What follows belongs to an exercise in optimizing a design on an open flow for a short achievable clock period and few clock cycles; a production flow would make more cautious choices.
Where RTL was checked, it was by simulation tests only, not by an equivalence proof against the original.
Some runs may be left out. An edit can pass the tests and still lose a function that they never use.
The RTL of runs 2 and 9 to 13 was laid out without a check of its function.
No activity file was given, so power comes from the tool's default toggle rates.

==> flow/design.v <==
`timescale 1ns / 1ps
module alu_arith (
    input  wire [7:0] operand_a,     
    input  wire [7:0] operand_b,     
    input  wire [3:0] alu_op,        
    input  wire       carry_in,      
    output reg  [7:0] result,        
    output wire       flag_z,        
    output wire       flag_n,        
    output wire       flag_c,        
    output wire       flag_v         
);
    reg [8:0] extended;
    always @(*) begin
        case (alu_op)
            4'h0: extended = {1'b0, operand_a} + {1'b0, operand_b};
            4'h1: extended = {1'b0, operand_a} + {1'b0, operand_b} + {8'b0, carry_in};
            4'h2: extended = {1'b0, operand_a} - {1'b0, operand_b};
            4'h3: extended = {1'b0, operand_a} - {1'b0, operand_b} - {8'b0, carry_in};
            4'h4: extended = {1'b0, operand_a  & operand_b};
            4'h5: extended = {1'b0, operand_a  | operand_b};
            4'h6: extended = {1'b0, ~(operand_a | operand_b)};
            4'h7: extended = {1'b0, ~(operand_a & operand_b)};
            4'h8: extended = {1'b0, operand_a  ^ operand_b};
            4'h9: extended = {1'b0, operand_a} - {1'b0, operand_b};  
            default: extended = {9{1'b0}};
        endcase
        result = extended[7:0];
    end
    assign flag_z = (result == 8'b0);
    assign flag_n = result[7];
    assign flag_c = extended[8];
    reg flag_v_r;
    always @(*) begin
        case (alu_op)
            4'h0, 4'h1:  
                flag_v_r = (~operand_a[7] & ~operand_b[7] &  result[7])
                         | ( operand_a[7] &  operand_b[7] & ~result[7]);
            4'h2, 4'h3, 4'h9:  
                flag_v_r = (~operand_a[7] &  operand_b[7] &  result[7])
                         | ( operand_a[7] & ~operand_b[7] & ~result[7]);
            default:
                flag_v_r = 1'b0;
        endcase
    end
    assign flag_v = flag_v_r;
endmodule
`timescale 1ns / 1ps
module alu_shift (
    input  wire [7:0] operand_a,     
    input  wire [2:0] alu_op,        
    output reg  [7:0] result,        
    output wire       flag_z,        
    output wire       flag_n,        
    output wire       flag_c         
);
    wire carry_out_left  = operand_a[7];
    wire carry_out_right = operand_a[0];
    reg cin;
    always @(*) begin
        case (alu_op)
            3'h0: cin = carry_out_left;    
            3'h1: cin = 1'b1;              
            3'h2: cin = 1'b0;              
            3'h3: cin = ~carry_out_left;   
            3'h4: cin = carry_out_right;   
            3'h5: cin = 1'b1;              
            3'h6: cin = 1'b0;              
            3'h7: cin = ~carry_out_right;  
            default: cin = 1'b0;
        endcase
    end
    always @(*) begin
        case (alu_op)
            3'h0, 3'h1, 3'h2, 3'h3:  
                result = {operand_a[6:0], cin};
            3'h4, 3'h5, 3'h6, 3'h7:  
                result = {cin, operand_a[7:1]};
            default:
                result = operand_a;
        endcase
    end
    assign flag_z = (result == 8'b0);
    assign flag_n =  result[7];
    assign flag_c = (alu_op[2] == 1'b0) ? carry_out_left    
                                         : carry_out_right;  
endmodule
`timescale 1ns / 1ps
module alu_bitmanip (
    input  wire [7:0] operand_a,     
    input  wire [4:0] alu_op,        
    output reg  [7:0] result,        
    output wire       flag_z,        
    output wire       flag_n         
);
    wire b0 = operand_a[0];
    wire b1 = operand_a[1];
    wire b2 = operand_a[2];
    wire b3 = operand_a[3];
    wire b4 = operand_a[4];
    wire b5 = operand_a[5];
    wire b6 = operand_a[6];
    wire b7 = operand_a[7];
    wire [7:0] inv_INV = {~b7, ~b6, ~b5, ~b4, ~b3, ~b2, ~b1, ~b0};
    wire [7:0] inv_INH = {~b7, ~b6, ~b5, ~b4, b3,   b2,   b1,   b0  };
    wire [7:0] inv_INL = {b7,   b6,   b5,   b4,   ~b3, ~b2, ~b1, ~b0};
    wire [7:0] inv_INE = {~b7, b6,   ~b5, b4,   ~b3, b2,   ~b1, b0  };
    wire [7:0] inv_INO = {b7,   ~b6, b5,   ~b4, b3,   ~b2, b1,   ~b0};
    wire [7:0] inv_IEH = {~b7, b6,   ~b5, b4,   b3,   b2,   b1,   b0  };
    wire [7:0] inv_IOH = {b7,   ~b6, b5,   ~b4, b3,   b2,   b1,   b0  };
    wire [7:0] inv_IEL = {b7,   b6,   b5,   b4,   ~b3, b2,   ~b1, b0  };
    wire [7:0] inv_IOL = {b7,   b6,   b5,   b4,   b3,   ~b2, b1,   ~b0};
    wire [7:0] inv_IFB = {b7,   b6,   b5,   b4,   b3,   b2,   b1,   ~b0};
    wire [7:0] inv_ILB = {~b7, b6,   b5,   b4,   b3,   b2,   b1,   b0  };
    wire [7:0] perm_REV = {b0, b1, b2, b3, b4, b5, b6, b7};
    wire [7:0] perm_RVL = {b7, b6, b5, b4, b0, b1, b2, b3};
    wire [7:0] perm_RVH = {b4, b5, b6, b7, b3, b2, b1, b0};
    wire [7:0] perm_RVE = {b1, b6, b3, b4, b5, b2, b7, b0};
    wire [7:0] perm_RVO = {b7, b0, b5, b2, b3, b4, b1, b6};
    wire [7:0] perm_RLE = {b7, b6, b5, b4, b1, b2, b3, b0};
    wire [7:0] perm_RHE = {b5, b6, b7, b4, b3, b2, b1, b0};
    wire [7:0] perm_RLO = {b7, b6, b5, b4, b3, b0, b1, b2};
    wire [7:0] perm_RHO = {b7, b4, b5, b6, b3, b2, b1, b0};
    always @(*) begin
        case (alu_op)
            5'h00: result = inv_INV;
            5'h01: result = inv_INH;
            5'h02: result = inv_INL;
            5'h03: result = inv_INE;
            5'h04: result = inv_INO;
            5'h05: result = inv_IEH;
            5'h06: result = inv_IOH;
            5'h07: result = inv_IEL;
            5'h08: result = inv_IOL;
            5'h09: result = inv_IFB;
            5'h0A: result = inv_ILB;
            5'h0B: result = perm_REV;
            5'h0C: result = perm_RVL;
            5'h0D: result = perm_RVH;
            5'h0E: result = perm_RVE;
            5'h0F: result = perm_RVO;
            5'h10: result = perm_RLE;
            5'h11: result = perm_RHE;
            5'h12: result = perm_RLO;
            5'h13: result = perm_RHO;
            default: result = operand_a;  
        endcase
    end
    assign flag_z = (result == 8'b0);
    assign flag_n =  result[7];
endmodule
`timescale 1ns / 1ps
module alu (
    input  wire [7:0] operand_a,
    input  wire [7:0] operand_b,
    input  wire [1:0] alu_group,
    input  wire [5:0] alu_op,
    input  wire       carry_in,
    output reg  [7:0] result,
    output reg        flag_z,
    output reg        flag_n,
    output reg        flag_c,
    output reg        flag_v
);
    wire [7:0] arith_result;
    wire       arith_z, arith_n, arith_c, arith_v;
    alu_arith u_arith (
        .operand_a  (operand_a),
        .operand_b  (operand_b),
        .alu_op     (alu_op[3:0]),
        .carry_in   (carry_in),
        .result     (arith_result),
        .flag_z     (arith_z),
        .flag_n     (arith_n),
        .flag_c     (arith_c),
        .flag_v     (arith_v)
    );
    wire [7:0] shift_result;
    wire       shift_z, shift_n, shift_c;
    alu_shift u_shift (
        .operand_a  (operand_a),
        .alu_op     (alu_op[2:0]),
        .result     (shift_result),
        .flag_z     (shift_z),
        .flag_n     (shift_n),
        .flag_c     (shift_c)
    );
    wire [7:0] bitmanip_result;
    wire       bitmanip_z, bitmanip_n;
    alu_bitmanip u_bitmanip (
        .operand_a  (operand_a),
        .alu_op     (alu_op[4:0]),
        .result     (bitmanip_result),
        .flag_z     (bitmanip_z),
        .flag_n     (bitmanip_n)
    );
    always @(*) begin
        case (alu_group)
            2'b00: begin     
                result = arith_result;
                flag_z = arith_z;
                flag_n = arith_n;
                flag_c = arith_c;
                flag_v = arith_v;
            end
            2'b01: begin     
                result = shift_result;
                flag_z = shift_z;
                flag_n = shift_n;
                flag_c = shift_c;
                flag_v = 1'b0;
            end
            2'b10: begin     
                result = bitmanip_result;
                flag_z = bitmanip_z;
                flag_n = bitmanip_n;
                flag_c = 1'b0;
                flag_v = 1'b0;
            end
            default: begin   
                result = operand_a;
                flag_z = 1'b0;
                flag_n = 1'b0;
                flag_c = 1'b0;
                flag_v = 1'b0;
            end
        endcase
    end
endmodule
`timescale 1ns / 1ps
module reg_file (
    input  wire        clk,
    input  wire        rst_n,
    input  wire [3:0]  rd_addr0,
    output wire [15:0] rd_data0,
    input  wire [3:0]  rd_addr1,
    output wire [15:0] rd_data1,
    input  wire [3:0]  rd_addr2,
    output wire [15:0] rd_data2,
    input  wire [3:0]  rd_addr3,
    output wire [15:0] rd_data3,
    input  wire        wr_a_en,
    input  wire [3:0]  wr_a_addr,
    input  wire [7:0]  wr_a_data,
    input  wire        wr_a_wide,
    input  wire [15:0] wr_a_data_wide,
    input  wire        wr_b_en,
    input  wire [3:0]  wr_b_addr,
    input  wire [7:0]  wr_b_data,
    input  wire        wr_b_wide,
    input  wire [15:0] wr_b_data_wide
);
    reg [15:0] regs [1:15];  
    assign rd_data0 = (rd_addr0 == 4'h0) ? 16'h0000 : regs[rd_addr0];
    assign rd_data1 = (rd_addr1 == 4'h0) ? 16'h0000 : regs[rd_addr1];
    assign rd_data2 = (rd_addr2 == 4'h0) ? 16'h0000 : regs[rd_addr2];
    assign rd_data3 = (rd_addr3 == 4'h0) ? 16'h0000 : regs[rd_addr3];
    always @(posedge clk or negedge rst_n) begin
        if (!rst_n) begin
            regs[1]  <= 16'h0000; regs[2]  <= 16'h0000;
            regs[3]  <= 16'h0000; regs[4]  <= 16'h0000;
            regs[5]  <= 16'h0000; regs[6]  <= 16'h0000;
            regs[7]  <= 16'h0000; regs[8]  <= 16'h0000;
            regs[9]  <= 16'h0000; regs[10] <= 16'h0000;
            regs[11] <= 16'h0000; regs[12] <= 16'h0000;
            regs[13] <= 16'h0000; regs[14] <= 16'h0000;
            regs[15] <= 16'h0000;
        end else begin
            if (wr_b_en && wr_b_addr != 4'h0) begin
                if (wr_b_wide)
                    regs[wr_b_addr] <= wr_b_data_wide;
                else
                    regs[wr_b_addr] <= {regs[wr_b_addr][15:8], wr_b_data};
            end
            if (wr_a_en && wr_a_addr != 4'h0) begin
                if (wr_a_wide)
                    regs[wr_a_addr] <= wr_a_data_wide;
                else
                    regs[wr_a_addr] <= {regs[wr_a_addr][15:8], wr_a_data};
            end
        end
    end
endmodule
`timescale 1ns / 1ps
module decode (
    input  wire [31:0] instr,         
    input  wire        instr_valid,   
    output reg  [1:0]  alu_group,     
    output reg  [5:0]  alu_op,        
    output reg  [3:0]  dst_addr,      
    output reg  [3:0]  src1_addr,     
    output reg  [3:0]  src2_addr,     
    output reg  [3:0]  jmp_addr,      
    output reg  [1:0]  mode,          
    output reg  [7:0]  imm,           
    output reg  [15:0] imm_wide,      
    output reg         reg_wr_en,     
    output reg         reg_wr_wide,   
    output reg         mem_rd_en,     
    output reg         mem_wr_en,     
    output reg         mar_wr_en,     
    output reg         mar_inc,       
    output reg         mar_dec,       
    output reg         is_branch,     
    output reg         is_compound,   
    output reg         uses_carry,    
    output reg         valid          
);
    wire [7:0] opcode   = instr[31:24];
    wire [1:0] w1_mode  = instr[23:22];
    wire [3:0] w1_dst   = instr[21:18];
    wire [3:0] w2_src1  = instr[15:12];
    wire [3:0] w2_src2  = instr[11:8];
    wire [7:0] w2_imm   = instr[15:8];
    wire [15:0] w12_addr = instr[23:8];
    wire [3:0] cp_src1  = instr[23:20];
    wire [3:0] cp_src2  = instr[19:16];
    wire [3:0] cp_dst   = instr[15:12];
    wire [3:0] cp_jmp   = instr[7:4];
    always @(*) begin
        alu_group    = 2'b00;
        alu_op       = {2'b0, 4'h0};
        dst_addr     = w1_dst;
        src1_addr    = w2_src1;
        src2_addr    = w2_src2;
        jmp_addr     = 4'h0;
        mode         = w1_mode;
        imm          = w2_imm;
        imm_wide     = w12_addr;
        reg_wr_en    = 1'b0;
        reg_wr_wide  = 1'b0;
        mem_rd_en    = 1'b0;
        mem_wr_en    = 1'b0;
        mar_wr_en    = 1'b0;
        mar_inc      = 1'b0;
        mar_dec      = 1'b0;
        is_branch    = 1'b0;
        is_compound  = 1'b0;
        uses_carry   = 1'b0;
        valid        = instr_valid;
        if (instr_valid) begin
            case (opcode)
                8'h00: begin alu_group = 2'b00; alu_op = {2'b0, 4'h0}; reg_wr_en = 1; end
                8'h01: begin alu_group = 2'b00; alu_op = {2'b0, 4'h1}; reg_wr_en = 1; uses_carry = 1; end
                8'h02: begin alu_group = 2'b00; alu_op = {2'b0, 4'h2}; reg_wr_en = 1; end
                8'h03: begin alu_group = 2'b00; alu_op = {2'b0, 4'h3}; reg_wr_en = 1; uses_carry = 1; end
                8'h04: begin alu_group = 2'b00; alu_op = {2'b0, 4'h4}; reg_wr_en = 1; end
                8'h05:  begin alu_group = 2'b00; alu_op = {2'b0, 4'h5};  reg_wr_en = 1; end
                8'h06: begin alu_group = 2'b00; alu_op = {2'b0, 4'h6}; reg_wr_en = 1; end
                8'h07: begin alu_group = 2'b00; alu_op = {2'b0, 4'h7}; reg_wr_en = 1; end
                8'h08: begin alu_group = 2'b00; alu_op = {2'b0, 4'h8}; reg_wr_en = 1; end
                8'h09: begin alu_group = 2'b00; alu_op = {2'b0, 4'h9}; reg_wr_en = 0; end  
                8'h0A: begin alu_group = 2'b01; alu_op = {3'b0, 3'h0}; reg_wr_en = 1; end
                8'h0B: begin alu_group = 2'b01; alu_op = {3'b0, 3'h1}; reg_wr_en = 1; end
                8'h0C: begin alu_group = 2'b01; alu_op = {3'b0, 3'h2}; reg_wr_en = 1; end
                8'h0D: begin alu_group = 2'b01; alu_op = {3'b0, 3'h3}; reg_wr_en = 1; end
                8'h0E: begin alu_group = 2'b01; alu_op = {3'b0, 3'h4}; reg_wr_en = 1; end
                8'h0F: begin alu_group = 2'b01; alu_op = {3'b0, 3'h5}; reg_wr_en = 1; end
                8'h10: begin alu_group = 2'b01; alu_op = {3'b0, 3'h6}; reg_wr_en = 1; end
                8'h11: begin alu_group = 2'b01; alu_op = {3'b0, 3'h7}; reg_wr_en = 1; end
                8'h12: begin alu_group = 2'b10; alu_op = {1'b0, 5'h00}; reg_wr_en = 1; end
                8'h13: begin alu_group = 2'b10; alu_op = {1'b0, 5'h01}; reg_wr_en = 1; end
                8'h14: begin alu_group = 2'b10; alu_op = {1'b0, 5'h02}; reg_wr_en = 1; end
                8'h15: begin alu_group = 2'b10; alu_op = {1'b0, 5'h03}; reg_wr_en = 1; end
                8'h16: begin alu_group = 2'b10; alu_op = {1'b0, 5'h04}; reg_wr_en = 1; end
                8'h17: begin alu_group = 2'b10; alu_op = {1'b0, 5'h05}; reg_wr_en = 1; end
                8'h18: begin alu_group = 2'b10; alu_op = {1'b0, 5'h06}; reg_wr_en = 1; end
                8'h19: begin alu_group = 2'b10; alu_op = {1'b0, 5'h07}; reg_wr_en = 1; end
                8'h1A: begin alu_group = 2'b10; alu_op = {1'b0, 5'h08}; reg_wr_en = 1; end
                8'h1B: begin alu_group = 2'b10; alu_op = {1'b0, 5'h09}; reg_wr_en = 1; end
                8'h1C: begin alu_group = 2'b10; alu_op = {1'b0, 5'h0A}; reg_wr_en = 1; end
                8'h1D: begin alu_group = 2'b10; alu_op = {1'b0, 5'h0B}; reg_wr_en = 1; end
                8'h1E: begin alu_group = 2'b10; alu_op = {1'b0, 5'h0C}; reg_wr_en = 1; end
                8'h1F: begin alu_group = 2'b10; alu_op = {1'b0, 5'h0D}; reg_wr_en = 1; end
                8'h20: begin alu_group = 2'b10; alu_op = {1'b0, 5'h0E}; reg_wr_en = 1; end
                8'h21: begin alu_group = 2'b10; alu_op = {1'b0, 5'h0F}; reg_wr_en = 1; end
                8'h22: begin alu_group = 2'b10; alu_op = {1'b0, 5'h10}; reg_wr_en = 1; end
                8'h23: begin alu_group = 2'b10; alu_op = {1'b0, 5'h11}; reg_wr_en = 1; end
                8'h24: begin alu_group = 2'b10; alu_op = {1'b0, 5'h12}; reg_wr_en = 1; end
                8'h25: begin alu_group = 2'b10; alu_op = {1'b0, 5'h13}; reg_wr_en = 1; end
                8'h26: begin is_branch = 1; src1_addr = w1_dst; alu_group = 2'b11; end
                8'h27: begin is_branch = 1; src1_addr = w1_dst; alu_group = 2'b11; end
                8'h28: begin is_branch = 1; src1_addr = w1_dst; alu_group = 2'b11; end
                8'h29: begin is_branch = 1; src1_addr = w1_dst; alu_group = 2'b11; end
                8'h2A: begin is_branch = 1; src1_addr = w1_dst; alu_group = 2'b11; end
                8'h2B: begin is_branch = 1; src1_addr = w1_dst; alu_group = 2'b11; end
                8'h2C: begin is_branch = 1; src1_addr = w1_dst; alu_group = 2'b11; end
                8'h38: begin is_branch = 1; src1_addr = w1_dst; alu_group = 2'b11; end
                8'h39: begin is_branch = 1; src1_addr = w1_dst; alu_group = 2'b11; end
                8'h3A: begin is_branch = 1; src1_addr = w1_dst; alu_group = 2'b11; end
                8'h2D: begin
                    alu_group = 2'b11;
                    reg_wr_en = 1;
                    mem_rd_en = (w1_mode == 2'b11);
                end
                8'h2E: begin
                    alu_group = 2'b11;
                    mar_wr_en = 1;
                    imm_wide  = w12_addr;
                end
                8'h2F: begin
                    alu_group = 2'b11;
                    mar_wr_en = 1;
                    src1_addr = w1_dst;  
                end
                8'h30: begin
                    alu_group = 2'b11;
                    mem_rd_en = 1;
                    reg_wr_en = 1;
                end
                8'h31: begin
                    alu_group = 2'b11;
                    mem_wr_en = 1;
                    src1_addr = w1_dst;  
                end
                8'h32: begin alu_group = 2'b11; mar_inc = 1; end
                8'h33: begin alu_group = 2'b11; mar_dec = 1; end
                8'h34: begin
                    alu_group   = 2'b00;
                    alu_op      = {2'b0, 4'h0};
                    src1_addr   = cp_src1;
                    src2_addr   = cp_src2;
                    dst_addr    = cp_dst;
                    jmp_addr    = cp_jmp;
                    reg_wr_en   = 1;
                    is_branch   = 1;
                    is_compound = 1;
                end
                8'h35: begin
                    alu_group   = 2'b00;
                    alu_op      = {2'b0, 4'h2};
                    src1_addr   = cp_src1;  
                    dst_addr    = cp_src1;  
                    jmp_addr    = cp_jmp;
                    reg_wr_en   = 1;
                    is_branch   = 1;
                    is_compound = 1;
                end
                8'h36: begin
                    alu_group   = 2'b00;
                    alu_op      = {2'b0, 4'h2};
                    src1_addr   = cp_src1;
                    src2_addr   = cp_src2;
                    dst_addr    = cp_dst;
                    jmp_addr    = cp_jmp;
                    reg_wr_en   = 1;
                    is_branch   = 1;
                    is_compound = 1;
                end
                8'h37: begin
                    alu_group   = 2'b00;
                    alu_op      = {2'b0, 4'h2};
                    src1_addr   = cp_src1;
                    src2_addr   = cp_src2;
                    dst_addr    = cp_dst;
                    jmp_addr    = cp_jmp;
                    reg_wr_en   = 1;
                    is_branch   = 1;
                    is_compound = 1;
                end
                8'h3B: begin
                    alu_group = 2'b11;
                    src1_addr = w1_dst;  
                end
                8'h3C: begin
                    alu_group  = 2'b11;
                    dst_addr   = w1_dst;  
                    reg_wr_en  = 1;
                    reg_wr_wide = 1;     
                end
                8'h3D: begin
                    alu_group = 2'b11;
                    src1_addr = w1_dst;  
                    is_branch = 1;
                end
                8'h3E: begin
                    alu_group = 2'b11;
                    is_branch = 1;
                end
                default: begin
                    valid = 1'b0;  
                end
            endcase
        end
    end
endmodule
`timescale 1ns / 1ps
`default_nettype none
module fetch (
    input  wire        clk,
    input  wire        rst_n,
    output wire [15:0] mem_addr,      
    input  wire [7:0]  mem_data,      
    input  wire        pc_load_en,    
    input  wire [15:0] pc_load_val,   
    output reg  [31:0] instr,         
    output wire        instr_valid,   
    output wire [15:0] pc,            
    output wire        stall          
);
    localparam S_RST0 = 3'd7;    
    localparam S_RST1 = 3'd6;    
    localparam S_W0   = 3'd0;
    localparam S_W1   = 3'd1;
    localparam S_W2   = 3'd2;
    localparam S_W3   = 3'd3;
    localparam S_DONE = 3'd4;
    localparam RESET_VEC_LO = 16'hFFFC;
    localparam RESET_VEC_HI = 16'hFFFD;
    reg [2:0]  state;
    reg [15:0] pc_r;
    reg [2:0]  instr_len;
    reg [7:0]  vec_lo;       
    wire in_rst = (state == S_RST0) || (state == S_RST1);
    assign mem_addr = (state == S_RST0) ? RESET_VEC_LO :
                      (state == S_RST1) ? RESET_VEC_HI :
                                          pc_r;
    assign pc         = pc_r;
    assign stall      = (state != S_DONE);
    assign instr_valid = (state == S_DONE);
    function [2:0] opcode_len;
        input [7:0] opc;
        begin
            case (opc)
                8'h2F,
                8'h30, 8'h31,
                8'h32, 8'h33,
                8'h26,  8'h27, 8'h28,
                8'h29,  8'h2A, 8'h2B, 8'h2C,
                8'h38,  8'h39, 8'h3A,
                8'h3B, 8'h3C, 8'h3D, 8'h3E:
                    opcode_len = 3'd2;
                8'h34, 8'h35, 8'h36, 8'h37:
                    opcode_len = 3'd4;
                default:
                    opcode_len = 3'd3;
            endcase
        end
    endfunction
    always @(posedge clk or negedge rst_n) begin
        if (!rst_n) begin
            pc_r        <= 16'h0000;
            state       <= S_RST0;       
            instr_len   <= 3'd3;
            instr       <= 32'h0000_0000;
            vec_lo      <= 8'h00;
        end else begin
            if (pc_load_en && !in_rst) begin
                pc_r        <= pc_load_val;
                state       <= S_W0;
                instr       <= 32'h0000_0000;
            end else begin
                case (state)
                    S_RST0: begin
                        vec_lo <= mem_data;
                        state  <= S_RST1;
                    end
                    S_RST1: begin
                        pc_r  <= {mem_data, vec_lo};
                        state <= S_W0;
                    end
                    S_W0: begin
                        instr[31:24] <= mem_data;
                        instr[23:0]  <= 24'h000000;
                        instr_len    <= opcode_len(mem_data);
                        pc_r         <= pc_r + 1;
                        state        <= S_W1;
                    end
                    S_W1: begin
                        instr[23:16] <= mem_data;
                        pc_r         <= pc_r + 1;
                        if (instr_len == 3'd2) begin
                            instr[15:0] <= 16'h0000;
                            state       <= S_DONE;
                        end else begin
                            state       <= S_W2;
                        end
                    end
                    S_W2: begin
                        instr[15:8]  <= mem_data;
                        pc_r         <= pc_r + 1;
                        if (instr_len == 3'd3) begin
                            instr[7:0]  <= 8'h00;
                            state       <= S_DONE;
                        end else begin
                            state       <= S_W3;
                        end
                    end
                    S_W3: begin
                        instr[7:0]   <= mem_data;
                        pc_r         <= pc_r + 1;
                        state        <= S_DONE;
                    end
                    S_DONE: begin
                        state        <= S_W0;
                    end
                    default: begin
                        state       <= S_W0;
                    end
                endcase
            end
        end
    end
endmodule
`timescale 1ns / 1ps
module execute (
    input  wire        clk,
    input  wire        rst_n,
    input  wire [31:0] instr,
    input  wire        instr_valid,
    input  wire [7:0]  mem_rd_data,
    output reg  [15:0] mar,           
    output wire [7:0]  mem_wr_data,   
    output wire        mem_wr_en,     
    output reg         pc_load_en,
    output reg  [15:0] pc_load_val,
    output wire [4:0]  flags,         
    input  wire [15:0] pc_in,         
    output wire [3:0]  sp,            
    output wire        stall          
);
    assign stall = 1'b0;
    wire [1:0]  alu_group;
    wire [5:0]  alu_op;
    wire [3:0]  dst_addr, src1_addr, src2_addr, jmp_addr;
    wire [1:0]  mode;
    wire [7:0]  imm;
    wire [15:0] imm_wide;
    wire        reg_wr_en, reg_wr_wide;
    wire        mem_rd_en, dec_mem_wr_en;
    wire        mar_wr_en, mar_inc, mar_dec;
    wire        is_branch, is_compound, uses_carry;
    wire        dec_valid;
    reg  [31:0] instr_r;
    reg         valid_r;
    reg [15:0] pc_in_r;    
    always @(posedge clk or negedge rst_n) begin
        if (!rst_n) begin
            instr_r  <= 32'h0;
            valid_r  <= 1'b0;
            pc_in_r  <= 16'h0000;
        end else begin
            instr_r  <= instr;
            valid_r  <= instr_valid;
            pc_in_r  <= pc_in;    
        end
    end
    decode dec_inst (
        .instr        (instr_r),
        .instr_valid  (valid_r),
        .alu_group    (alu_group),
        .alu_op       (alu_op),
        .dst_addr     (dst_addr),
        .src1_addr    (src1_addr),
        .src2_addr    (src2_addr),
        .jmp_addr     (jmp_addr),
        .mode         (mode),
        .imm          (imm),
        .imm_wide     (imm_wide),
        .reg_wr_en    (reg_wr_en),
        .reg_wr_wide  (reg_wr_wide),
        .mem_rd_en    (mem_rd_en),
        .mem_wr_en    (dec_mem_wr_en),
        .mar_wr_en    (mar_wr_en),
        .mar_inc      (mar_inc),
        .mar_dec      (mar_dec),
        .is_branch    (is_branch),
        .is_compound  (is_compound),
        .uses_carry   (uses_carry),
        .valid        (dec_valid)
    );
    wire [15:0] rd_data0, rd_data1, rd_data2, rd_data3;
    reg        wr_a_en;
    reg [3:0]  wr_a_addr;
    reg [7:0]  wr_a_data;
    reg        wr_a_wide;
    reg [15:0] wr_a_data_wide;
    reg        wr_b_en;           
    reg [3:0]  wr_b_addr;
    reg [15:0] wr_b_data_wide;
    reg_file rf (
        .clk            (clk),
        .rst_n          (rst_n),
        .rd_addr0       (src1_addr),    
        .rd_data0       (rd_data0),
        .rd_addr1       (src2_addr),    
        .rd_data1       (rd_data1),
        .rd_addr2       (dst_addr),     
        .rd_data2       (rd_data2),
        .rd_addr3       (jmp_addr),     
        .rd_data3       (rd_data3),
        .wr_a_en        (wr_a_en),
        .wr_a_addr      (wr_a_addr),
        .wr_a_data      (wr_a_data),
        .wr_a_wide      (wr_a_wide),
        .wr_a_data_wide (wr_a_data_wide),
        .wr_b_en        (wr_b_en),
        .wr_b_addr      (wr_b_addr),
        .wr_b_data      (8'h00),        
        .wr_b_wide      (wr_b_en),      
        .wr_b_data_wide (wr_b_data_wide)
    );
    wire [7:0] opcode = instr_r[31:24];
    reg [15:0] stk_mem [0:15];
    reg [3:0]  stk_sp;            
    reg [15:0] stk_pop_data;      
    wire dec_push_en = dec_valid && valid_r &&
                       ((opcode == 8'h3B) || (opcode == 8'h3D));
    wire dec_pop_en  = dec_valid && valid_r &&
                       ((opcode == 8'h3C)  || (opcode == 8'h3E));
    wire [15:0] stack_push_data = (opcode == 8'h3D) ? pc_in_r : rd_data0;
    assign sp = stk_sp;
    wire [7:0] operand_a = (mode == 2'b00) ? rd_data0[7:0]   
                                           : rd_data2[7:0];  
    wire [7:0] operand_b = (mode == 2'b10)              ? imm             
                         : (mode == 2'b11)              ? mem_rd_data      
                         : (opcode == 8'h35)         ? 8'h01            
                         :                               rd_data1[7:0];   
    reg [4:0] flags_r;    
    reg        pop_wb_en;      
    reg [3:0]  pop_wb_addr;    
    reg        ret_pending;    
    assign flags = flags_r;
    wire flag_O = flags_r[4];
    wire flag_V = flags_r[3];
    wire flag_C = flags_r[2];
    wire flag_N = flags_r[1];
    wire flag_Z = flags_r[0];
    wire [7:0] alu_result;
    wire       alu_zero, alu_neg, alu_carry, alu_ovf;
    alu alu_inst (
        .operand_a  (operand_a),
        .operand_b  (operand_b),
        .alu_group  (alu_group),
        .alu_op     (alu_op),
        .carry_in   (uses_carry ? flag_C : 1'b0),
        .result     (alu_result),
        .flag_z     (alu_zero),
        .flag_n     (alu_neg),
        .flag_c     (alu_carry),
        .flag_v     (alu_ovf)
    );
    wire alu_odd = ^alu_result;
    wire branch_taken;
    assign branch_taken =
        (opcode == 8'h26)                                  ? 1'b1          :
        (opcode == 8'h27)                                  ? flag_Z        :
        (opcode == 8'h28)                                  ? flag_N        :
        (opcode == 8'h29)                                  ? (~flag_Z & ~flag_N) :
        (opcode == 8'h2A)                                  ? flag_V        :
        (opcode == 8'h2B)                                  ? flag_C        :
        (opcode == 8'h2C)                                  ? flag_O        :
        (opcode == 8'h38)                                  ? ~flag_Z       :
        (opcode == 8'h39)                                  ? (flag_N == flag_V) :
        (opcode == 8'h3A)                                  ? (flag_N != flag_V || flag_Z) :
        (opcode == 8'h34)                                  ? ~alu_zero     :
        (opcode == 8'h35)                                  ? ~alu_zero     :
        (opcode == 8'h36)                                  ? (alu_neg | alu_zero) :
        (opcode == 8'h37)                                  ? ~alu_zero     :
        1'b0;
    assign mem_wr_en   = dec_mem_wr_en & valid_r;
    assign mem_wr_data = rd_data0[7:0];   
    always @(posedge clk or negedge rst_n) begin
        if (!rst_n) begin
            flags_r        <= 5'b00000;
            mar            <= 16'h0000;
            wr_a_en        <= 1'b0;
            wr_a_addr      <= 4'h0;
            wr_a_data      <= 8'h00;
            wr_a_wide      <= 1'b0;
            wr_a_data_wide <= 16'h0000;
            pc_load_en     <= 1'b0;
            pc_load_val    <= 16'h0000;
            pop_wb_en      <= 1'b0;
            pop_wb_addr    <= 4'h0;
            ret_pending    <= 1'b0;
            wr_b_en        <= 1'b0;
            wr_b_addr      <= 4'h0;
            wr_b_data_wide <= 16'h0000;
            stk_sp         <= 4'h0;
            stk_pop_data   <= 16'h0000;
        end else begin
            wr_a_en     <= 1'b0;
            wr_b_en     <= 1'b0;
            pc_load_en  <= 1'b0;
            pop_wb_en   <= 1'b0;
            ret_pending <= 1'b0;
            if (pop_wb_en) begin
                wr_b_en        <= 1'b1;
                wr_b_addr      <= pop_wb_addr;
                wr_b_data_wide <= stk_pop_data;
            end
            if (dec_push_en && !dec_pop_en) begin
                stk_mem[stk_sp] <= stack_push_data;
                stk_sp          <= stk_sp - 1;
            end else if (dec_pop_en && !dec_push_en) begin
                stk_pop_data    <= stk_mem[stk_sp + 4'h1];
                stk_sp          <= stk_sp + 1;
            end
            if (valid_r) begin
                if (alu_group != 2'b11) begin
                    flags_r[0] <= alu_zero;            
                    flags_r[1] <= alu_neg;             
                    flags_r[2] <= alu_carry;           
                    flags_r[3] <= alu_ovf;             
                    flags_r[4] <= alu_odd;             
                end
                if (mar_wr_en) begin
                    if (opcode == 8'h2E)
                        mar <= imm_wide;               
                    else
                        mar <= rd_data0;               
                end else if (mar_inc) begin
                    mar <= mar + 1;
                end else if (mar_dec) begin
                    mar <= mar - 1;
                end
                if (reg_wr_en) begin
                    wr_a_en   <= 1'b1;
                    wr_a_wide <= reg_wr_wide;
                    wr_a_addr <= is_compound ? dst_addr : dst_addr;
                    if (mem_rd_en) begin
                        wr_a_data <= mem_rd_data;
                    end else if (opcode == 8'h2D) begin
                        wr_a_data <= rd_data0[7:0];
                    end else begin
                        wr_a_data <= alu_result;
                    end
                    if (reg_wr_wide)
                        wr_a_data_wide <= rd_data0;  
                end
                if (is_branch && branch_taken &&
                    opcode != 8'h3D && opcode != 8'h3E) begin
                    pc_load_en  <= 1'b1;
                    pc_load_val <= is_compound ? rd_data3 : rd_data0;
                end
                if (opcode == 8'h3D) begin
                    pc_load_en  <= 1'b1;
                    pc_load_val <= rd_data0;
                end
                if (opcode == 8'h3C) begin
                    pop_wb_en   <= 1'b1;
                    pop_wb_addr <= dst_addr;
                end
                if (opcode == 8'h3E) begin
                    pc_load_en  <= 1'b1;
                    pc_load_val <= stk_mem[stk_sp + 4'h1];
                end
            end
        end
    end
endmodule
`timescale 1ns/1ps
module cpu (
    input  wire        clk,
    input  wire        rst_n,
    output wire [15:0] imem_addr,
    input  wire [7:0]  imem_data,
    output wire [15:0] dmem_addr,       
    input  wire [7:0]  dmem_rd_data,
    output wire [7:0]  dmem_wr_data,
    output wire        dmem_wr_en
);
    wire [31:0] instr;
    wire        instr_valid;
    wire        pc_load_en;
    wire [15:0] pc_load_val;
    wire        fetch_stall;
    wire        exec_stall;
    wire [15:0] mar;
    wire [15:0] pc_wire;
    wire [3:0]  sp_wire;
    wire [4:0]  flags_wire;
    fetch u_fetch (
        .clk         (clk),
        .rst_n       (rst_n),
        .mem_addr    (imem_addr),
        .mem_data    (imem_data),
        .pc_load_en  (pc_load_en),
        .pc_load_val (pc_load_val),
        .instr       (instr),
        .instr_valid (instr_valid),
        .pc          (pc_wire),
        .stall       (fetch_stall)
    );
    execute u_execute (
        .clk         (clk),
        .rst_n       (rst_n),
        .instr       (instr),
        .instr_valid (instr_valid),
        .mem_rd_data (dmem_rd_data),
        .mar         (mar),
        .mem_wr_data (dmem_wr_data),
        .mem_wr_en   (dmem_wr_en),
        .pc_load_en  (pc_load_en),
        .pc_load_val (pc_load_val),
        .pc_in       (pc_wire),
        .sp          (sp_wire),
        .flags       (flags_wire),
        .stall       (exec_stall)
    );
    assign dmem_addr = mar;
endmodule
==> flow/run.sh <==
#!/bin/bash
# synth_recipe.tcl (not shown) runs the flow's synth.tcl, then flattens the netlist and writes it again
# the make line also repeats each setting of config.mk as NAME=value (left out here)
make -C /OpenROAD-flow-scripts/flow DESIGN_CONFIG=/design/flow/config.mk WORK_HOME=/design/flow/orfs CLKGATE_MAP_FILE= SYNTH_SCRIPT=/design/flow/synth_recipe.tcl finish
==> flow/config.mk <==
export PLATFORM = sky130hd
export DESIGN_NAME = cpu
export DESIGN_NICKNAME = cpu
export VERILOG_FILES = /design/flow/design.v
export SDC_FILE = /design/flow/constraint.sdc
export NUM_CORES = 4
export LEC_CHECK = 0
export CAP_MARGIN = 20
export CORE_MARGIN = 2
export CORE_UTILIZATION = 40
export PLACE_DENSITY = 0.6
export SLEW_MARGIN = 20
==> flow/constraint.sdc <==
create_clock -name core_clock -period 8.0 [get_ports {clk}]
set_input_delay 1.6000 -clock core_clock [delete_from_list [all_inputs] [get_ports {clk}]]
set_output_delay 1.6000 -clock core_clock [all_outputs]
set_load 0.01 [all_outputs]
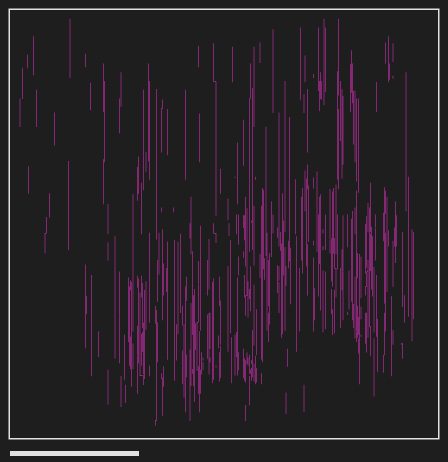
Run 1: M4 wires
Bar = 100 um.
nets with wire on the layer = 229
wire length on this layer = 13000 um
main direction = vertical
share of all routed wire = 6.6%
longest straight run = 135 um
routed vias: 40200
final wirelength: 197000 um

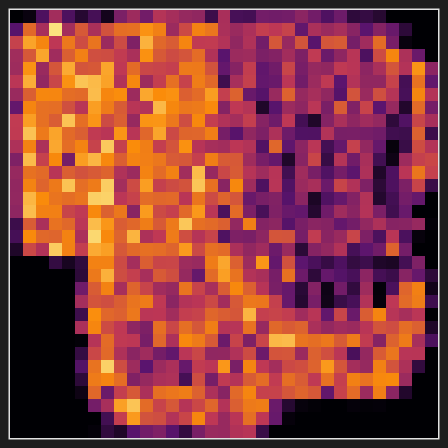
Run 1: cell density map
33 x 33 tiles, from black (low) to pale yellow (high), 0 to 100% covered.
densest ninth of the die = top left
tiles over 75% full = 6.6%
fullest tile = 94%
initial core utilization: 40.2%
core area: 107000 um^2

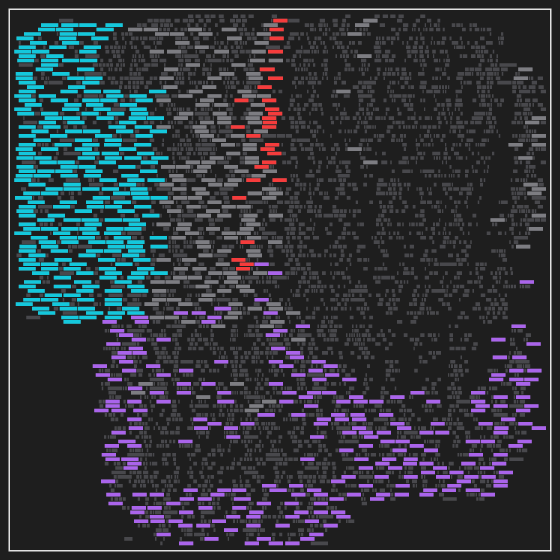
Run 1: sequential cells grouped by signal name
Other sequential cells in the stronger gray, the rest of the logic in the fainter gray.
u_execute.instr_r -> red  # flops 28, where top middle
u_execute.rf.regs -> purple  # flops 248
u_execute.stk_mem -> cyan  # flops 256
not colored = 189
Final Core Density: 45.6%
register fraction of the total cell area: 39.8%
Seq power: 0.00518 W

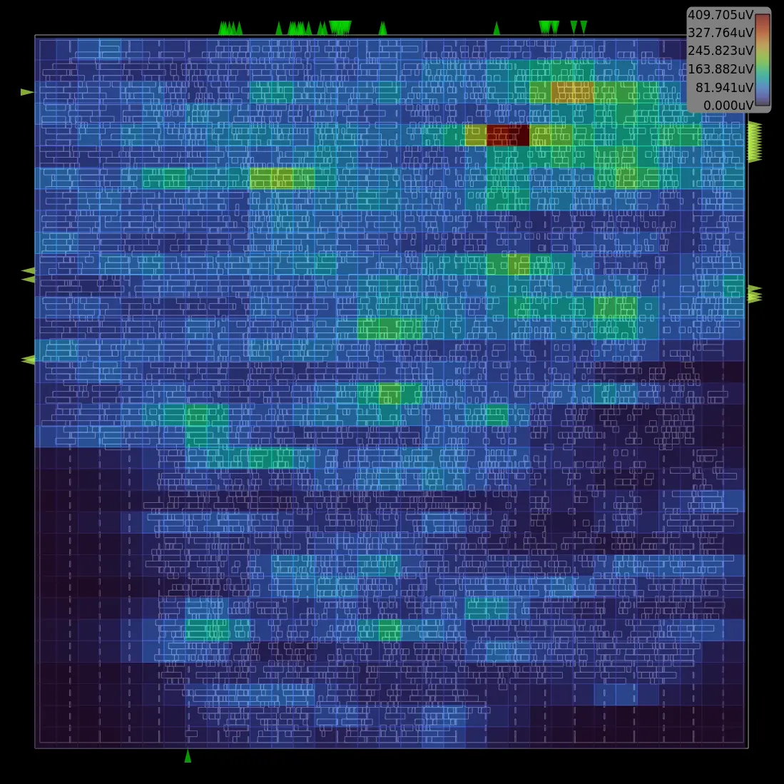
Run 1: supply voltage drop heat map
Pwr Total: 0.0192 W
cell internal pwr: 0.0102 W
Pwr Density: 395 nW/um^2

[run 1: kinds of logic after synthesis]
| group | share of synthesized area (%) |
|---|---|
| compound gates | 23.4 |
| xor+xnor | 1.38 |
| fa+ha+maj | 1.76 |
| buf+inv | 4.51 |
| flops | 45.1 |
| mux | 9.10 |
| simple gates | 14.7 |
[run 1: registers in the layout, summed over array words and instances, names as in the netlist, 4 cells and up]
signal and count:
u_execute.wr_b_addr 4, u_fetch.instr 28, u_execute.wr_a_data 8, u_execute.stk_mem 256
u_execute.stk_sp 4, u_execute.pc_load_val 16, u_fetch.vec_lo 8, u_execute.stk_pop_data 16
u_execute.pc_in_r 16, u_execute.pop_wb_addr 4, u_execute.wr_a_data_wide 16, u_execute.instr_r 28
u_execute.mar 16, u_execute.rf.regs 248, u_execute.wr_a_addr 4, u_execute.flags_r 5
u_execute.wr_b_data_wide 16, u_fetch.pc_r 16
[run 1: stage by stage]
| stage | cells | hold slack, ps | setup slack, ps |
|---|---|---|---|
| 2_1_floorplan | 4463 | 352 | 979 |
| 3_3_place_gp | 5807 | 361 | 125 |
| 3_5_place_dp | 5807 | 361 | -13.0 |
| 4_1_cts | 5951 | 378 | 77.7 |
| 5_1_grt | 5955 | 383 | 2.49 |
| 6_report | 5956 | 377 | 427 |
[run 1: power breakdown]
part | total, W | switching [W] | internal, W
clock network | 0.00388 | 0.00165 | 0.00223
logic | 0.0102 | 0.00666 | 0.00351
registers | 0.00518 | 0.000684 | 0.00449
[run 1: synthesized netlist by cell type (all sizes together) (57+ instances only)]
| master | count |
|---|---|
| a211oi | 81 |
| dfrtp | 452 |
| edfxtp | 264 |
| a222oi | 58 |
| a22oi | 221 |
| nand3 | 124 |
| nor3 | 63 |
| a21oi | 281 |
| mux2i | 234 |
| mux2 | 135 |
| clkbuf | 278 |
| inv | 93 |
| buf | 88 |
| nand2 | 461 |
| nor2b | 78 |
| o21ai | 331 |
| a221oi | 64 |
| nand4 | 57 |
| nor2 | 343 |
| a22o | 84 |
[run 1: critical path, delay by kind of cell, from the launching register on]
family	cells	cell delay, ps
buffers and inverters	3	670
xor gates and xnor gates	2	310
and+or+nand+nor	9	1670
AOI/OAI and AO/OA	14	3220
muxes	1	310
adders and majority gates	2	810
DFF	1	480
[run 1: repair_timing]
action	in CTS	in global routing
setup endpoints to repair	15	21
resized for setup	1	21
pin swaps	0	2
buffers inserted	0	2
==> impl_metrics.csv, run 1 <==
group,metric,value,unit
status,outcome,"finished clean",
yosys,syn_nets,4538,
floorplanning,die_h,332,um
clock_network,clk_pin_slew,60,ps
yosys,synth_area_leaders,"dfrtp_1 26%, edfxtp_1 18%, mux2i_1 5.4%",
clock_network,cts_buffers,80,
critical_path,reg2regPathDepth,31,
route,post_drt_wl_per_cell,33.1,um
grt,grtUsageMet1,44.9,%
critical_path,critPathLaunch,"u_execute.instr_r[31]",
grt,grt_pass1_vias,38200,
route,dr.pass1.iters,10,
cells_and_area,seq_cells,721,
min_path,holdPathStages,0,
cells_and_area,nMultiInputCombCells,3281,
yosys,yosysSeqAreaShare,45.1,%
yosys,synth_top_area_share,26.3,%
cells_and_area,multi_input_area_share,45.1,%
min_path,min_path_type,"flop to flop",
route,drc,0,
grt,grt_util_met3,9.39,%
placement,gp_congestion,1.03,
critical_path,worstPathMaxFanout,14,
cells_and_area,multi_input_area,22000,um^2
placement,dp_hpwl,136000,um
cells_and_area,drive_gt1_share,14.6,%
route,dr_wl_met3,21000,um
yosys,yosysTopAreaCell,"dfrtp_1",
critical_path,timing.rr.end,"u_execute.pc_load_val[10]",
yosys,synth_edf_count,264,
clock_network,clk_latency,700,ps
critical_path,worst-endpoint-arrival,8130,ps
yosys,synth_area_per_cell,9.62,um^2
cells_and_area,buffers,310,
critical_path,crit_end,"u_execute.pc_load_val[10]",
clock_network,htree_levels,3,
sta,setup_viol_count_final,0,
sta,skew,37.7,ps
critical_path,critPathLaunchType,"flop",
cells_and_area,nClkBuffers,112,
cells_and_area,regArea,19400,um^2
sta,period_share,94.7,%
cells_and_area,n_antenna_cell,2,
critical_path,cp-end-kind,"flop",
route,wl_met1,77200,um
grt,grt-ovfl-total,0,
grt,grt_use_met2,53.3,%
sta,setup_tns,0,ps
sta,relSlewSlack,20.6,%
cells_and_area,nonClkBufAreaFrac,5.15,%
floorplanning,nWellTaps,1403,
critical_path,r2r_start,"u_execute.instr_r[31]",
yosys,netlist_area,42900,um^2
cells_and_area,area_delta_synth_final,13.5,%
cells_and_area,final_nets,4564,
grt,busiest_layer,"met2",
cells_and_area,final_cell_area,48700,um^2
route,ant_nets,0,
placement,place.port_buffers,58,
clock_network,clockBufferDepth,3,
clock_network,root_buffer,"clkbuf_16",
yosys,yosys_warnings,10,
sta,hold_viol_final,0,
grt,grt_max_degree,161,
clock_network,cts_tree,"done",
Testbench counts for the RTL of run 1, summed over its fixed seeds: cycles 192,956.
==> run 2: a larger rewrite; changed files in full <==
==> flow/design.v <==
`timescale 1ns / 1ps
`timescale 1ns / 1ps
`timescale 1ns / 1ps
`timescale 1ns / 1ps
`timescale 1ns / 1ps
`timescale 1ns / 1ps
`timescale 1ns / 1ps
`timescale 1ns / 1ps
`timescale 1ns / 1ps
`default_nettype none
module cpu (
    input  wire        clk,
    input  wire        rst_n,
    output wire [15:0] imem_addr,
    input  wire [7:0]  imem_data,
    output wire [15:0] dmem_addr,
    input  wire [7:0]  dmem_rd_data,
    output wire [7:0]  dmem_wr_data,
    output wire        dmem_wr_en
);
    reg  [15:0] rf [1:15];
    wire [15:0] rv [0:15];
    assign rv[0] = 16'h0000;
    genvar gi;
    generate
        for (gi = 1; gi < 16; gi = gi + 1) begin : g_rv
            assign rv[gi] = rf[gi];
        end
    endgenerate
    reg         fO, fV, fC, fN, fZ;
    reg  [15:0] mar;
    reg  [15:0] stk [0:15];
    reg  [3:0]  sp;
    reg  [15:0] tos;             
    reg         s_rv0, s_rv1, s_op, s_b1, s_b2, s_b3;
    reg  [15:0] fa;              
    reg  [7:0]  op;              
    reg  [7:0]  w1;              
    reg  [7:0]  vlo;             
    wire [15:0] cur = fa;
    assign imem_addr = fa;
    wire [7:0]  b    = imem_data;
    wire [15:0] cur1 = cur + 16'd1;
    wire [15:0] cur2 = cur + 16'd2;
    wire [15:0] r_52 = rv[b[5:2]];
    wire [15:0] r_74 = rv[b[7:4]];
    wire [15:0] r_30 = rv[b[3:0]];
    wire o_arith = (op <= 8'h09) || (op >= 8'h3F);    
    wire o_unary = (op >= 8'h0A) && (op <= 8'h25);    
    wire o_jump  = ((op >= 8'h26) && (op <= 8'h2C)) ||
                   ((op >= 8'h38) && (op <= 8'h3A));
    wire o_mov   = (op == 8'h2D);
    wire o_lmar  = (op == 8'h2E);
    wire o_smar  = (op == 8'h2F);
    wire o_load  = (op == 8'h30);
    wire o_stor  = (op == 8'h31);
    wire o_push  = (op == 8'h3B);
    wire o_pop   = (op == 8'h3C);
    wire o_call  = (op == 8'h3D);
    wire o_comp  = (op >= 8'h34) && (op <= 8'h37);
    wire o_djn   = (op == 8'h35);
    wire o_std3  = o_arith | o_unary | o_mov | o_lmar;
    wire b_imar  = (b == 8'h32);
    wire b_dmar  = (b == 8'h33);
    wire b_ret   = (b == 8'h3E);
    wire [1:0] bmode = b[7:6];
    wire [1:0] mode  = w1[7:6];
    wire need_w2 = o_lmar |
                   (o_mov   & (bmode != 2'b11)) |
                   (o_arith & (bmode != 2'b11)) |
                   (o_unary & (bmode == 2'b00));
    wire djn_skip = o_djn & (bmode != 2'b10);
    reg jcond;
    always @(*) begin
        case (op)
            8'h26: jcond = 1'b1;
            8'h27: jcond = fZ;
            8'h28: jcond = fN;
            8'h29: jcond = ~fZ & ~fN;
            8'h2A: jcond = fV;
            8'h2B: jcond = fC;
            8'h2C: jcond = fO;
            8'h38: jcond = ~fZ;
            8'h39: jcond = (fN == fV);
            8'h3A: jcond = (fN != fV) | fZ;
            default:  jcond = 1'b0;
        endcase
    end
    reg  [7:0]  A, B;
    reg  [3:0]  xrd;
    reg  [15:0] d16;             
    reg  [7:0]  wd;              
    reg         x_alu;           
    reg         x_we;            
    reg         x_pass;          
    reg         x_sub;
    reg  [1:0]  x_cm;            
    reg  [2:0]  x_sel;           
    reg  [2:0]  x_sh;
    reg  [4:0]  x_bm;
    reg  [1:0]  x_cj;            
    reg         x_mar_ld, x_imar, x_dmar;
    reg         x_push, x_pop, x_popw;
    reg         x_stor;
    reg         c_alu, c_we, c_sub;
    reg  [1:0]  c_cm;
    reg  [2:0]  c_sel;
    reg  [2:0]  c_sh;
    reg  [4:0]  c_bm;
    reg  [1:0]  c_cj;
    always @(*) begin
        c_alu = 1'b1; c_we = 1'b0; c_sub = 1'b0; c_cm = 2'd0; c_sel = 3'd0;
        c_sh  = op[2:0] - 3'd2;      
        c_bm  = op[4:0] - 5'h12;     
        c_cj  = 2'd0;
        case (op)
            8'h00: begin c_we = 1'b1; end
            8'h01: begin c_we = 1'b1; c_cm = 2'd2; end
            8'h02: begin c_we = 1'b1; c_sub = 1'b1; c_cm = 2'd1; end
            8'h03: begin c_we = 1'b1; c_sub = 1'b1; c_cm = 2'd3; end
            8'h04: begin c_we = 1'b1; c_sel = 3'd1; end
            8'h05:  begin c_we = 1'b1; c_sel = 3'd2; end
            8'h06: begin c_we = 1'b1; c_sel = 3'd3; end
            8'h07: begin c_we = 1'b1; c_sel = 3'd4; end
            8'h08: begin c_we = 1'b1; c_sel = 3'd5; end
            8'h09: begin c_sub = 1'b1; c_cm = 2'd1; end
            8'h34: begin c_we = 1'b1; c_cj = 2'd1; end
            8'h35: begin c_we = 1'b1; c_sub = 1'b1; c_cm = 2'd1; c_cj = 2'd1; end
            8'h36: begin c_we = 1'b1; c_sub = 1'b1; c_cm = 2'd1; c_cj = 2'd2; end
            8'h37: begin c_we = 1'b1; c_sub = 1'b1; c_cm = 2'd1; c_cj = 2'd1; end
            default: begin
                if (o_unary) begin
                    c_we  = 1'b1;
                    c_sel = (op <= 8'h11) ? 3'd6 : 3'd7;
                end
            end
        endcase
    end
    wire [7:0] bx  = B ^ {8{x_sub}};
    wire       ci  = (x_cm == 2'd0) ? 1'b0 :
                     (x_cm == 2'd1) ? 1'b1 :
                     (x_cm == 2'd2) ? fC : ~fC;
    wire [8:0] s9  = {1'b0, A} + {1'b0, bx} + {8'd0, ci};
    wire       add_c = s9[8] ^ x_sub;
    wire       add_v = (A[7] == bx[7]) & (s9[7] != A[7]);
    wire       sh_right = x_sh[2];
    wire       sh_out   = sh_right ? A[0] : A[7];
    reg        sh_in;
    always @(*) begin
        case (x_sh[1:0])
            2'd0: sh_in = sh_out;
            2'd1: sh_in = 1'b1;
            2'd2: sh_in = 1'b0;
            default: sh_in = ~sh_out;
        endcase
    end
    wire [7:0] sh_r = sh_right ? {sh_in, A[7:1]} : {A[6:0], sh_in};
    reg [7:0] bm_r;
    always @(*) begin
        case (x_bm)
            5'h00: bm_r = A ^ 8'hFF;
            5'h01: bm_r = A ^ 8'hF0;
            5'h02: bm_r = A ^ 8'h0F;
            5'h03: bm_r = A ^ 8'hAA;
            5'h04: bm_r = A ^ 8'h55;
            5'h05: bm_r = A ^ 8'hA0;
            5'h06: bm_r = A ^ 8'h50;
            5'h07: bm_r = A ^ 8'h0A;
            5'h08: bm_r = A ^ 8'h05;
            5'h09: bm_r = A ^ 8'h01;
            5'h0A: bm_r = A ^ 8'h80;
            5'h0B: bm_r = {A[0], A[1], A[2], A[3], A[4], A[5], A[6], A[7]};
            5'h0C: bm_r = {A[7], A[6], A[5], A[4], A[0], A[1], A[2], A[3]};
            5'h0D: bm_r = {A[4], A[5], A[6], A[7], A[3], A[2], A[1], A[0]};
            5'h0E: bm_r = {A[1], A[6], A[3], A[4], A[5], A[2], A[7], A[0]};
            5'h0F: bm_r = {A[7], A[0], A[5], A[2], A[3], A[4], A[1], A[6]};
            5'h10: bm_r = {A[7], A[6], A[5], A[4], A[1], A[2], A[3], A[0]};
            5'h11: bm_r = {A[5], A[6], A[7], A[4], A[3], A[2], A[1], A[0]};
            5'h12: bm_r = {A[7], A[6], A[5], A[4], A[3], A[0], A[1], A[2]};
            5'h13: bm_r = {A[7], A[4], A[5], A[6], A[3], A[2], A[1], A[0]};
            default: bm_r = A;
        endcase
    end
    reg [7:0] res;
    reg       res_c, res_v;
    always @(*) begin
        res_c = 1'b0; res_v = 1'b0;
        case (x_sel)
            3'd0: begin res = s9[7:0]; res_c = add_c; res_v = add_v; end
            3'd1: res = A & B;
            3'd2: res = A | B;
            3'd3: res = ~(A | B);
            3'd4: res = ~(A & B);
            3'd5: res = A ^ B;
            3'd6: begin res = sh_r; res_c = sh_out; end
            default: res = bm_r;
        endcase
        if (x_pass) res = A;
    end
    wire res_z = (res == 8'h00);
    wire res_n = res[7];
    wire res_o = ^res;
    wire ccond = (x_cj == 2'd2) ? (res_n | res_z) : ~res_z;
    wire [15:0] tos_d = (s_rv0 | s_rv1) ? stk[4'd1] :
                        x_push          ? d16 :
                        x_pop           ? stk[sp + 4'd2] : tos;
    assign dmem_addr    = mar;
    assign dmem_wr_en   = x_stor;
    assign dmem_wr_data = wd;
    always @(posedge clk or negedge rst_n) begin
        if (!rst_n) begin
            s_rv0 <= 1'b1; s_rv1 <= 1'b0; s_op <= 1'b0;
            s_b1  <= 1'b0; s_b2  <= 1'b0; s_b3 <= 1'b0;
            fa    <= 16'hFFFC;
            op    <= 8'h00;
            w1    <= 8'h00;
            vlo   <= 8'h00;
            A     <= 8'h00;
            B     <= 8'h00;
            xrd   <= 4'h0;
            d16   <= 16'h0000;
            wd    <= 8'h00;
            x_alu <= 1'b0; x_we <= 1'b0; x_pass <= 1'b0; x_sub <= 1'b0;
            x_cm  <= 2'd0; x_sel <= 3'd0; x_sh <= 3'd0; x_bm <= 5'd0; x_cj <= 2'd0;
            x_mar_ld <= 1'b0; x_imar <= 1'b0; x_dmar <= 1'b0;
            x_push <= 1'b0; x_pop <= 1'b0; x_popw <= 1'b0; x_stor <= 1'b0;
        end else begin
            x_alu <= 1'b0; x_we <= 1'b0; x_pass <= 1'b0; x_cj <= 2'd0;
            x_mar_ld <= 1'b0; x_imar <= 1'b0; x_dmar <= 1'b0;
            x_push <= 1'b0; x_pop <= 1'b0; x_popw <= 1'b0; x_stor <= 1'b0;
            fa <= cur1;
            x_sub <= c_sub; x_cm <= c_cm; x_sel <= c_sel; x_sh <= c_sh; x_bm <= c_bm;
            if (s_rv0) begin
                vlo   <= b;
                s_rv0 <= 1'b0;
                s_rv1 <= 1'b1;
            end
            if (s_rv1) begin
                fa    <= {b, vlo};
                s_rv1 <= 1'b0;
                s_op  <= 1'b1;
            end
            if (s_op) begin
                op <= b;
                if (b_imar | b_dmar) begin
                    x_imar <= b_imar;
                    x_dmar <= b_dmar;
                    fa     <= cur2;
                end else if (b_ret) begin
                    x_pop  <= 1'b1;
                    fa     <= tos_d;
                end else begin
                    s_op <= 1'b0;
                    s_b1 <= 1'b1;
                end
            end
            if (s_b1) begin
                w1  <= b;
                s_b1 <= 1'b0;
                if (o_std3) begin
                    xrd <= b[5:2];
                    A   <= (o_mov & (bmode == 2'b11)) ? dmem_rd_data : r_52[7:0];
                    B   <= dmem_rd_data;
                    if (need_w2) begin
                        s_b2 <= 1'b1;
                    end else begin
                        s_op   <= 1'b1;
                        fa     <= cur2;
                        x_alu  <= ~o_mov;
                        x_we   <= o_mov | c_we;
                        x_pass <= o_mov;
                    end
                end else if (o_comp) begin
                    xrd <= b[7:4];
                    A   <= r_74[7:0];
                    B   <= (bmode == 2'b11) ? dmem_rd_data :
                           o_djn            ? 8'h01 : r_30[7:0];
                    if (djn_skip) begin
                        s_b3   <= 1'b1;
                        fa     <= cur2;
                        x_alu  <= 1'b1;
                        x_we   <= 1'b1;
                        x_cj   <= c_cj;
                    end else begin
                        s_b2 <= 1'b1;
                    end
                end else begin
                    s_op <= 1'b1;
                    xrd  <= b[5:2];
                    A    <= dmem_rd_data;           
                    wd   <= r_52[7:0];              
                    d16  <= o_call ? cur1 : r_52;   
                    if ((o_jump & jcond) | o_call)
                        fa <= r_52;                 
                    x_mar_ld <= o_smar;
                    x_stor   <= o_stor;
                    x_push   <= o_push | o_call;
                    x_pop    <= o_pop;
                    x_popw   <= o_pop;
                    x_we     <= o_load;
                    x_pass   <= o_load;
                end
            end
            if (s_b2) begin
                s_b2 <= 1'b0;
                if (o_comp) begin
                    s_b3 <= 1'b1;
                    if (!o_djn) begin
                        xrd <= b[7:4];
                        if (mode != 2'b00) A <= r_74[7:0];
                    end
                    if (mode == 2'b10) B <= b;
                    x_alu <= 1'b1;
                    x_we  <= 1'b1;
                    x_cj  <= c_cj;
                end else begin
                    s_op <= 1'b1;
                    d16  <= {w1, b};                
                    if (o_mov | (mode == 2'b00)) A <= r_74[7:0];
                    B    <= (mode == 2'b10) ? b : r_30[7:0];
                    x_mar_ld <= o_lmar;
                    x_alu    <= ~o_mov & ~o_lmar;
                    x_we     <= o_mov | c_we;
                    x_pass   <= o_mov;
                end
            end
            if (s_b3) begin
                s_b3  <= 1'b0;
                s_op  <= 1'b1;
                if (ccond)
                    fa <= r_74;
            end
        end
    end
    always @(posedge clk or negedge rst_n) begin
        if (!rst_n) begin
            fO <= 1'b0; fV <= 1'b0; fC <= 1'b0; fN <= 1'b0; fZ <= 1'b0;
            mar <= 16'h0000;
            sp  <= 4'h0;
        end else begin
            if (x_alu) begin
                fZ <= res_z;
                fN <= res_n;
                fC <= res_c;
                fV <= res_v;
                fO <= res_o;
            end
            if (x_mar_ld)
                mar <= d16;
            else if (x_imar)
                mar <= mar + 16'd1;
            else if (x_dmar)
                mar <= mar - 16'd1;
            if (x_push)
                sp <= sp - 4'd1;
            else if (x_pop)
                sp <= sp + 4'd1;
        end
    end
    integer i;
    always @(posedge clk or negedge rst_n) begin
        if (!rst_n) begin
            for (i = 1; i < 16; i = i + 1)
                rf[i] <= 16'h0000;
        end else begin
            for (i = 1; i < 16; i = i + 1) begin
                if (x_popw && xrd == i[3:0])
                    rf[i] <= tos;
                else if (x_we && xrd == i[3:0])
                    rf[i][7:0] <= res;
            end
        end
    end
    always @(posedge clk) begin
        if (x_push)
            stk[sp] <= d16;
    end
    always @(posedge clk) begin
        tos <= tos_d;
    end
endmodule
`default_nettype wire
==> flow/config.mk <==
export PLATFORM = sky130hd
export DESIGN_NAME = cpu
export DESIGN_NICKNAME = cpu
export VERILOG_FILES = /design/flow/design.v
export SDC_FILE = /design/flow/constraint.sdc
export NUM_CORES = 4
export LEC_CHECK = 0
export CAP_MARGIN = 20
export CORE_MARGIN = 2
export CORE_UTILIZATION = 40
export PLACE_DENSITY = 0.6
export SETUP_SLACK_MARGIN = 5
export SLEW_MARGIN = 20
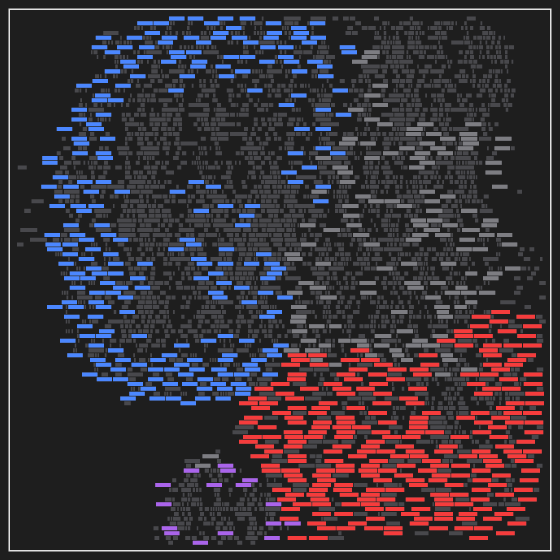
Run 2: sequential cells grouped by signal name
Other sequential cells in the stronger gray, the rest of the logic in the fainter gray.
stk -> red  # flops 256
mar -> purple  # flops 16, where bottom middle
rf -> blue  # flops 240
Final Core Density: 49.4%
FF+latch area: 17500 um^2
register fraction of the total cell area: 39.4%

==> run 2 against run 1 <==
Against the previous run:
- still clean on timing, DRC and antenna
- core utilization increased by 3.8 points
- via count decreased by 18%
- power decreased by 16%
- sequential share of layout area decreased by 0.39 points
- worst setup slack improved by 3500 ps
- synthesized cell count decreased by 21%
- routed wire length decreased by 23%
- count of clock-buffer cells in the layout decreased by 18
- critical path type unchanged
- highest routed layer unchanged
==> impl_metrics.csv, run 2 <==
group,metric,value,unit
grt,grt_max_degree,119,
route,drc,0,
clock_network,cts_tree,"done",
cells_and_area,largest_reg_flops,256,
grt,grt_pass1_vias,31100,
floorplanning,die_h,305,um
critical_path,timing.rr.end,"fa[10]",
placement,gp_congestion,1.04,
critical_path,worst-endpoint-arrival,4690,ps
cells_and_area,drive_gt1_share,25.3,%
clock_network,cts_buffers,73,
sta,worst_pin_slew,1240,ps
power,power-top-group,"combinational cells",
yosys,ys_types,108,
sta,fin_crit,4090,ps
critical_path,worstPathMaxFanout,11,
floorplanning,rows,110,
placement,place_ws,2600,ps
sta,drv_slew,0,
critical_path,worstPathRequired,8600,ps
critical_path,critPathLaunch,"fC",
cells_and_area,area_delta_synth_final,22.4,%
clock_network,htree_levels,3,
flow_run,max_cap_viol_count,0,
critical_path,cpMostUsedCell,"fa_2",
cells_and_area,final_nets,3728,
power,seq-power,0.00566,W
route,vias,33100,
floorplanning,dieArea,93200,um^2
yosys,synth-seq-cells,650,
sta,setup_viol_count_final,0,
yosys,netlist_instances,3531,
route,ant_nets,0,
yosys,yosysTopAreaCell,"dfrtp_1",
critical_path,critPathLaunchType,"flop",
yosys,ys.flop_type,"dfrtp_1",
critical_path,crit_cells,19,
critical_path,slowest_stage,"fa_2",
status,outcome,"finished clean",
yosys,netlist_area,36300,um^2
power,combPwrFrac,43.3,%
clock_network,clk_pin_slew,60,ps
critical_path,crit_end,"fa[10]",
clock_network,clkSinkCount,650,
yosys,synth_edf_count,256,
route,via_per_inst,6.75,
route,post_drt_wl_per_cell,31.1,um
floorplanning,ioPinCount,59,
yosys,yosysMostFrequentCell,"nand2_1",
route,drtIter0Drc,5555,
critical_path,r2r_slack,3910,ps
yosys,synth_top_area_share,25.0,%
grt,antenna_found_initial,6,
yosys,async_flop_share,58.2,%
sta,rsz0062_at_grt,"yes",
power,power_leakage,17.6,nW
critical_path,reg2regPathDepth,19,
floorplanning,start_util,40.4,%
clock_network,clockBufferDepth,3,
yosys,syn_nets,3603,
cells_and_area,top_regs,"stk (256), rf (240)",
clock_network,postCtsHoldBufs,0,
power,switching_power,0.00682,W
sta,setup_ws,3910,ps
grt,gr-usage-all-layers,31.7,%
min_path,holdPathStages,2,
grt,grt-ovfl-total,0,
placement,place.port_buffers,58,
cells_and_area,final_common_cell,"nand2_1",
sta,fmax,0.245,GHz
placement,dp_hpwl,97000,um
yosys,yosysSeqAreaShare,48.1,%
critical_path,critical_path.top_delay_family,"compound AO/OA/AOI/OAI gates",
cells_and_area,fill_cells,8157,
power,comb-power,0.00699,W
critical_path,max_stage_delay,390,ps
route,dr.pass1.iters,13,
yosys,synth_area_leaders,"dfrtp_1 25%, edfxtp_1 21%, nand2_1 4.5%",
power,pg_clk,0.00349,W
power,clkPwrFrac,21.6,%
sta,skew,44.5,ps
grt,grt_pass1_wl,218000,um
critical_path,cp-end-kind,"flop",
sta,setup_tns,0,ps
critical_path,critPathKind,"flop to flop",
power,ir_worst_vdd,0.409,mV
critical_path,path_cells,"nand2_2, xnor2_4, fa_2, inv_2, fa_2, nor2b_2, o21ai_2, nor3b_2, o31ai_2, a221oi_2, a311oi_2, buf_6, inv_4, ha_4, and4_4, or3_4, o211a_4, nand4_1, o221a_1",
cells_and_area,layout_common_cells,"422 x nand2_1, 341 x dfrtp_1, 256 x edfxtp_1, 234 x nor2_1, 187 x buf_4",
yosys,synthTopCellsByCount,"432 x nand2_1, 363 x dfrtp_1, 269 x nor2_1, 256 x edfxtp_1, 190 x clkbuf_1",
clock_network,root_buffer,"clkbuf_16",
min_path,min_path_type,"flop to flop",
power,seq_power_share,35.1,%
clock_network,clk_latency,670,ps
route,drt-total-wl,152000,um
sta,relSlewSlack,17.0,%
cells_and_area,top_register,"stk",
floorplanning,fp.coreArea,90000,um^2
yosys,synth_area_per_cell,10.3,um^2
floorplanning,fp.dieW,305,um
sta,period_share,51.1,%
critical_path,worst-path-buf-inv,3,
power,swShare,42.3,%
critical_path,r2r_start,"fC",
yosys,yosys_warnings,2,
sta,hold_viol_final,0,
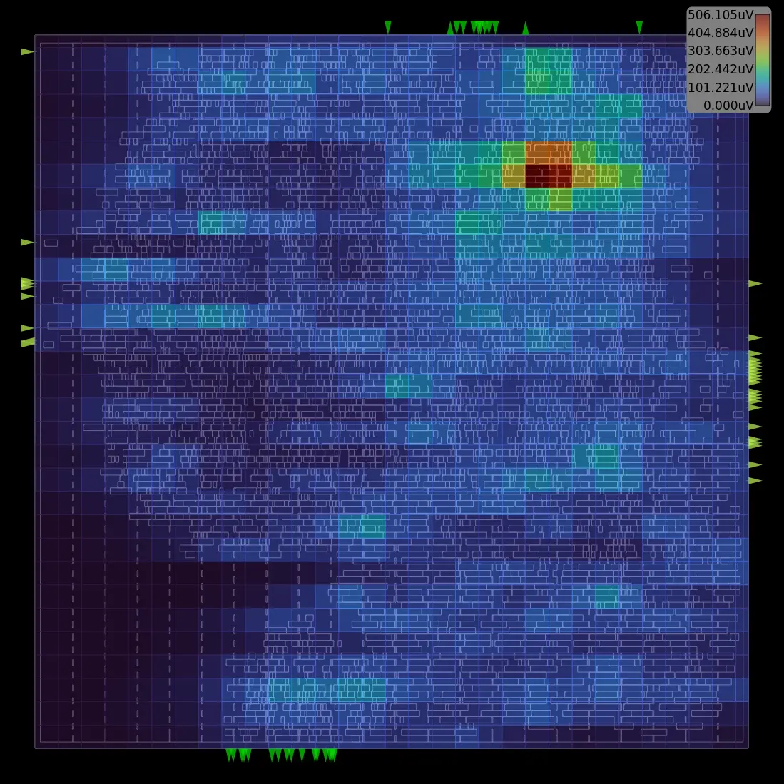
Run 2: supply voltage drop heat map
Pwr Density: 363 nW/um^2
cell internal pwr: 0.00931 W

-- run 2: layer usage --
metal  routed length [um]  track usage [%]  vias up
li1                     -                -    13600
met4                 9880             16.0        6
met5                  131            0.207        -
met2                62100             44.8     2518
met1                59800             42.7    16300
met3                20400             11.3      668
-- run 2: timing repair --
item | 4_1_cts | 5_1_grt
setup endpoints to repair | 334 | 212
resized for setup | 344 | 179
pin swaps | 67 | 83
buffers inserted | 113 | 68
endpoints found under the hold margin | 0 | 0
cloned | 18 | 3
-- run 2: cell type report --
type,instances,area (um^2),share of cell area (%)
Multi-Input combinational cell,2538,19000,42.8
Sequential cell,650,17500,39.4
Timing Repair Buffer,333,3700,8.32
Clock buffer,94,2020,4.54
Tap cell,1176,1470,3.31
Clock inverter,40,457,1.03
Inverter,60,249,0.560
Antenna cell,4,10.0,0.0225
-- run 2: through the flow --
step | util, % | power, W | cells | instance area [um^2] | hold WS (ps)
after global placement | 42.4 | 0.0111 | 4553 | 38200 | 464
after global routing | 49.4 | 0.0168 | 4893 | 44500 | 490
after floorplan | - | 0.00904 | 3531 | 37100 | 352
after detailed placement | 42.5 | 0.0111 | 4553 | 38200 | 475
final | 49.4 | 0.0161 | 4895 | 44500 | 482
after CTS | 47.8 | 0.0154 | 4818 | 43000 | 484
-- run 2: kinds of logic after synthesis --
logic type	Yosys count	share of synthesized area [%]
buf+inv	348	3.97
fa+ha+maj	55	1.97
xor+xnor	68	1.68
simple gates	1108	14.3
flops	650	48.1
compound gates	1022	19.7
mux	279	10.2
other cells	1	0.0103
-- run 2: how the worst min path moves through the flow --
stage,endpoint,slack (ps),start
CTS,wd[2],480,wd[2]
floorplan,x_bm[0],350,op[0]
global placement,wd[6],460,wd[6]
finish,wd[2],480,wd[2]
detailed placement,wd[2],480,wd[2]
global route,wd[2],490,wd[2]
-- run 2: worst reg2reg max path: stages, from the launching register on --
cell and delay [ps]:
dfrtp_1 360, nand2_2 100, xnor2_4 190, fa_2 280
inv_2 50, fa_2 390, nor2b_2 150, o21ai_2 70
nor3b_2 160, o31ai_2 240, a221oi_2 110, a311oi_2 260
buf_6 160, inv_4 40, ha_4 130, and4_4 160
or3_4 350, o211a_4 330, nand4_1 280, o221a_1 250
Run 2, logic cells by family:
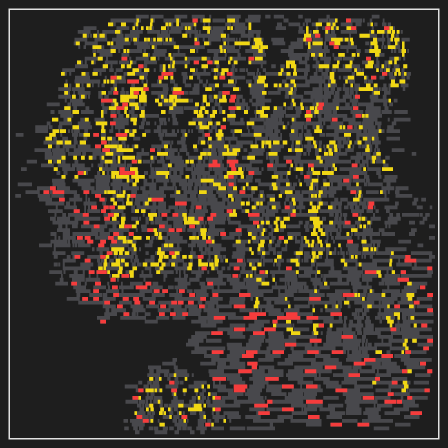

==> run 2 -> run 3 <==
--- a/flow/design.v
+++ b/flow/design.v
@@ -34,11 +34,14 @@
     reg  [15:0] tos;             
     reg         s_rv0, s_rv1, s_op, s_b1, s_b2, s_b3;
     reg  [15:0] fa;              
+    reg  [15:0] jt;              
+    reg         sel_j;           
+    reg         sel_t;           
     reg  [7:0]  op;              
     reg  [7:0]  w1;              
     reg  [7:0]  vlo;             
-    wire [15:0] cur = fa;
-    assign imem_addr = fa;
+    wire [15:0] cur = sel_j ? jt : (sel_t ? tos : fa);
+    assign imem_addr = cur;
     wire [7:0]  b    = imem_data;
     wire [15:0] cur1 = cur + 16'd1;
     wire [15:0] cur2 = cur + 16'd2;
@@ -201,9 +204,6 @@
     wire res_n = res[7];
     wire res_o = ^res;
     wire ccond = (x_cj == 2'd2) ? (res_n | res_z) : ~res_z;
-    wire [15:0] tos_d = (s_rv0 | s_rv1) ? stk[4'd1] :
-                        x_push          ? d16 :
-                        x_pop           ? stk[sp + 4'd2] : tos;
     assign dmem_addr    = mar;
     assign dmem_wr_en   = x_stor;
     assign dmem_wr_data = wd;
@@ -212,6 +212,9 @@
             s_rv0 <= 1'b1; s_rv1 <= 1'b0; s_op <= 1'b0;
             s_b1  <= 1'b0; s_b2  <= 1'b0; s_b3 <= 1'b0;
             fa    <= 16'hFFFC;
+            jt    <= 16'h0000;
+            sel_j <= 1'b0;
+            sel_t <= 1'b0;
             op    <= 8'h00;
             w1    <= 8'h00;
             vlo   <= 8'h00;
@@ -225,6 +228,8 @@
             x_mar_ld <= 1'b0; x_imar <= 1'b0; x_dmar <= 1'b0;
             x_push <= 1'b0; x_pop <= 1'b0; x_popw <= 1'b0; x_stor <= 1'b0;
         end else begin
+            sel_j <= 1'b0;
+            sel_t <= 1'b0;
             x_alu <= 1'b0; x_we <= 1'b0; x_pass <= 1'b0; x_cj <= 2'd0;
             x_mar_ld <= 1'b0; x_imar <= 1'b0; x_dmar <= 1'b0;
             x_push <= 1'b0; x_pop <= 1'b0; x_popw <= 1'b0; x_stor <= 1'b0;
@@ -236,7 +241,8 @@
                 s_rv1 <= 1'b1;
             end
             if (s_rv1) begin
-                fa    <= {b, vlo};
+                jt    <= {b, vlo};
+                sel_j <= 1'b1;
                 s_rv1 <= 1'b0;
                 s_op  <= 1'b1;
             end
@@ -248,7 +254,7 @@
                     fa     <= cur2;
                 end else if (b_ret) begin
                     x_pop  <= 1'b1;
-                    fa     <= tos_d;
+                    sel_t  <= 1'b1;
                 end else begin
                     s_op <= 1'b0;
                     s_b1 <= 1'b1;
@@ -290,8 +296,8 @@
                     A    <= dmem_rd_data;           
                     wd   <= r_52[7:0];              
                     d16  <= o_call ? cur1 : r_52;   
-                    if ((o_jump & jcond) | o_call)
-                        fa <= r_52;                 
+                    jt   <= r_52;                   
+                    sel_j    <= (o_jump & jcond) | o_call;
                     x_mar_ld <= o_smar;
                     x_stor   <= o_stor;
                     x_push   <= o_push | o_call;
@@ -327,8 +333,8 @@
             if (s_b3) begin
                 s_b3  <= 1'b0;
                 s_op  <= 1'b1;
-                if (ccond)
-                    fa <= r_74;
+                jt    <= r_74;
+                sel_j <= ccond;
             end
         end
     end
@@ -376,7 +382,12 @@
             stk[sp] <= d16;
     end
     always @(posedge clk) begin
-        tos <= tos_d;
+        if (s_rv0 | s_rv1)
+            tos <= stk[4'd1];
+        else if (x_push)
+            tos <= d16;
+        else if (x_pop)
+            tos <= stk[sp + 4'd2];
     end
 endmodule
 `default_nettype wire
--- a/flow/config.mk
+++ b/flow/config.mk
@@ -9,5 +9,4 @@
 export CORE_MARGIN = 2
 export CORE_UTILIZATION = 40
 export PLACE_DENSITY = 0.6
-export SETUP_SLACK_MARGIN = 5
 export SLEW_MARGIN = 20
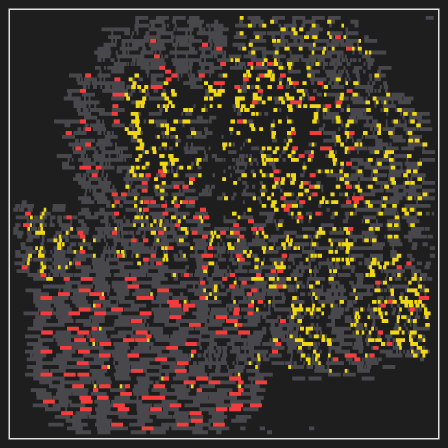
Run 3: logic cells by family
inverting AOI/OAI gates -> yellow  # cells 783, most used o21ai_0
multiplexers -> red  # cells 266, most used mux2_2
fraction of area in multi-input gates: 41.2%
most common library cell in the layout ignoring fill and taps: nand2_1
final cell count without fillers: 4577

==> run 3 against run 2 <==
Against the previous run:
- cell area is 9.0% lower
- power decreased by 9.3%
- via count decreased by 9.3%
- sequential cell count is 18 higher
- hold slack improved by 21 ps
- critical path type is now flop to output pin
- largest power group is now sequential cells
==> impl_metrics.csv, run 3 <==
group,metric,value,unit
status,outcome,"finished clean",
critical_path,reg2regPathDepth,16,
placement,gp_congestion,1.03,
route,post_drt_wl_per_cell,30.8,um
yosys,synth-seq-cells,668,
yosys,yosysSeqAreaShare,50.4,%
clock_network,cts_resized,0,
sta,fin_crit,4710,ps
clock_network,htree_levels,3,
clock_network,root_buffer,"clkbuf_16",
critical_path,worstPathMaxFanout,16,
critical_path,cp-end-kind,"output pin",
floorplanning,start_util,40.5,%
critical_path,max_stage_delay,770,ps
flow_run,max_cap_viol_count,0,
grt,grt_max_degree,155,
route,ant_nets,0,
clock_network,clk_pin_slew,60,ps
critical_path,critPathKind,"flop to output pin",
cells_and_area,layout_common_cells,"501 x nand2_1, 379 x dfrtp_1, 272 x edfxtp_1, 248 x nor2_1, 165 x o21ai_0",
floorplanning,fp.dieW,303,um
critical_path,critical_path.top_delay_family,"flip-flops",
grt,grt_pass1_wl,203000,um
yosys,netlist_instances,3368,
cells_and_area,area_delta_synth_final,12.8,%
route,drtIter0Drc,4352,
critical_path,r2r_slack,3590,ps
min_path,min_path_type,"flop to flop",
sta,worst_pin_slew,1250,ps
power,swShare,41.1,%
yosys,synth_top_area_share,26.6,%
clock_network,cts_buffers,78,
critical_path,critPathLaunch,"tos[10]",
cells_and_area,drive_gt1_share,14.9,%
critical_path,crit_end,"imem_addr[10]",
cells_and_area,largest_reg_flops,256,
yosys,yosysTopAreaCell,"dfrtp_1",
sta,period_share,58.8,%
yosys,synth_area_per_cell,10.7,um^2
grt,grt-ovfl-total,0,
sta,skew,40.9,ps
yosys,syn_nets,3440,
cells_and_area,multi_input_area,16700,um^2
yosys,synthTopCellsByCount,"501 x nand2_1, 381 x dfrtp_1, 272 x edfxtp_1, 268 x nor2_1, 166 x o21ai_0",
yosys,yosysMostFrequentCell,"nand2_1",
floorplanning,dieArea,92100,um^2
yosys,netlist_area,35900,um^2
sta,setup_tns,0,ps
placement,dpl.cell_count,4434,
critical_path,crit_cells,5,
placement,place.port_buffers,58,
power,combPwrFrac,35.1,%
power,clkPwrFrac,25.5,%
route,dr.pass1.iters,8,
cells_and_area,top_register,"stk",
cells_and_area,fill_cells,8200,
yosys,ys_types,107,
cells_and_area,regArea,18100,um^2
power,seq_power_share,39.4,%
critical_path,worst-path-buf-inv,2,
critical_path,worstPathRequired,6400,ps
grt,grt_use_met2,43.6,%
clock_network,postCtsHoldBufs,0,
critical_path,slowest_stage,"edfxtp_1",
route,via_per_inst,6.55,
floorplanning,fp.coreArea,88600,um^2
grt,grtUsageMet1,44.4,%
sta,hold_viol_final,0,
critical_path,worst-endpoint-arrival,3110,ps
sta,setup_viol_count_final,0,
grt,grt_pass1_vias,27800,
grt,grt_util_met3,6.75,%
power,ir_worst_vdd,0.284,mV
floorplanning,ioPinCount,59,
clock_network,cts_setup_buffers,0,
Testbench counts for the RTL of run 3, summed over its fixed seeds: cycles 116,082.
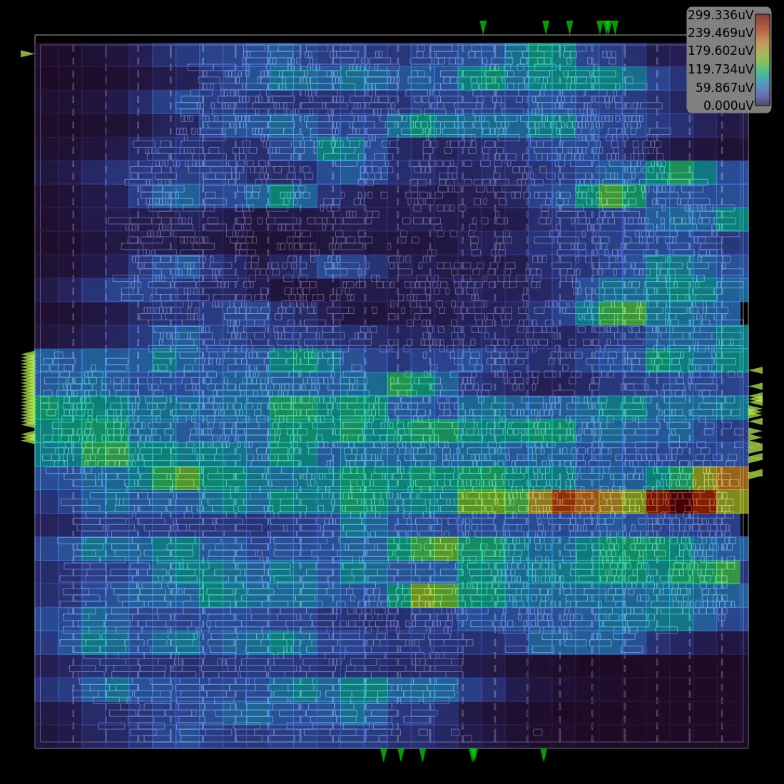
Run 3: supply voltage drop heat map
cell internal pwr: 0.00862 W
Pwr Density: 362 nW/um^2

## run 3: area by class of cell
class	count	area share, %
Antenna cell	2	0.0124
Clock inverter	39	1.42
Inverter	69	0.640
Timing Repair Buffer	148	3.09
Multi-Input combinational cell	2385	41.2
Clock buffer	101	5.26
Tap cell	1165	3.60
Sequential cell	668	44.7
## run 3: how the worst min path moves through the flow
stage	cells past startpoint	from	end	slack, ps
global route	1	vlo[7]	vlo[7]	530
floorplan	0	op[0]	x_bm[0]	370
detailed placement	2	w1[5]	d16[13]	490
global placement	2	w1[1]	d16[9]	480
CTS	2	w1[5]	d16[13]	480
finish	2	w1[5]	d16[13]	500
## run 3: power groups by stage
stage | clock (W) | combinational, W | sequential, W
2_1_floorplan | 0 | 0.00371 | 0.00489
3_3_place_gp | 0 | 0.00500 | 0.00577
3_5_place_dp | 0 | 0.00505 | 0.00574
4_1_cts | 0.00378 | 0.00507 | 0.00569
5_1_grt | 0.00391 | 0.00555 | 0.00579
6_report | 0.00373 | 0.00514 | 0.00577
## run 3: stage by stage
stage / cell area [um^2] / hold slack (ps) / total power, W
after CTS: 40400 / 477 / 0.0145
after floorplan: 35900 / 369 / 0.00861
after global routing: 40500 / 529 / 0.0153
final: 40500 / 503 / 0.0146
after global placement: 37700 / 479 / 0.0108
after detailed placement: 37700 / 493 / 0.0108
## run 3: cells by family (layout without fill, tap and decap cells)
logic type               Yosys count  in the layout  synth area share (%)
AO/OA/AOI/OAI                    891            891                  17.6
XOR/XNOR                          66             66                  1.61
other                              1              3                0.0105
adder cells (fa/ha/maj)           54             54                  1.97
multiplexers                     266            266                  10.8
flip-flops                       668            668                  50.4
AND/OR/NAND/NOR                 1107           1107                  13.9
buffers and inverters            315            357                  3.57
## run 3: routing by layer
metal,wire length [um],share of wire (%)
met4,6290,4.5
met3,15300,11
met1,59900,42
met2,59700,42
met5,0,0
## run 3: worst register-to-register path, cell delays in order, from the launching register on
cell	delay, ps
dfrtp_1	630
xor2_1	220
fa_1	220
inv_1	60
fa_1	410
nor2b_1	170
o21ai_0	120
a21boi_0	250
o21ai_0	180
nand3_1	120
a21oi_1	130
o221ai_2	900
ha_1	300
nand4_1	180
nand3_1	130
nor2_1	50
o22ai_1	270
Run 3, M4 wires:
Bar = 100 um.
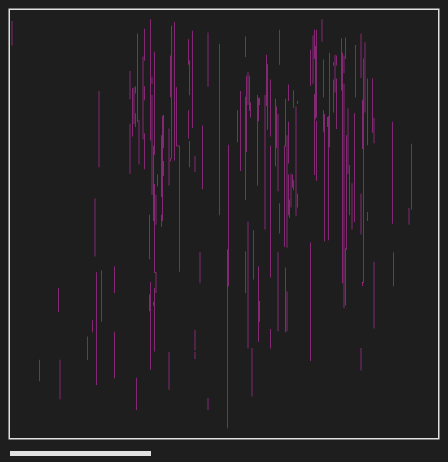

--- run 4 (changed files replaced; the others as in run 3) ---
==> flow/design.v <==
`timescale 1ns / 1ps
`timescale 1ns / 1ps
`timescale 1ns / 1ps
`timescale 1ns / 1ps
`timescale 1ns / 1ps
`timescale 1ns / 1ps
`timescale 1ns / 1ps
`timescale 1ns / 1ps
`timescale 1ns / 1ps
`default_nettype none
module cpu (
    input  wire        clk,
    input  wire        rst_n,
    output wire [15:0] imem_addr,
    input  wire [7:0]  imem_data,
    output wire [15:0] dmem_addr,
    input  wire [7:0]  dmem_rd_data,
    output wire [7:0]  dmem_wr_data,
    output wire        dmem_wr_en
);
    reg  [15:0] rf [1:15];
    reg         fO, fV, fC, fN, fZ;
    reg  [15:0] mar;
    reg  [15:0] stk [0:15];
    reg  [3:0]  sp;
    reg  [15:0] tos;             
    reg         s_rv0, s_rv1, s_op, s_b1, s_b2, s_b3;
    reg  [15:0] fa;              
    reg  [15:0] ia_n;            
    reg  [7:0]  op;              
    reg  [7:0]  w1;              
    reg  [7:0]  vlo;             
    assign imem_addr = ~ia_n;
    wire [7:0]  b  = imem_data;
    wire [7:0]  md = dmem_rd_data;
    wire [15:0] p1 = fa + 16'd1;
    wire [15:0] p2 = {fa[15:1] + 15'd1, fa[0]};
    function [15:0] rsel;
        input [3:0] idx;
        input [239:0] regs;      
        integer k;
        begin
            rsel = 16'h0000;
            for (k = 1; k < 16; k = k + 1)
                rsel = rsel | (regs[(k-1)*16 +: 16] & {16{idx == k}});
        end
    endfunction
    wire [239:0] rflat;
    genvar gi;
    generate
        for (gi = 1; gi < 16; gi = gi + 1) begin : g_rf
            assign rflat[(gi-1)*16 +: 16] = rf[gi];
        end
    endgenerate
    wire [15:0] r_52 = rsel(b[5:2], rflat);
    wire [15:0] r_74 = rsel(b[7:4], rflat);
    wire [7:0]  r_30 = rsel(b[3:0], rflat);
    wire o_arith = (op <= 8'h09) || (op >= 8'h3F);    
    wire o_unary = (op >= 8'h0A) && (op <= 8'h25);    
    wire o_jump  = ((op >= 8'h26) && (op <= 8'h2C)) ||
                   ((op >= 8'h38) && (op <= 8'h3A));
    wire o_mov   = (op == 8'h2D);
    wire o_lmar  = (op == 8'h2E);
    wire o_smar  = (op == 8'h2F);
    wire o_load  = (op == 8'h30);
    wire o_stor  = (op == 8'h31);
    wire o_push  = (op == 8'h3B);
    wire o_pop   = (op == 8'h3C);
    wire o_call  = (op == 8'h3D);
    wire o_comp  = (op >= 8'h34) && (op <= 8'h37);
    wire o_djn   = (op == 8'h35);
    wire o_std3  = o_arith | o_unary | o_mov | o_lmar;
    wire o_two   = ~o_std3 & ~o_comp;
    wire b_imar  = (b == 8'h32);
    wire b_dmar  = (b == 8'h33);
    wire b_ret   = (b == 8'h3E);
    wire [1:0] bmode = b[7:6];       
    wire [1:0] mode  = w1[7:6];      
    wire need_w2 = o_lmar |
                   (o_mov   & (bmode != 2'b11)) |
                   (o_arith & (bmode != 2'b11)) |
                   (o_unary & (bmode == 2'b00));
    wire djn_skip = o_djn & (bmode != 2'b10);
    reg jcond;
    always @(*) begin
        case (op)
            8'h26: jcond = 1'b1;
            8'h27: jcond = fZ;
            8'h28: jcond = fN;
            8'h29: jcond = ~fZ & ~fN;
            8'h2A: jcond = fV;
            8'h2B: jcond = fC;
            8'h2C: jcond = fO;
            8'h38: jcond = ~fZ;
            8'h39: jcond = (fN == fV);
            8'h3A: jcond = (fN != fV) | fZ;
            8'h3D: jcond = 1'b1;
            default:  jcond = 1'b0;
        endcase
    end
    reg  [7:0]  A, B;
    reg  [3:0]  xrd;
    reg  [15:0] d16;             
    reg  [7:0]  wd;              
    reg         x_alu;           
    reg         x_we;            
    reg         x_passa;         
    reg         x_passb;         
    reg         x_sub;
    reg         x_ci;            
    reg  [2:0]  x_sel;           
    reg  [2:0]  x_sh;
    reg  [4:0]  x_bm;
    reg         x_sle;           
    reg         x_mar_ld, x_imar, x_dmar;
    reg         x_push, x_pop, x_popw;
    reg         x_stor;
    reg         c_we, c_sub;
    reg  [1:0]  c_cm;
    reg  [2:0]  c_sel;
    always @(*) begin
        c_we = 1'b0; c_sub = 1'b0; c_cm = 2'd0; c_sel = 3'd0;
        case (op)
            8'h00: begin c_we = 1'b1; end
            8'h01: begin c_we = 1'b1; c_cm = 2'd2; end
            8'h02: begin c_we = 1'b1; c_sub = 1'b1; c_cm = 2'd1; end
            8'h03: begin c_we = 1'b1; c_sub = 1'b1; c_cm = 2'd3; end
            8'h04: begin c_we = 1'b1; c_sel = 3'd1; end
            8'h05:  begin c_we = 1'b1; c_sel = 3'd2; end
            8'h06: begin c_we = 1'b1; c_sel = 3'd3; end
            8'h07: begin c_we = 1'b1; c_sel = 3'd4; end
            8'h08: begin c_we = 1'b1; c_sel = 3'd5; end
            8'h09: begin c_sub = 1'b1; c_cm = 2'd1; end
            8'h34: begin c_we = 1'b1; end
            8'h35: begin c_we = 1'b1; c_sub = 1'b1; c_cm = 2'd1; end
            8'h36: begin c_we = 1'b1; c_sub = 1'b1; c_cm = 2'd1; end
            8'h37: begin c_we = 1'b1; c_sub = 1'b1; c_cm = 2'd1; end
            default: begin
                if (o_unary) begin
                    c_we  = 1'b1;
                    c_sel = (op <= 8'h11) ? 3'd6 : 3'd7;
                end
            end
        endcase
    end
    wire c_ci = (c_cm == 2'd0) ? 1'b0 :
                (c_cm == 2'd1) ? 1'b1 :
                (c_cm == 2'd2) ? fC : ~fC;
    wire [7:0] bx = B ^ {8{x_sub}};
    wire [7:0] g  = A & bx;
    wire [7:0] pp = A ^ bx;
    reg [7:0] G0, P0, G1, P1, G2, P2, G3;
    integer q;
    always @(*) begin
        G0 = g; P0 = pp;
        G0[0] = g[0] | (pp[0] & x_ci);
        for (q = 0; q < 8; q = q + 1) begin
            G1[q] = G0[q]; P1[q] = P0[q];
            if (q >= 1) begin
                G1[q] = G0[q] | (P0[q] & G0[q-1]);
                P1[q] = P0[q] & P0[q-1];
            end
        end
        for (q = 0; q < 8; q = q + 1) begin
            G2[q] = G1[q]; P2[q] = P1[q];
            if (q >= 2) begin
                G2[q] = G1[q] | (P1[q] & G1[q-2]);
                P2[q] = P1[q] & P1[q-2];
            end
        end
        for (q = 0; q < 8; q = q + 1) begin
            G3[q] = G2[q];
            if (q >= 4)
                G3[q] = G2[q] | (P2[q] & G2[q-4]);
        end
    end
    wire [8:0] cy = {G3, x_ci};
    wire [7:0] sum   = pp ^ cy[7:0];
    wire       add_c = cy[8] ^ x_sub;
    wire       add_v = (A[7] == bx[7]) & (sum[7] != A[7]);
    wire [7:0] zt    = {A[6:0] | bx[6:0], x_ci};
    wire       add_z = ~|(pp ^ zt);
    wire       sh_right = x_sh[2];
    wire       sh_out   = sh_right ? A[0] : A[7];
    reg        sh_in;
    always @(*) begin
        case (x_sh[1:0])
            2'd0: sh_in = sh_out;
            2'd1: sh_in = 1'b1;
            2'd2: sh_in = 1'b0;
            default: sh_in = ~sh_out;
        endcase
    end
    wire [7:0] sh_r = sh_right ? {sh_in, A[7:1]} : {A[6:0], sh_in};
    reg [7:0] bm_r;
    always @(*) begin
        case (x_bm)
            5'h00: bm_r = A ^ 8'hFF;
            5'h01: bm_r = A ^ 8'hF0;
            5'h02: bm_r = A ^ 8'h0F;
            5'h03: bm_r = A ^ 8'hAA;
            5'h04: bm_r = A ^ 8'h55;
            5'h05: bm_r = A ^ 8'hA0;
            5'h06: bm_r = A ^ 8'h50;
            5'h07: bm_r = A ^ 8'h0A;
            5'h08: bm_r = A ^ 8'h05;
            5'h09: bm_r = A ^ 8'h01;
            5'h0A: bm_r = A ^ 8'h80;
            5'h0B: bm_r = {A[0], A[1], A[2], A[3], A[4], A[5], A[6], A[7]};
            5'h0C: bm_r = {A[7], A[6], A[5], A[4], A[0], A[1], A[2], A[3]};
            5'h0D: bm_r = {A[4], A[5], A[6], A[7], A[3], A[2], A[1], A[0]};
            5'h0E: bm_r = {A[1], A[6], A[3], A[4], A[5], A[2], A[7], A[0]};
            5'h0F: bm_r = {A[7], A[0], A[5], A[2], A[3], A[4], A[1], A[6]};
            5'h10: bm_r = {A[7], A[6], A[5], A[4], A[1], A[2], A[3], A[0]};
            5'h11: bm_r = {A[5], A[6], A[7], A[4], A[3], A[2], A[1], A[0]};
            5'h12: bm_r = {A[7], A[6], A[5], A[4], A[3], A[0], A[1], A[2]};
            5'h13: bm_r = {A[7], A[4], A[5], A[6], A[3], A[2], A[1], A[0]};
            default: bm_r = A;
        endcase
    end
    reg [7:0] res;
    reg       res_c, res_v;
    always @(*) begin
        res_c = 1'b0; res_v = 1'b0;
        case (x_sel)
            3'd0: begin res = sum; res_c = add_c; res_v = add_v; end
            3'd1: res = A & B;
            3'd2: res = A | B;
            3'd3: res = ~(A | B);
            3'd4: res = ~(A & B);
            3'd5: res = A ^ B;
            3'd6: begin res = sh_r; res_c = sh_out; end
            default: res = bm_r;
        endcase
        if (x_passa) res = A;
        if (x_passb) res = B;
    end
    wire res_z = (x_sel == 3'd0) ? add_z : (res == 8'h00);
    wire res_n = res[7];
    wire res_o = ^res;
    wire ccond = x_sle ? (sum[7] | add_z) : ~add_z;
    wire [15:0] tos_d = (s_rv0 | s_rv1) ? stk[4'd1] :
                        x_push          ? d16 :
                        x_pop           ? stk[sp + 4'd2] : tos;
    assign dmem_addr    = mar;
    assign dmem_wr_en   = x_stor;
    assign dmem_wr_data = wd;
    wire sel_vec = s_rv1;
    wire sel_r52 = s_b1 & ((o_jump | o_call) & jcond);
    wire sel_r74 = s_b3 & ccond;
    wire sel_tos = s_op & b_ret;
    wire sel_p2  = (s_op & (b_imar | b_dmar)) |
                   (s_b1 & o_std3 & ~need_w2) |
                   (s_b1 & o_comp & djn_skip);
    wire sel_p1  = ~(sel_vec | sel_r52 | sel_r74 | sel_tos | sel_p2);
    wire [15:0] fa_d = ({16{sel_vec}} & {b, vlo}) |
                       ({16{sel_r52}} & r_52) |
                       ({16{sel_r74}} & r_74) |
                       ({16{sel_tos}} & tos_d) |
                       ({16{sel_p2}}  & p2) |
                       ({16{sel_p1}}  & p1);
    always @(posedge clk or negedge rst_n) begin
        if (!rst_n) begin
            fa   <= 16'hFFFC;
            ia_n <= ~16'hFFFC;
        end else begin
            fa   <= fa_d;
            ia_n <= ~fa_d;
        end
    end
    always @(posedge clk or negedge rst_n) begin
        if (!rst_n) begin
            s_rv0 <= 1'b1; s_rv1 <= 1'b0; s_op <= 1'b0;
            s_b1  <= 1'b0; s_b2  <= 1'b0; s_b3 <= 1'b0;
            op    <= 8'h00;
            w1    <= 8'h00;
            vlo   <= 8'h00;
            A     <= 8'h00;
            B     <= 8'h00;
            xrd   <= 4'h0;
            d16   <= 16'h0000;
            wd    <= 8'h00;
            x_alu <= 1'b0; x_we <= 1'b0; x_passa <= 1'b0; x_passb <= 1'b0;
            x_sub <= 1'b0; x_ci <= 1'b0; x_sel <= 3'd0; x_sh <= 3'd0; x_bm <= 5'd0;
            x_sle <= 1'b0;
            x_mar_ld <= 1'b0; x_imar <= 1'b0; x_dmar <= 1'b0;
            x_push <= 1'b0; x_pop <= 1'b0; x_popw <= 1'b0; x_stor <= 1'b0;
        end else begin
            x_alu <= 1'b0; x_we <= 1'b0; x_passa <= 1'b0; x_passb <= 1'b0;
            x_mar_ld <= 1'b0; x_imar <= 1'b0; x_dmar <= 1'b0;
            x_push <= 1'b0; x_pop <= 1'b0; x_popw <= 1'b0; x_stor <= 1'b0;
            x_sub <= c_sub;
            x_ci  <= c_ci;
            x_sel <= c_sel;
            x_sh  <= op[2:0] - 3'd2;      
            x_bm  <= op[4:0] - 5'h12;     
            x_sle <= (op == 8'h36);
            if (s_rv0) begin
                vlo   <= b;
                s_rv0 <= 1'b0;
                s_rv1 <= 1'b1;
            end
            if (s_rv1) begin
                s_rv1 <= 1'b0;
                s_op  <= 1'b1;
            end
            if (s_op) begin
                op <= b;
                if (b_imar | b_dmar) begin
                    x_imar <= b_imar;
                    x_dmar <= b_dmar;
                end else if (b_ret) begin
                    x_pop  <= 1'b1;
                end else begin
                    s_op <= 1'b0;
                    s_b1 <= 1'b1;
                end
            end
            if (s_b1) begin
                w1   <= b;
                s_b1 <= 1'b0;
                A    <= o_comp ? r_74[7:0] : r_52[7:0];
                B    <= (o_comp & (bmode != 2'b11)) ? (o_djn ? 8'h01 : r_30) : md;
                xrd  <= o_comp ? b[7:4] : b[5:2];
                wd   <= r_52[7:0];                  
                d16  <= o_call ? p1 : r_52;         
                if (o_std3) begin
                    if (need_w2) begin
                        s_b2 <= 1'b1;
                    end else begin
                        s_op    <= 1'b1;
                        x_alu   <= ~o_mov;
                        x_we    <= o_mov | c_we;
                        x_passb <= o_mov;
                    end
                end else if (o_comp) begin
                    if (djn_skip) begin
                        s_b3   <= 1'b1;
                        x_alu  <= 1'b1;
                        x_we   <= 1'b1;
                    end else begin
                        s_b2 <= 1'b1;
                    end
                end else begin
                    s_op     <= 1'b1;
                    x_mar_ld <= o_smar;
                    x_stor   <= o_stor;
                    x_push   <= o_push | o_call;
                    x_pop    <= o_pop;
                    x_popw   <= o_pop;
                    x_we     <= o_load;
                    x_passb  <= o_load;
                end
            end
            if (s_b2) begin
                s_b2 <= 1'b0;
                d16  <= {w1, b};                    
                if (mode == 2'b10)
                    B <= b;
                else if (o_std3)
                    B <= r_30;
                if (o_comp) begin
                    s_b3 <= 1'b1;
                    if (!o_djn) begin
                        xrd <= b[7:4];
                        if (mode != 2'b00) A <= r_74[7:0];
                    end
                    x_alu  <= 1'b1;
                    x_we   <= 1'b1;
                end else begin
                    s_op <= 1'b1;
                    if (o_mov | (mode == 2'b00)) A <= r_74[7:0];
                    x_mar_ld <= o_lmar;
                    x_alu    <= ~o_mov & ~o_lmar;
                    x_we     <= o_mov | c_we;
                    x_passa  <= o_mov;
                end
            end
            if (s_b3) begin
                s_b3 <= 1'b0;
                s_op <= 1'b1;
            end
        end
    end
    always @(posedge clk or negedge rst_n) begin
        if (!rst_n) begin
            fO <= 1'b0; fV <= 1'b0; fC <= 1'b0; fN <= 1'b0; fZ <= 1'b0;
            mar <= 16'h0000;
            sp  <= 4'h0;
        end else begin
            if (x_alu) begin
                fZ <= res_z;
                fN <= res_n;
                fC <= res_c;
                fV <= res_v;
                fO <= res_o;
            end
            if (x_mar_ld)
                mar <= d16;
            else if (x_imar)
                mar <= mar + 16'd1;
            else if (x_dmar)
                mar <= mar - 16'd1;
            if (x_push)
                sp <= sp - 4'd1;
            else if (x_pop)
                sp <= sp + 4'd1;
        end
    end
    integer i;
    always @(posedge clk or negedge rst_n) begin
        if (!rst_n) begin
            for (i = 1; i < 16; i = i + 1)
                rf[i] <= 16'h0000;
        end else begin
            for (i = 1; i < 16; i = i + 1) begin
                if (x_popw && xrd == i[3:0])
                    rf[i] <= tos;
                else if (x_we && xrd == i[3:0])
                    rf[i][7:0] <= res;
            end
        end
    end
    always @(posedge clk) begin
        if (x_push)
            stk[sp] <= d16;
    end
    always @(posedge clk) begin
        tos <= tos_d;
    end
endmodule
`default_nettype wire
==> flow/config.mk <==
export PLATFORM = sky130hd
export DESIGN_NAME = cpu
export DESIGN_NICKNAME = cpu
export VERILOG_FILES = /design/flow/design.v
export SDC_FILE = /design/flow/constraint.sdc
export NUM_CORES = 4
export LEC_CHECK = 0
export ABC_CLOCK_PERIOD_IN_PS = 2500
export CAP_MARGIN = 20
export CORE_MARGIN = 2
export CORE_UTILIZATION = 40
export PLACE_DENSITY = 0.6
export SETUP_SLACK_MARGIN = 5
export SLEW_MARGIN = 20
export TNS_END_PERCENT = 100
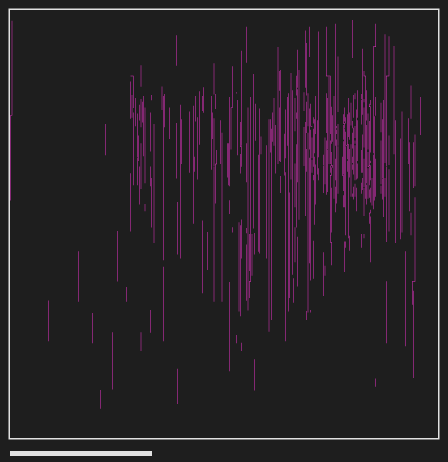
Run 4: M4 wires
Bar = 100 um.
nets with wire on the layer = 206
main direction = vertical
routed vias: 31700
final wirelength: 146000 um

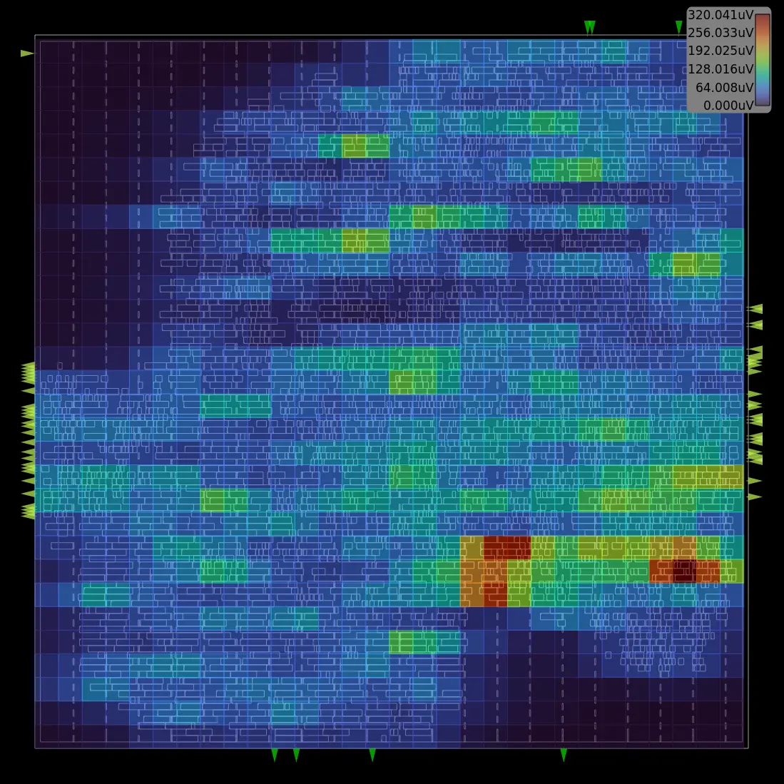
Run 4: supply voltage drop heat map
Pwr Density: 345 nW/um^2
cell internal pwr: 0.00922 W
Pwr Total: 0.0157 W
Psw: 0.00651 W

==> run 4 against run 3 <==
Against the previous run:
- non-clock buffer count up 282
- cell area up 13%
- sequential share of layout area down 5.5 points
- cell count up 3.5%
- critical path type is now flop to flop
- power up 7.5%
==> impl_metrics.csv, run 4 <==
group,metric,value,unit
status,outcome,"finished clean",
yosys,yosysMostFrequentCell,"dfrtp_1",
clock_network,cts_buffers,75,
critical_path,max_stage_delay,440,ps
route,dr.pass1.iters,13,
placement,dp_hpwl,88600,um
floorplanning,fp.coreArea,88100,um^2
grt,antenna_found_initial,4,
cells_and_area,fill_cells,7632,
power,seq_power_share,35.3,%
grt,grt_max_degree,161,
cells_and_area,drive_gt1_share,31.8,%
critical_path,slowest_stage,"fa_2",
yosys,yosysSeqAreaShare,50.3,%
placement,dpl.cell_count,4307,
clock_network,clk_latency,660,ps
clock_network,clkSinkCount,665,
yosys,netlist_area,35500,um^2
cells_and_area,layout_common_cells,"346 x dfrtp_1, 263 x nor2_1, 256 x edfxtp_1, 241 x nand2_1, 229 x buf_4",
placement,gp_congestion,1.01,
sta,worst_pin_slew,1380,ps
sta,skew,34.9,ps
sta,period_share,44.6,%
yosys,syn_nets,3326,
min_path,min_path_type,"flop to flop",
yosys,async_flop_share,59.1,%
grt,busiest_layer,"met2",
grt,grt-ovfl-total,0,
sta,fmax,0.280,GHz
sta,rsz0062_at_grt,"yes",
sta,setup_tns,0,ps
grt,gr-usage-all-layers,30.8,%
sta,fin_crit,3570,ps
floorplanning,die_h,302,um
yosys,synth_top_area_share,26.5,%
route,ant_nets,0,
grt,grt_use_met2,44.3,%
yosys,synth_area_per_cell,10.9,um^2
critical_path,cp-end-kind,"flop",
flow_run,max_cap_viol_count,0,
sta,relSlewSlack,7.66,%
placement,place.port_buffers,58,
yosys,synthTopCellsByCount,"376 x dfrtp_1, 307 x nor2_1, 256 x edfxtp_1, 251 x nand2_1, 198 x clkbuf_1",
yosys,yosysTopAreaCell,"dfrtp_1",
clock_network,clockBufferDepth,3,
critical_path,path_cells,"clkinvlp_4, fa_2, inv_2, fa_2, mux2i_4, o221ai_2, o21bai_4, a2111o_1, o2111a_2, a21oi_4, ha_4, nand4_1, nor2_1, a21oi_1, a21oi_1",
grt,grtUsageMet1,41.9,%
power,power_leakage,18.1,nW
power,ir_worst_vdd,0.467,mV
floorplanning,ioPinCount,59,
yosys,synth_edf_count,256,
cells_and_area,final_common_cell,"dfrtp_1",
cells_and_area,area_delta_synth_final,28.5,%
grt,grt_pass1_vias,29500,
route,post_drt_wl_per_cell,30.9,um
clock_network,cts_tree,"done",
route,drtIter0Drc,4895,
critical_path,worst-endpoint-arrival,4130,ps
sta,hold_viol_final,0,
yosys,netlist_instances,3247,
critical_path,worstPathMaxFanout,2,
floorplanning,rows,109,
yosys,yosys_warnings,2,
critical_path,critPathKind,"flop to flop",
power,swShare,41.4,%
placement,placed_cell_area,37900,um^2
floorplanning,start_util,40.3,%
cells_and_area,final_nets,3591,
cells_and_area,top_regs,"stk (256), rf (240)",
yosys,synth-seq-cells,665,
route,via_per_inst,6.69,
yosys,ys_types,92,
critical_path,worstPathRequired,8560,ps
floorplanning,fp.dieW,302,um
cells_and_area,largest_reg_flops,256,
clock_network,htree_levels,3,
grt,grt_util_met3,9.06,%
critical_path,critPathLaunchType,"flop",
power,clkPwrFrac,22.2,%
sta,drv_slew,0,
floorplanning,dieArea,91100,um^2
yosys,synth_area_leaders,"dfrtp_1 27%, edfxtp_1 22%, mux4_2 4.9%",
cells_and_area,top_register,"stk",
critical_path,r2r_slack,4430,ps
yosys,ys.flop_type,"dfrtp_1",
sta,setup_viol_count_final,0,
cells_and_area,instances_no_fill,4738,
power,combPwrFrac,42.5,%
clock_network,root_buffer,"clkbuf_16",
clock_network,clk_pin_slew,60,ps
sta,timing.hold.ws,442,ps
route,drc,0,
cells_and_area,final_cell_area,45600,um^2
grt,grt_pass1_wl,206000,um
Testbench counts for the RTL of run 4, summed over its fixed seeds: cycles 116,082.
[run 4: worst paths after layout]
| path | depth (start not counted) | start | end |
|---|---|---|---|
| worst min-delay path | 1 | s_b3 | s_b3 |
| min in group asynchronous | 1 | rst_n | rf[1][0] |
| worst max-delay path | 15 | A[0] | fZ |
| max in group asynchronous | 2 | rst_n | mar[0] |
| worst max register to register | 15 | A[0] | fZ |
| worst min register to register | 1 | s_b3 | s_b3 |
[run 4: routing by layer]
metal,share of wire (%),vias to the layer above
met5,0.012,-
met4,6.9,4
met3,12,628
met2,42,2277
met1,39,15800
li1,-,13000
[run 4: critical path, delay by kind of cell (launching register included)]
family | cells | cell delay (ps)
AO/OA/AOI/OAI | 7 | 1310
buffers and inverters | 2 | 240
AND/OR/NAND/NOR | 2 | 270
multiplexers | 1 | 190
adder cells (fa/ha/maj) | 3 | 1040
flip-flops | 1 | 420
[run 4: area by class of cell]
type	count	area, um^2	area share (%)
inverters	87	358	0.784
multi-input cells	2253	18600	40.9
repair buffers	430	4740	10.4
clock buffers	99	2010	4.40
diodes	5	12.5	0.0274
flip-flops and latches	665	17900	39.3
clock inverters	34	485	1.06
well taps	1165	1460	3.20
[run 4: stage by stage]
step,worst slack (ps),utilization [%],total power (W)
4_1_cts,4540,49.2,0.0147
3_5_place_dp,2910,43.0,0.0104
5_1_grt,4380,51.8,0.0163
3_3_place_gp,2990,43.0,0.0104
6_report,4430,51.8,0.0157
2_1_floorplan,4560,-,0.00844
[run 4: power by group through the flow]
stage               Sequential (W)  Clock [W]  Combinational, W
CTS                        0.00544    0.00354           0.00568
floorplan                  0.00475          0           0.00369
global placement           0.00554          0           0.00482
detailed placement         0.00552          0           0.00487
finish                     0.00555    0.00350           0.00668
global route               0.00558    0.00368           0.00708
[run 4: cell families (layout without fill, tap and decap cells)]
group                      count (synthesis)  in the layout  share of synthesized area [%]
other                                      1              6                         0.0106
and+or+nand+nor                          946            950                           12.6
AOI/OAI and AO/OA                        890            894                           18.4
DFF                                      665            665                           50.3
xor gates and xnor gates                  72             72                           1.78
adders and majority gates                 61             61                           2.23
buffers and inverters                    337            650                           3.68
muxes                                    275            275                           11.0
[run 4: what timing repair did]
item | 4_1_cts | 5_1_grt
pin swaps | 73 | 160
resized for setup | 372 | 288
endpoints found under the hold margin | 0 | 0
setup buffers | 172 | 91
endpoints found under the setup margin | 345 | 209
gates cloned | 21 | 9
hold buffers | 0 | 0
==> run 4 -> run 5 <==
--- a/flow/config.mk
+++ b/flow/config.mk
@@ -5,7 +5,6 @@
 export SDC_FILE = /design/flow/constraint.sdc
 export NUM_CORES = 4
 export LEC_CHECK = 0
-export ABC_CLOCK_PERIOD_IN_PS = 2500
 export CAP_MARGIN = 20
 export CORE_MARGIN = 2
 export CORE_UTILIZATION = 40
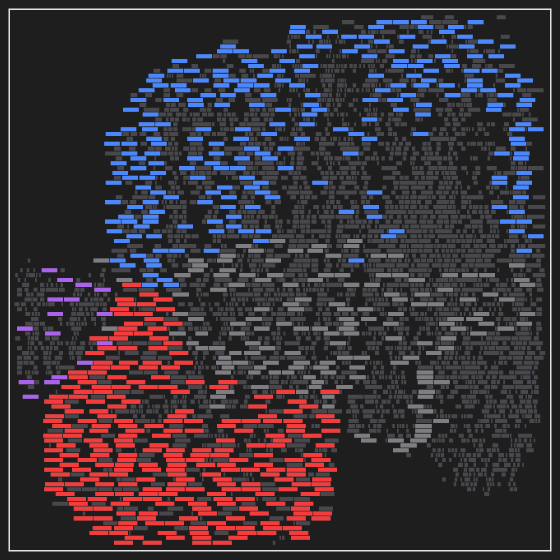
Run 5: sequential cells grouped by signal name
Other sequential cells in the stronger gray, the rest of the logic in the fainter gray.
rf -> blue  # flops 240
stk -> red  # flops 256
mar -> purple  # flops 16, where left middle
not colored = 153
register fraction of the total cell area: 39.3%
Seq power: 0.00555 W
Final Core Density: 51.8%
FF+latch area: 17900 um^2

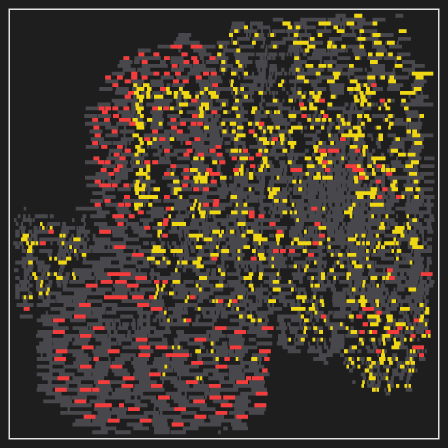
Run 5: logic cells by family
multiplexers -> red  # cells 275, most used mux2_2
inverting AOI/OAI gates -> yellow  # cells 766, most used a22oi_1
most common library cell in the layout ignoring fill and taps: dfrtp_1
fraction of area in multi-input gates: 40.9%
final cell count without fillers: 4738

==> run 5 against run 4 <==
Against the previous run:
- clock skew stayed put
- global-route usage is the same
- synthesized cell count unchanged
- worst setup slack unchanged
- non-clock buffer count is the same
- via count stayed put
- combinational power is essentially flat
- die area unchanged
- sequential cell count is the same
==> impl_metrics.csv, run 5 <==
group,metric,value,unit
cells_and_area,final_nets,3591,
clock_network,cts_buffers,75,
critical_path,r2r_slack,4430,ps
floorplanning,fp.dieW,302,um
yosys,synth_top_family_by_area,"compound AO/OA/AOI/OAI gates",
yosys,ys_types,92,
clock_network,clk_latency,660,ps
critical_path,critPathKind,"flop to flop",
yosys,yosysMostFrequentCell,"dfrtp_1",
floorplanning,rows,109,
placement,place.port_buffers,58,
grt,grt_max_degree,161,
power,power_leakage,18.1,nW
yosys,synth_edf_count,256,
power,ir_worst_vdd,0.467,mV
yosys,yosys.area_share.adder,2.23,%
sta,timing.hold.ws,442,ps
sta,hold_viol_final,0,
route,drt-total-wl,146000,um
cells_and_area,largest_reg_flops,256,
sta,worst_pin_slew,1380,ps
yosys,yosysTopAreaCell,"dfrtp_1",
route,post_drt_wl_per_cell,30.9,um
clock_network,root_buffer,"clkbuf_16",
yosys,async_flop_share,59.1,%
floorplanning,ioPinCount,59,
min_path,min_path_type,"flop to flop",
clock_network,clockBufferDepth,3,
sta,fin_crit,3570,ps
grt,grt-ovfl-total,0,
yosys,synth_area_per_cell,10.9,um^2
yosys,synthMuxAreaShare,11.0,%
route,dr.pass1.iters,13,
route,vias,31700,
status,outcome,"finished clean",
cells_and_area,layout_common_cells,"346 x dfrtp_1, 263 x nor2_1, 256 x edfxtp_1, 241 x nand2_1, 229 x buf_4",
clock_network,htree_levels,3,
sta,setup_tns,0,ps
sta,skew,34.9,ps
cells_and_area,fill_cells,7632,
yosys,netlist_instances,3247,
sta,fmax,0.280,GHz
grt,antenna_found_initial,4,
route,ant_nets,0,
floorplanning,die_h,302,um
yosys,synth-xor-area-share,1.78,%
placement,gp_congestion,1.01,
grt,grt_pass1_vias,29500,
power,p_per_area,345,nW/um^2
critical_path,cp-end-kind,"flop",
route,drc,0,
floorplanning,fp.coreArea,88100,um^2
yosys,synth-seq-cells,665,
cells_and_area,drive_gt1_share,31.8,%
placement,placed_cell_area,37900,um^2
sta,setup_viol_count_final,0,
yosys,yosys_warnings,2,
placement,dpl.cell_count,4307,
sta,rsz0062_at_grt,"yes",
critical_path,worstPathRequired,8560,ps
sta,drv_slew,0,
power,power,0.0157,W
yosys,synth_top_area_share,26.5,%
clock_network,clk_pin_slew,60,ps
yosys,ys.flop_type,"dfrtp_1",
cells_and_area,area_delta_synth_final,28.5,%
cells_and_area,top_regs,"stk (256), rf (240)",
cells_and_area,top_register,"stk",
clock_network,cts_tree,"done",
clock_network,postCtsHoldBufs,0,
grt,gr-usage-all-layers,30.8,%
sta,relSlewSlack,7.66,%
critical_path,worst-endpoint-arrival,4130,ps
critical_path,worstPathMaxFanout,2,
route,via_per_inst,6.69,
clock_network,clkSinkCount,665,
yosys,synth_area_leaders,"dfrtp_1 27%, edfxtp_1 22%, mux4_2 4.9%",
yosys,yosysSeqAreaShare,50.3,%
critical_path,critPathLaunchType,"flop",
yosys,netlist_area,35500,um^2
placement,dp_hpwl,88600,um
yosys,synth-simple-area-share,12.6,%
flow_run,max_cap_viol_count,0,
cells_and_area,final_cell_area,45600,um^2
route,drtIter0Drc,4895,
grt,grt_pass1_wl,206000,um
yosys,synthTopCellsByCount,"376 x dfrtp_1, 307 x nor2_1, 256 x edfxtp_1, 251 x nand2_1, 198 x clkbuf_1",
floorplanning,start_util,40.3,%
sta,period_share,44.6,%
yosys,synth_compound_area_share,18.4,%
yosys,syn_nets,3326,
floorplanning,dieArea,91100,um^2
==> run 5: cell counts after synthesis <==
No cell type changed its count.
==> run 5: power breakdown <==
part / internal (W) / switching [W]
clock network: 0.00199 / 0.00150
logic: 0.00298 / 0.00370
registers: 0.00424 / 0.00131
total: 0.00922 / 0.00651
==> run 5: final cells by class <==
type                       instances  area [um^2]  area share (%)
timing repair buffer             430         4740            10.4
multi-input combinational       2253        18600            40.9
sequential                       665        17900            39.3
clock inverter                    34          485            1.06
inverter                          87          358           0.784
antenna                            5         12.5          0.0274
clock buffer                      99         2010            4.40
tap                             1165         1460            3.20
==> run 5: cell families after synthesis <==
family,after synthesis
AOI/OAI and AO/OA,890
xor gates and xnor gates,72
adders and majority gates,61
buffers and inverters,337
DFF,665
muxes,275
other,1
and+or+nand+nor,946
==> run 5: routing by layer <==
| metal | track usage [%] | vias up | part of all wire (%) |
|---|---|---|---|
| li1 | - | 13000 | - |
| met1 | 41.9 | 15800 | 39 |
| met2 | 44.3 | 2277 | 42 |
| met3 | 9.06 | 628 | 12 |
| met4 | 16.1 | 4 | 6.9 |
| met5 | 0 | - | 0.012 |
==> run 5: per-stage QoR <==
step	worst slack, ps	util [%]
floorplan	4560	-
global placement	2990	43.0
detailed placement	2910	43.0
CTS	4540	49.2
global route	4380	51.8
finish	4430	51.8
==> run 5: worst max-delay path, stage by stage (launching register included) <==
cell,delay [ps]
dfrtp_2,420
clkinvlp_4,160
fa_2,440
inv_2,80
fa_2,430
mux2i_4,190
o221ai_2,110
o21bai_4,190
a2111o_1,300
o2111a_2,210
a21oi_4,280
ha_4,170
nand4_1,120
nor2_1,150
a21oi_1,60
a21oi_1,160
==> run 5: path summary, 6_finish.rpt <==
check,from,end,depth (start not counted)
setup / recovery,A[0],fZ,15
hold / removal,s_b3,s_b3,1
setup reg to reg,A[0],fZ,15
hold reg to reg,s_b3,s_b3,1
max in group asynchronous,rst_n,mar[0],2
min in group asynchronous,rst_n,rf[1][0],1
==> run 5: timing repair <==
item / CTS / global route
resized for setup: 372 / 288
gates cloned: 21 / 9
buffers inserted: 172 / 91
pin swaps: 73 / 160
setup endpoints to repair: 345 / 209
Run 5, cell density map:
30 x 30 tiles, from black (low) to pale yellow (high), 0 to 100% covered.
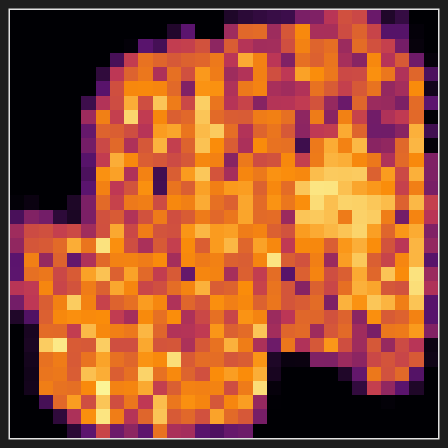

==> run 5 -> run 6 <==
--- a/flow/design.v
+++ b/flow/design.v
@@ -19,18 +19,23 @@
     output wire        dmem_wr_en
 );
     reg  [15:0] rf [1:15];
-    reg         fO, fV, fC, fN, fZ;
+    reg         fV, fC;
+    reg  [7:0]  fres;            
+    reg         fvalid;          
+    wire        fZ = fvalid & (fres == 8'h00);
+    wire        fN = fres[7];
+    wire        fO = ^fres;
     reg  [15:0] mar;
     reg  [15:0] stk [0:15];
     reg  [3:0]  sp;
     reg  [15:0] tos;             
     reg         s_rv0, s_rv1, s_op, s_b1, s_b2, s_b3;
     reg  [15:0] fa;              
-    reg  [15:0] ia_n;            
+    reg  [15:0] ia_x;            
     reg  [7:0]  op;              
     reg  [7:0]  w1;              
     reg  [7:0]  vlo;             
-    assign imem_addr = ~ia_n;
+    assign imem_addr = ia_x ^ 16'hFFFC;
     wire [7:0]  b  = imem_data;
     wire [7:0]  md = dmem_rd_data;
     wire [15:0] p1 = fa + 16'd1;
@@ -218,26 +223,27 @@
             default: bm_r = A;
         endcase
     end
-    reg [7:0] res;
-    reg       res_c, res_v;
+    reg [7:0] oth;               
+    reg       oth_c;
     always @(*) begin
-        res_c = 1'b0; res_v = 1'b0;
+        oth_c = 1'b0;
         case (x_sel)
-            3'd0: begin res = sum; res_c = add_c; res_v = add_v; end
-            3'd1: res = A & B;
-            3'd2: res = A | B;
-            3'd3: res = ~(A | B);
-            3'd4: res = ~(A & B);
-            3'd5: res = A ^ B;
-            3'd6: begin res = sh_r; res_c = sh_out; end
-            default: res = bm_r;
+            3'd1: oth = A & B;
+            3'd2: oth = A | B;
+            3'd3: oth = ~(A | B);
+            3'd4: oth = ~(A & B);
+            3'd5: oth = A ^ B;
+            3'd6: begin oth = sh_r; oth_c = sh_out; end
+            default: oth = bm_r;
         endcase
-        if (x_passa) res = A;
-        if (x_passb) res = B;
+        if (x_passa) oth = A;
+        if (x_passb) oth = B;
+        if (x_popw)  oth = tos[7:0];
     end
-    wire res_z = (x_sel == 3'd0) ? add_z : (res == 8'h00);
-    wire res_n = res[7];
-    wire res_o = ^res;
+    wire       x_add = (x_sel == 3'd0) & ~x_passa & ~x_passb & ~x_popw;
+    wire [7:0] res   = x_add ? sum : oth;
+    wire       res_c = x_add ? add_c : oth_c;
+    wire       res_v = x_add & add_v;
     wire ccond = x_sle ? (sum[7] | add_z) : ~add_z;
     wire [15:0] tos_d = (s_rv0 | s_rv1) ? stk[4'd1] :
                         x_push          ? d16 :
@@ -247,27 +253,46 @@
     assign dmem_wr_data = wd;
     wire sel_vec = s_rv1;
     wire sel_r52 = s_b1 & ((o_jump | o_call) & jcond);
-    wire sel_r74 = s_b3 & ccond;
     wire sel_tos = s_op & b_ret;
     wire sel_p2  = (s_op & (b_imar | b_dmar)) |
                    (s_b1 & o_std3 & ~need_w2) |
                    (s_b1 & o_comp & djn_skip);
-    wire sel_p1  = ~(sel_vec | sel_r52 | sel_r74 | sel_tos | sel_p2);
-    wire [15:0] fa_d = ({16{sel_vec}} & {b, vlo}) |
+    wire sel_p1  = ~(sel_vec | sel_r52 | sel_tos | sel_p2);
+    wire [15:0] fa_o = ({16{sel_vec}} & {b, vlo}) |
                        ({16{sel_r52}} & r_52) |
-                       ({16{sel_r74}} & r_74) |
                        ({16{sel_tos}} & tos_d) |
                        ({16{sel_p2}}  & p2) |
                        ({16{sel_p1}}  & p1);
+    wire [15:0] fa_d = (s_b3 & ccond) ? r_74 : fa_o;
     always @(posedge clk or negedge rst_n) begin
         if (!rst_n) begin
             fa   <= 16'hFFFC;
-            ia_n <= ~16'hFFFC;
+            ia_x <= 16'h0000;
         end else begin
             fa   <= fa_d;
-            ia_n <= ~fa_d;
+            ia_x <= fa_d ^ 16'hFFFC;
         end
     end
+    wire b_m11  = (bmode == 2'b11);
+    wire selA52 = s_b1 & ~o_comp;
+    wire selA74 = (s_b1 & o_comp) |
+                  (s_b2 & o_comp & ~o_djn & (mode != 2'b00)) |
+                  (s_b2 & ~o_comp & (o_mov | (mode == 2'b00)));
+    wire selAh  = ~(selA52 | selA74);
+    wire [7:0] A_d = ({8{selA52}} & r_52[7:0]) |
+                     ({8{selA74}} & r_74[7:0]) |
+                     ({8{selAh}}  & A);
+    wire selB30 = (s_b1 & o_comp & ~o_djn & ~b_m11) |
+                  (s_b2 & o_std3 & (mode != 2'b10));
+    wire selB1  = s_b1 & o_comp & o_djn & ~b_m11;
+    wire selBmd = s_b1 & ~(o_comp & ~b_m11);
+    wire selBb  = s_b2 & (mode == 2'b10);
+    wire selBh  = ~(selB30 | selB1 | selBmd | selBb);
+    wire [7:0] B_d = ({8{selB30}} & r_30) |
+                     {7'd0, selB1} |
+                     ({8{selBmd}} & md) |
+                     ({8{selBb}}  & b) |
+                     ({8{selBh}}  & B);
     always @(posedge clk or negedge rst_n) begin
         if (!rst_n) begin
             s_rv0 <= 1'b1; s_rv1 <= 1'b0; s_op <= 1'b0;
@@ -289,6 +314,8 @@
             x_alu <= 1'b0; x_we <= 1'b0; x_passa <= 1'b0; x_passb <= 1'b0;
             x_mar_ld <= 1'b0; x_imar <= 1'b0; x_dmar <= 1'b0;
             x_push <= 1'b0; x_pop <= 1'b0; x_popw <= 1'b0; x_stor <= 1'b0;
+            A <= A_d;
+            B <= B_d;
             x_sub <= c_sub;
             x_ci  <= c_ci;
             x_sel <= c_sel;
@@ -319,8 +346,6 @@
             if (s_b1) begin
                 w1   <= b;
                 s_b1 <= 1'b0;
-                A    <= o_comp ? r_74[7:0] : r_52[7:0];
-                B    <= (o_comp & (bmode != 2'b11)) ? (o_djn ? 8'h01 : r_30) : md;
                 xrd  <= o_comp ? b[7:4] : b[5:2];
                 wd   <= r_52[7:0];                  
                 d16  <= o_call ? p1 : r_52;         
@@ -355,21 +380,15 @@
             if (s_b2) begin
                 s_b2 <= 1'b0;
                 d16  <= {w1, b};                    
-                if (mode == 2'b10)
-                    B <= b;
-                else if (o_std3)
-                    B <= r_30;
                 if (o_comp) begin
                     s_b3 <= 1'b1;
                     if (!o_djn) begin
                         xrd <= b[7:4];
-                        if (mode != 2'b00) A <= r_74[7:0];
                     end
                     x_alu  <= 1'b1;
                     x_we   <= 1'b1;
                 end else begin
                     s_op <= 1'b1;
-                    if (o_mov | (mode == 2'b00)) A <= r_74[7:0];
                     x_mar_ld <= o_lmar;
                     x_alu    <= ~o_mov & ~o_lmar;
                     x_we     <= o_mov | c_we;
@@ -384,16 +403,15 @@
     end
     always @(posedge clk or negedge rst_n) begin
         if (!rst_n) begin
-            fO <= 1'b0; fV <= 1'b0; fC <= 1'b0; fN <= 1'b0; fZ <= 1'b0;
+            fV <= 1'b0; fC <= 1'b0; fres <= 8'h00; fvalid <= 1'b0;
             mar <= 16'h0000;
             sp  <= 4'h0;
         end else begin
             if (x_alu) begin
-                fZ <= res_z;
-                fN <= res_n;
-                fC <= res_c;
-                fV <= res_v;
-                fO <= res_o;
+                fres   <= res;
+                fvalid <= 1'b1;
+                fC     <= res_c;
+                fV     <= res_v;
             end
             if (x_mar_ld)
                 mar <= d16;
@@ -414,10 +432,10 @@
                 rf[i] <= 16'h0000;
         end else begin
             for (i = 1; i < 16; i = i + 1) begin
-                if (x_popw && xrd == i[3:0])
-                    rf[i] <= tos;
-                else if (x_we && xrd == i[3:0])
+                if ((x_we | x_popw) && xrd == i[3:0])
                     rf[i][7:0] <= res;
+                if (x_popw && xrd == i[3:0])
+                    rf[i][15:8] <= tos[15:8];
             end
         end
     end
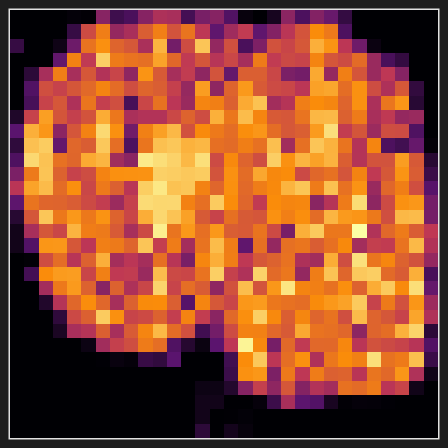
Run 6: cell density map
30 x 30 tiles, from black (low) to pale yellow (high), 0 to 100% covered.
tiles over 75% full = 18%
mean over tiles = 47%
fullest tile = 100%
densest ninth of the die = middle
nearly empty tiles = 20%
core area: 87000 um^2
initial core utilization: 40.5%
Final Core Density: 50.4%

==> run 6 against run 5 <==
Against the previous run:
- still clean
- via count is 6.8% lower
- global-route usage shrank 1.6 points
- critical path depth shrank 1
- synthesized cell count down 3.9%
- non-clock buffer count is 71 lower
- core utilization decreased by 1.4 points
- fmax rose by 11%
- combinational power down 21%
- clock power barely moved
- highest routed layer unchanged
==> impl_metrics.csv, run 6 <==
group,metric,value,unit
critical_path,worst-path-buf-inv,6,
placement,gp_congestion,0.993,
yosys,yosysTopAreaCell,"dfrtp_1",
critical_path,worstPathMaxFanout,5,
floorplanning,rows,108,
clock_network,clk_latency,660,ps
power,power_leakage,17.5,nW
cells_and_area,largest_reg_flops,256,
yosys,synth_area_per_cell,11.3,um^2
sta,hold_viol_final,0,
status,outcome,"finished clean",
cells_and_area,drive_gt1_share,31.7,%
sta,drv_slew,0,
yosys,ys_types,109,
sta,fin_crit,3220,ps
route,dr.pass1.iters,13,
placement,dp_hpwl,83900,um
critical_path,r2r_start,"x_sub",
clock_network,clkSinkCount,669,
route,vias,29500,
clock_network,clk_pin_slew,60,ps
grt,grt_pass1_wl,195000,um
cells_and_area,final_nets,3406,
power,swShare,40.2,%
critical_path,crit_cells,14,
grt,antenna_found_initial,6,
yosys,synth-seq-cells,669,
critical_path,cpMostUsedCell,"buf_16",
critical_path,crit_end,"fa[15]",
cells_and_area,area_delta_synth_final,24.5,%
sta,relSlewSlack,16.3,%
grt,gr-usage-all-layers,29.1,%
sta,rsz0062_at_grt,"yes",
floorplanning,fp.dieW,301,um
sta,setup_tns,0,ps
grt,grt_pass1_vias,28100,
yosys,netlist_area,35200,um^2
critical_path,r2r_slack,4930,ps
route,drc,0,
critical_path,worstPathRequired,8580,ps
critical_path,reg2regPathDepth,14,
placement,place.port_buffers,58,
route,wl_met1,53800,um
clock_network,clockBufferDepth,3,
yosys,synth_edf_count,256,
yosys,yosys_warnings,2,
power,p_per_area,323,nW/um^2
clock_network,htree_levels,3,
route,via_per_inst,6.49,
yosys,synth_area_leaders,"dfrtp_1 27%, edfxtp_1 22%, mux2_2 7.6%",
yosys,yosysSeqAreaShare,51.0,%
critical_path,slowest_stage,"nor4_4",
yosys,yosysMostFrequentCell,"dfrtp_1",
route,post_drt_wl_per_cell,29.7,um
flow_run,max_cap_viol_count,0,
critical_path,worst-endpoint-arrival,3800,ps
cells_and_area,layout_common_cells,"347 x dfrtp_1, 256 x edfxtp_1, 232 x nand2_1, 223 x mux2_2, 209 x buf_4",
min_path,min_from,"w1[1]",
yosys,ys.flop_type,"dfrtp_1",
route,drtIter0Drc,4896,
yosys,async_flop_share,59.3,%
route,dr_wl_met3,15600,um
floorplanning,dieArea,90500,um^2
cells_and_area,final_common_cell,"dfrtp_1",
floorplanning,die_h,301,um
critical_path,critPathKind,"input pin to flop",
route,ant_nets,0,
cells_and_area,instances_no_fill,4549,
power,ir_worst_vdd,0.259,mV
min_path,whs_endpoint,"d16[9]",
critical_path,timing.rr.end,"ia_x[13]",
sta,skew,44.3,ps
power,clkPwrFrac,24.7,%
grt,grt-ovfl-total,0,
cells_and_area,top_register,"stk",
floorplanning,ioPinCount,59,
min_path,holdPathStages,2,
yosys,netlist_instances,3121,
min_path,min_path_type,"flop to flop",
grt,grt_max_degree,157,
critical_path,max_stage_delay,320,ps
sta,setup_viol_count_final,0,
power,seq_power_share,38.0,%
critical_path,path_cells,"buf_16, buf_12, buf_16, buf_4, buf_8, nor2b_4, a22o_1, and3_1, nor4_4, buf_6, nor2_4, a211oi_2, o211ai_1, o31a_1",
route,routed.top_layer,"met5",
clock_network,cts_tree,"done",
power,combPwrFrac,37.3,%
clock_network,root_buffer,"clkbuf_16",
yosys,synth_top_area_share,27.1,%
critical_path,cp-end-kind,"flop",
Testbench counts for the RTL of run 6, summed over its fixed seeds: cycles 116,082.
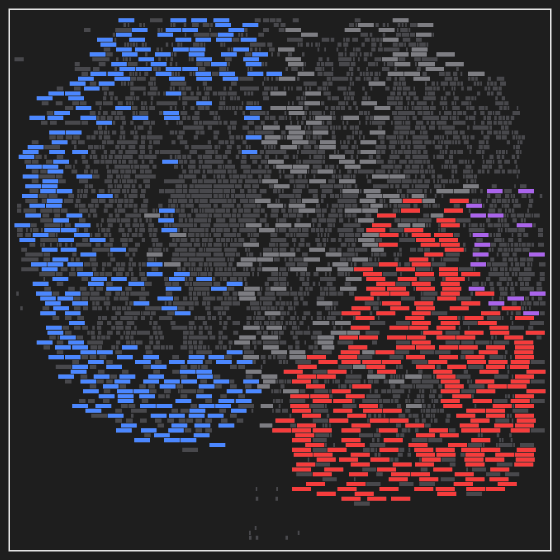
Run 6: sequential cells grouped by signal name
Other sequential cells in the stronger gray, the rest of the logic in the fainter gray.
mar -> purple  # flops 16, where right middle
stk -> red  # flops 256
rf -> blue  # flops 240
Seq power: 0.00538 W
register fraction of the total cell area: 41.1%
FF+latch area: 18000 um^2

run 6: changes by cell type after synthesis, sizes merged, moves of 23 or more:
cell    delta
a221oi    -73
mux2      +95
buf       +47
nor2      -97
a21oi     +39
inv       +23
clkbuf    -64
run 6: power groups by stage:
stage | combinational [W] | sequential, W | clock, W
global placement | 0.00416 | 0.00541 | 0
floorplan | 0.00322 | 0.00472 | 0
global route | 0.00566 | 0.00543 | 0.00368
CTS | 0.00470 | 0.00531 | 0.00354
finish | 0.00528 | 0.00538 | 0.00349
detailed placement | 0.00418 | 0.00540 | 0
run 6: tightest hold or removal path, delay by kind of cell (launching register included):
| family | cells | cell delay, ps |
|---|---|---|
| AO/OA/AOI/OAI | 1 | 60 |
| flip-flops | 1 | 340 |
| AND/OR/NAND/NOR | 1 | 50 |
run 6: final cells by class:
type | count | area [um^2] | area share, %
antenna | 5 | 12.5 | 0.0285
clock buffer | 97 | 2010 | 4.58
clock inverter | 41 | 475 | 1.08
inverter | 112 | 480 | 1.09
multi-input combinational | 2110 | 17500 | 39.9
sequential | 669 | 18000 | 41.1
tap | 1155 | 1450 | 3.29
timing repair buffer | 359 | 3920 | 8.94
timing repair inverter | 1 | 5.00 | 0.0114
run 6: stage by stage:
| stage | util (%) | hold slack, ps | setup WS [ps] | cell area (um^2) |
|---|---|---|---|---|
| final | 50.4 | 493 | 4780 | 43900 |
| after global placement | 42.8 | 439 | 3070 | 37300 |
| after CTS | 48.9 | 490 | 4850 | 42500 |
| after detailed placement | 42.8 | 446 | 2970 | 37300 |
| after floorplan | - | 349 | 4590 | 35900 |
| after global routing | 50.4 | 524 | 4710 | 43900 |
run 6: logic make-up after synthesis:
logic type | after synthesis | synth area share (%)
buf+inv | 345 | 4.21
simple gates | 800 | 11.0
compound gates | 817 | 16.6
xor+xnor | 75 | 1.89
mux | 352 | 13.1
flops | 669 | 51.0
other cells | 1 | 0.0106
fa+ha+maj | 62 | 2.28
run 6: timing repair:
action	4_1_cts	5_1_grt
resized for setup	341	181
pin swaps	71	107
buffers inserted	140	63
setup endpoints to repair	300	205
cloned	20	3
hold buffers	0	0
run 6: routing by layer:
metal	track usage, %	vias up
li1	-	12300
met1	39.1	14600
met2	43.6	1998
met3	8.81	584
met4	12.5	6
met5	0	-
Run 6, M4 wires:
Bar = 100 um.
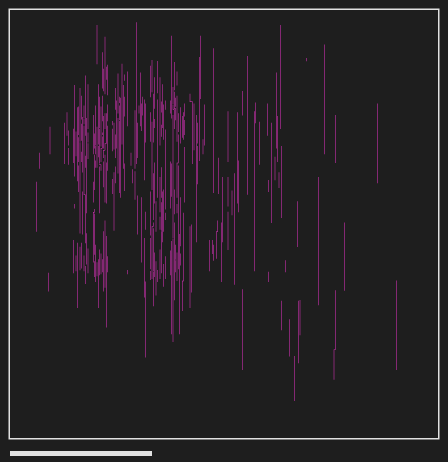

==> run 6 -> run 7 <==
==> flow/flow/run.sh (new file) <==
#!/bin/bash
set -euo pipefail
bash standard.sh SETUP_SLACK_MARGIN=5.6 finish > standard.log 2>&1
==> flow/standard.sh (new file) <==
#!/bin/bash
# synth_recipe.tcl (not shown) runs the flow's synth.tcl, then flattens the netlist and writes it again
# the make line also repeats each setting of config.mk as NAME=value (left out here)
make -C /OpenROAD-flow-scripts/flow DESIGN_CONFIG=/design/flow/config.mk WORK_HOME=/design/flow/orfs CLKGATE_MAP_FILE= SYNTH_SCRIPT=/design/flow/synth_recipe.tcl "${@:-finish}"
removed: flow/run.sh
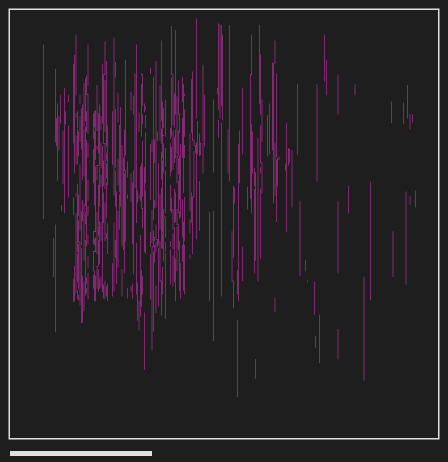
Run 7: M4 wires
Bar = 100 um.
share of all routed wire = 7.3%
nets with wire on the layer = 251
final wirelength: 152000 um
routed vias: 31500

==> run 7 against run 6 <==
Against the previous run:
- still clean
- register-to-register slack gained 30 ps
- worst setup slack gained 100 ps
- power grew 14%
- die area is the same
- non-clock buffer count grew 151
- synthesized cell count is the same
- sequential cell count is the same
- clock power grew 5%
- sequential share of layout area shrank 3.3 points
- critical path type unchanged
==> impl_metrics.csv, run 7 <==
group,metric,value,unit
cells_and_area,final_cell_area,47800,um^2
sta,worst_pin_slew,1020,ps
yosys,synth_top_area_share,27.1,%
cells_and_area,final_nets,3563,
critical_path,worstPathRequired,8530,ps
clock_network,cts_tree,"done",
cells_and_area,layout_common_cells,"337 x dfrtp_1, 256 x edfxtp_1, 242 x buf_4, 224 x nand2_1, 189 x mux2_2",
yosys,syn_nets,3200,
floorplanning,die_h,301,um
sta,fmax,0.321,GHz
floorplanning,dieArea,90500,um^2
route,drtIter0Drc,5286,
critical_path,cpMostUsedCell,"buf_6",
yosys,async_flop_share,59.3,%
status,outcome,"finished clean",
cells_and_area,area_delta_synth_final,35.5,%
clock_network,clockBufferDepth,3,
cells_and_area,largest_reg_flops,256,
sta,rsz0062_at_grt,"yes",
cells_and_area,top_register,"stk",
clock_network,clk_pin_slew,70,ps
cells_and_area,utilization,54.9,%
floorplanning,rows,108,
grt,grt_pass1_wl,216000,um
yosys,synthMuxAreaShare,13.1,%
power,power_leakage,19.0,nW
cells_and_area,top_regs,"stk (256), rf (240)",
critical_path,cp-end-kind,"flop",
placement,dp_hpwl,87700,um
grt,grt-ovfl-total,0,
critical_path,worst-endpoint-arrival,3650,ps
sta,setup_viol_count_final,0,
clock_network,postCtsHoldBufs,0,
critical_path,worstPathMaxFanout,7,
yosys,ys.flop_type,"dfrtp_1",
yosys,yosys_warnings,2,
yosys,synth-simple-area-share,11.0,%
placement,place.port_buffers,58,
power,swShare,41.1,%
critical_path,path_cells,"buf_16, buf_12, nor4b_4, buf_6, a22oi_2, o211ai_1, nor3_4, buf_6, nor2_1, a22oi_1, o211a_1, mux2_4",
yosys,synth-seq-cells,669,
cells_and_area,drive_gt1_share,41.7,%
yosys,yosysSeqAreaShare,51.0,%
power,seq_power_share,33.3,%
flow_run,max_cap_viol_count,0,
sta,skew,44.4,ps
yosys,netlist_area,35200,um^2
placement,gp_congestion,0.973,
yosys,netlist_instances,3121,
sta,drv_slew,0,
power,clkPwrFrac,22.7,%
yosys,yosysTopAreaCell,"dfrtp_1",
yosys,yosysMostFrequentCell,"dfrtp_1",
power,p_per_area,338,nW/um^2
sta,setup_tns,0,ps
yosys,ys_types,109,
yosys,synth_area_per_cell,11.3,um^2
cells_and_area,fill_cells,7173,
clock_network,clkSinkCount,669,
critical_path,max_stage_delay,380,ps
yosys,synth_area_leaders,"dfrtp_1 27%, edfxtp_1 22%, mux2_2 7.6%",
grt,antenna_found_initial,5,
power,ir_worst_vdd,0.316,mV
critical_path,critPathLaunchType,"input pin",
route,post_drt_wl_per_cell,32.4,um
sta,relSlewSlack,31.5,%
yosys,synth_edf_count,256,
route,dr.pass1.iters,13,
sta,hold_viol_final,0,
yosys,yosys.area_share.adder,2.28,%
clock_network,cts_buffers,74,
critical_path,slowest_stage,"nor4b_4",
cells_and_area,final_common_cell,"dfrtp_1",
floorplanning,fp.dieW,301,um
route,via_per_inst,6.70,
sta,fin_crit,3120,ps
critical_path,critPathKind,"input pin to flop",
grt,grt_max_degree,148,
grt,gr-usage-all-layers,32.7,%
placement,dpl.cell_count,4171,
grt,grt_pass1_vias,30600,
yosys,synth_compound_area_share,16.6,%
route,ant_nets,0,
sta,period_share,38.9,%
placement,placed_cell_area,37600,um^2
floorplanning,start_util,40.5,%
floorplanning,ioPinCount,59,
power,combPwrFrac,44.0,%
power,power.internal,0.00952,W
clock_network,clk_latency,680,ps
clock_network,root_buffer,"clkbuf_16",
yosys,synthTopCellsByCount,"382 x dfrtp_1, 256 x edfxtp_1, 241 x nand2_1, 237 x mux2_2, 209 x nor2_1",
yosys,synth-xor-area-share,1.89,%
power,switching_power,0.00663,W
yosys,synth_top_family_by_area,"compound AO/OA/AOI/OAI gates",
floorplanning,fp.coreArea,87000,um^2
min_path,min_path_type,"flop to flop",
clock_network,htree_levels,3,
route,drc,0,
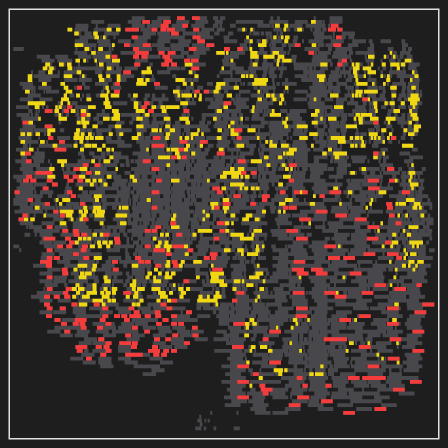
Run 7: logic cells by family
inverting AOI/OAI gates -> yellow  # cells 728, most used a22oi_1
multiplexers -> red  # cells 352, most used mux2_2, where spread over the die
fraction of area in multi-input gates: 39.8%
final cell count without fillers: 4702

run 7: critical path: cells and delay by family:
kind	cells	cell delay, ps
buf+inv	4	640
simple gates	3	580
compound gates	4	540
mux	1	250
run 7: worst paths after layout:
check                                  start       end  slack, ps  cells past startpoint
worst max-delay path            imem_data[4]   ia_x[5]       4880                     12
worst min-delay path                   w1[1]    d16[9]        500                      2
worst max register to register          B[1]   ia_x[8]       4960                     12
worst min register to register         w1[1]    d16[9]        500                      2
max in group asynchronous              rst_n   x_bm[4]       5790                      2
min in group asynchronous              rst_n  rf[2][2]        910                      1
run 7: logic make-up (layout without fill, tap and decap cells):
kind of cell / Yosys count / in the layout
compound gates: 817 / 820
simple gates: 800 / 804
flops: 669 / 669
mux: 352 / 352
buf+inv: 345 / 761
xor+xnor: 75 / 76
fa+ha+maj: 62 / 62
other cells: 1 / 3
run 7: through the flow:
stage,hold slack [ps],power [W],worst slack [ps]
2_1_floorplan,349,0.00811,4590
3_3_place_gp,444,0.00968,3090
3_5_place_dp,452,0.00978,3050
4_1_cts,502,0.0153,5030
5_1_grt,517,0.0167,4880
6_report,502,0.0161,4880
run 7: power by group through the flow:
| stage | Sequential, W | Clock [W] | Combinational (W) |
|---|---|---|---|
| 2_1_floorplan | 0.00473 | 0 | 0.00338 |
| 3_3_place_gp | 0.00542 | 0 | 0.00426 |
| 3_5_place_dp | 0.00544 | 0 | 0.00434 |
| 4_1_cts | 0.00531 | 0.00370 | 0.00629 |
| 5_1_grt | 0.00542 | 0.00384 | 0.00742 |
| 6_report | 0.00538 | 0.00367 | 0.00710 |
run 7: area by class of cell:
cell class | count | area (um^2) | share of cell area [%]
repair buffers | 510 | 6110 | 12.8
diodes | 2 | 5.00 | 0.0105
clock inverters | 41 | 612 | 1.28
flip-flops and latches | 669 | 18000 | 37.8
multi-input cells | 2115 | 19000 | 39.8
repair inverters | 2 | 16.3 | 0.0341
clock buffers | 96 | 2030 | 4.26
inverters | 112 | 485 | 1.02
well taps | 1155 | 1450 | 3.03
run 7: repair_timing:
action | 4_1_cts | 5_1_grt
resized for setup | 785 | 212
gates cloned | 47 | 3
pin swaps | 211 | 158
endpoints found under the setup margin | 678 | 518
setup buffers | 282 | 60
run 7: per-layer routing:
metal	vias up	share of wire [%]	track usage, %
met5	-	0.045	0
met4	4	7.3	17.8
met3	776	12	9.91
met2	2406	43	48.6
met1	15700	37	42.7
li1	12700	-	-
Run 7, supply voltage drop heat map:
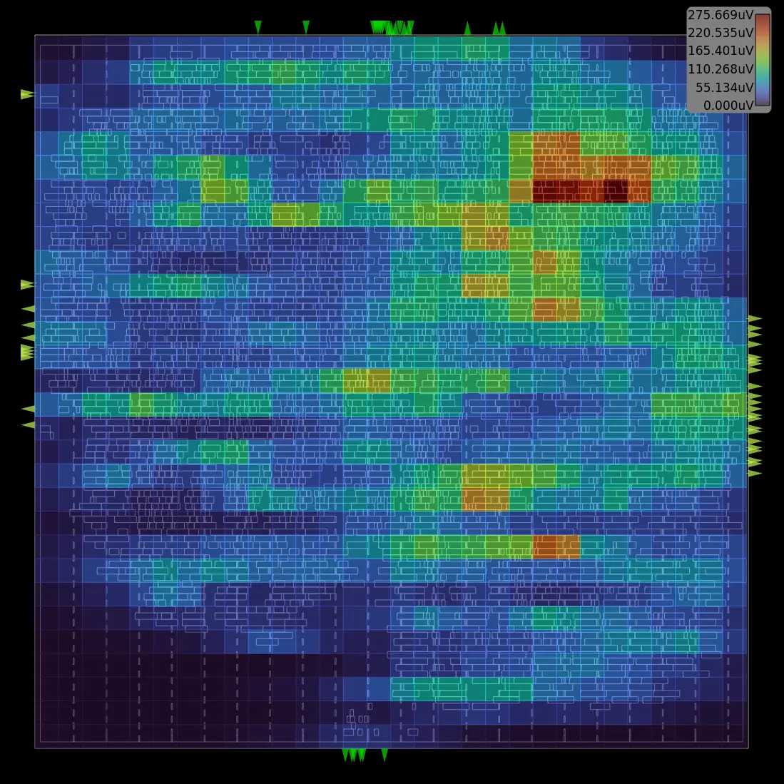

==> run 7 -> run 8 <==
--- a/flow/config.mk
+++ b/flow/config.mk
@@ -5,10 +5,10 @@
 export SDC_FILE = /design/flow/constraint.sdc
 export NUM_CORES = 4
 export LEC_CHECK = 0
-export CAP_MARGIN = 20
+export CAP_MARGIN = 40
 export CORE_MARGIN = 2
 export CORE_UTILIZATION = 40
 export PLACE_DENSITY = 0.6
 export SETUP_SLACK_MARGIN = 5
-export SLEW_MARGIN = 20
+export SLEW_MARGIN = 40
 export TNS_END_PERCENT = 100
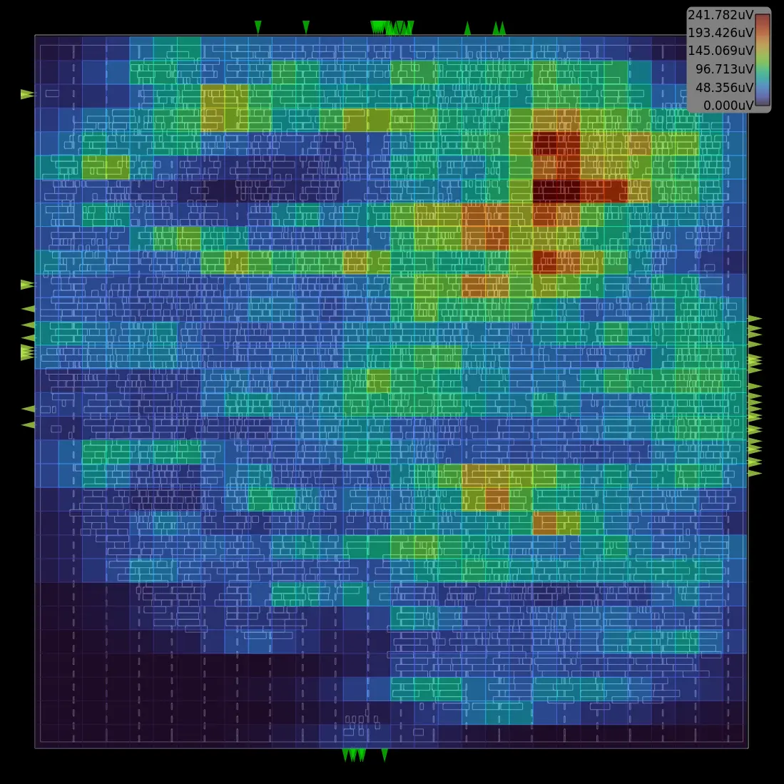
Run 8: supply voltage drop heat map
Psw: 0.00654 W
Pwr Density: 334 nW/um^2
Pwr Total: 0.0160 W

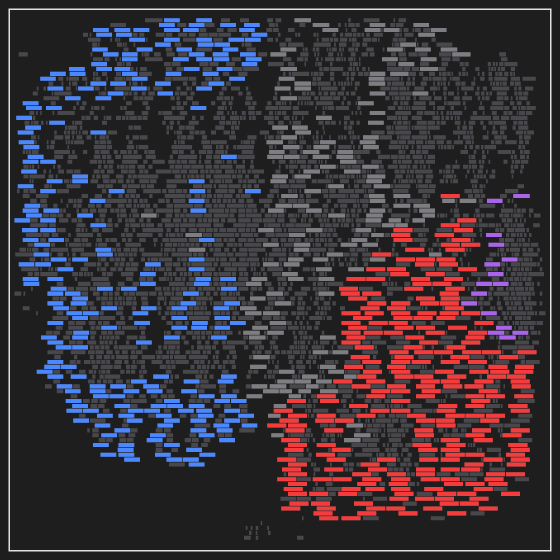
Run 8: sequential cells grouped by signal name
Other sequential cells in the stronger gray, the rest of the logic in the fainter gray.
stk -> red  # flops 256
mar -> purple  # flops 16, where right middle
rf -> blue  # flops 240
not colored = 157
register fraction of the total cell area: 37.6%
FF+latch area: 18000 um^2
Seq power: 0.00539 W
Final Core Density: 55.0%

==> run 8 against run 7 <==
Against the previous run:
- non-clock buffer count grew 27
- synthesized cell count unchanged
- cell area increased by 0.30%
- global-route usage decreased by 0.25 points
- synthesized area stayed put
- combinational power shrank 0.8%
- largest power group unchanged
- hold slack got worse by 1.2 ps
- worst setup slack got worse by 46 ps
==> impl_metrics.csv, run 8 <==
group,metric,value,unit
yosys,synth-simple-area-share,11.0,%
clock_network,clk_latency,670,ps
floorplanning,fp.coreArea,87000,um^2
grt,grt-ovfl-total,0,
route,vias,31400,
cells_and_area,top_regs,"stk (256), rf (240)",
yosys,synth_area_per_cell,11.3,um^2
critical_path,path_cells,"buf_16, buf_16, buf_8, and4bb_4, buf_4, buf_6, a22oi_2, nand4_1, a211oi_4, nand2_1, a311oi_2, a21oi_1",
yosys,synth_top_area_share,27.1,%
critical_path,critPathLaunchType,"input pin",
critical_path,critical_path.top_delay_family,"compound AO/OA/AOI/OAI gates",
clock_network,clkSinkCount,669,
yosys,syn_nets,3200,
clock_network,cts_buffers,76,
sta,drv_slew,0,
critical_path,worst-path-buf-inv,5,
grt,grt_pass1_vias,30500,
cells_and_area,area_delta_synth_final,35.9,%
route,post_drt_wl_per_cell,31.9,um
clock_network,cts_tree,"done",
cells_and_area,drive_gt1_share,42.2,%
floorplanning,dieArea,90500,um^2
critical_path,worst-endpoint-arrival,3690,ps
floorplanning,fp.dieW,301,um
critical_path,critPathKind,"input pin to flop",
sta,worst_pin_slew,856,ps
cells_and_area,layout_common_cells,"335 x dfrtp_1, 256 x buf_4, 256 x edfxtp_1, 220 x nand2_1, 188 x mux2_2",
cells_and_area,largest_reg_flops,256,
yosys,yosysMostFrequentCell,"dfrtp_1",
yosys,synth_edf_count,256,
placement,dpl.cell_count,4180,
yosys,yosysTopAreaCell,"dfrtp_1",
sta,skew,48.5,ps
clock_network,clk_pin_slew,60,ps
sta,fin_crit,3160,ps
sta,hold_viol_final,0,
critical_path,max_stage_delay,360,ps
flow_run,max_cap_viol_count,0,
cells_and_area,final_nets,3591,
floorplanning,ioPinCount,59,
critical_path,r2r_start,"x_sub",
route,drt-total-wl,151000,um
sta,setup_tns,0,ps
grt,grt_max_degree,148,
clock_network,cts_resized,773,
critical_path,reg2regPathDepth,13,
status,outcome,"finished clean",
power,ir_worst_vdd,0.261,mV
grt,grt_pass1_wl,214000,um
cells_and_area,final_common_cell,"dfrtp_1",
critical_path,cp-end-kind,"flop",
clock_network,htree_levels,3,
yosys,synth-xor-area-share,1.89,%
critical_path,cpMostUsedCell,"buf_16",
min_path,min_path_type,"flop to flop",
min_path,holdPathStages,2,
sta,rsz0062_at_grt,"yes",
placement,place.port_buffers,58,
route,drtIter0Drc,5051,
clock_network,root_buffer,"clkbuf_16",
yosys,synth_top_family_by_area,"compound AO/OA/AOI/OAI gates",
critical_path,worstPathRequired,8530,ps
route,ant_nets,0,
==> run 8: cell count changes in the layout (fill, tap and decap cells not counted), moves of 7 or more <==
cell,before,now
buf_4,242,256
buf_8,13,24
o21ai_1,39,47
o21ai_2,26,19
==> run 8: cells by family after synthesis <==
logic type / after synthesis
AO/OA/AOI/OAI: 817
XOR/XNOR: 75
multiplexers: 352
other: 1
buffers and inverters: 345
AND/OR/NAND/NOR: 800
adder cells (fa/ha/maj): 62
flip-flops: 669
==> run 8: final cells by class <==
type,count,area share [%]
Sequential cell,669,37.6
Clock inverter,43,1.03
Inverter,112,1.05
Multi-Input combinational cell,2112,39.6
Tap cell,1155,3.02
Clock buffer,97,4.34
Antenna cell,1,0.00522
Timing Repair inverter,4,0.112
Timing Repair Buffer,537,13.2
==> run 8: through the flow <==
| stage | utilization (%) | setup WS, ps | hold WS [ps] | total power [W] | area [um^2] |
|---|---|---|---|---|---|
| 2_1_floorplan | - | 4590 | 349 | 0.00811 | 36400 |
| 3_3_place_gp | 43.1 | 3090 | 444 | 0.00968 | 37500 |
| 3_5_place_dp | 43.4 | 3110 | 453 | 0.00990 | 37800 |
| 4_1_cts | 53.2 | 4990 | 498 | 0.0153 | 46300 |
| 5_1_grt | 55.0 | 4840 | 517 | 0.0165 | 47900 |
| 6_report | 55.0 | 4840 | 501 | 0.0160 | 47900 |
==> run 8: how the worst max path moves through the flow <==
| stage | cells past startpoint | slack, ps | endpoint | startpoint |
|---|---|---|---|---|
| floorplan | 9 | 4590 | ia_x[3] | imem_data[5] |
| global placement | 10 | 3090 | ia_x[4] | imem_data[5] |
| detailed placement | 10 | 3110 | ia_x[4] | imem_data[4] |
| CTS | 7 | 4990 | ia_x[8] | s_b1 |
| global route | 13 | 4840 | ia_x[0] | x_sub |
| finish | 12 | 4840 | d16[8] | imem_data[2] |
==> run 8: worst min-delay path, cell delays in order (launching register included) <==
cell and delay (ps):
dfrtp_1 350, nand2_1 50, o21ai_1 60
==> run 8: power by group <==
part | internal (W) | switching [W] | leakage, nW
sequential | 0.00426 | 0.00113 | 7.65
combinational | 0.00317 | 0.00387 | 10.2
clock | 0.00201 | 0.00155 | 1.25
total | 0.00944 | 0.00654 | 19.2
==> run 8: layer usage <==
metal	share of wire [%]	vias to the layer above	global-route usage (%)
li1	-	12700	-
met1	38	15700	42.0
met2	43	2251	48.5
met3	12	717	10.1
met4	6.6	10	17.3
met5	0.17	-	0.317
Run 8, logic cells by family:
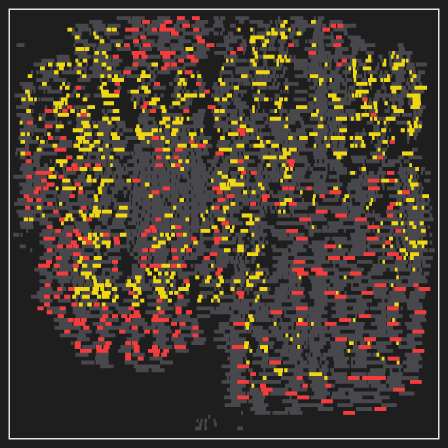

==> run 8 -> run 9 <==
--- a/flow/design.v
+++ b/flow/design.v
@@ -316,6 +316,8 @@
             x_push <= 1'b0; x_pop <= 1'b0; x_popw <= 1'b0; x_stor <= 1'b0;
             A <= A_d;
             B <= B_d;
+            wd  <= r_52[7:0];                                    
+            d16 <= s_b2 ? {w1, b} : (o_call ? p1 : r_52);        
             x_sub <= c_sub;
             x_ci  <= c_ci;
             x_sel <= c_sel;
@@ -347,8 +349,6 @@
                 w1   <= b;
                 s_b1 <= 1'b0;
                 xrd  <= o_comp ? b[7:4] : b[5:2];
-                wd   <= r_52[7:0];                  
-                d16  <= o_call ? p1 : r_52;         
                 if (o_std3) begin
                     if (need_w2) begin
                         s_b2 <= 1'b1;
@@ -379,7 +379,6 @@
             end
             if (s_b2) begin
                 s_b2 <= 1'b0;
-                d16  <= {w1, b};                    
                 if (o_comp) begin
                     s_b3 <= 1'b1;
                     if (!o_djn) begin
--- a/flow/config.mk
+++ b/flow/config.mk
@@ -5,10 +5,10 @@
 export SDC_FILE = /design/flow/constraint.sdc
 export NUM_CORES = 4
 export LEC_CHECK = 0
-export CAP_MARGIN = 40
+export CAP_MARGIN = 20
 export CORE_MARGIN = 2
 export CORE_UTILIZATION = 40
 export PLACE_DENSITY = 0.6
 export SETUP_SLACK_MARGIN = 5
-export SLEW_MARGIN = 40
+export SLEW_MARGIN = 20
 export TNS_END_PERCENT = 100
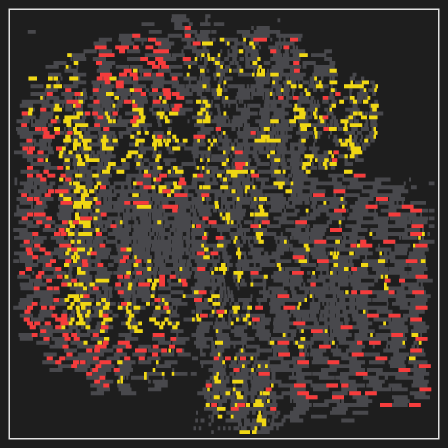
Run 9: logic cells by family
multiplexers -> red  # cells 378, most used mux2_2, where spread over the die
inverting AOI/OAI gates -> yellow  # cells 652, most used a22oi_1
fraction of area in multi-input gates: 39.1%
final cell count without fillers: 4609

==> run 9 against run 8 <==
Against the previous run:
- via count decreased by 3.2%
- still clean on timing, DRC and antenna
- register-to-register slack got worse by 50 ps
- combinational power decreased by 8.8%
- global-route usage decreased by 1.3 points
- sequential power decreased by 1%
- clock skew decreased by 10 ps
- die area decreased by 0.84%
- non-clock buffer count decreased by 35
- first-iteration DRC count increased by 2.6%
- sequential cell count unchanged
- sequential share of layout area increased by 1.0 points
==> impl_metrics.csv, run 9 <==
group,metric,value,unit
status,outcome,"finished clean",
floorplanning,start_util,40.3,%
critical_path,worst-path-buf-inv,2,
critical_path,crit_cells,9,
sta,fmax,0.314,GHz
critical_path,path_cells,"buf_16, nor2b_4, buf_6, a22oi_1, nor2_1, a21oi_1, o221ai_2, a222oi_1, nand2_1",
grt,antenna_found_initial,4,
sta,setup_viol_count_final,0,
placement,placed_cell_area,37300,um^2
yosys,synth_area_per_cell,11.5,um^2
cells_and_area,layout_common_cells,"339 x dfrtp_1, 256 x edfxtp_1, 242 x buf_4, 239 x nand2_1, 210 x mux2_2",
route,ant_nets,0,
sta,relSlewSlack,19.9,%
yosys,yosysSeqAreaShare,51.4,%
route,dr.pass1.iters,11,
cells_and_area,largest_reg_flops,256,
floorplanning,fp.dieW,300,um
yosys,synth_edf_count,256,
cells_and_area,area_delta_synth_final,33.5,%
min_path,min_path_type,"flop to flop",
placement,gp_congestion,0.995,
yosys,ys_types,97,
grt,grt_max_degree,168,
clock_network,clk_latency,670,ps
critical_path,slowest_stage,"a222oi_1",
placement,place.port_buffers,58,
grt,grt_pass1_wl,206000,um
cells_and_area,top_regs,"stk (256), rf (240)",
min_path,min_from,"fvalid",
critical_path,worstPathRequired,8500,ps
yosys,netlist_area,34900,um^2
route,drtIter0Drc,5180,
yosys,yosys_warnings,2,
sta,drv_slew,0,
power,ir_worst_vdd,0.275,mV
placement,dp_hpwl,83300,um
grt,grt_pass1_vias,29800,
cells_and_area,fill_cells,7086,
yosys,synth_top_area_share,27.4,%
floorplanning,fp.coreArea,86600,um^2
critical_path,critPathKind,"input pin to flop",
floorplanning,rows,108,
critical_path,critical_path.top_delay_family,"compound AO/OA/AOI/OAI gates",
power,p_per_area,330,nW/um^2
yosys,ys.flop_type,"dfrtp_1",
critical_path,cp-end-kind,"flop",
sta,period_share,39.8,%
sta,skew,38.4,ps
clock_network,clk_pin_slew,50,ps
clock_network,clockBufferDepth,3,
critical_path,max_stage_delay,490,ps
cells_and_area,top_register,"stk",
yosys,async_flop_share,59.3,%
sta,setup_tns,0,ps
yosys,yosysTopAreaCell,"dfrtp_1",
route,via_per_inst,6.60,
cells_and_area,drive_gt1_share,40.6,%
sta,setup_ws,4820,ps
floorplanning,dieArea,89700,um^2
yosys,syn_nets,3104,
clock_network,clkSinkCount,669,
yosys,synth_area_leaders,"dfrtp_1 27%, edfxtp_1 22%, mux2_2 8.9%",
sta,fin_crit,3180,ps
sta,hold_viol_final,0,
cells_and_area,final_cell_area,46600,um^2
clock_network,cts_buffers,76,
clock_network,htree_levels,3,
critical_path,worst-endpoint-arrival,3680,ps
sta,rsz0062_at_grt,"yes",
critical_path,critPathLaunch,"imem_data[3]",
route,post_drt_wl_per_cell,31.3,um
cells_and_area,final_nets,3470,
yosys,yosysMostFrequentCell,"dfrtp_1",
critical_path,r2r_start,"x_sub",
floorplanning,ioPinCount,59,
critical_path,worstPathMaxFanout,17,
yosys,netlist_instances,3025,
placement,place_ws,2990,ps
clock_network,root_buffer,"clkbuf_16",
flow_run,max_cap_viol_count,0,
yosys,synthTopCellsByCount,"382 x dfrtp_1, 277 x mux2_2, 269 x nand2_1, 256 x edfxtp_1, 169 x nor2_1",
yosys,synth-seq-cells,669,
sta,worst_pin_slew,1190,ps
clock_network,cts_tree,"done",
route,drc,0,
grt,grt-ovfl-total,0,
power,power_leakage,18.7,nW
cells_and_area,final_common_cell,"dfrtp_1",
sta,timing.hold.ws,473,ps
critical_path,critPathLaunchType,"input pin",
floorplanning,die_h,300,um
min_path,holdPathStages,1,
critical_path,reg2regPathDepth,15,
grt,gr-usage-all-layers,31.1,%
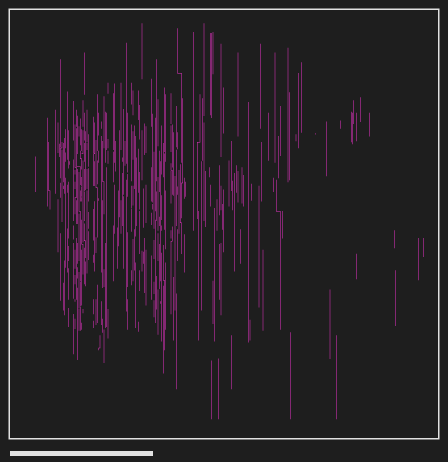
Run 9: M4 wires
Bar = 100 um.
longest straight run = 168 um
main direction = vertical
routed vias: 30400
final wirelength: 144000 um

-- run 9: path summary, 6_finish.rpt --
| check | slack (ps) | to |
|---|---|---|
| worst max-delay path | 4820 | B[0] |
| worst min-delay path | 470 | fvalid |
| worst max register to register | 4850 | fa[14] |
| worst min register to register | 470 | fvalid |
| max in group asynchronous | 6030 | fa[12] |
| min in group asynchronous | 940 | rf[3][3] |
-- run 9: cell type report --
type	instances	area [um^2]	share of cell area, %
well taps	1155	1450	3.10
flip-flops and latches	669	18000	38.7
diodes	1	2.50	0.00537
inverters	83	367	0.786
repair buffers	502	5900	12.6
clock buffers	100	2080	4.47
multi-input cells	2059	18200	39.1
clock inverters	40	568	1.22
-- run 9: metal layers --
metal / vias to the layer above / track usage (%) / wire (um)
met5: - / 0 / 13
met4: 2 / 16.6 / 10200
met3: 695 / 10.0 / 16400
met2: 2194 / 47.4 / 63500
met1: 15200 / 39.5 / 54100
li1: 12300 / - / -
-- run 9: logic make-up (layout without fill, tap and decap cells) --
logic type,count (synthesis),in the layout,share of synthesized area (%)
adders and majority gates,62,62,2.30
buffers and inverters,301,725,3.69
AOI/OAI and AO/OA,779,780,16.2
xor gates and xnor gates,75,75,1.88
DFF,669,669,51.4
muxes,378,378,14.0
other,1,2,0.0107
and+or+nand+nor,760,763,10.5
-- run 9: power by group --
group | switching (W) | leakage (nW) | internal, W | total (W)
sequential | 0.00108 | 7.69 | 0.00424 | 0.00532
clock | 0.00154 | 1.26 | 0.00213 | 0.00367
combinational | 0.00344 | 9.72 | 0.00299 | 0.00642
total | 0.00605 | 18.7 | 0.00936 | 0.0154
-- run 9: what timing repair did --
| action | 4_1_cts | 5_1_grt |
|---|---|---|
| hold buffers | 0 | 0 |
| setup buffers | 287 | 60 |
| setup endpoints to repair | 645 | 465 |
| pin swaps | 187 | 102 |
| resized for setup | 726 | 170 |
| cloned | 34 | 4 |
-- run 9: stage by stage --
step           utilization (%)  total power, W  instances
2_1_floorplan                -         0.00802       3025
3_3_place_gp              43.0         0.00952       4081
3_5_place_dp              43.1         0.00963       4083
4_1_cts                   52.3          0.0147       4544
5_1_grt                   53.8          0.0160       4608
6_report                  53.8          0.0154       4609
Run 9, supply voltage drop heat map:
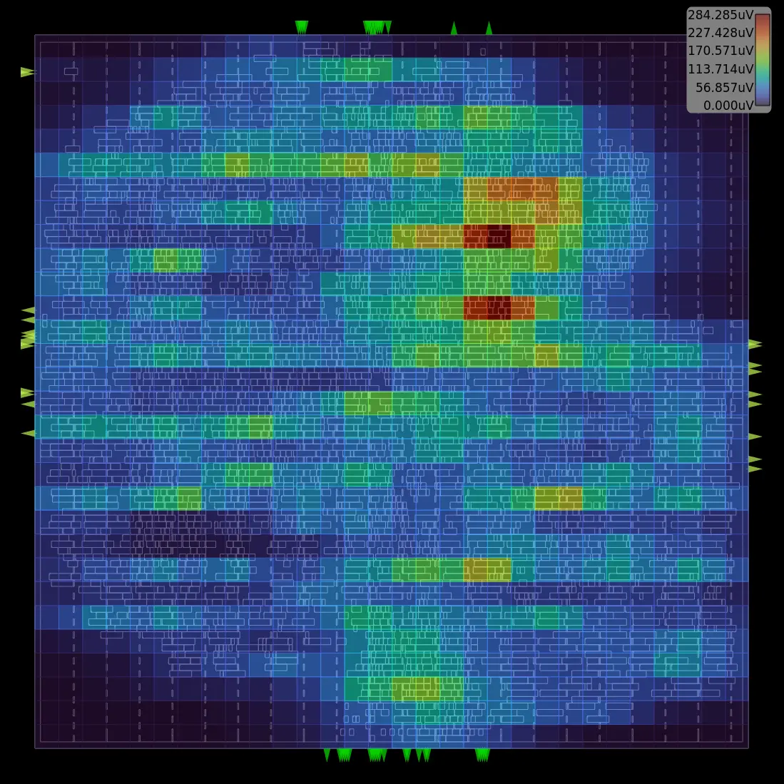

==> run 9 -> run 10 <==
--- a/flow/design.v
+++ b/flow/design.v
@@ -50,6 +50,17 @@
                 rsel = rsel | (regs[(k-1)*16 +: 16] & {16{idx == k}});
         end
     endfunction
+    function [15:0] rselg;
+        input [3:0] idx;
+        input gate;
+        input [239:0] regs;
+        integer k;
+        begin
+            rselg = 16'h0000;
+            for (k = 1; k < 16; k = k + 1)
+                rselg = rselg | (regs[(k-1)*16 +: 16] & {16{gate & (idx == k)}});
+        end
+    endfunction
     wire [239:0] rflat;
     genvar gi;
     generate
@@ -257,13 +268,14 @@
     wire sel_p2  = (s_op & (b_imar | b_dmar)) |
                    (s_b1 & o_std3 & ~need_w2) |
                    (s_b1 & o_comp & djn_skip);
-    wire sel_p1  = ~(sel_vec | sel_r52 | sel_tos | sel_p2);
-    wire [15:0] fa_o = ({16{sel_vec}} & {b, vlo}) |
-                       ({16{sel_r52}} & r_52) |
+    wire sel_r74 = s_b3 & ccond;     
+    wire sel_p1  = ~(sel_vec | sel_r52 | sel_tos | sel_p2 | sel_r74);
+    wire [15:0] fa_d = rselg(b[5:2], sel_r52, rflat) |
+                       rselg(b[7:4], sel_r74, rflat) |
+                       ({16{sel_vec}} & {b, vlo}) |
                        ({16{sel_tos}} & tos_d) |
                        ({16{sel_p2}}  & p2) |
                        ({16{sel_p1}}  & p1);
-    wire [15:0] fa_d = (s_b3 & ccond) ? r_74 : fa_o;
     always @(posedge clk or negedge rst_n) begin
         if (!rst_n) begin
             fa   <= 16'hFFFC;
@@ -279,8 +291,10 @@
                   (s_b2 & o_comp & ~o_djn & (mode != 2'b00)) |
                   (s_b2 & ~o_comp & (o_mov | (mode == 2'b00)));
     wire selAh  = ~(selA52 | selA74);
-    wire [7:0] A_d = ({8{selA52}} & r_52[7:0]) |
-                     ({8{selA74}} & r_74[7:0]) |
+    wire [15:0] A52 = rselg(b[5:2], selA52, rflat);
+    wire [15:0] A74 = rselg(b[7:4], selA74, rflat);
+    wire [15:0] B30 = rselg(b[3:0], selB30, rflat);
+    wire [7:0] A_d = A52[7:0] | A74[7:0] |
                      ({8{selAh}}  & A);
     wire selB30 = (s_b1 & o_comp & ~o_djn & ~b_m11) |
                   (s_b2 & o_std3 & (mode != 2'b10));
@@ -288,7 +302,7 @@
     wire selBmd = s_b1 & ~(o_comp & ~b_m11);
     wire selBb  = s_b2 & (mode == 2'b10);
     wire selBh  = ~(selB30 | selB1 | selBmd | selBb);
-    wire [7:0] B_d = ({8{selB30}} & r_30) |
+    wire [7:0] B_d = B30[7:0] |
                      {7'd0, selB1} |
                      ({8{selBmd}} & md) |
                      ({8{selBb}}  & b) |
==> flow/run.sh (new file) <==
#!/bin/bash
# synth_recipe.tcl (not shown) runs the flow's synth.tcl, then flattens the netlist and writes it again
# the make line also repeats each setting of config.mk as NAME=value (left out here)
make -C /OpenROAD-flow-scripts/flow DESIGN_CONFIG=/design/flow/config.mk WORK_HOME=/design/flow/orfs CLKGATE_MAP_FILE= SYNTH_SCRIPT=/design/flow/synth_recipe.tcl finish
removed: flow/flow/run.sh
removed: flow/standard.sh
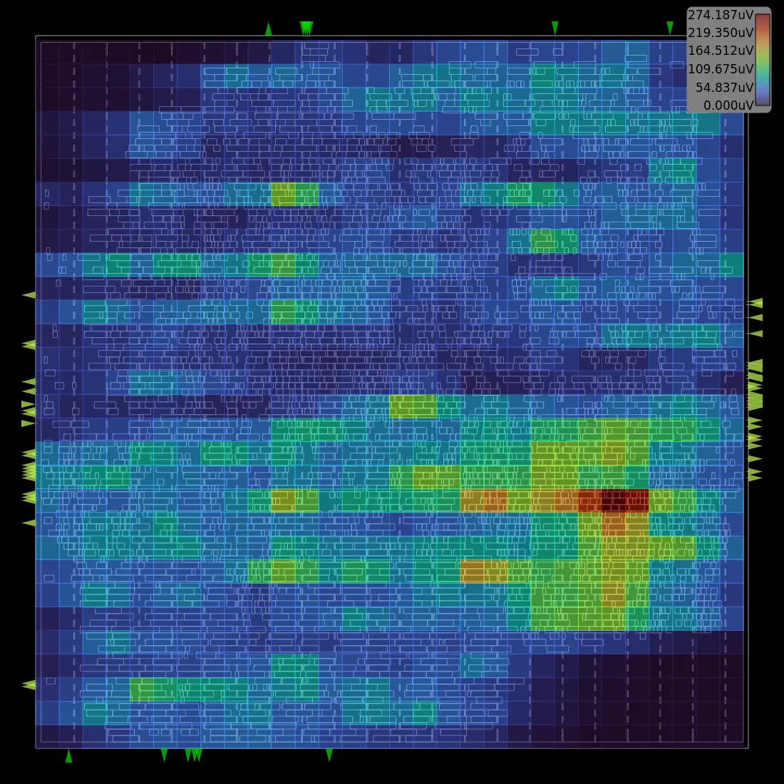
Run 10: supply voltage drop heat map
Pwr Total: 0.0153 W
cell internal pwr: 0.00892 W
Pwr Density: 335 nW/um^2
Psw: 0.00642 W

==> run 10 against run 9 <==
Against the previous run:
- clock skew rose by 3.7 ps
- critical endpoint is now fa[9]
- still clean on timing, DRC and antenna
- via count rose by 4.9%
- highest routed layer unchanged
- worst setup slack got worse by 700 ps
- largest cell class unchanged
- power fell by 0.43%
- critical path depth rose by 6
==> impl_metrics.csv, run 10 <==
group,metric,value,unit
yosys,yosysMostFrequentCell,"dfrtp_1",
placement,gp_congestion,1.04,
critical_path,cpMostUsedCell,"buf_6",
critical_path,cp-end-kind,"flop",
critical_path,worstPathRequired,8590,ps
cells_and_area,top_register,"stk",
clock_network,clkSinkCount,669,
clock_network,clk_pin_slew,70,ps
floorplanning,rows,109,
critical_path,timing.rr.end,"fa[9]",
min_path,min_from,"fvalid",
floorplanning,die_h,302,um
critical_path,crit_end,"fa[9]",
critical_path,critPathLaunchType,"flop",
cells_and_area,final_nets,3581,
cells_and_area,layout_common_cells,"340 x dfrtp_1, 272 x buf_4, 256 x edfxtp_1, 219 x mux2_2, 217 x nand2_1",
critical_path,r2r_slack,4120,ps
status,outcome,"finished clean",
route,drtIter0Drc,5492,
floorplanning,ioPinCount,59,
power,ir_worst_vdd,0.243,mV
floorplanning,start_util,40.3,%
sta,rsz0062_at_grt,"yes",
critical_path,slowest_stage,"or4_4",
grt,grt_pass1_wl,227000,um
placement,dp_hpwl,103000,um
route,via_per_inst,6.74,
cells_and_area,final_common_cell,"dfrtp_1",
yosys,async_flop_share,59.3,%
clock_network,htree_levels,3,
placement,dpl.cell_count,4253,
floorplanning,fp.coreArea,88200,um^2
critical_path,worstPathMaxFanout,10,
clock_network,cts_tree,"done",
min_path,whs_endpoint,"fvalid",
cells_and_area,fill_cells,7614,
critical_path,critPathKind,"flop to flop",
route,vias,31900,
sta,setup_viol_count_final,0,
sta,worst_pin_slew,1160,ps
min_path,min_path_type,"flop to flop",
clock_network,clockBufferDepth,3,
yosys,synth-seq-cells,669,
min_path,holdPathStages,1,
critical_path,reg2regPathDepth,15,
sta,fin_crit,3880,ps
yosys,yosysSeqAreaShare,50.5,%
critical_path,worst-endpoint-arrival,4470,ps
critical_path,path_cells,"buf_4, inv_1, ha_1, xnor2_1, or4_4, o31ai_4, a31o_4, buf_6, nor3_2, buf_6, buf_4, buf_6, a221oi_2, nand4b_1, a211o_1",
yosys,netlist_area,35500,um^2
yosys,syn_nets,3235,
yosys,synth_area_per_cell,11.3,um^2
yosys,ys_types,101,
clock_network,clk_latency,670,ps
yosys,synth_edf_count,256,
sta,hold_viol_final,0,
route,drt-total-wl,164000,um
yosys,yosys_warnings,2,
sta,period_share,48.5,%
yosys,synth_top_area_share,26.9,%
grt,gr-usage-all-layers,35.1,%
power,power_leakage,18.0,nW
floorplanning,dieArea,91200,um^2
route,post_drt_wl_per_cell,34.7,um
sta,skew,42.1,ps
cells_and_area,top_regs,"stk (256), rf (240)",
cells_and_area,largest_reg_flops,256,
critical_path,critPathLaunch,"A[4]",
grt,antenna_found_initial,11,
clock_network,cts_buffers,76,
cells_and_area,drive_gt1_share,34.8,%
sta,drv_slew,0,
clock_network,root_buffer,"clkbuf_16",
yosys,netlist_instances,3156,
grt,grt-ovfl-total,0,
cells_and_area,instances_no_fill,4733,
sta,setup_tns,0,ps
yosys,yosysTopAreaCell,"dfrtp_1",
yosys,ys.flop_type,"dfrtp_1",
sta,relSlewSlack,21.7,%
route,dr.pass1.iters,7,
cells_and_area,area_delta_synth_final,28.7,%
clock_network,postCtsHoldBufs,0,
grt,grt_pass1_vias,30100,
placement,place.port_buffers,58,
flow_run,max_cap_viol_count,0,
yosys,synth_area_leaders,"dfrtp_1 27%, edfxtp_1 22%, mux2_2 7.0%",
critical_path,max_stage_delay,560,ps
yosys,synthTopCellsByCount,"382 x dfrtp_1, 256 x edfxtp_1, 234 x nand2_1, 232 x nor2_1, 221 x mux2_2",
critical_path,r2r_start,"A[4]",
route,drc,0,
sta,fmax,0.258,GHz
grt,grt_max_degree,150,
route,ant_nets,0,
floorplanning,fp.dieW,302,um
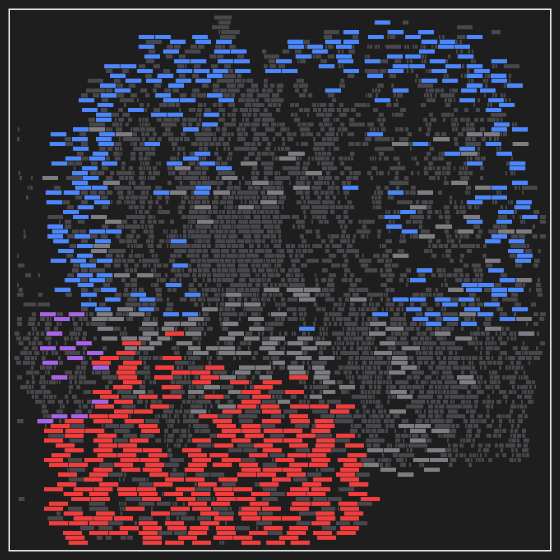
Run 10: sequential cells grouped by signal name
Other sequential cells in the stronger gray, the rest of the logic in the fainter gray.
stk -> red  # flops 256
mar -> purple  # flops 16
rf -> blue  # flops 240
Final Core Density: 51.8%
Seq power: 0.00592 W
register fraction of the total cell area: 39.4%
FF+latch area: 18000 um^2

-- run 10: cell types whose count changed in the layout (fill, tap and decap cells not counted), sizes merged, moves of 18 or more --
cell	previous run	this run
a22oi	122	142
nand4	24	45
dlygate4sd2	0	18
a21oi	110	180
nand2	269	234
mux2	277	221
buf	481	436
a22o	34	53
nor2	172	232
mux2i	39	64
mux4	62	81
-- run 10: repair_timing --
| action | CTS | global route |
|---|---|---|
| setup buffers | 222 | 94 |
| gates cloned | 15 | 3 |
| resized for setup | 481 | 190 |
| endpoints found under the setup margin | 387 | 194 |
| pin swaps | 125 | 104 |
-- run 10: stage by stage --
stage               util [%]  cell area (um^2)  worst slack (ps)  hold slack (ps)
detailed placement      42.9             37900              2850              455
floorplan                  -             36200              4420              440
finish                  51.8             45700              4120              468
global route            51.8             45700              4100              514
global placement        42.9             37800              2890              455
CTS                     50.1             44200              4310              469
-- run 10: power breakdown --
group | internal (W) | switching [W] | total (W)
Sequential | 0.00430 | 0.00162 | 0.00592
Combinational | 0.00248 | 0.00323 | 0.00571
Clock | 0.00215 | 0.00157 | 0.00372
-- run 10: per-layer routing --
metal	wire length (um)	global-route usage (%)	share of wire, %
met5	205	0	0.12
met4	11800	19.3	7.2
met3	23000	14.1	14
met2	66700	49.2	41
met1	62400	46.2	38
-- run 10: cells by family (layout without fill, tap and decap cells) --
group,count (synthesis),after routing,share of synthesized area [%]
compound gates,820,824,16.2
xor+xnor,75,75,1.85
fa+ha+maj,62,62,2.26
buf+inv,310,713,3.55
flops,669,669,50.5
mux,366,366,13.9
other cells,1,4,0.0106
simple gates,853,855,11.6
-- run 10: area by class of cell --
| type | count | area, um^2 | share of cell area [%] |
|---|---|---|---|
| repair buffers | 480 | 4840 | 10.6 |
| flip-flops and latches | 669 | 18000 | 39.4 |
| diodes | 3 | 7.51 | 0.0164 |
| inverters | 92 | 375 | 0.821 |
| clock buffers | 98 | 2090 | 4.58 |
| multi-input cells | 2183 | 18300 | 40.1 |
| clock inverters | 43 | 586 | 1.28 |
| well taps | 1165 | 1460 | 3.19 |
-- run 10: critical path, delay by kind of cell (launching register included) --
kind	cells	cell delay, ps
AOI/OAI and AO/OA	4	1150
buffers and inverters	6	1030
and+or+nand+nor	3	880
DFF	1	320
adders and majority gates	1	280
xor gates and xnor gates	1	130
Run 10, logic cells by family:
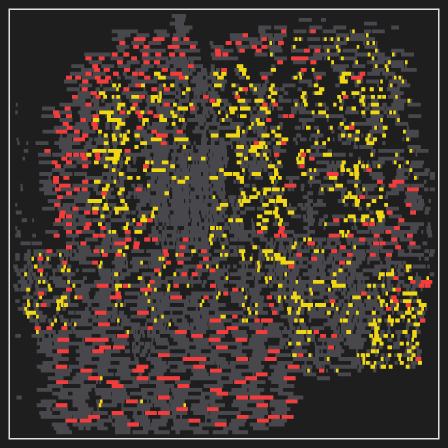

==> run 10 -> run 11 <==
--- a/flow/design.v
+++ b/flow/design.v
@@ -50,17 +50,6 @@
                 rsel = rsel | (regs[(k-1)*16 +: 16] & {16{idx == k}});
         end
     endfunction
-    function [15:0] rselg;
-        input [3:0] idx;
-        input gate;
-        input [239:0] regs;
-        integer k;
-        begin
-            rselg = 16'h0000;
-            for (k = 1; k < 16; k = k + 1)
-                rselg = rselg | (regs[(k-1)*16 +: 16] & {16{gate & (idx == k)}});
-        end
-    endfunction
     wire [239:0] rflat;
     genvar gi;
     generate
@@ -255,33 +244,43 @@
     wire [7:0] res   = x_add ? sum : oth;
     wire       res_c = x_add ? add_c : oth_c;
     wire       res_v = x_add & add_v;
-    wire ccond = x_sle ? (sum[7] | add_z) : ~add_z;
+    wire ccond = ~x_sle & ~add_z;
+    wire sle_t = x_sle & (sum[7] | add_z);
+    reg         sle_pend;
+    reg  [15:0] jt_sle;
     wire [15:0] tos_d = (s_rv0 | s_rv1) ? stk[4'd1] :
                         x_push          ? d16 :
                         x_pop           ? stk[sp + 4'd2] : tos;
     assign dmem_addr    = mar;
     assign dmem_wr_en   = x_stor;
     assign dmem_wr_data = wd;
+    wire s_opv   = s_op & ~sle_pend;     
     wire sel_vec = s_rv1;
     wire sel_r52 = s_b1 & ((o_jump | o_call) & jcond);
-    wire sel_tos = s_op & b_ret;
-    wire sel_p2  = (s_op & (b_imar | b_dmar)) |
+    wire sel_r74 = s_b3 & ccond;
+    wire sel_tos = s_opv & b_ret;
+    wire sel_p2  = (s_opv & (b_imar | b_dmar)) |
                    (s_b1 & o_std3 & ~need_w2) |
                    (s_b1 & o_comp & djn_skip);
-    wire sel_r74 = s_b3 & ccond;     
-    wire sel_p1  = ~(sel_vec | sel_r52 | sel_tos | sel_p2 | sel_r74);
-    wire [15:0] fa_d = rselg(b[5:2], sel_r52, rflat) |
-                       rselg(b[7:4], sel_r74, rflat) |
-                       ({16{sel_vec}} & {b, vlo}) |
-                       ({16{sel_tos}} & tos_d) |
-                       ({16{sel_p2}}  & p2) |
-                       ({16{sel_p1}}  & p1);
+    wire sel_p1  = ~(sel_vec | sel_r52 | sel_r74 | sel_tos | sel_p2 | sle_pend);
+    wire [15:0] fa_o = ({16{sel_vec}}  & {b, vlo}) |
+                       ({16{sle_pend}} & jt_sle) |
+                       ({16{sel_tos}}  & tos_d) |
+                       ({16{sel_p2}}   & p2) |
+                       ({16{sel_p1}}   & p1);
+    wire [15:0] fa_d = ({16{sel_r52}} & r_52) |
+                       ({16{sel_r74}} & r_74) |
+                       fa_o;
     always @(posedge clk or negedge rst_n) begin
         if (!rst_n) begin
             fa   <= 16'hFFFC;
             ia_x <= 16'h0000;
+            sle_pend <= 1'b0;
+            jt_sle   <= 16'h0000;
         end else begin
             fa   <= fa_d;
+            sle_pend <= s_b3 & sle_t;
+            jt_sle   <= r_74;
             ia_x <= fa_d ^ 16'hFFFC;
         end
     end
@@ -291,10 +290,8 @@
                   (s_b2 & o_comp & ~o_djn & (mode != 2'b00)) |
                   (s_b2 & ~o_comp & (o_mov | (mode == 2'b00)));
     wire selAh  = ~(selA52 | selA74);
-    wire [15:0] A52 = rselg(b[5:2], selA52, rflat);
-    wire [15:0] A74 = rselg(b[7:4], selA74, rflat);
-    wire [15:0] B30 = rselg(b[3:0], selB30, rflat);
-    wire [7:0] A_d = A52[7:0] | A74[7:0] |
+    wire [7:0] A_d = ({8{selA52}} & r_52[7:0]) |
+                     ({8{selA74}} & r_74[7:0]) |
                      ({8{selAh}}  & A);
     wire selB30 = (s_b1 & o_comp & ~o_djn & ~b_m11) |
                   (s_b2 & o_std3 & (mode != 2'b10));
@@ -302,7 +299,7 @@
     wire selBmd = s_b1 & ~(o_comp & ~b_m11);
     wire selBb  = s_b2 & (mode == 2'b10);
     wire selBh  = ~(selB30 | selB1 | selBmd | selBb);
-    wire [7:0] B_d = B30[7:0] |
+    wire [7:0] B_d = ({8{selB30}} & r_30) |
                      {7'd0, selB1} |
                      ({8{selBmd}} & md) |
                      ({8{selBb}}  & b) |
@@ -330,8 +327,6 @@
             x_push <= 1'b0; x_pop <= 1'b0; x_popw <= 1'b0; x_stor <= 1'b0;
             A <= A_d;
             B <= B_d;
-            wd  <= r_52[7:0];                                    
-            d16 <= s_b2 ? {w1, b} : (o_call ? p1 : r_52);        
             x_sub <= c_sub;
             x_ci  <= c_ci;
             x_sel <= c_sel;
@@ -347,7 +342,7 @@
                 s_rv1 <= 1'b0;
                 s_op  <= 1'b1;
             end
-            if (s_op) begin
+            if (s_opv) begin
                 op <= b;
                 if (b_imar | b_dmar) begin
                     x_imar <= b_imar;
@@ -363,6 +358,8 @@
                 w1   <= b;
                 s_b1 <= 1'b0;
                 xrd  <= o_comp ? b[7:4] : b[5:2];
+                wd   <= r_52[7:0];                  
+                d16  <= o_call ? p1 : r_52;         
                 if (o_std3) begin
                     if (need_w2) begin
                         s_b2 <= 1'b1;
@@ -393,6 +390,7 @@
             end
             if (s_b2) begin
                 s_b2 <= 1'b0;
+                d16  <= {w1, b};                    
                 if (o_comp) begin
                     s_b3 <= 1'b1;
                     if (!o_djn) begin
==> flow/flow/run.sh (new file) <==
#!/bin/bash
set -euo pipefail
bash standard.sh SETUP_SLACK_MARGIN=5.6 finish > standard.log 2>&1
==> flow/standard.sh (new file) <==
#!/bin/bash
# synth_recipe.tcl (not shown) runs the flow's synth.tcl, then flattens the netlist and writes it again
# the make line also repeats each setting of config.mk as NAME=value (left out here)
make -C /OpenROAD-flow-scripts/flow DESIGN_CONFIG=/design/flow/config.mk WORK_HOME=/design/flow/orfs CLKGATE_MAP_FILE= SYNTH_SCRIPT=/design/flow/synth_recipe.tcl "${@:-finish}"
removed: flow/run.sh
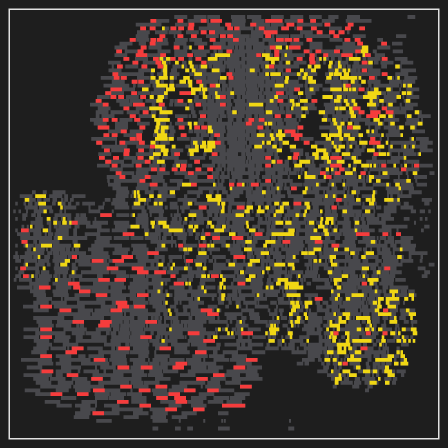
Run 11: logic cells by family
inverting AOI/OAI gates -> yellow  # cells 702, most used a22oi_1
multiplexers -> red  # cells 350, most used mux2_2
final cell count without fillers: 4874
fraction of area in multi-input gates: 39.6%

==> run 11 against run 10 <==
Against the previous run:
- clock skew increased by 2.6 ps
- hold slack improved by 4.2 ps
- critical path depth fell by 6
- via count grew 2.5%
- count of clock-buffer cells in the layout is 6 higher
- die area rose by 2.3%
- routed wire length decreased by 6.4%
- cell area grew 8.3%
- critical path type is now input pin to flop
- largest cell class unchanged
==> impl_metrics.csv, run 11 <==
group,metric,value,unit
min_path,min_path_type,"flop to flop",
clock_network,htree_levels,3,
route,ant_nets,0,
sta,skew,44.7,ps
sta,timing.hold.ws,472,ps
sta,fin_crit,3280,ps
power,power.internal,0.00981,W
cells_and_area,top_register,"stk",
clock_network,postCtsHoldBufs,0,
critical_path,crit_end,"ia_x[14]",
critical_path,cp-end-kind,"flop",
cells_and_area,largest_reg_flops,256,
route,drtIter0Drc,5710,
clock_network,cts_resized,739,
grt,grt_max_degree,154,
grt,antenna_found_initial,6,
sta,fmax,0.304,GHz
min_path,holdPathStages,1,
route,drt-total-wl,154000,um
critical_path,critical_path.top_delay_family,"simple AND/OR/NAND/NOR gates",
yosys,synth_area_per_cell,11.4,um^2
power,p_per_area,332,nW/um^2
min_path,min_from,"fvalid",
clock_network,clk_latency,670,ps
power,clkPwrFrac,22.0,%
yosys,netlist_instances,3184,
critical_path,max_stage_delay,950,ps
sta,period_share,41.1,%
sta,setup_viol_count_final,0,
yosys,netlist_area,36400,um^2
critical_path,timing.rr.end,"fa[6]",
cells_and_area,area_delta_synth_final,36.1,%
critical_path,r2r_start,"x_sub",
clock_network,clk_pin_slew,60,ps
yosys,yosysMostFrequentCell,"dfrtp_1",
sta,rsz0062_at_grt,"yes",
critical_path,worst-path-buf-inv,2,
yosys,synth_top_area_share,27.5,%
cells_and_area,top_regs,"stk (256), rf (240)",
floorplanning,start_util,40.4,%
route,dr.pass1.iters,12,
cells_and_area,final_nets,3709,
clock_network,root_buffer,"clkbuf_16",
clock_network,clkSinkCount,686,
route,via_per_inst,6.71,
sta,setup_tns,0,ps
yosys,synthTopCellsByCount,"399 x dfrtp_1, 256 x edfxtp_1, 220 x mux2_2, 216 x nand2_1, 183 x nor2_1",
flow_run,max_cap_viol_count,0,
yosys,syn_nets,3263,
yosys,yosysSeqAreaShare,50.5,%
yosys,yosys_warnings,2,
sta,worst_pin_slew,1320,ps
power,swShare,40.3,%
floorplanning,die_h,306,um
sta,hold_viol_final,0,
yosys,ys.flop_type,"dfrtp_1",
critical_path,critPathKind,"input pin to flop",
grt,grt_pass1_wl,216000,um
critical_path,slowest_stage,"nor3_1",
placement,dp_hpwl,87300,um
floorplanning,ioPinCount,59,
status,outcome,"finished clean",
power,switching_power,0.00662,W
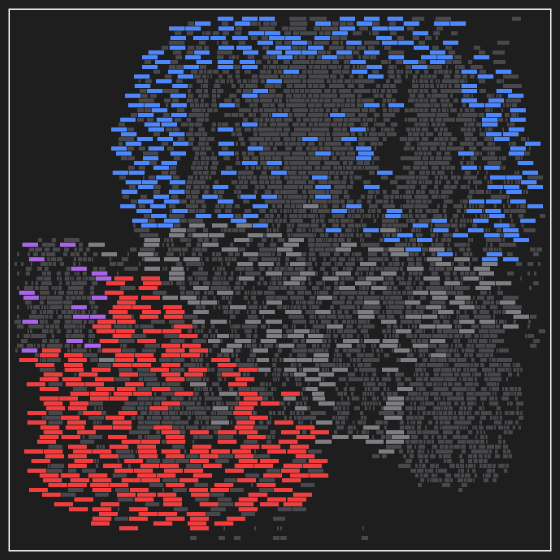
Run 11: sequential cells grouped by signal name
Other sequential cells in the stronger gray, the rest of the logic in the fainter gray.
rf -> blue  # flops 240
stk -> red  # flops 256
mar -> purple  # flops 16, where left middle
Final Core Density: 55.0%
FF+latch area: 18500 um^2
register fraction of the total cell area: 37.3%
Seq power: 0.00553 W

## run 11: changes by cell type after synthesis, moves of 15 or more
cell      delta
nand2_1     -18
nor3b_1     +17
dfrtp_1     +17
a221oi_1    -26
a21oi_1     -55
nor2_1      -49
a211oi_1    +19
buf_2       +25
a22o_1      -28
nor3_1      +15
## run 11: area by class of cell
class | count | area (um^2) | share of cell area (%)
antenna | 5 | 12.5 | 0.0253
clock buffer | 104 | 2070 | 4.18
clock inverter | 38 | 488 | 0.985
inverter | 100 | 447 | 0.902
multi-input combinational | 2155 | 19600 | 39.6
sequential | 686 | 18500 | 37.3
tap | 1176 | 1470 | 2.97
timing repair buffer | 610 | 6960 | 14.0
## run 11: layer usage
| metal | vias to the layer above | routed length, um | track usage [%] |
|---|---|---|---|
| li1 | 13200 | - | - |
| met1 | 16200 | 59200 | 42.0 |
| met2 | 2531 | 65100 | 45.9 |
| met3 | 771 | 18600 | 8.89 |
| met4 | 6 | 10600 | 17.0 |
| met5 | - | 45 | 0 |
## run 11: kinds of logic (layout without fill, tap and decap cells)
family | count (synthesis) | after routing | synth area share (%)
AOI/OAI and AO/OA | 823 | 824 | 16.4
other | 1 | 6 | 0.0103
muxes | 350 | 350 | 13.1
buffers and inverters | 348 | 852 | 4.02
DFF | 686 | 686 | 50.5
xor gates and xnor gates | 68 | 68 | 1.69
adders and majority gates | 61 | 61 | 2.18
and+or+nand+nor | 847 | 851 | 12.1
## run 11: stage by stage
stage / std cells / util, % / setup WS [ps] / area [um^2] / power [W]
floorplan: 3184 / - / 4460 / 37700 / 0.00857
CTS: 4763 / 52.6 / 4890 / 47400 / 0.0155
global placement: 4241 / 43.0 / 3040 / 38700 / 0.0103
global route: 4869 / 55.0 / 4760 / 49500 / 0.0170
detailed placement: 4241 / 43.0 / 3030 / 38700 / 0.0103
finish: 4874 / 55.0 / 4720 / 49500 / 0.0164
## run 11: power groups by stage
stage / Clock [W] / Combinational [W] / Sequential (W)
4_1_cts: 0.00364 / 0.00643 / 0.00540
6_report: 0.00362 / 0.00728 / 0.00553
2_1_floorplan: 0 / 0.00367 / 0.00490
3_3_place_gp: 0 / 0.00468 / 0.00561
3_5_place_dp: 0 / 0.00474 / 0.00558
5_1_grt: 0.00379 / 0.00767 / 0.00555
Run 11, cell density map:
31 x 31 tiles, from black (low) to pale yellow (high), 0 to 100% covered.
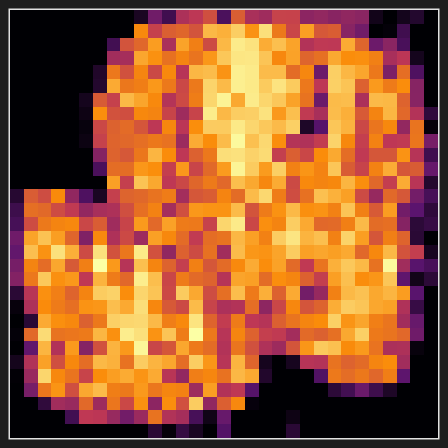

==> run 11 -> run 12 <==
--- a/flow/config.mk
+++ b/flow/config.mk
@@ -5,10 +5,10 @@
 export SDC_FILE = /design/flow/constraint.sdc
 export NUM_CORES = 4
 export LEC_CHECK = 0
-export CAP_MARGIN = 20
+export CAP_MARGIN = 40
 export CORE_MARGIN = 2
 export CORE_UTILIZATION = 40
 export PLACE_DENSITY = 0.6
 export SETUP_SLACK_MARGIN = 5
-export SLEW_MARGIN = 20
+export SLEW_MARGIN = 40
 export TNS_END_PERCENT = 100
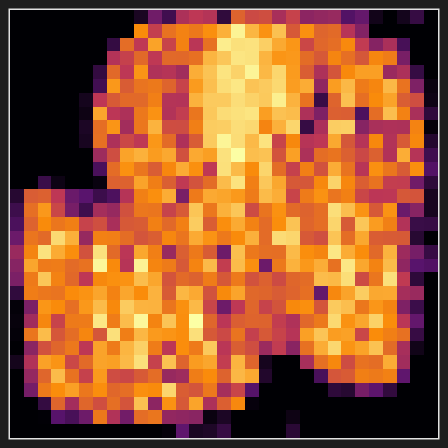
Run 12: cell density map
31 x 31 tiles, from black (low) to pale yellow (high), 0 to 100% covered.
tiles over 75% full = 26%
mean over tiles = 51%
emptiest ninth of the die = top left
initial core utilization: 40.4%
core area: 90000 um^2

==> run 12 against run 11 <==
Against the previous run:
- sequential share of layout area increased by 0.38 points
- still clean on timing, DRC and antenna
- critical path type unchanged
- synthesized cell count unchanged
- sequential cell count unchanged
- non-clock buffer count decreased by 54
- first-iteration DRC count decreased by 11%
- count of clock-buffer cells in the layout increased by 6
- cell area decreased by 0.94%
- global-route usage decreased by 0.31 points
==> impl_metrics.csv, run 12 <==
group,metric,value,unit
cells_and_area,buffers,556,
clock_network,clk_pin_slew,60,ps
cells_and_area,largest_class,"multi-input gates",
cells_and_area,final_nets,3654,
cells_and_area,nNonClkInverters,100,
critical_path,worstPathMaxFanout,9,
critical_path,timing.rr.end,"ia_x[2]",
status,outcome,"finished clean",
grt,grt_max_degree,154,
cells_and_area,n_antenna_cell,4,
sta,fin_crit,3200,ps
cells_and_area,nMultiInputCombCells,2154,
cells_and_area,drive_gt1_share,40.8,%
yosys,synthTopCellsByCount,"399 x dfrtp_1, 256 x edfxtp_1, 220 x mux2_2, 216 x nand2_1, 183 x nor2_1",
yosys,async_flop_share,60.3,%
placement,dp_hpwl,87700,um
yosys,synth-seq-cells,686,
cells_and_area,final_common_cell,"dfrtp_1",
critical_path,cp-end-kind,"flop",
cells_and_area,multi_input_area_share,39.8,%
clock_network,clockBufferDepth,3,
route,vias,32200,
yosys,ys_types,106,
yosys,synth_edf_count,256,
power,seq_power_share,33.7,%
cells_and_area,seq_cells,686,
cells_and_area,regArea,18500,um^2
critical_path,r2r_slack,4880,ps
floorplanning,ioPinCount,59,
grt,grt_pass1_vias,30400,
route,drc,0,
floorplanning,die_h,306,um
cells_and_area,layout_common_cells,"352 x dfrtp_1, 283 x buf_4, 256 x edfxtp_1, 200 x nand2_1, 192 x mux2_2",
min_path,whs_endpoint,"fvalid",
cells_and_area,clkCellAreaFrac,5.40,%
critical_path,worstPathRequired,8580,ps
yosys,synth_area_per_cell,11.4,um^2
sta,hold_viol_final,0,
cells_and_area,nClkBuffers,110,
cells_and_area,nonClkBufAreaFrac,13.2,%
floorplanning,fp.dieW,306,um
yosys,ys.flop_type,"dfrtp_1",
clock_network,clkSinkCount,686,
sta,worst_pin_slew,871,ps
floorplanning,nWellTaps,1176,
floorplanning,dieArea,93400,um^2
sta,setup_tns,0,ps
grt,grt-ovfl-total,0,
yosys,netlist_instances,3184,
route,ant_nets,0,
clock_network,cts_tree,"done",
route,dr.pass1.iters,21,
clock_network,cts_buffers,77,
yosys,yosysMostFrequentCell,"dfrtp_1",
sta,skew,53.5,ps
placement,gp_congestion,1.01,
cells_and_area,seq_share,37.7,%
critical_path,critPathKind,"input pin to flop",
route,drt-total-wl,151000,um
grt,gr-usage-all-layers,31.0,%
min_path,holdPathStages,1,
yosys,syn_nets,3263,
sta,rsz0062_at_grt,"yes",
flow_run,max_cap_viol_count,0,
critical_path,worst-endpoint-arrival,3780,ps
critical_path,reg2regPathDepth,16,
cells_and_area,top_regs,"stk (256), rf (240)",
route,drtIter0Drc,5062,
clock_network,clk_latency,670,ps
yosys,yosys_warnings,2,
critical_path,r2r_start,"x_sub",
yosys,netlist_area,36400,um^2
min_path,min_path_type,"flop to flop",
route,via_per_inst,6.67,
cells_and_area,area_delta_synth_final,34.9,%
grt,antenna_found_initial,5,
power,switching_power,0.00658,W
yosys,synth_top_area_share,27.5,%
min_path,min_from,"fvalid",
power,power_leakage,19.7,nW
power,power.internal,0.00986,W
power,clkPwrFrac,22.4,%
power,combPwrFrac,43.9,%
cells_and_area,instances_no_fill,4820,
floorplanning,rows,110,
sta,drv_slew,0,
critical_path,critPathLaunchType,"input pin",
route,post_drt_wl_per_cell,31.2,um
clock_network,root_buffer,"clkbuf_16",
grt,grt_pass1_wl,214000,um
cells_and_area,multi_input_area,19500,um^2
sta,fmax,0.312,GHz
sta,period_share,40.0,%
clock_network,htree_levels,3,
yosys,synth_area_leaders,"dfrtp_1 27%, edfxtp_1 21%, mux2_2 6.8%",
cells_and_area,largest_reg_flops,256,
placement,place.port_buffers,58,
placement,dpl.cell_count,4248,
cells_and_area,fill_cells,7395,
power,swShare,40.0,%
yosys,yosysSeqAreaShare,50.5,%
power,ir_worst_vdd,0.237,mV
sta,setup_viol_count_final,0,
clock_network,postCtsHoldBufs,0,
cells_and_area,top_register,"stk",
sta,relSlewSlack,41.7,%
yosys,yosysTopAreaCell,"dfrtp_1",
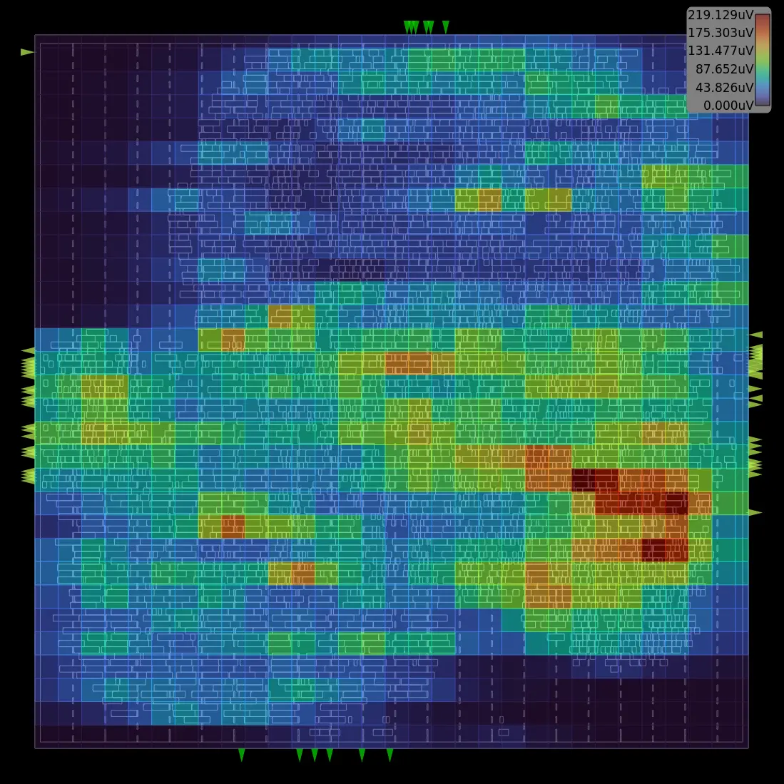
Run 12: supply voltage drop heat map
Pwr Density: 335 nW/um^2
Pwr Total: 0.0164 W

[run 12: metrics by stage]
| step | hold slack [ps] | power, W | setup WS, ps | cell area (um^2) | util [%] |
|---|---|---|---|---|---|
| final | 473 | 0.0164 | 4800 | 49100 | 54.5 |
| after global routing | 491 | 0.0170 | 4760 | 49000 | 54.5 |
| after CTS | 469 | 0.0155 | 4870 | 47200 | 52.5 |
| after detailed placement | 444 | 0.0104 | 3030 | 38900 | 43.2 |
| after global placement | 454 | 0.0103 | 3040 | 38700 | 43.0 |
| after floorplan | 374 | 0.00857 | 4460 | 37700 | - |
[run 12: worst max-delay path, cell delays in order]
cell and delay (ps):
buf_16 130, buf_12 120, buf_16 130, nor4bb_4 150, buf_6 160, buf_12 150, a222oi_1 390, nand4_1 260
a222oi_1 310, o211a_1 220, o211a_1 160
[run 12: logic make-up after synthesis]
| family | after synthesis | synth area share (%) |
|---|---|---|
| XOR/XNOR | 68 | 1.69 |
| adder cells (fa/ha/maj) | 61 | 2.18 |
| buffers and inverters | 348 | 4.02 |
| AO/OA/AOI/OAI | 823 | 16.4 |
| multiplexers | 350 | 13.1 |
| flip-flops | 686 | 50.5 |
| other | 1 | 0.0103 |
| AND/OR/NAND/NOR | 847 | 12.1 |
[run 12: routing by layer]
layer  share of wire, %  global-route usage [%]
met5             0.0086                       0
met4                6.6                    16.7
met2                 43                    44.9
met3                 12                    8.93
met1                 39                    42.0
[run 12: worst max-delay path by stage]
stage                  from  endpoint  slack (ps)  cells past startpoint
2_1_floorplan  imem_data[6]   ia_x[0]        4460                     10
3_3_place_gp   imem_data[3]     fa[6]        3040                      8
3_5_place_dp   imem_data[3]     fa[6]        3030                      8
4_1_cts        imem_data[4]  ia_x[10]        4870                     11
5_1_grt        imem_data[7]   ia_x[3]        4760                     11
6_report       imem_data[7]  ia_x[12]        4800                     11
[run 12: power by group through the flow]
stage,Combinational [W],Sequential (W),Clock (W)
2_1_floorplan,0.00367,0.00490,0
3_3_place_gp,0.00468,0.00561,0
3_5_place_dp,0.00478,0.00558,0
4_1_cts,0.00632,0.00544,0.00371
5_1_grt,0.00762,0.00557,0.00385
6_report,0.00722,0.00554,0.00368
[run 12: repair_timing]
action	CTS	global route
gates resized for setup	710	229
endpoints found under the setup margin	590	442
gates cloned	34	5
setup buffers	292	92
pin swaps	217	147
Run 12, M4 wires:
Bar = 100 um.
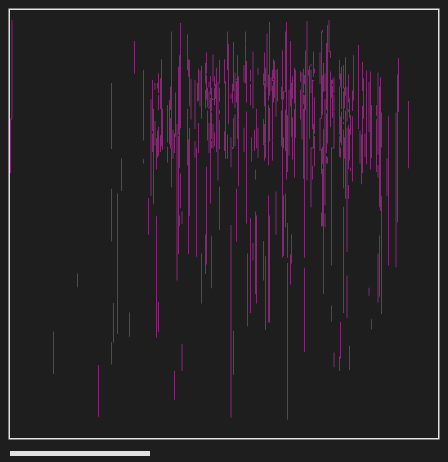

==> run 12 -> run 13 <==
--- a/flow/design.v
+++ b/flow/design.v
@@ -327,6 +327,8 @@
             x_push <= 1'b0; x_pop <= 1'b0; x_popw <= 1'b0; x_stor <= 1'b0;
             A <= A_d;
             B <= B_d;
+            wd  <= r_52[7:0];                                    
+            d16 <= s_b2 ? {w1, b} : (o_call ? p1 : r_52);        
             x_sub <= c_sub;
             x_ci  <= c_ci;
             x_sel <= c_sel;
@@ -358,8 +360,6 @@
                 w1   <= b;
                 s_b1 <= 1'b0;
                 xrd  <= o_comp ? b[7:4] : b[5:2];
-                wd   <= r_52[7:0];                  
-                d16  <= o_call ? p1 : r_52;         
                 if (o_std3) begin
                     if (need_w2) begin
                         s_b2 <= 1'b1;
@@ -390,7 +390,6 @@
             end
             if (s_b2) begin
                 s_b2 <= 1'b0;
-                d16  <= {w1, b};                    
                 if (o_comp) begin
                     s_b3 <= 1'b1;
                     if (!o_djn) begin
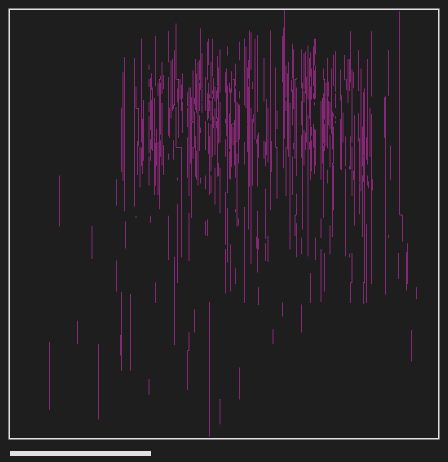
Run 13: M4 wires
Bar = 100 um.
nets with wire on the layer = 258
wire length on this layer = 10500 um
longest straight run = 145 um
main direction = vertical
share of all routed wire = 6.6%
routed vias: 32700
final wirelength: 158000 um

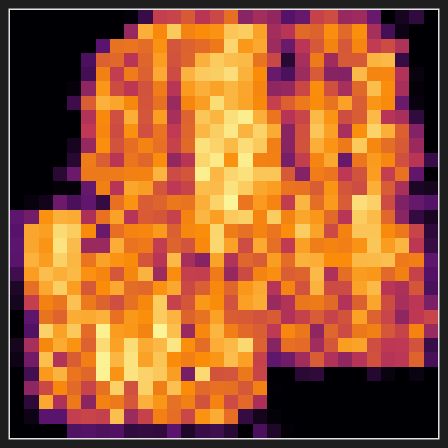
Run 13: cell density map
30 x 30 tiles, from black (low) to pale yellow (high), 0 to 100% covered.
tiles over 75% full = 28%
fullest tile = 98%
emptiest ninth of the die = top left
core area: 89700 um^2
initial core utilization: 40.3%
Final Core Density: 55.3%

==> run 13 against run 12 <==
Against the previous run:
- critical path type unchanged
- routed wire length increased by 5.3%
- still clean
- fmax decreased by 5.8%
- core utilization increased by 0.80 points
- clock power increased by 1%
- count of clock-buffer cells in the layout decreased by 10
- sequential power decreased by 2%
==> impl_metrics.csv, run 13 <==
group,metric,value,unit
status,outcome,"finished clean",
yosys,yosysSeqAreaShare,50.9,%
power,swShare,40.4,%
route,drtIter0Drc,4972,
clock_network,clk_pin_slew,60,ps
clock_network,clk_latency,690,ps
yosys,async_flop_share,60.3,%
sta,period_share,42.5,%
floorplanning,die_h,305,um
critical_path,critPathKind,"input pin to flop",
grt,grt-ovfl-total,0,
clock_network,clockBufferDepth,3,
sta,setup_viol_count_final,0,
cells_and_area,largest_reg_flops,256,
route,post_drt_wl_per_cell,32.3,um
cells_and_area,n_antenna_cell,0,
critical_path,critical_path.top_delay_family,"compound AO/OA/AOI/OAI gates",
cells_and_area,final_common_cell,"dfrtp_1",
cells_and_area,layout_common_cells,"362 x dfrtp_1, 298 x buf_4, 256 x edfxtp_1, 212 x nor2_1, 202 x nand2_1",
cells_and_area,final_nets,3745,
cells_and_area,drive_gt1_share,42.8,%
cells_and_area,top_register,"stk",
yosys,ys_types,103,
grt,gr-usage-all-layers,32.7,%
clock_network,postCtsHoldBufs,0,
power,power_leakage,19.9,nW
critical_path,r2r_slack,4720,ps
critical_path,cp-end-kind,"flop",
route,ant_nets,0,
yosys,ys.flop_type,"dfrtp_1",
critical_path,max_stage_delay,430,ps
power,ir_worst_vdd,0.299,mV
floorplanning,rows,110,
flow_run,max_cap_viol_count,0,
floorplanning,fp.dieW,305,um
sta,timing.hold.ws,470,ps
route,drc,0,
placement,place.port_buffers,58,
placement,dp_hpwl,90800,um
cells_and_area,top_regs,"stk (256), rf (240)",
yosys,synth_edf_count,256,
sta,skew,41.9,ps
yosys,netlist_area,36100,um^2
power,seq_power_share,33.3,%
clock_network,htree_levels,3,
placement,gp_congestion,0.997,
route,dr.pass1.iters,11,
critical_path,cpMostUsedCell,"buf_6",
sta,fmax,0.294,GHz
min_path,min_path_type,"flop to flop",
power,power.internal,0.00970,W
critical_path,r2r_start,"x_sub",
yosys,yosysTopAreaCell,"dfrtp_1",
sta,relSlewSlack,39.2,%
yosys,syn_nets,3288,
critical_path,critPathLaunchType,"input pin",
yosys,synth_top_area_share,27.6,%
cells_and_area,area_delta_synth_final,37.3,%
sta,rsz0062_at_grt,"yes",
route,via_per_inst,6.68,
yosys,synthTopCellsByCount,"399 x dfrtp_1, 279 x nor2_1, 256 x edfxtp_1, 225 x a21oi_1, 219 x nand2_1",
sta,drv_slew,0,
floorplanning,ioPinCount,59,
min_path,min_from,"fvalid",
critical_path,worstPathMaxFanout,8,
critical_path,worst-endpoint-arrival,3990,ps
critical_path,slowest_stage,"a222oi_1",
==> run 13: layout make-up <==
type	instances	area, um^2
Clock inverter	41	537
Inverter	82	393
Tap cell	1176	1470
Sequential cell	686	18500
Clock buffer	100	2110
Fill cell	7300	40100
Timing Repair Buffer	613	6990
Multi-Input combinational cell	2204	19600
Timing Repair inverter	2	46.3
==> run 13: worst paths after layout <==
path | endpoint | depth (start not counted)
worst min register to register | fvalid | 1
max in group asynchronous | x_bm[4] | 3
worst min-delay path | fvalid | 1
worst max register to register | rf[14][6] | 16
worst max-delay path | fa[5] | 12
min in group asynchronous | rf[3][7] | 1
==> run 13: layer usage <==
metal | share of wire, % | up-vias | global-route usage, %
li1 | - | 13200 | -
met1 | 39 | 16400 | 44.1
met2 | 42 | 2484 | 47.1
met3 | 12 | 731 | 10.6
met4 | 6.6 | 10 | 16.0
met5 | 0.036 | - | 0.310
==> run 13: cells by family after synthesis <==
group / count (synthesis) / synth area share, %
other: 1 / 0.0104
AO/OA/AOI/OAI: 878 / 16.9
multiplexers: 346 / 13.1
AND/OR/NAND/NOR: 844 / 11.4
adder cells (fa/ha/maj): 61 / 2.19
flip-flops: 686 / 50.9
buffers and inverters: 323 / 3.85
XOR/XNOR: 70 / 1.70
==> run 13: through the flow <==
| stage | setup WS [ps] | total power [W] | area, um^2 | std cells | util (%) |
|---|---|---|---|---|---|
| after floorplan | 4510 | 0.00822 | 37300 | 3209 | - |
| after global placement | 2790 | 0.00996 | 38400 | 4267 | 42.8 |
| after detailed placement | 2950 | 0.0100 | 38600 | 4277 | 43.1 |
| after CTS | 4760 | 0.0152 | 47200 | 4787 | 52.6 |
| after global routing | 4580 | 0.0169 | 49600 | 4904 | 55.3 |
| final | 4600 | 0.0163 | 49600 | 4904 | 55.3 |
==> run 13: timing repair <==
action                                 CTS  global route
setup endpoints to repair              560           387
endpoints found under the hold margin    0             0
setup buffers                          332           111
gates resized for setup                770           305
pin swaps                              239           200
gates cloned                            37             4
==> run 13: power groups by stage <==
| stage | clock network, W | registers [W] | logic [W] |
|---|---|---|---|
| final | 0.00372 | 0.00541 | 0.00714 |
| after CTS | 0.00375 | 0.00533 | 0.00611 |
| after global routing | 0.00390 | 0.00545 | 0.00751 |
| after detailed placement | 0 | 0.00546 | 0.00455 |
| after floorplan | 0 | 0.00475 | 0.00347 |
| after global placement | 0 | 0.00552 | 0.00444 |

## port drivers added, routing unchanged
The results above use ideal ports. As a check the final layouts listed here were re-extracted and re-timed, cells and wires unchanged. Step 1: set_driving_cell puts a clkbuf_16 on clk and a buf_2 on each other input, an assumption about the parent block. Step 2 moves the port delays by t, midway between the first and last clock arrival at a register: inputs arrive t later, outputs are due t later. That takes back most of the time a late clock gives input paths. a / b / c = ideal ports / drivers / drivers and shift; a / b = the first two.
| run | shift t [ns] | slack for setup (ns) | worst register clock-pin slew, ns |
|---|---|---|---|
| run 1 | 0.753 | 0.427 / 0.427 / 0.427 | 0.07 / 0.07 |
| run 2 | 0.712 | 3.911 / 3.911 / 3.784 | 0.07 / 0.07 |
| run 3 | 0.720 | 3.293 / 3.224 / 2.677 | 0.06 / 0.06 |
| run 4 | 0.702 | 4.431 / 4.431 / 3.917 | 0.06 / 0.06 |
| run 5 | 0.702 | 4.431 / 4.431 / 3.917 | 0.06 / 0.06 |
| run 6 | 0.708 | 4.781 / 4.710 / 4.002 | 0.07 / 0.07 |
| run 7 | 0.728 | 4.885 / 4.709 / 3.981 | 0.07 / 0.07 |
| run 8 | 0.724 | 4.838 / 4.778 / 4.055 | 0.07 / 0.07 |
| run 9 | 0.720 | 4.817 / 4.630 / 3.910 | 0.07 / 0.07 |
| run 10 | 0.716 | 4.121 / 4.121 / 3.532 | 0.07 / 0.07 |
| run 11 | 0.716 | 4.716 / 4.525 / 3.808 | 0.07 / 0.07 |
| run 12 | 0.704 | 4.798 / 4.622 / 3.918 | 0.07 / 0.07 |
| run 13 | 0.742 | 4.600 / 4.565 / 3.822 | 0.07 / 0.07 |
After both steps setup and hold are still met in every run listed. The setup slack of run 11, which loses most, moves by -0.191 ns with the drivers and by -0.908 ns with both steps.
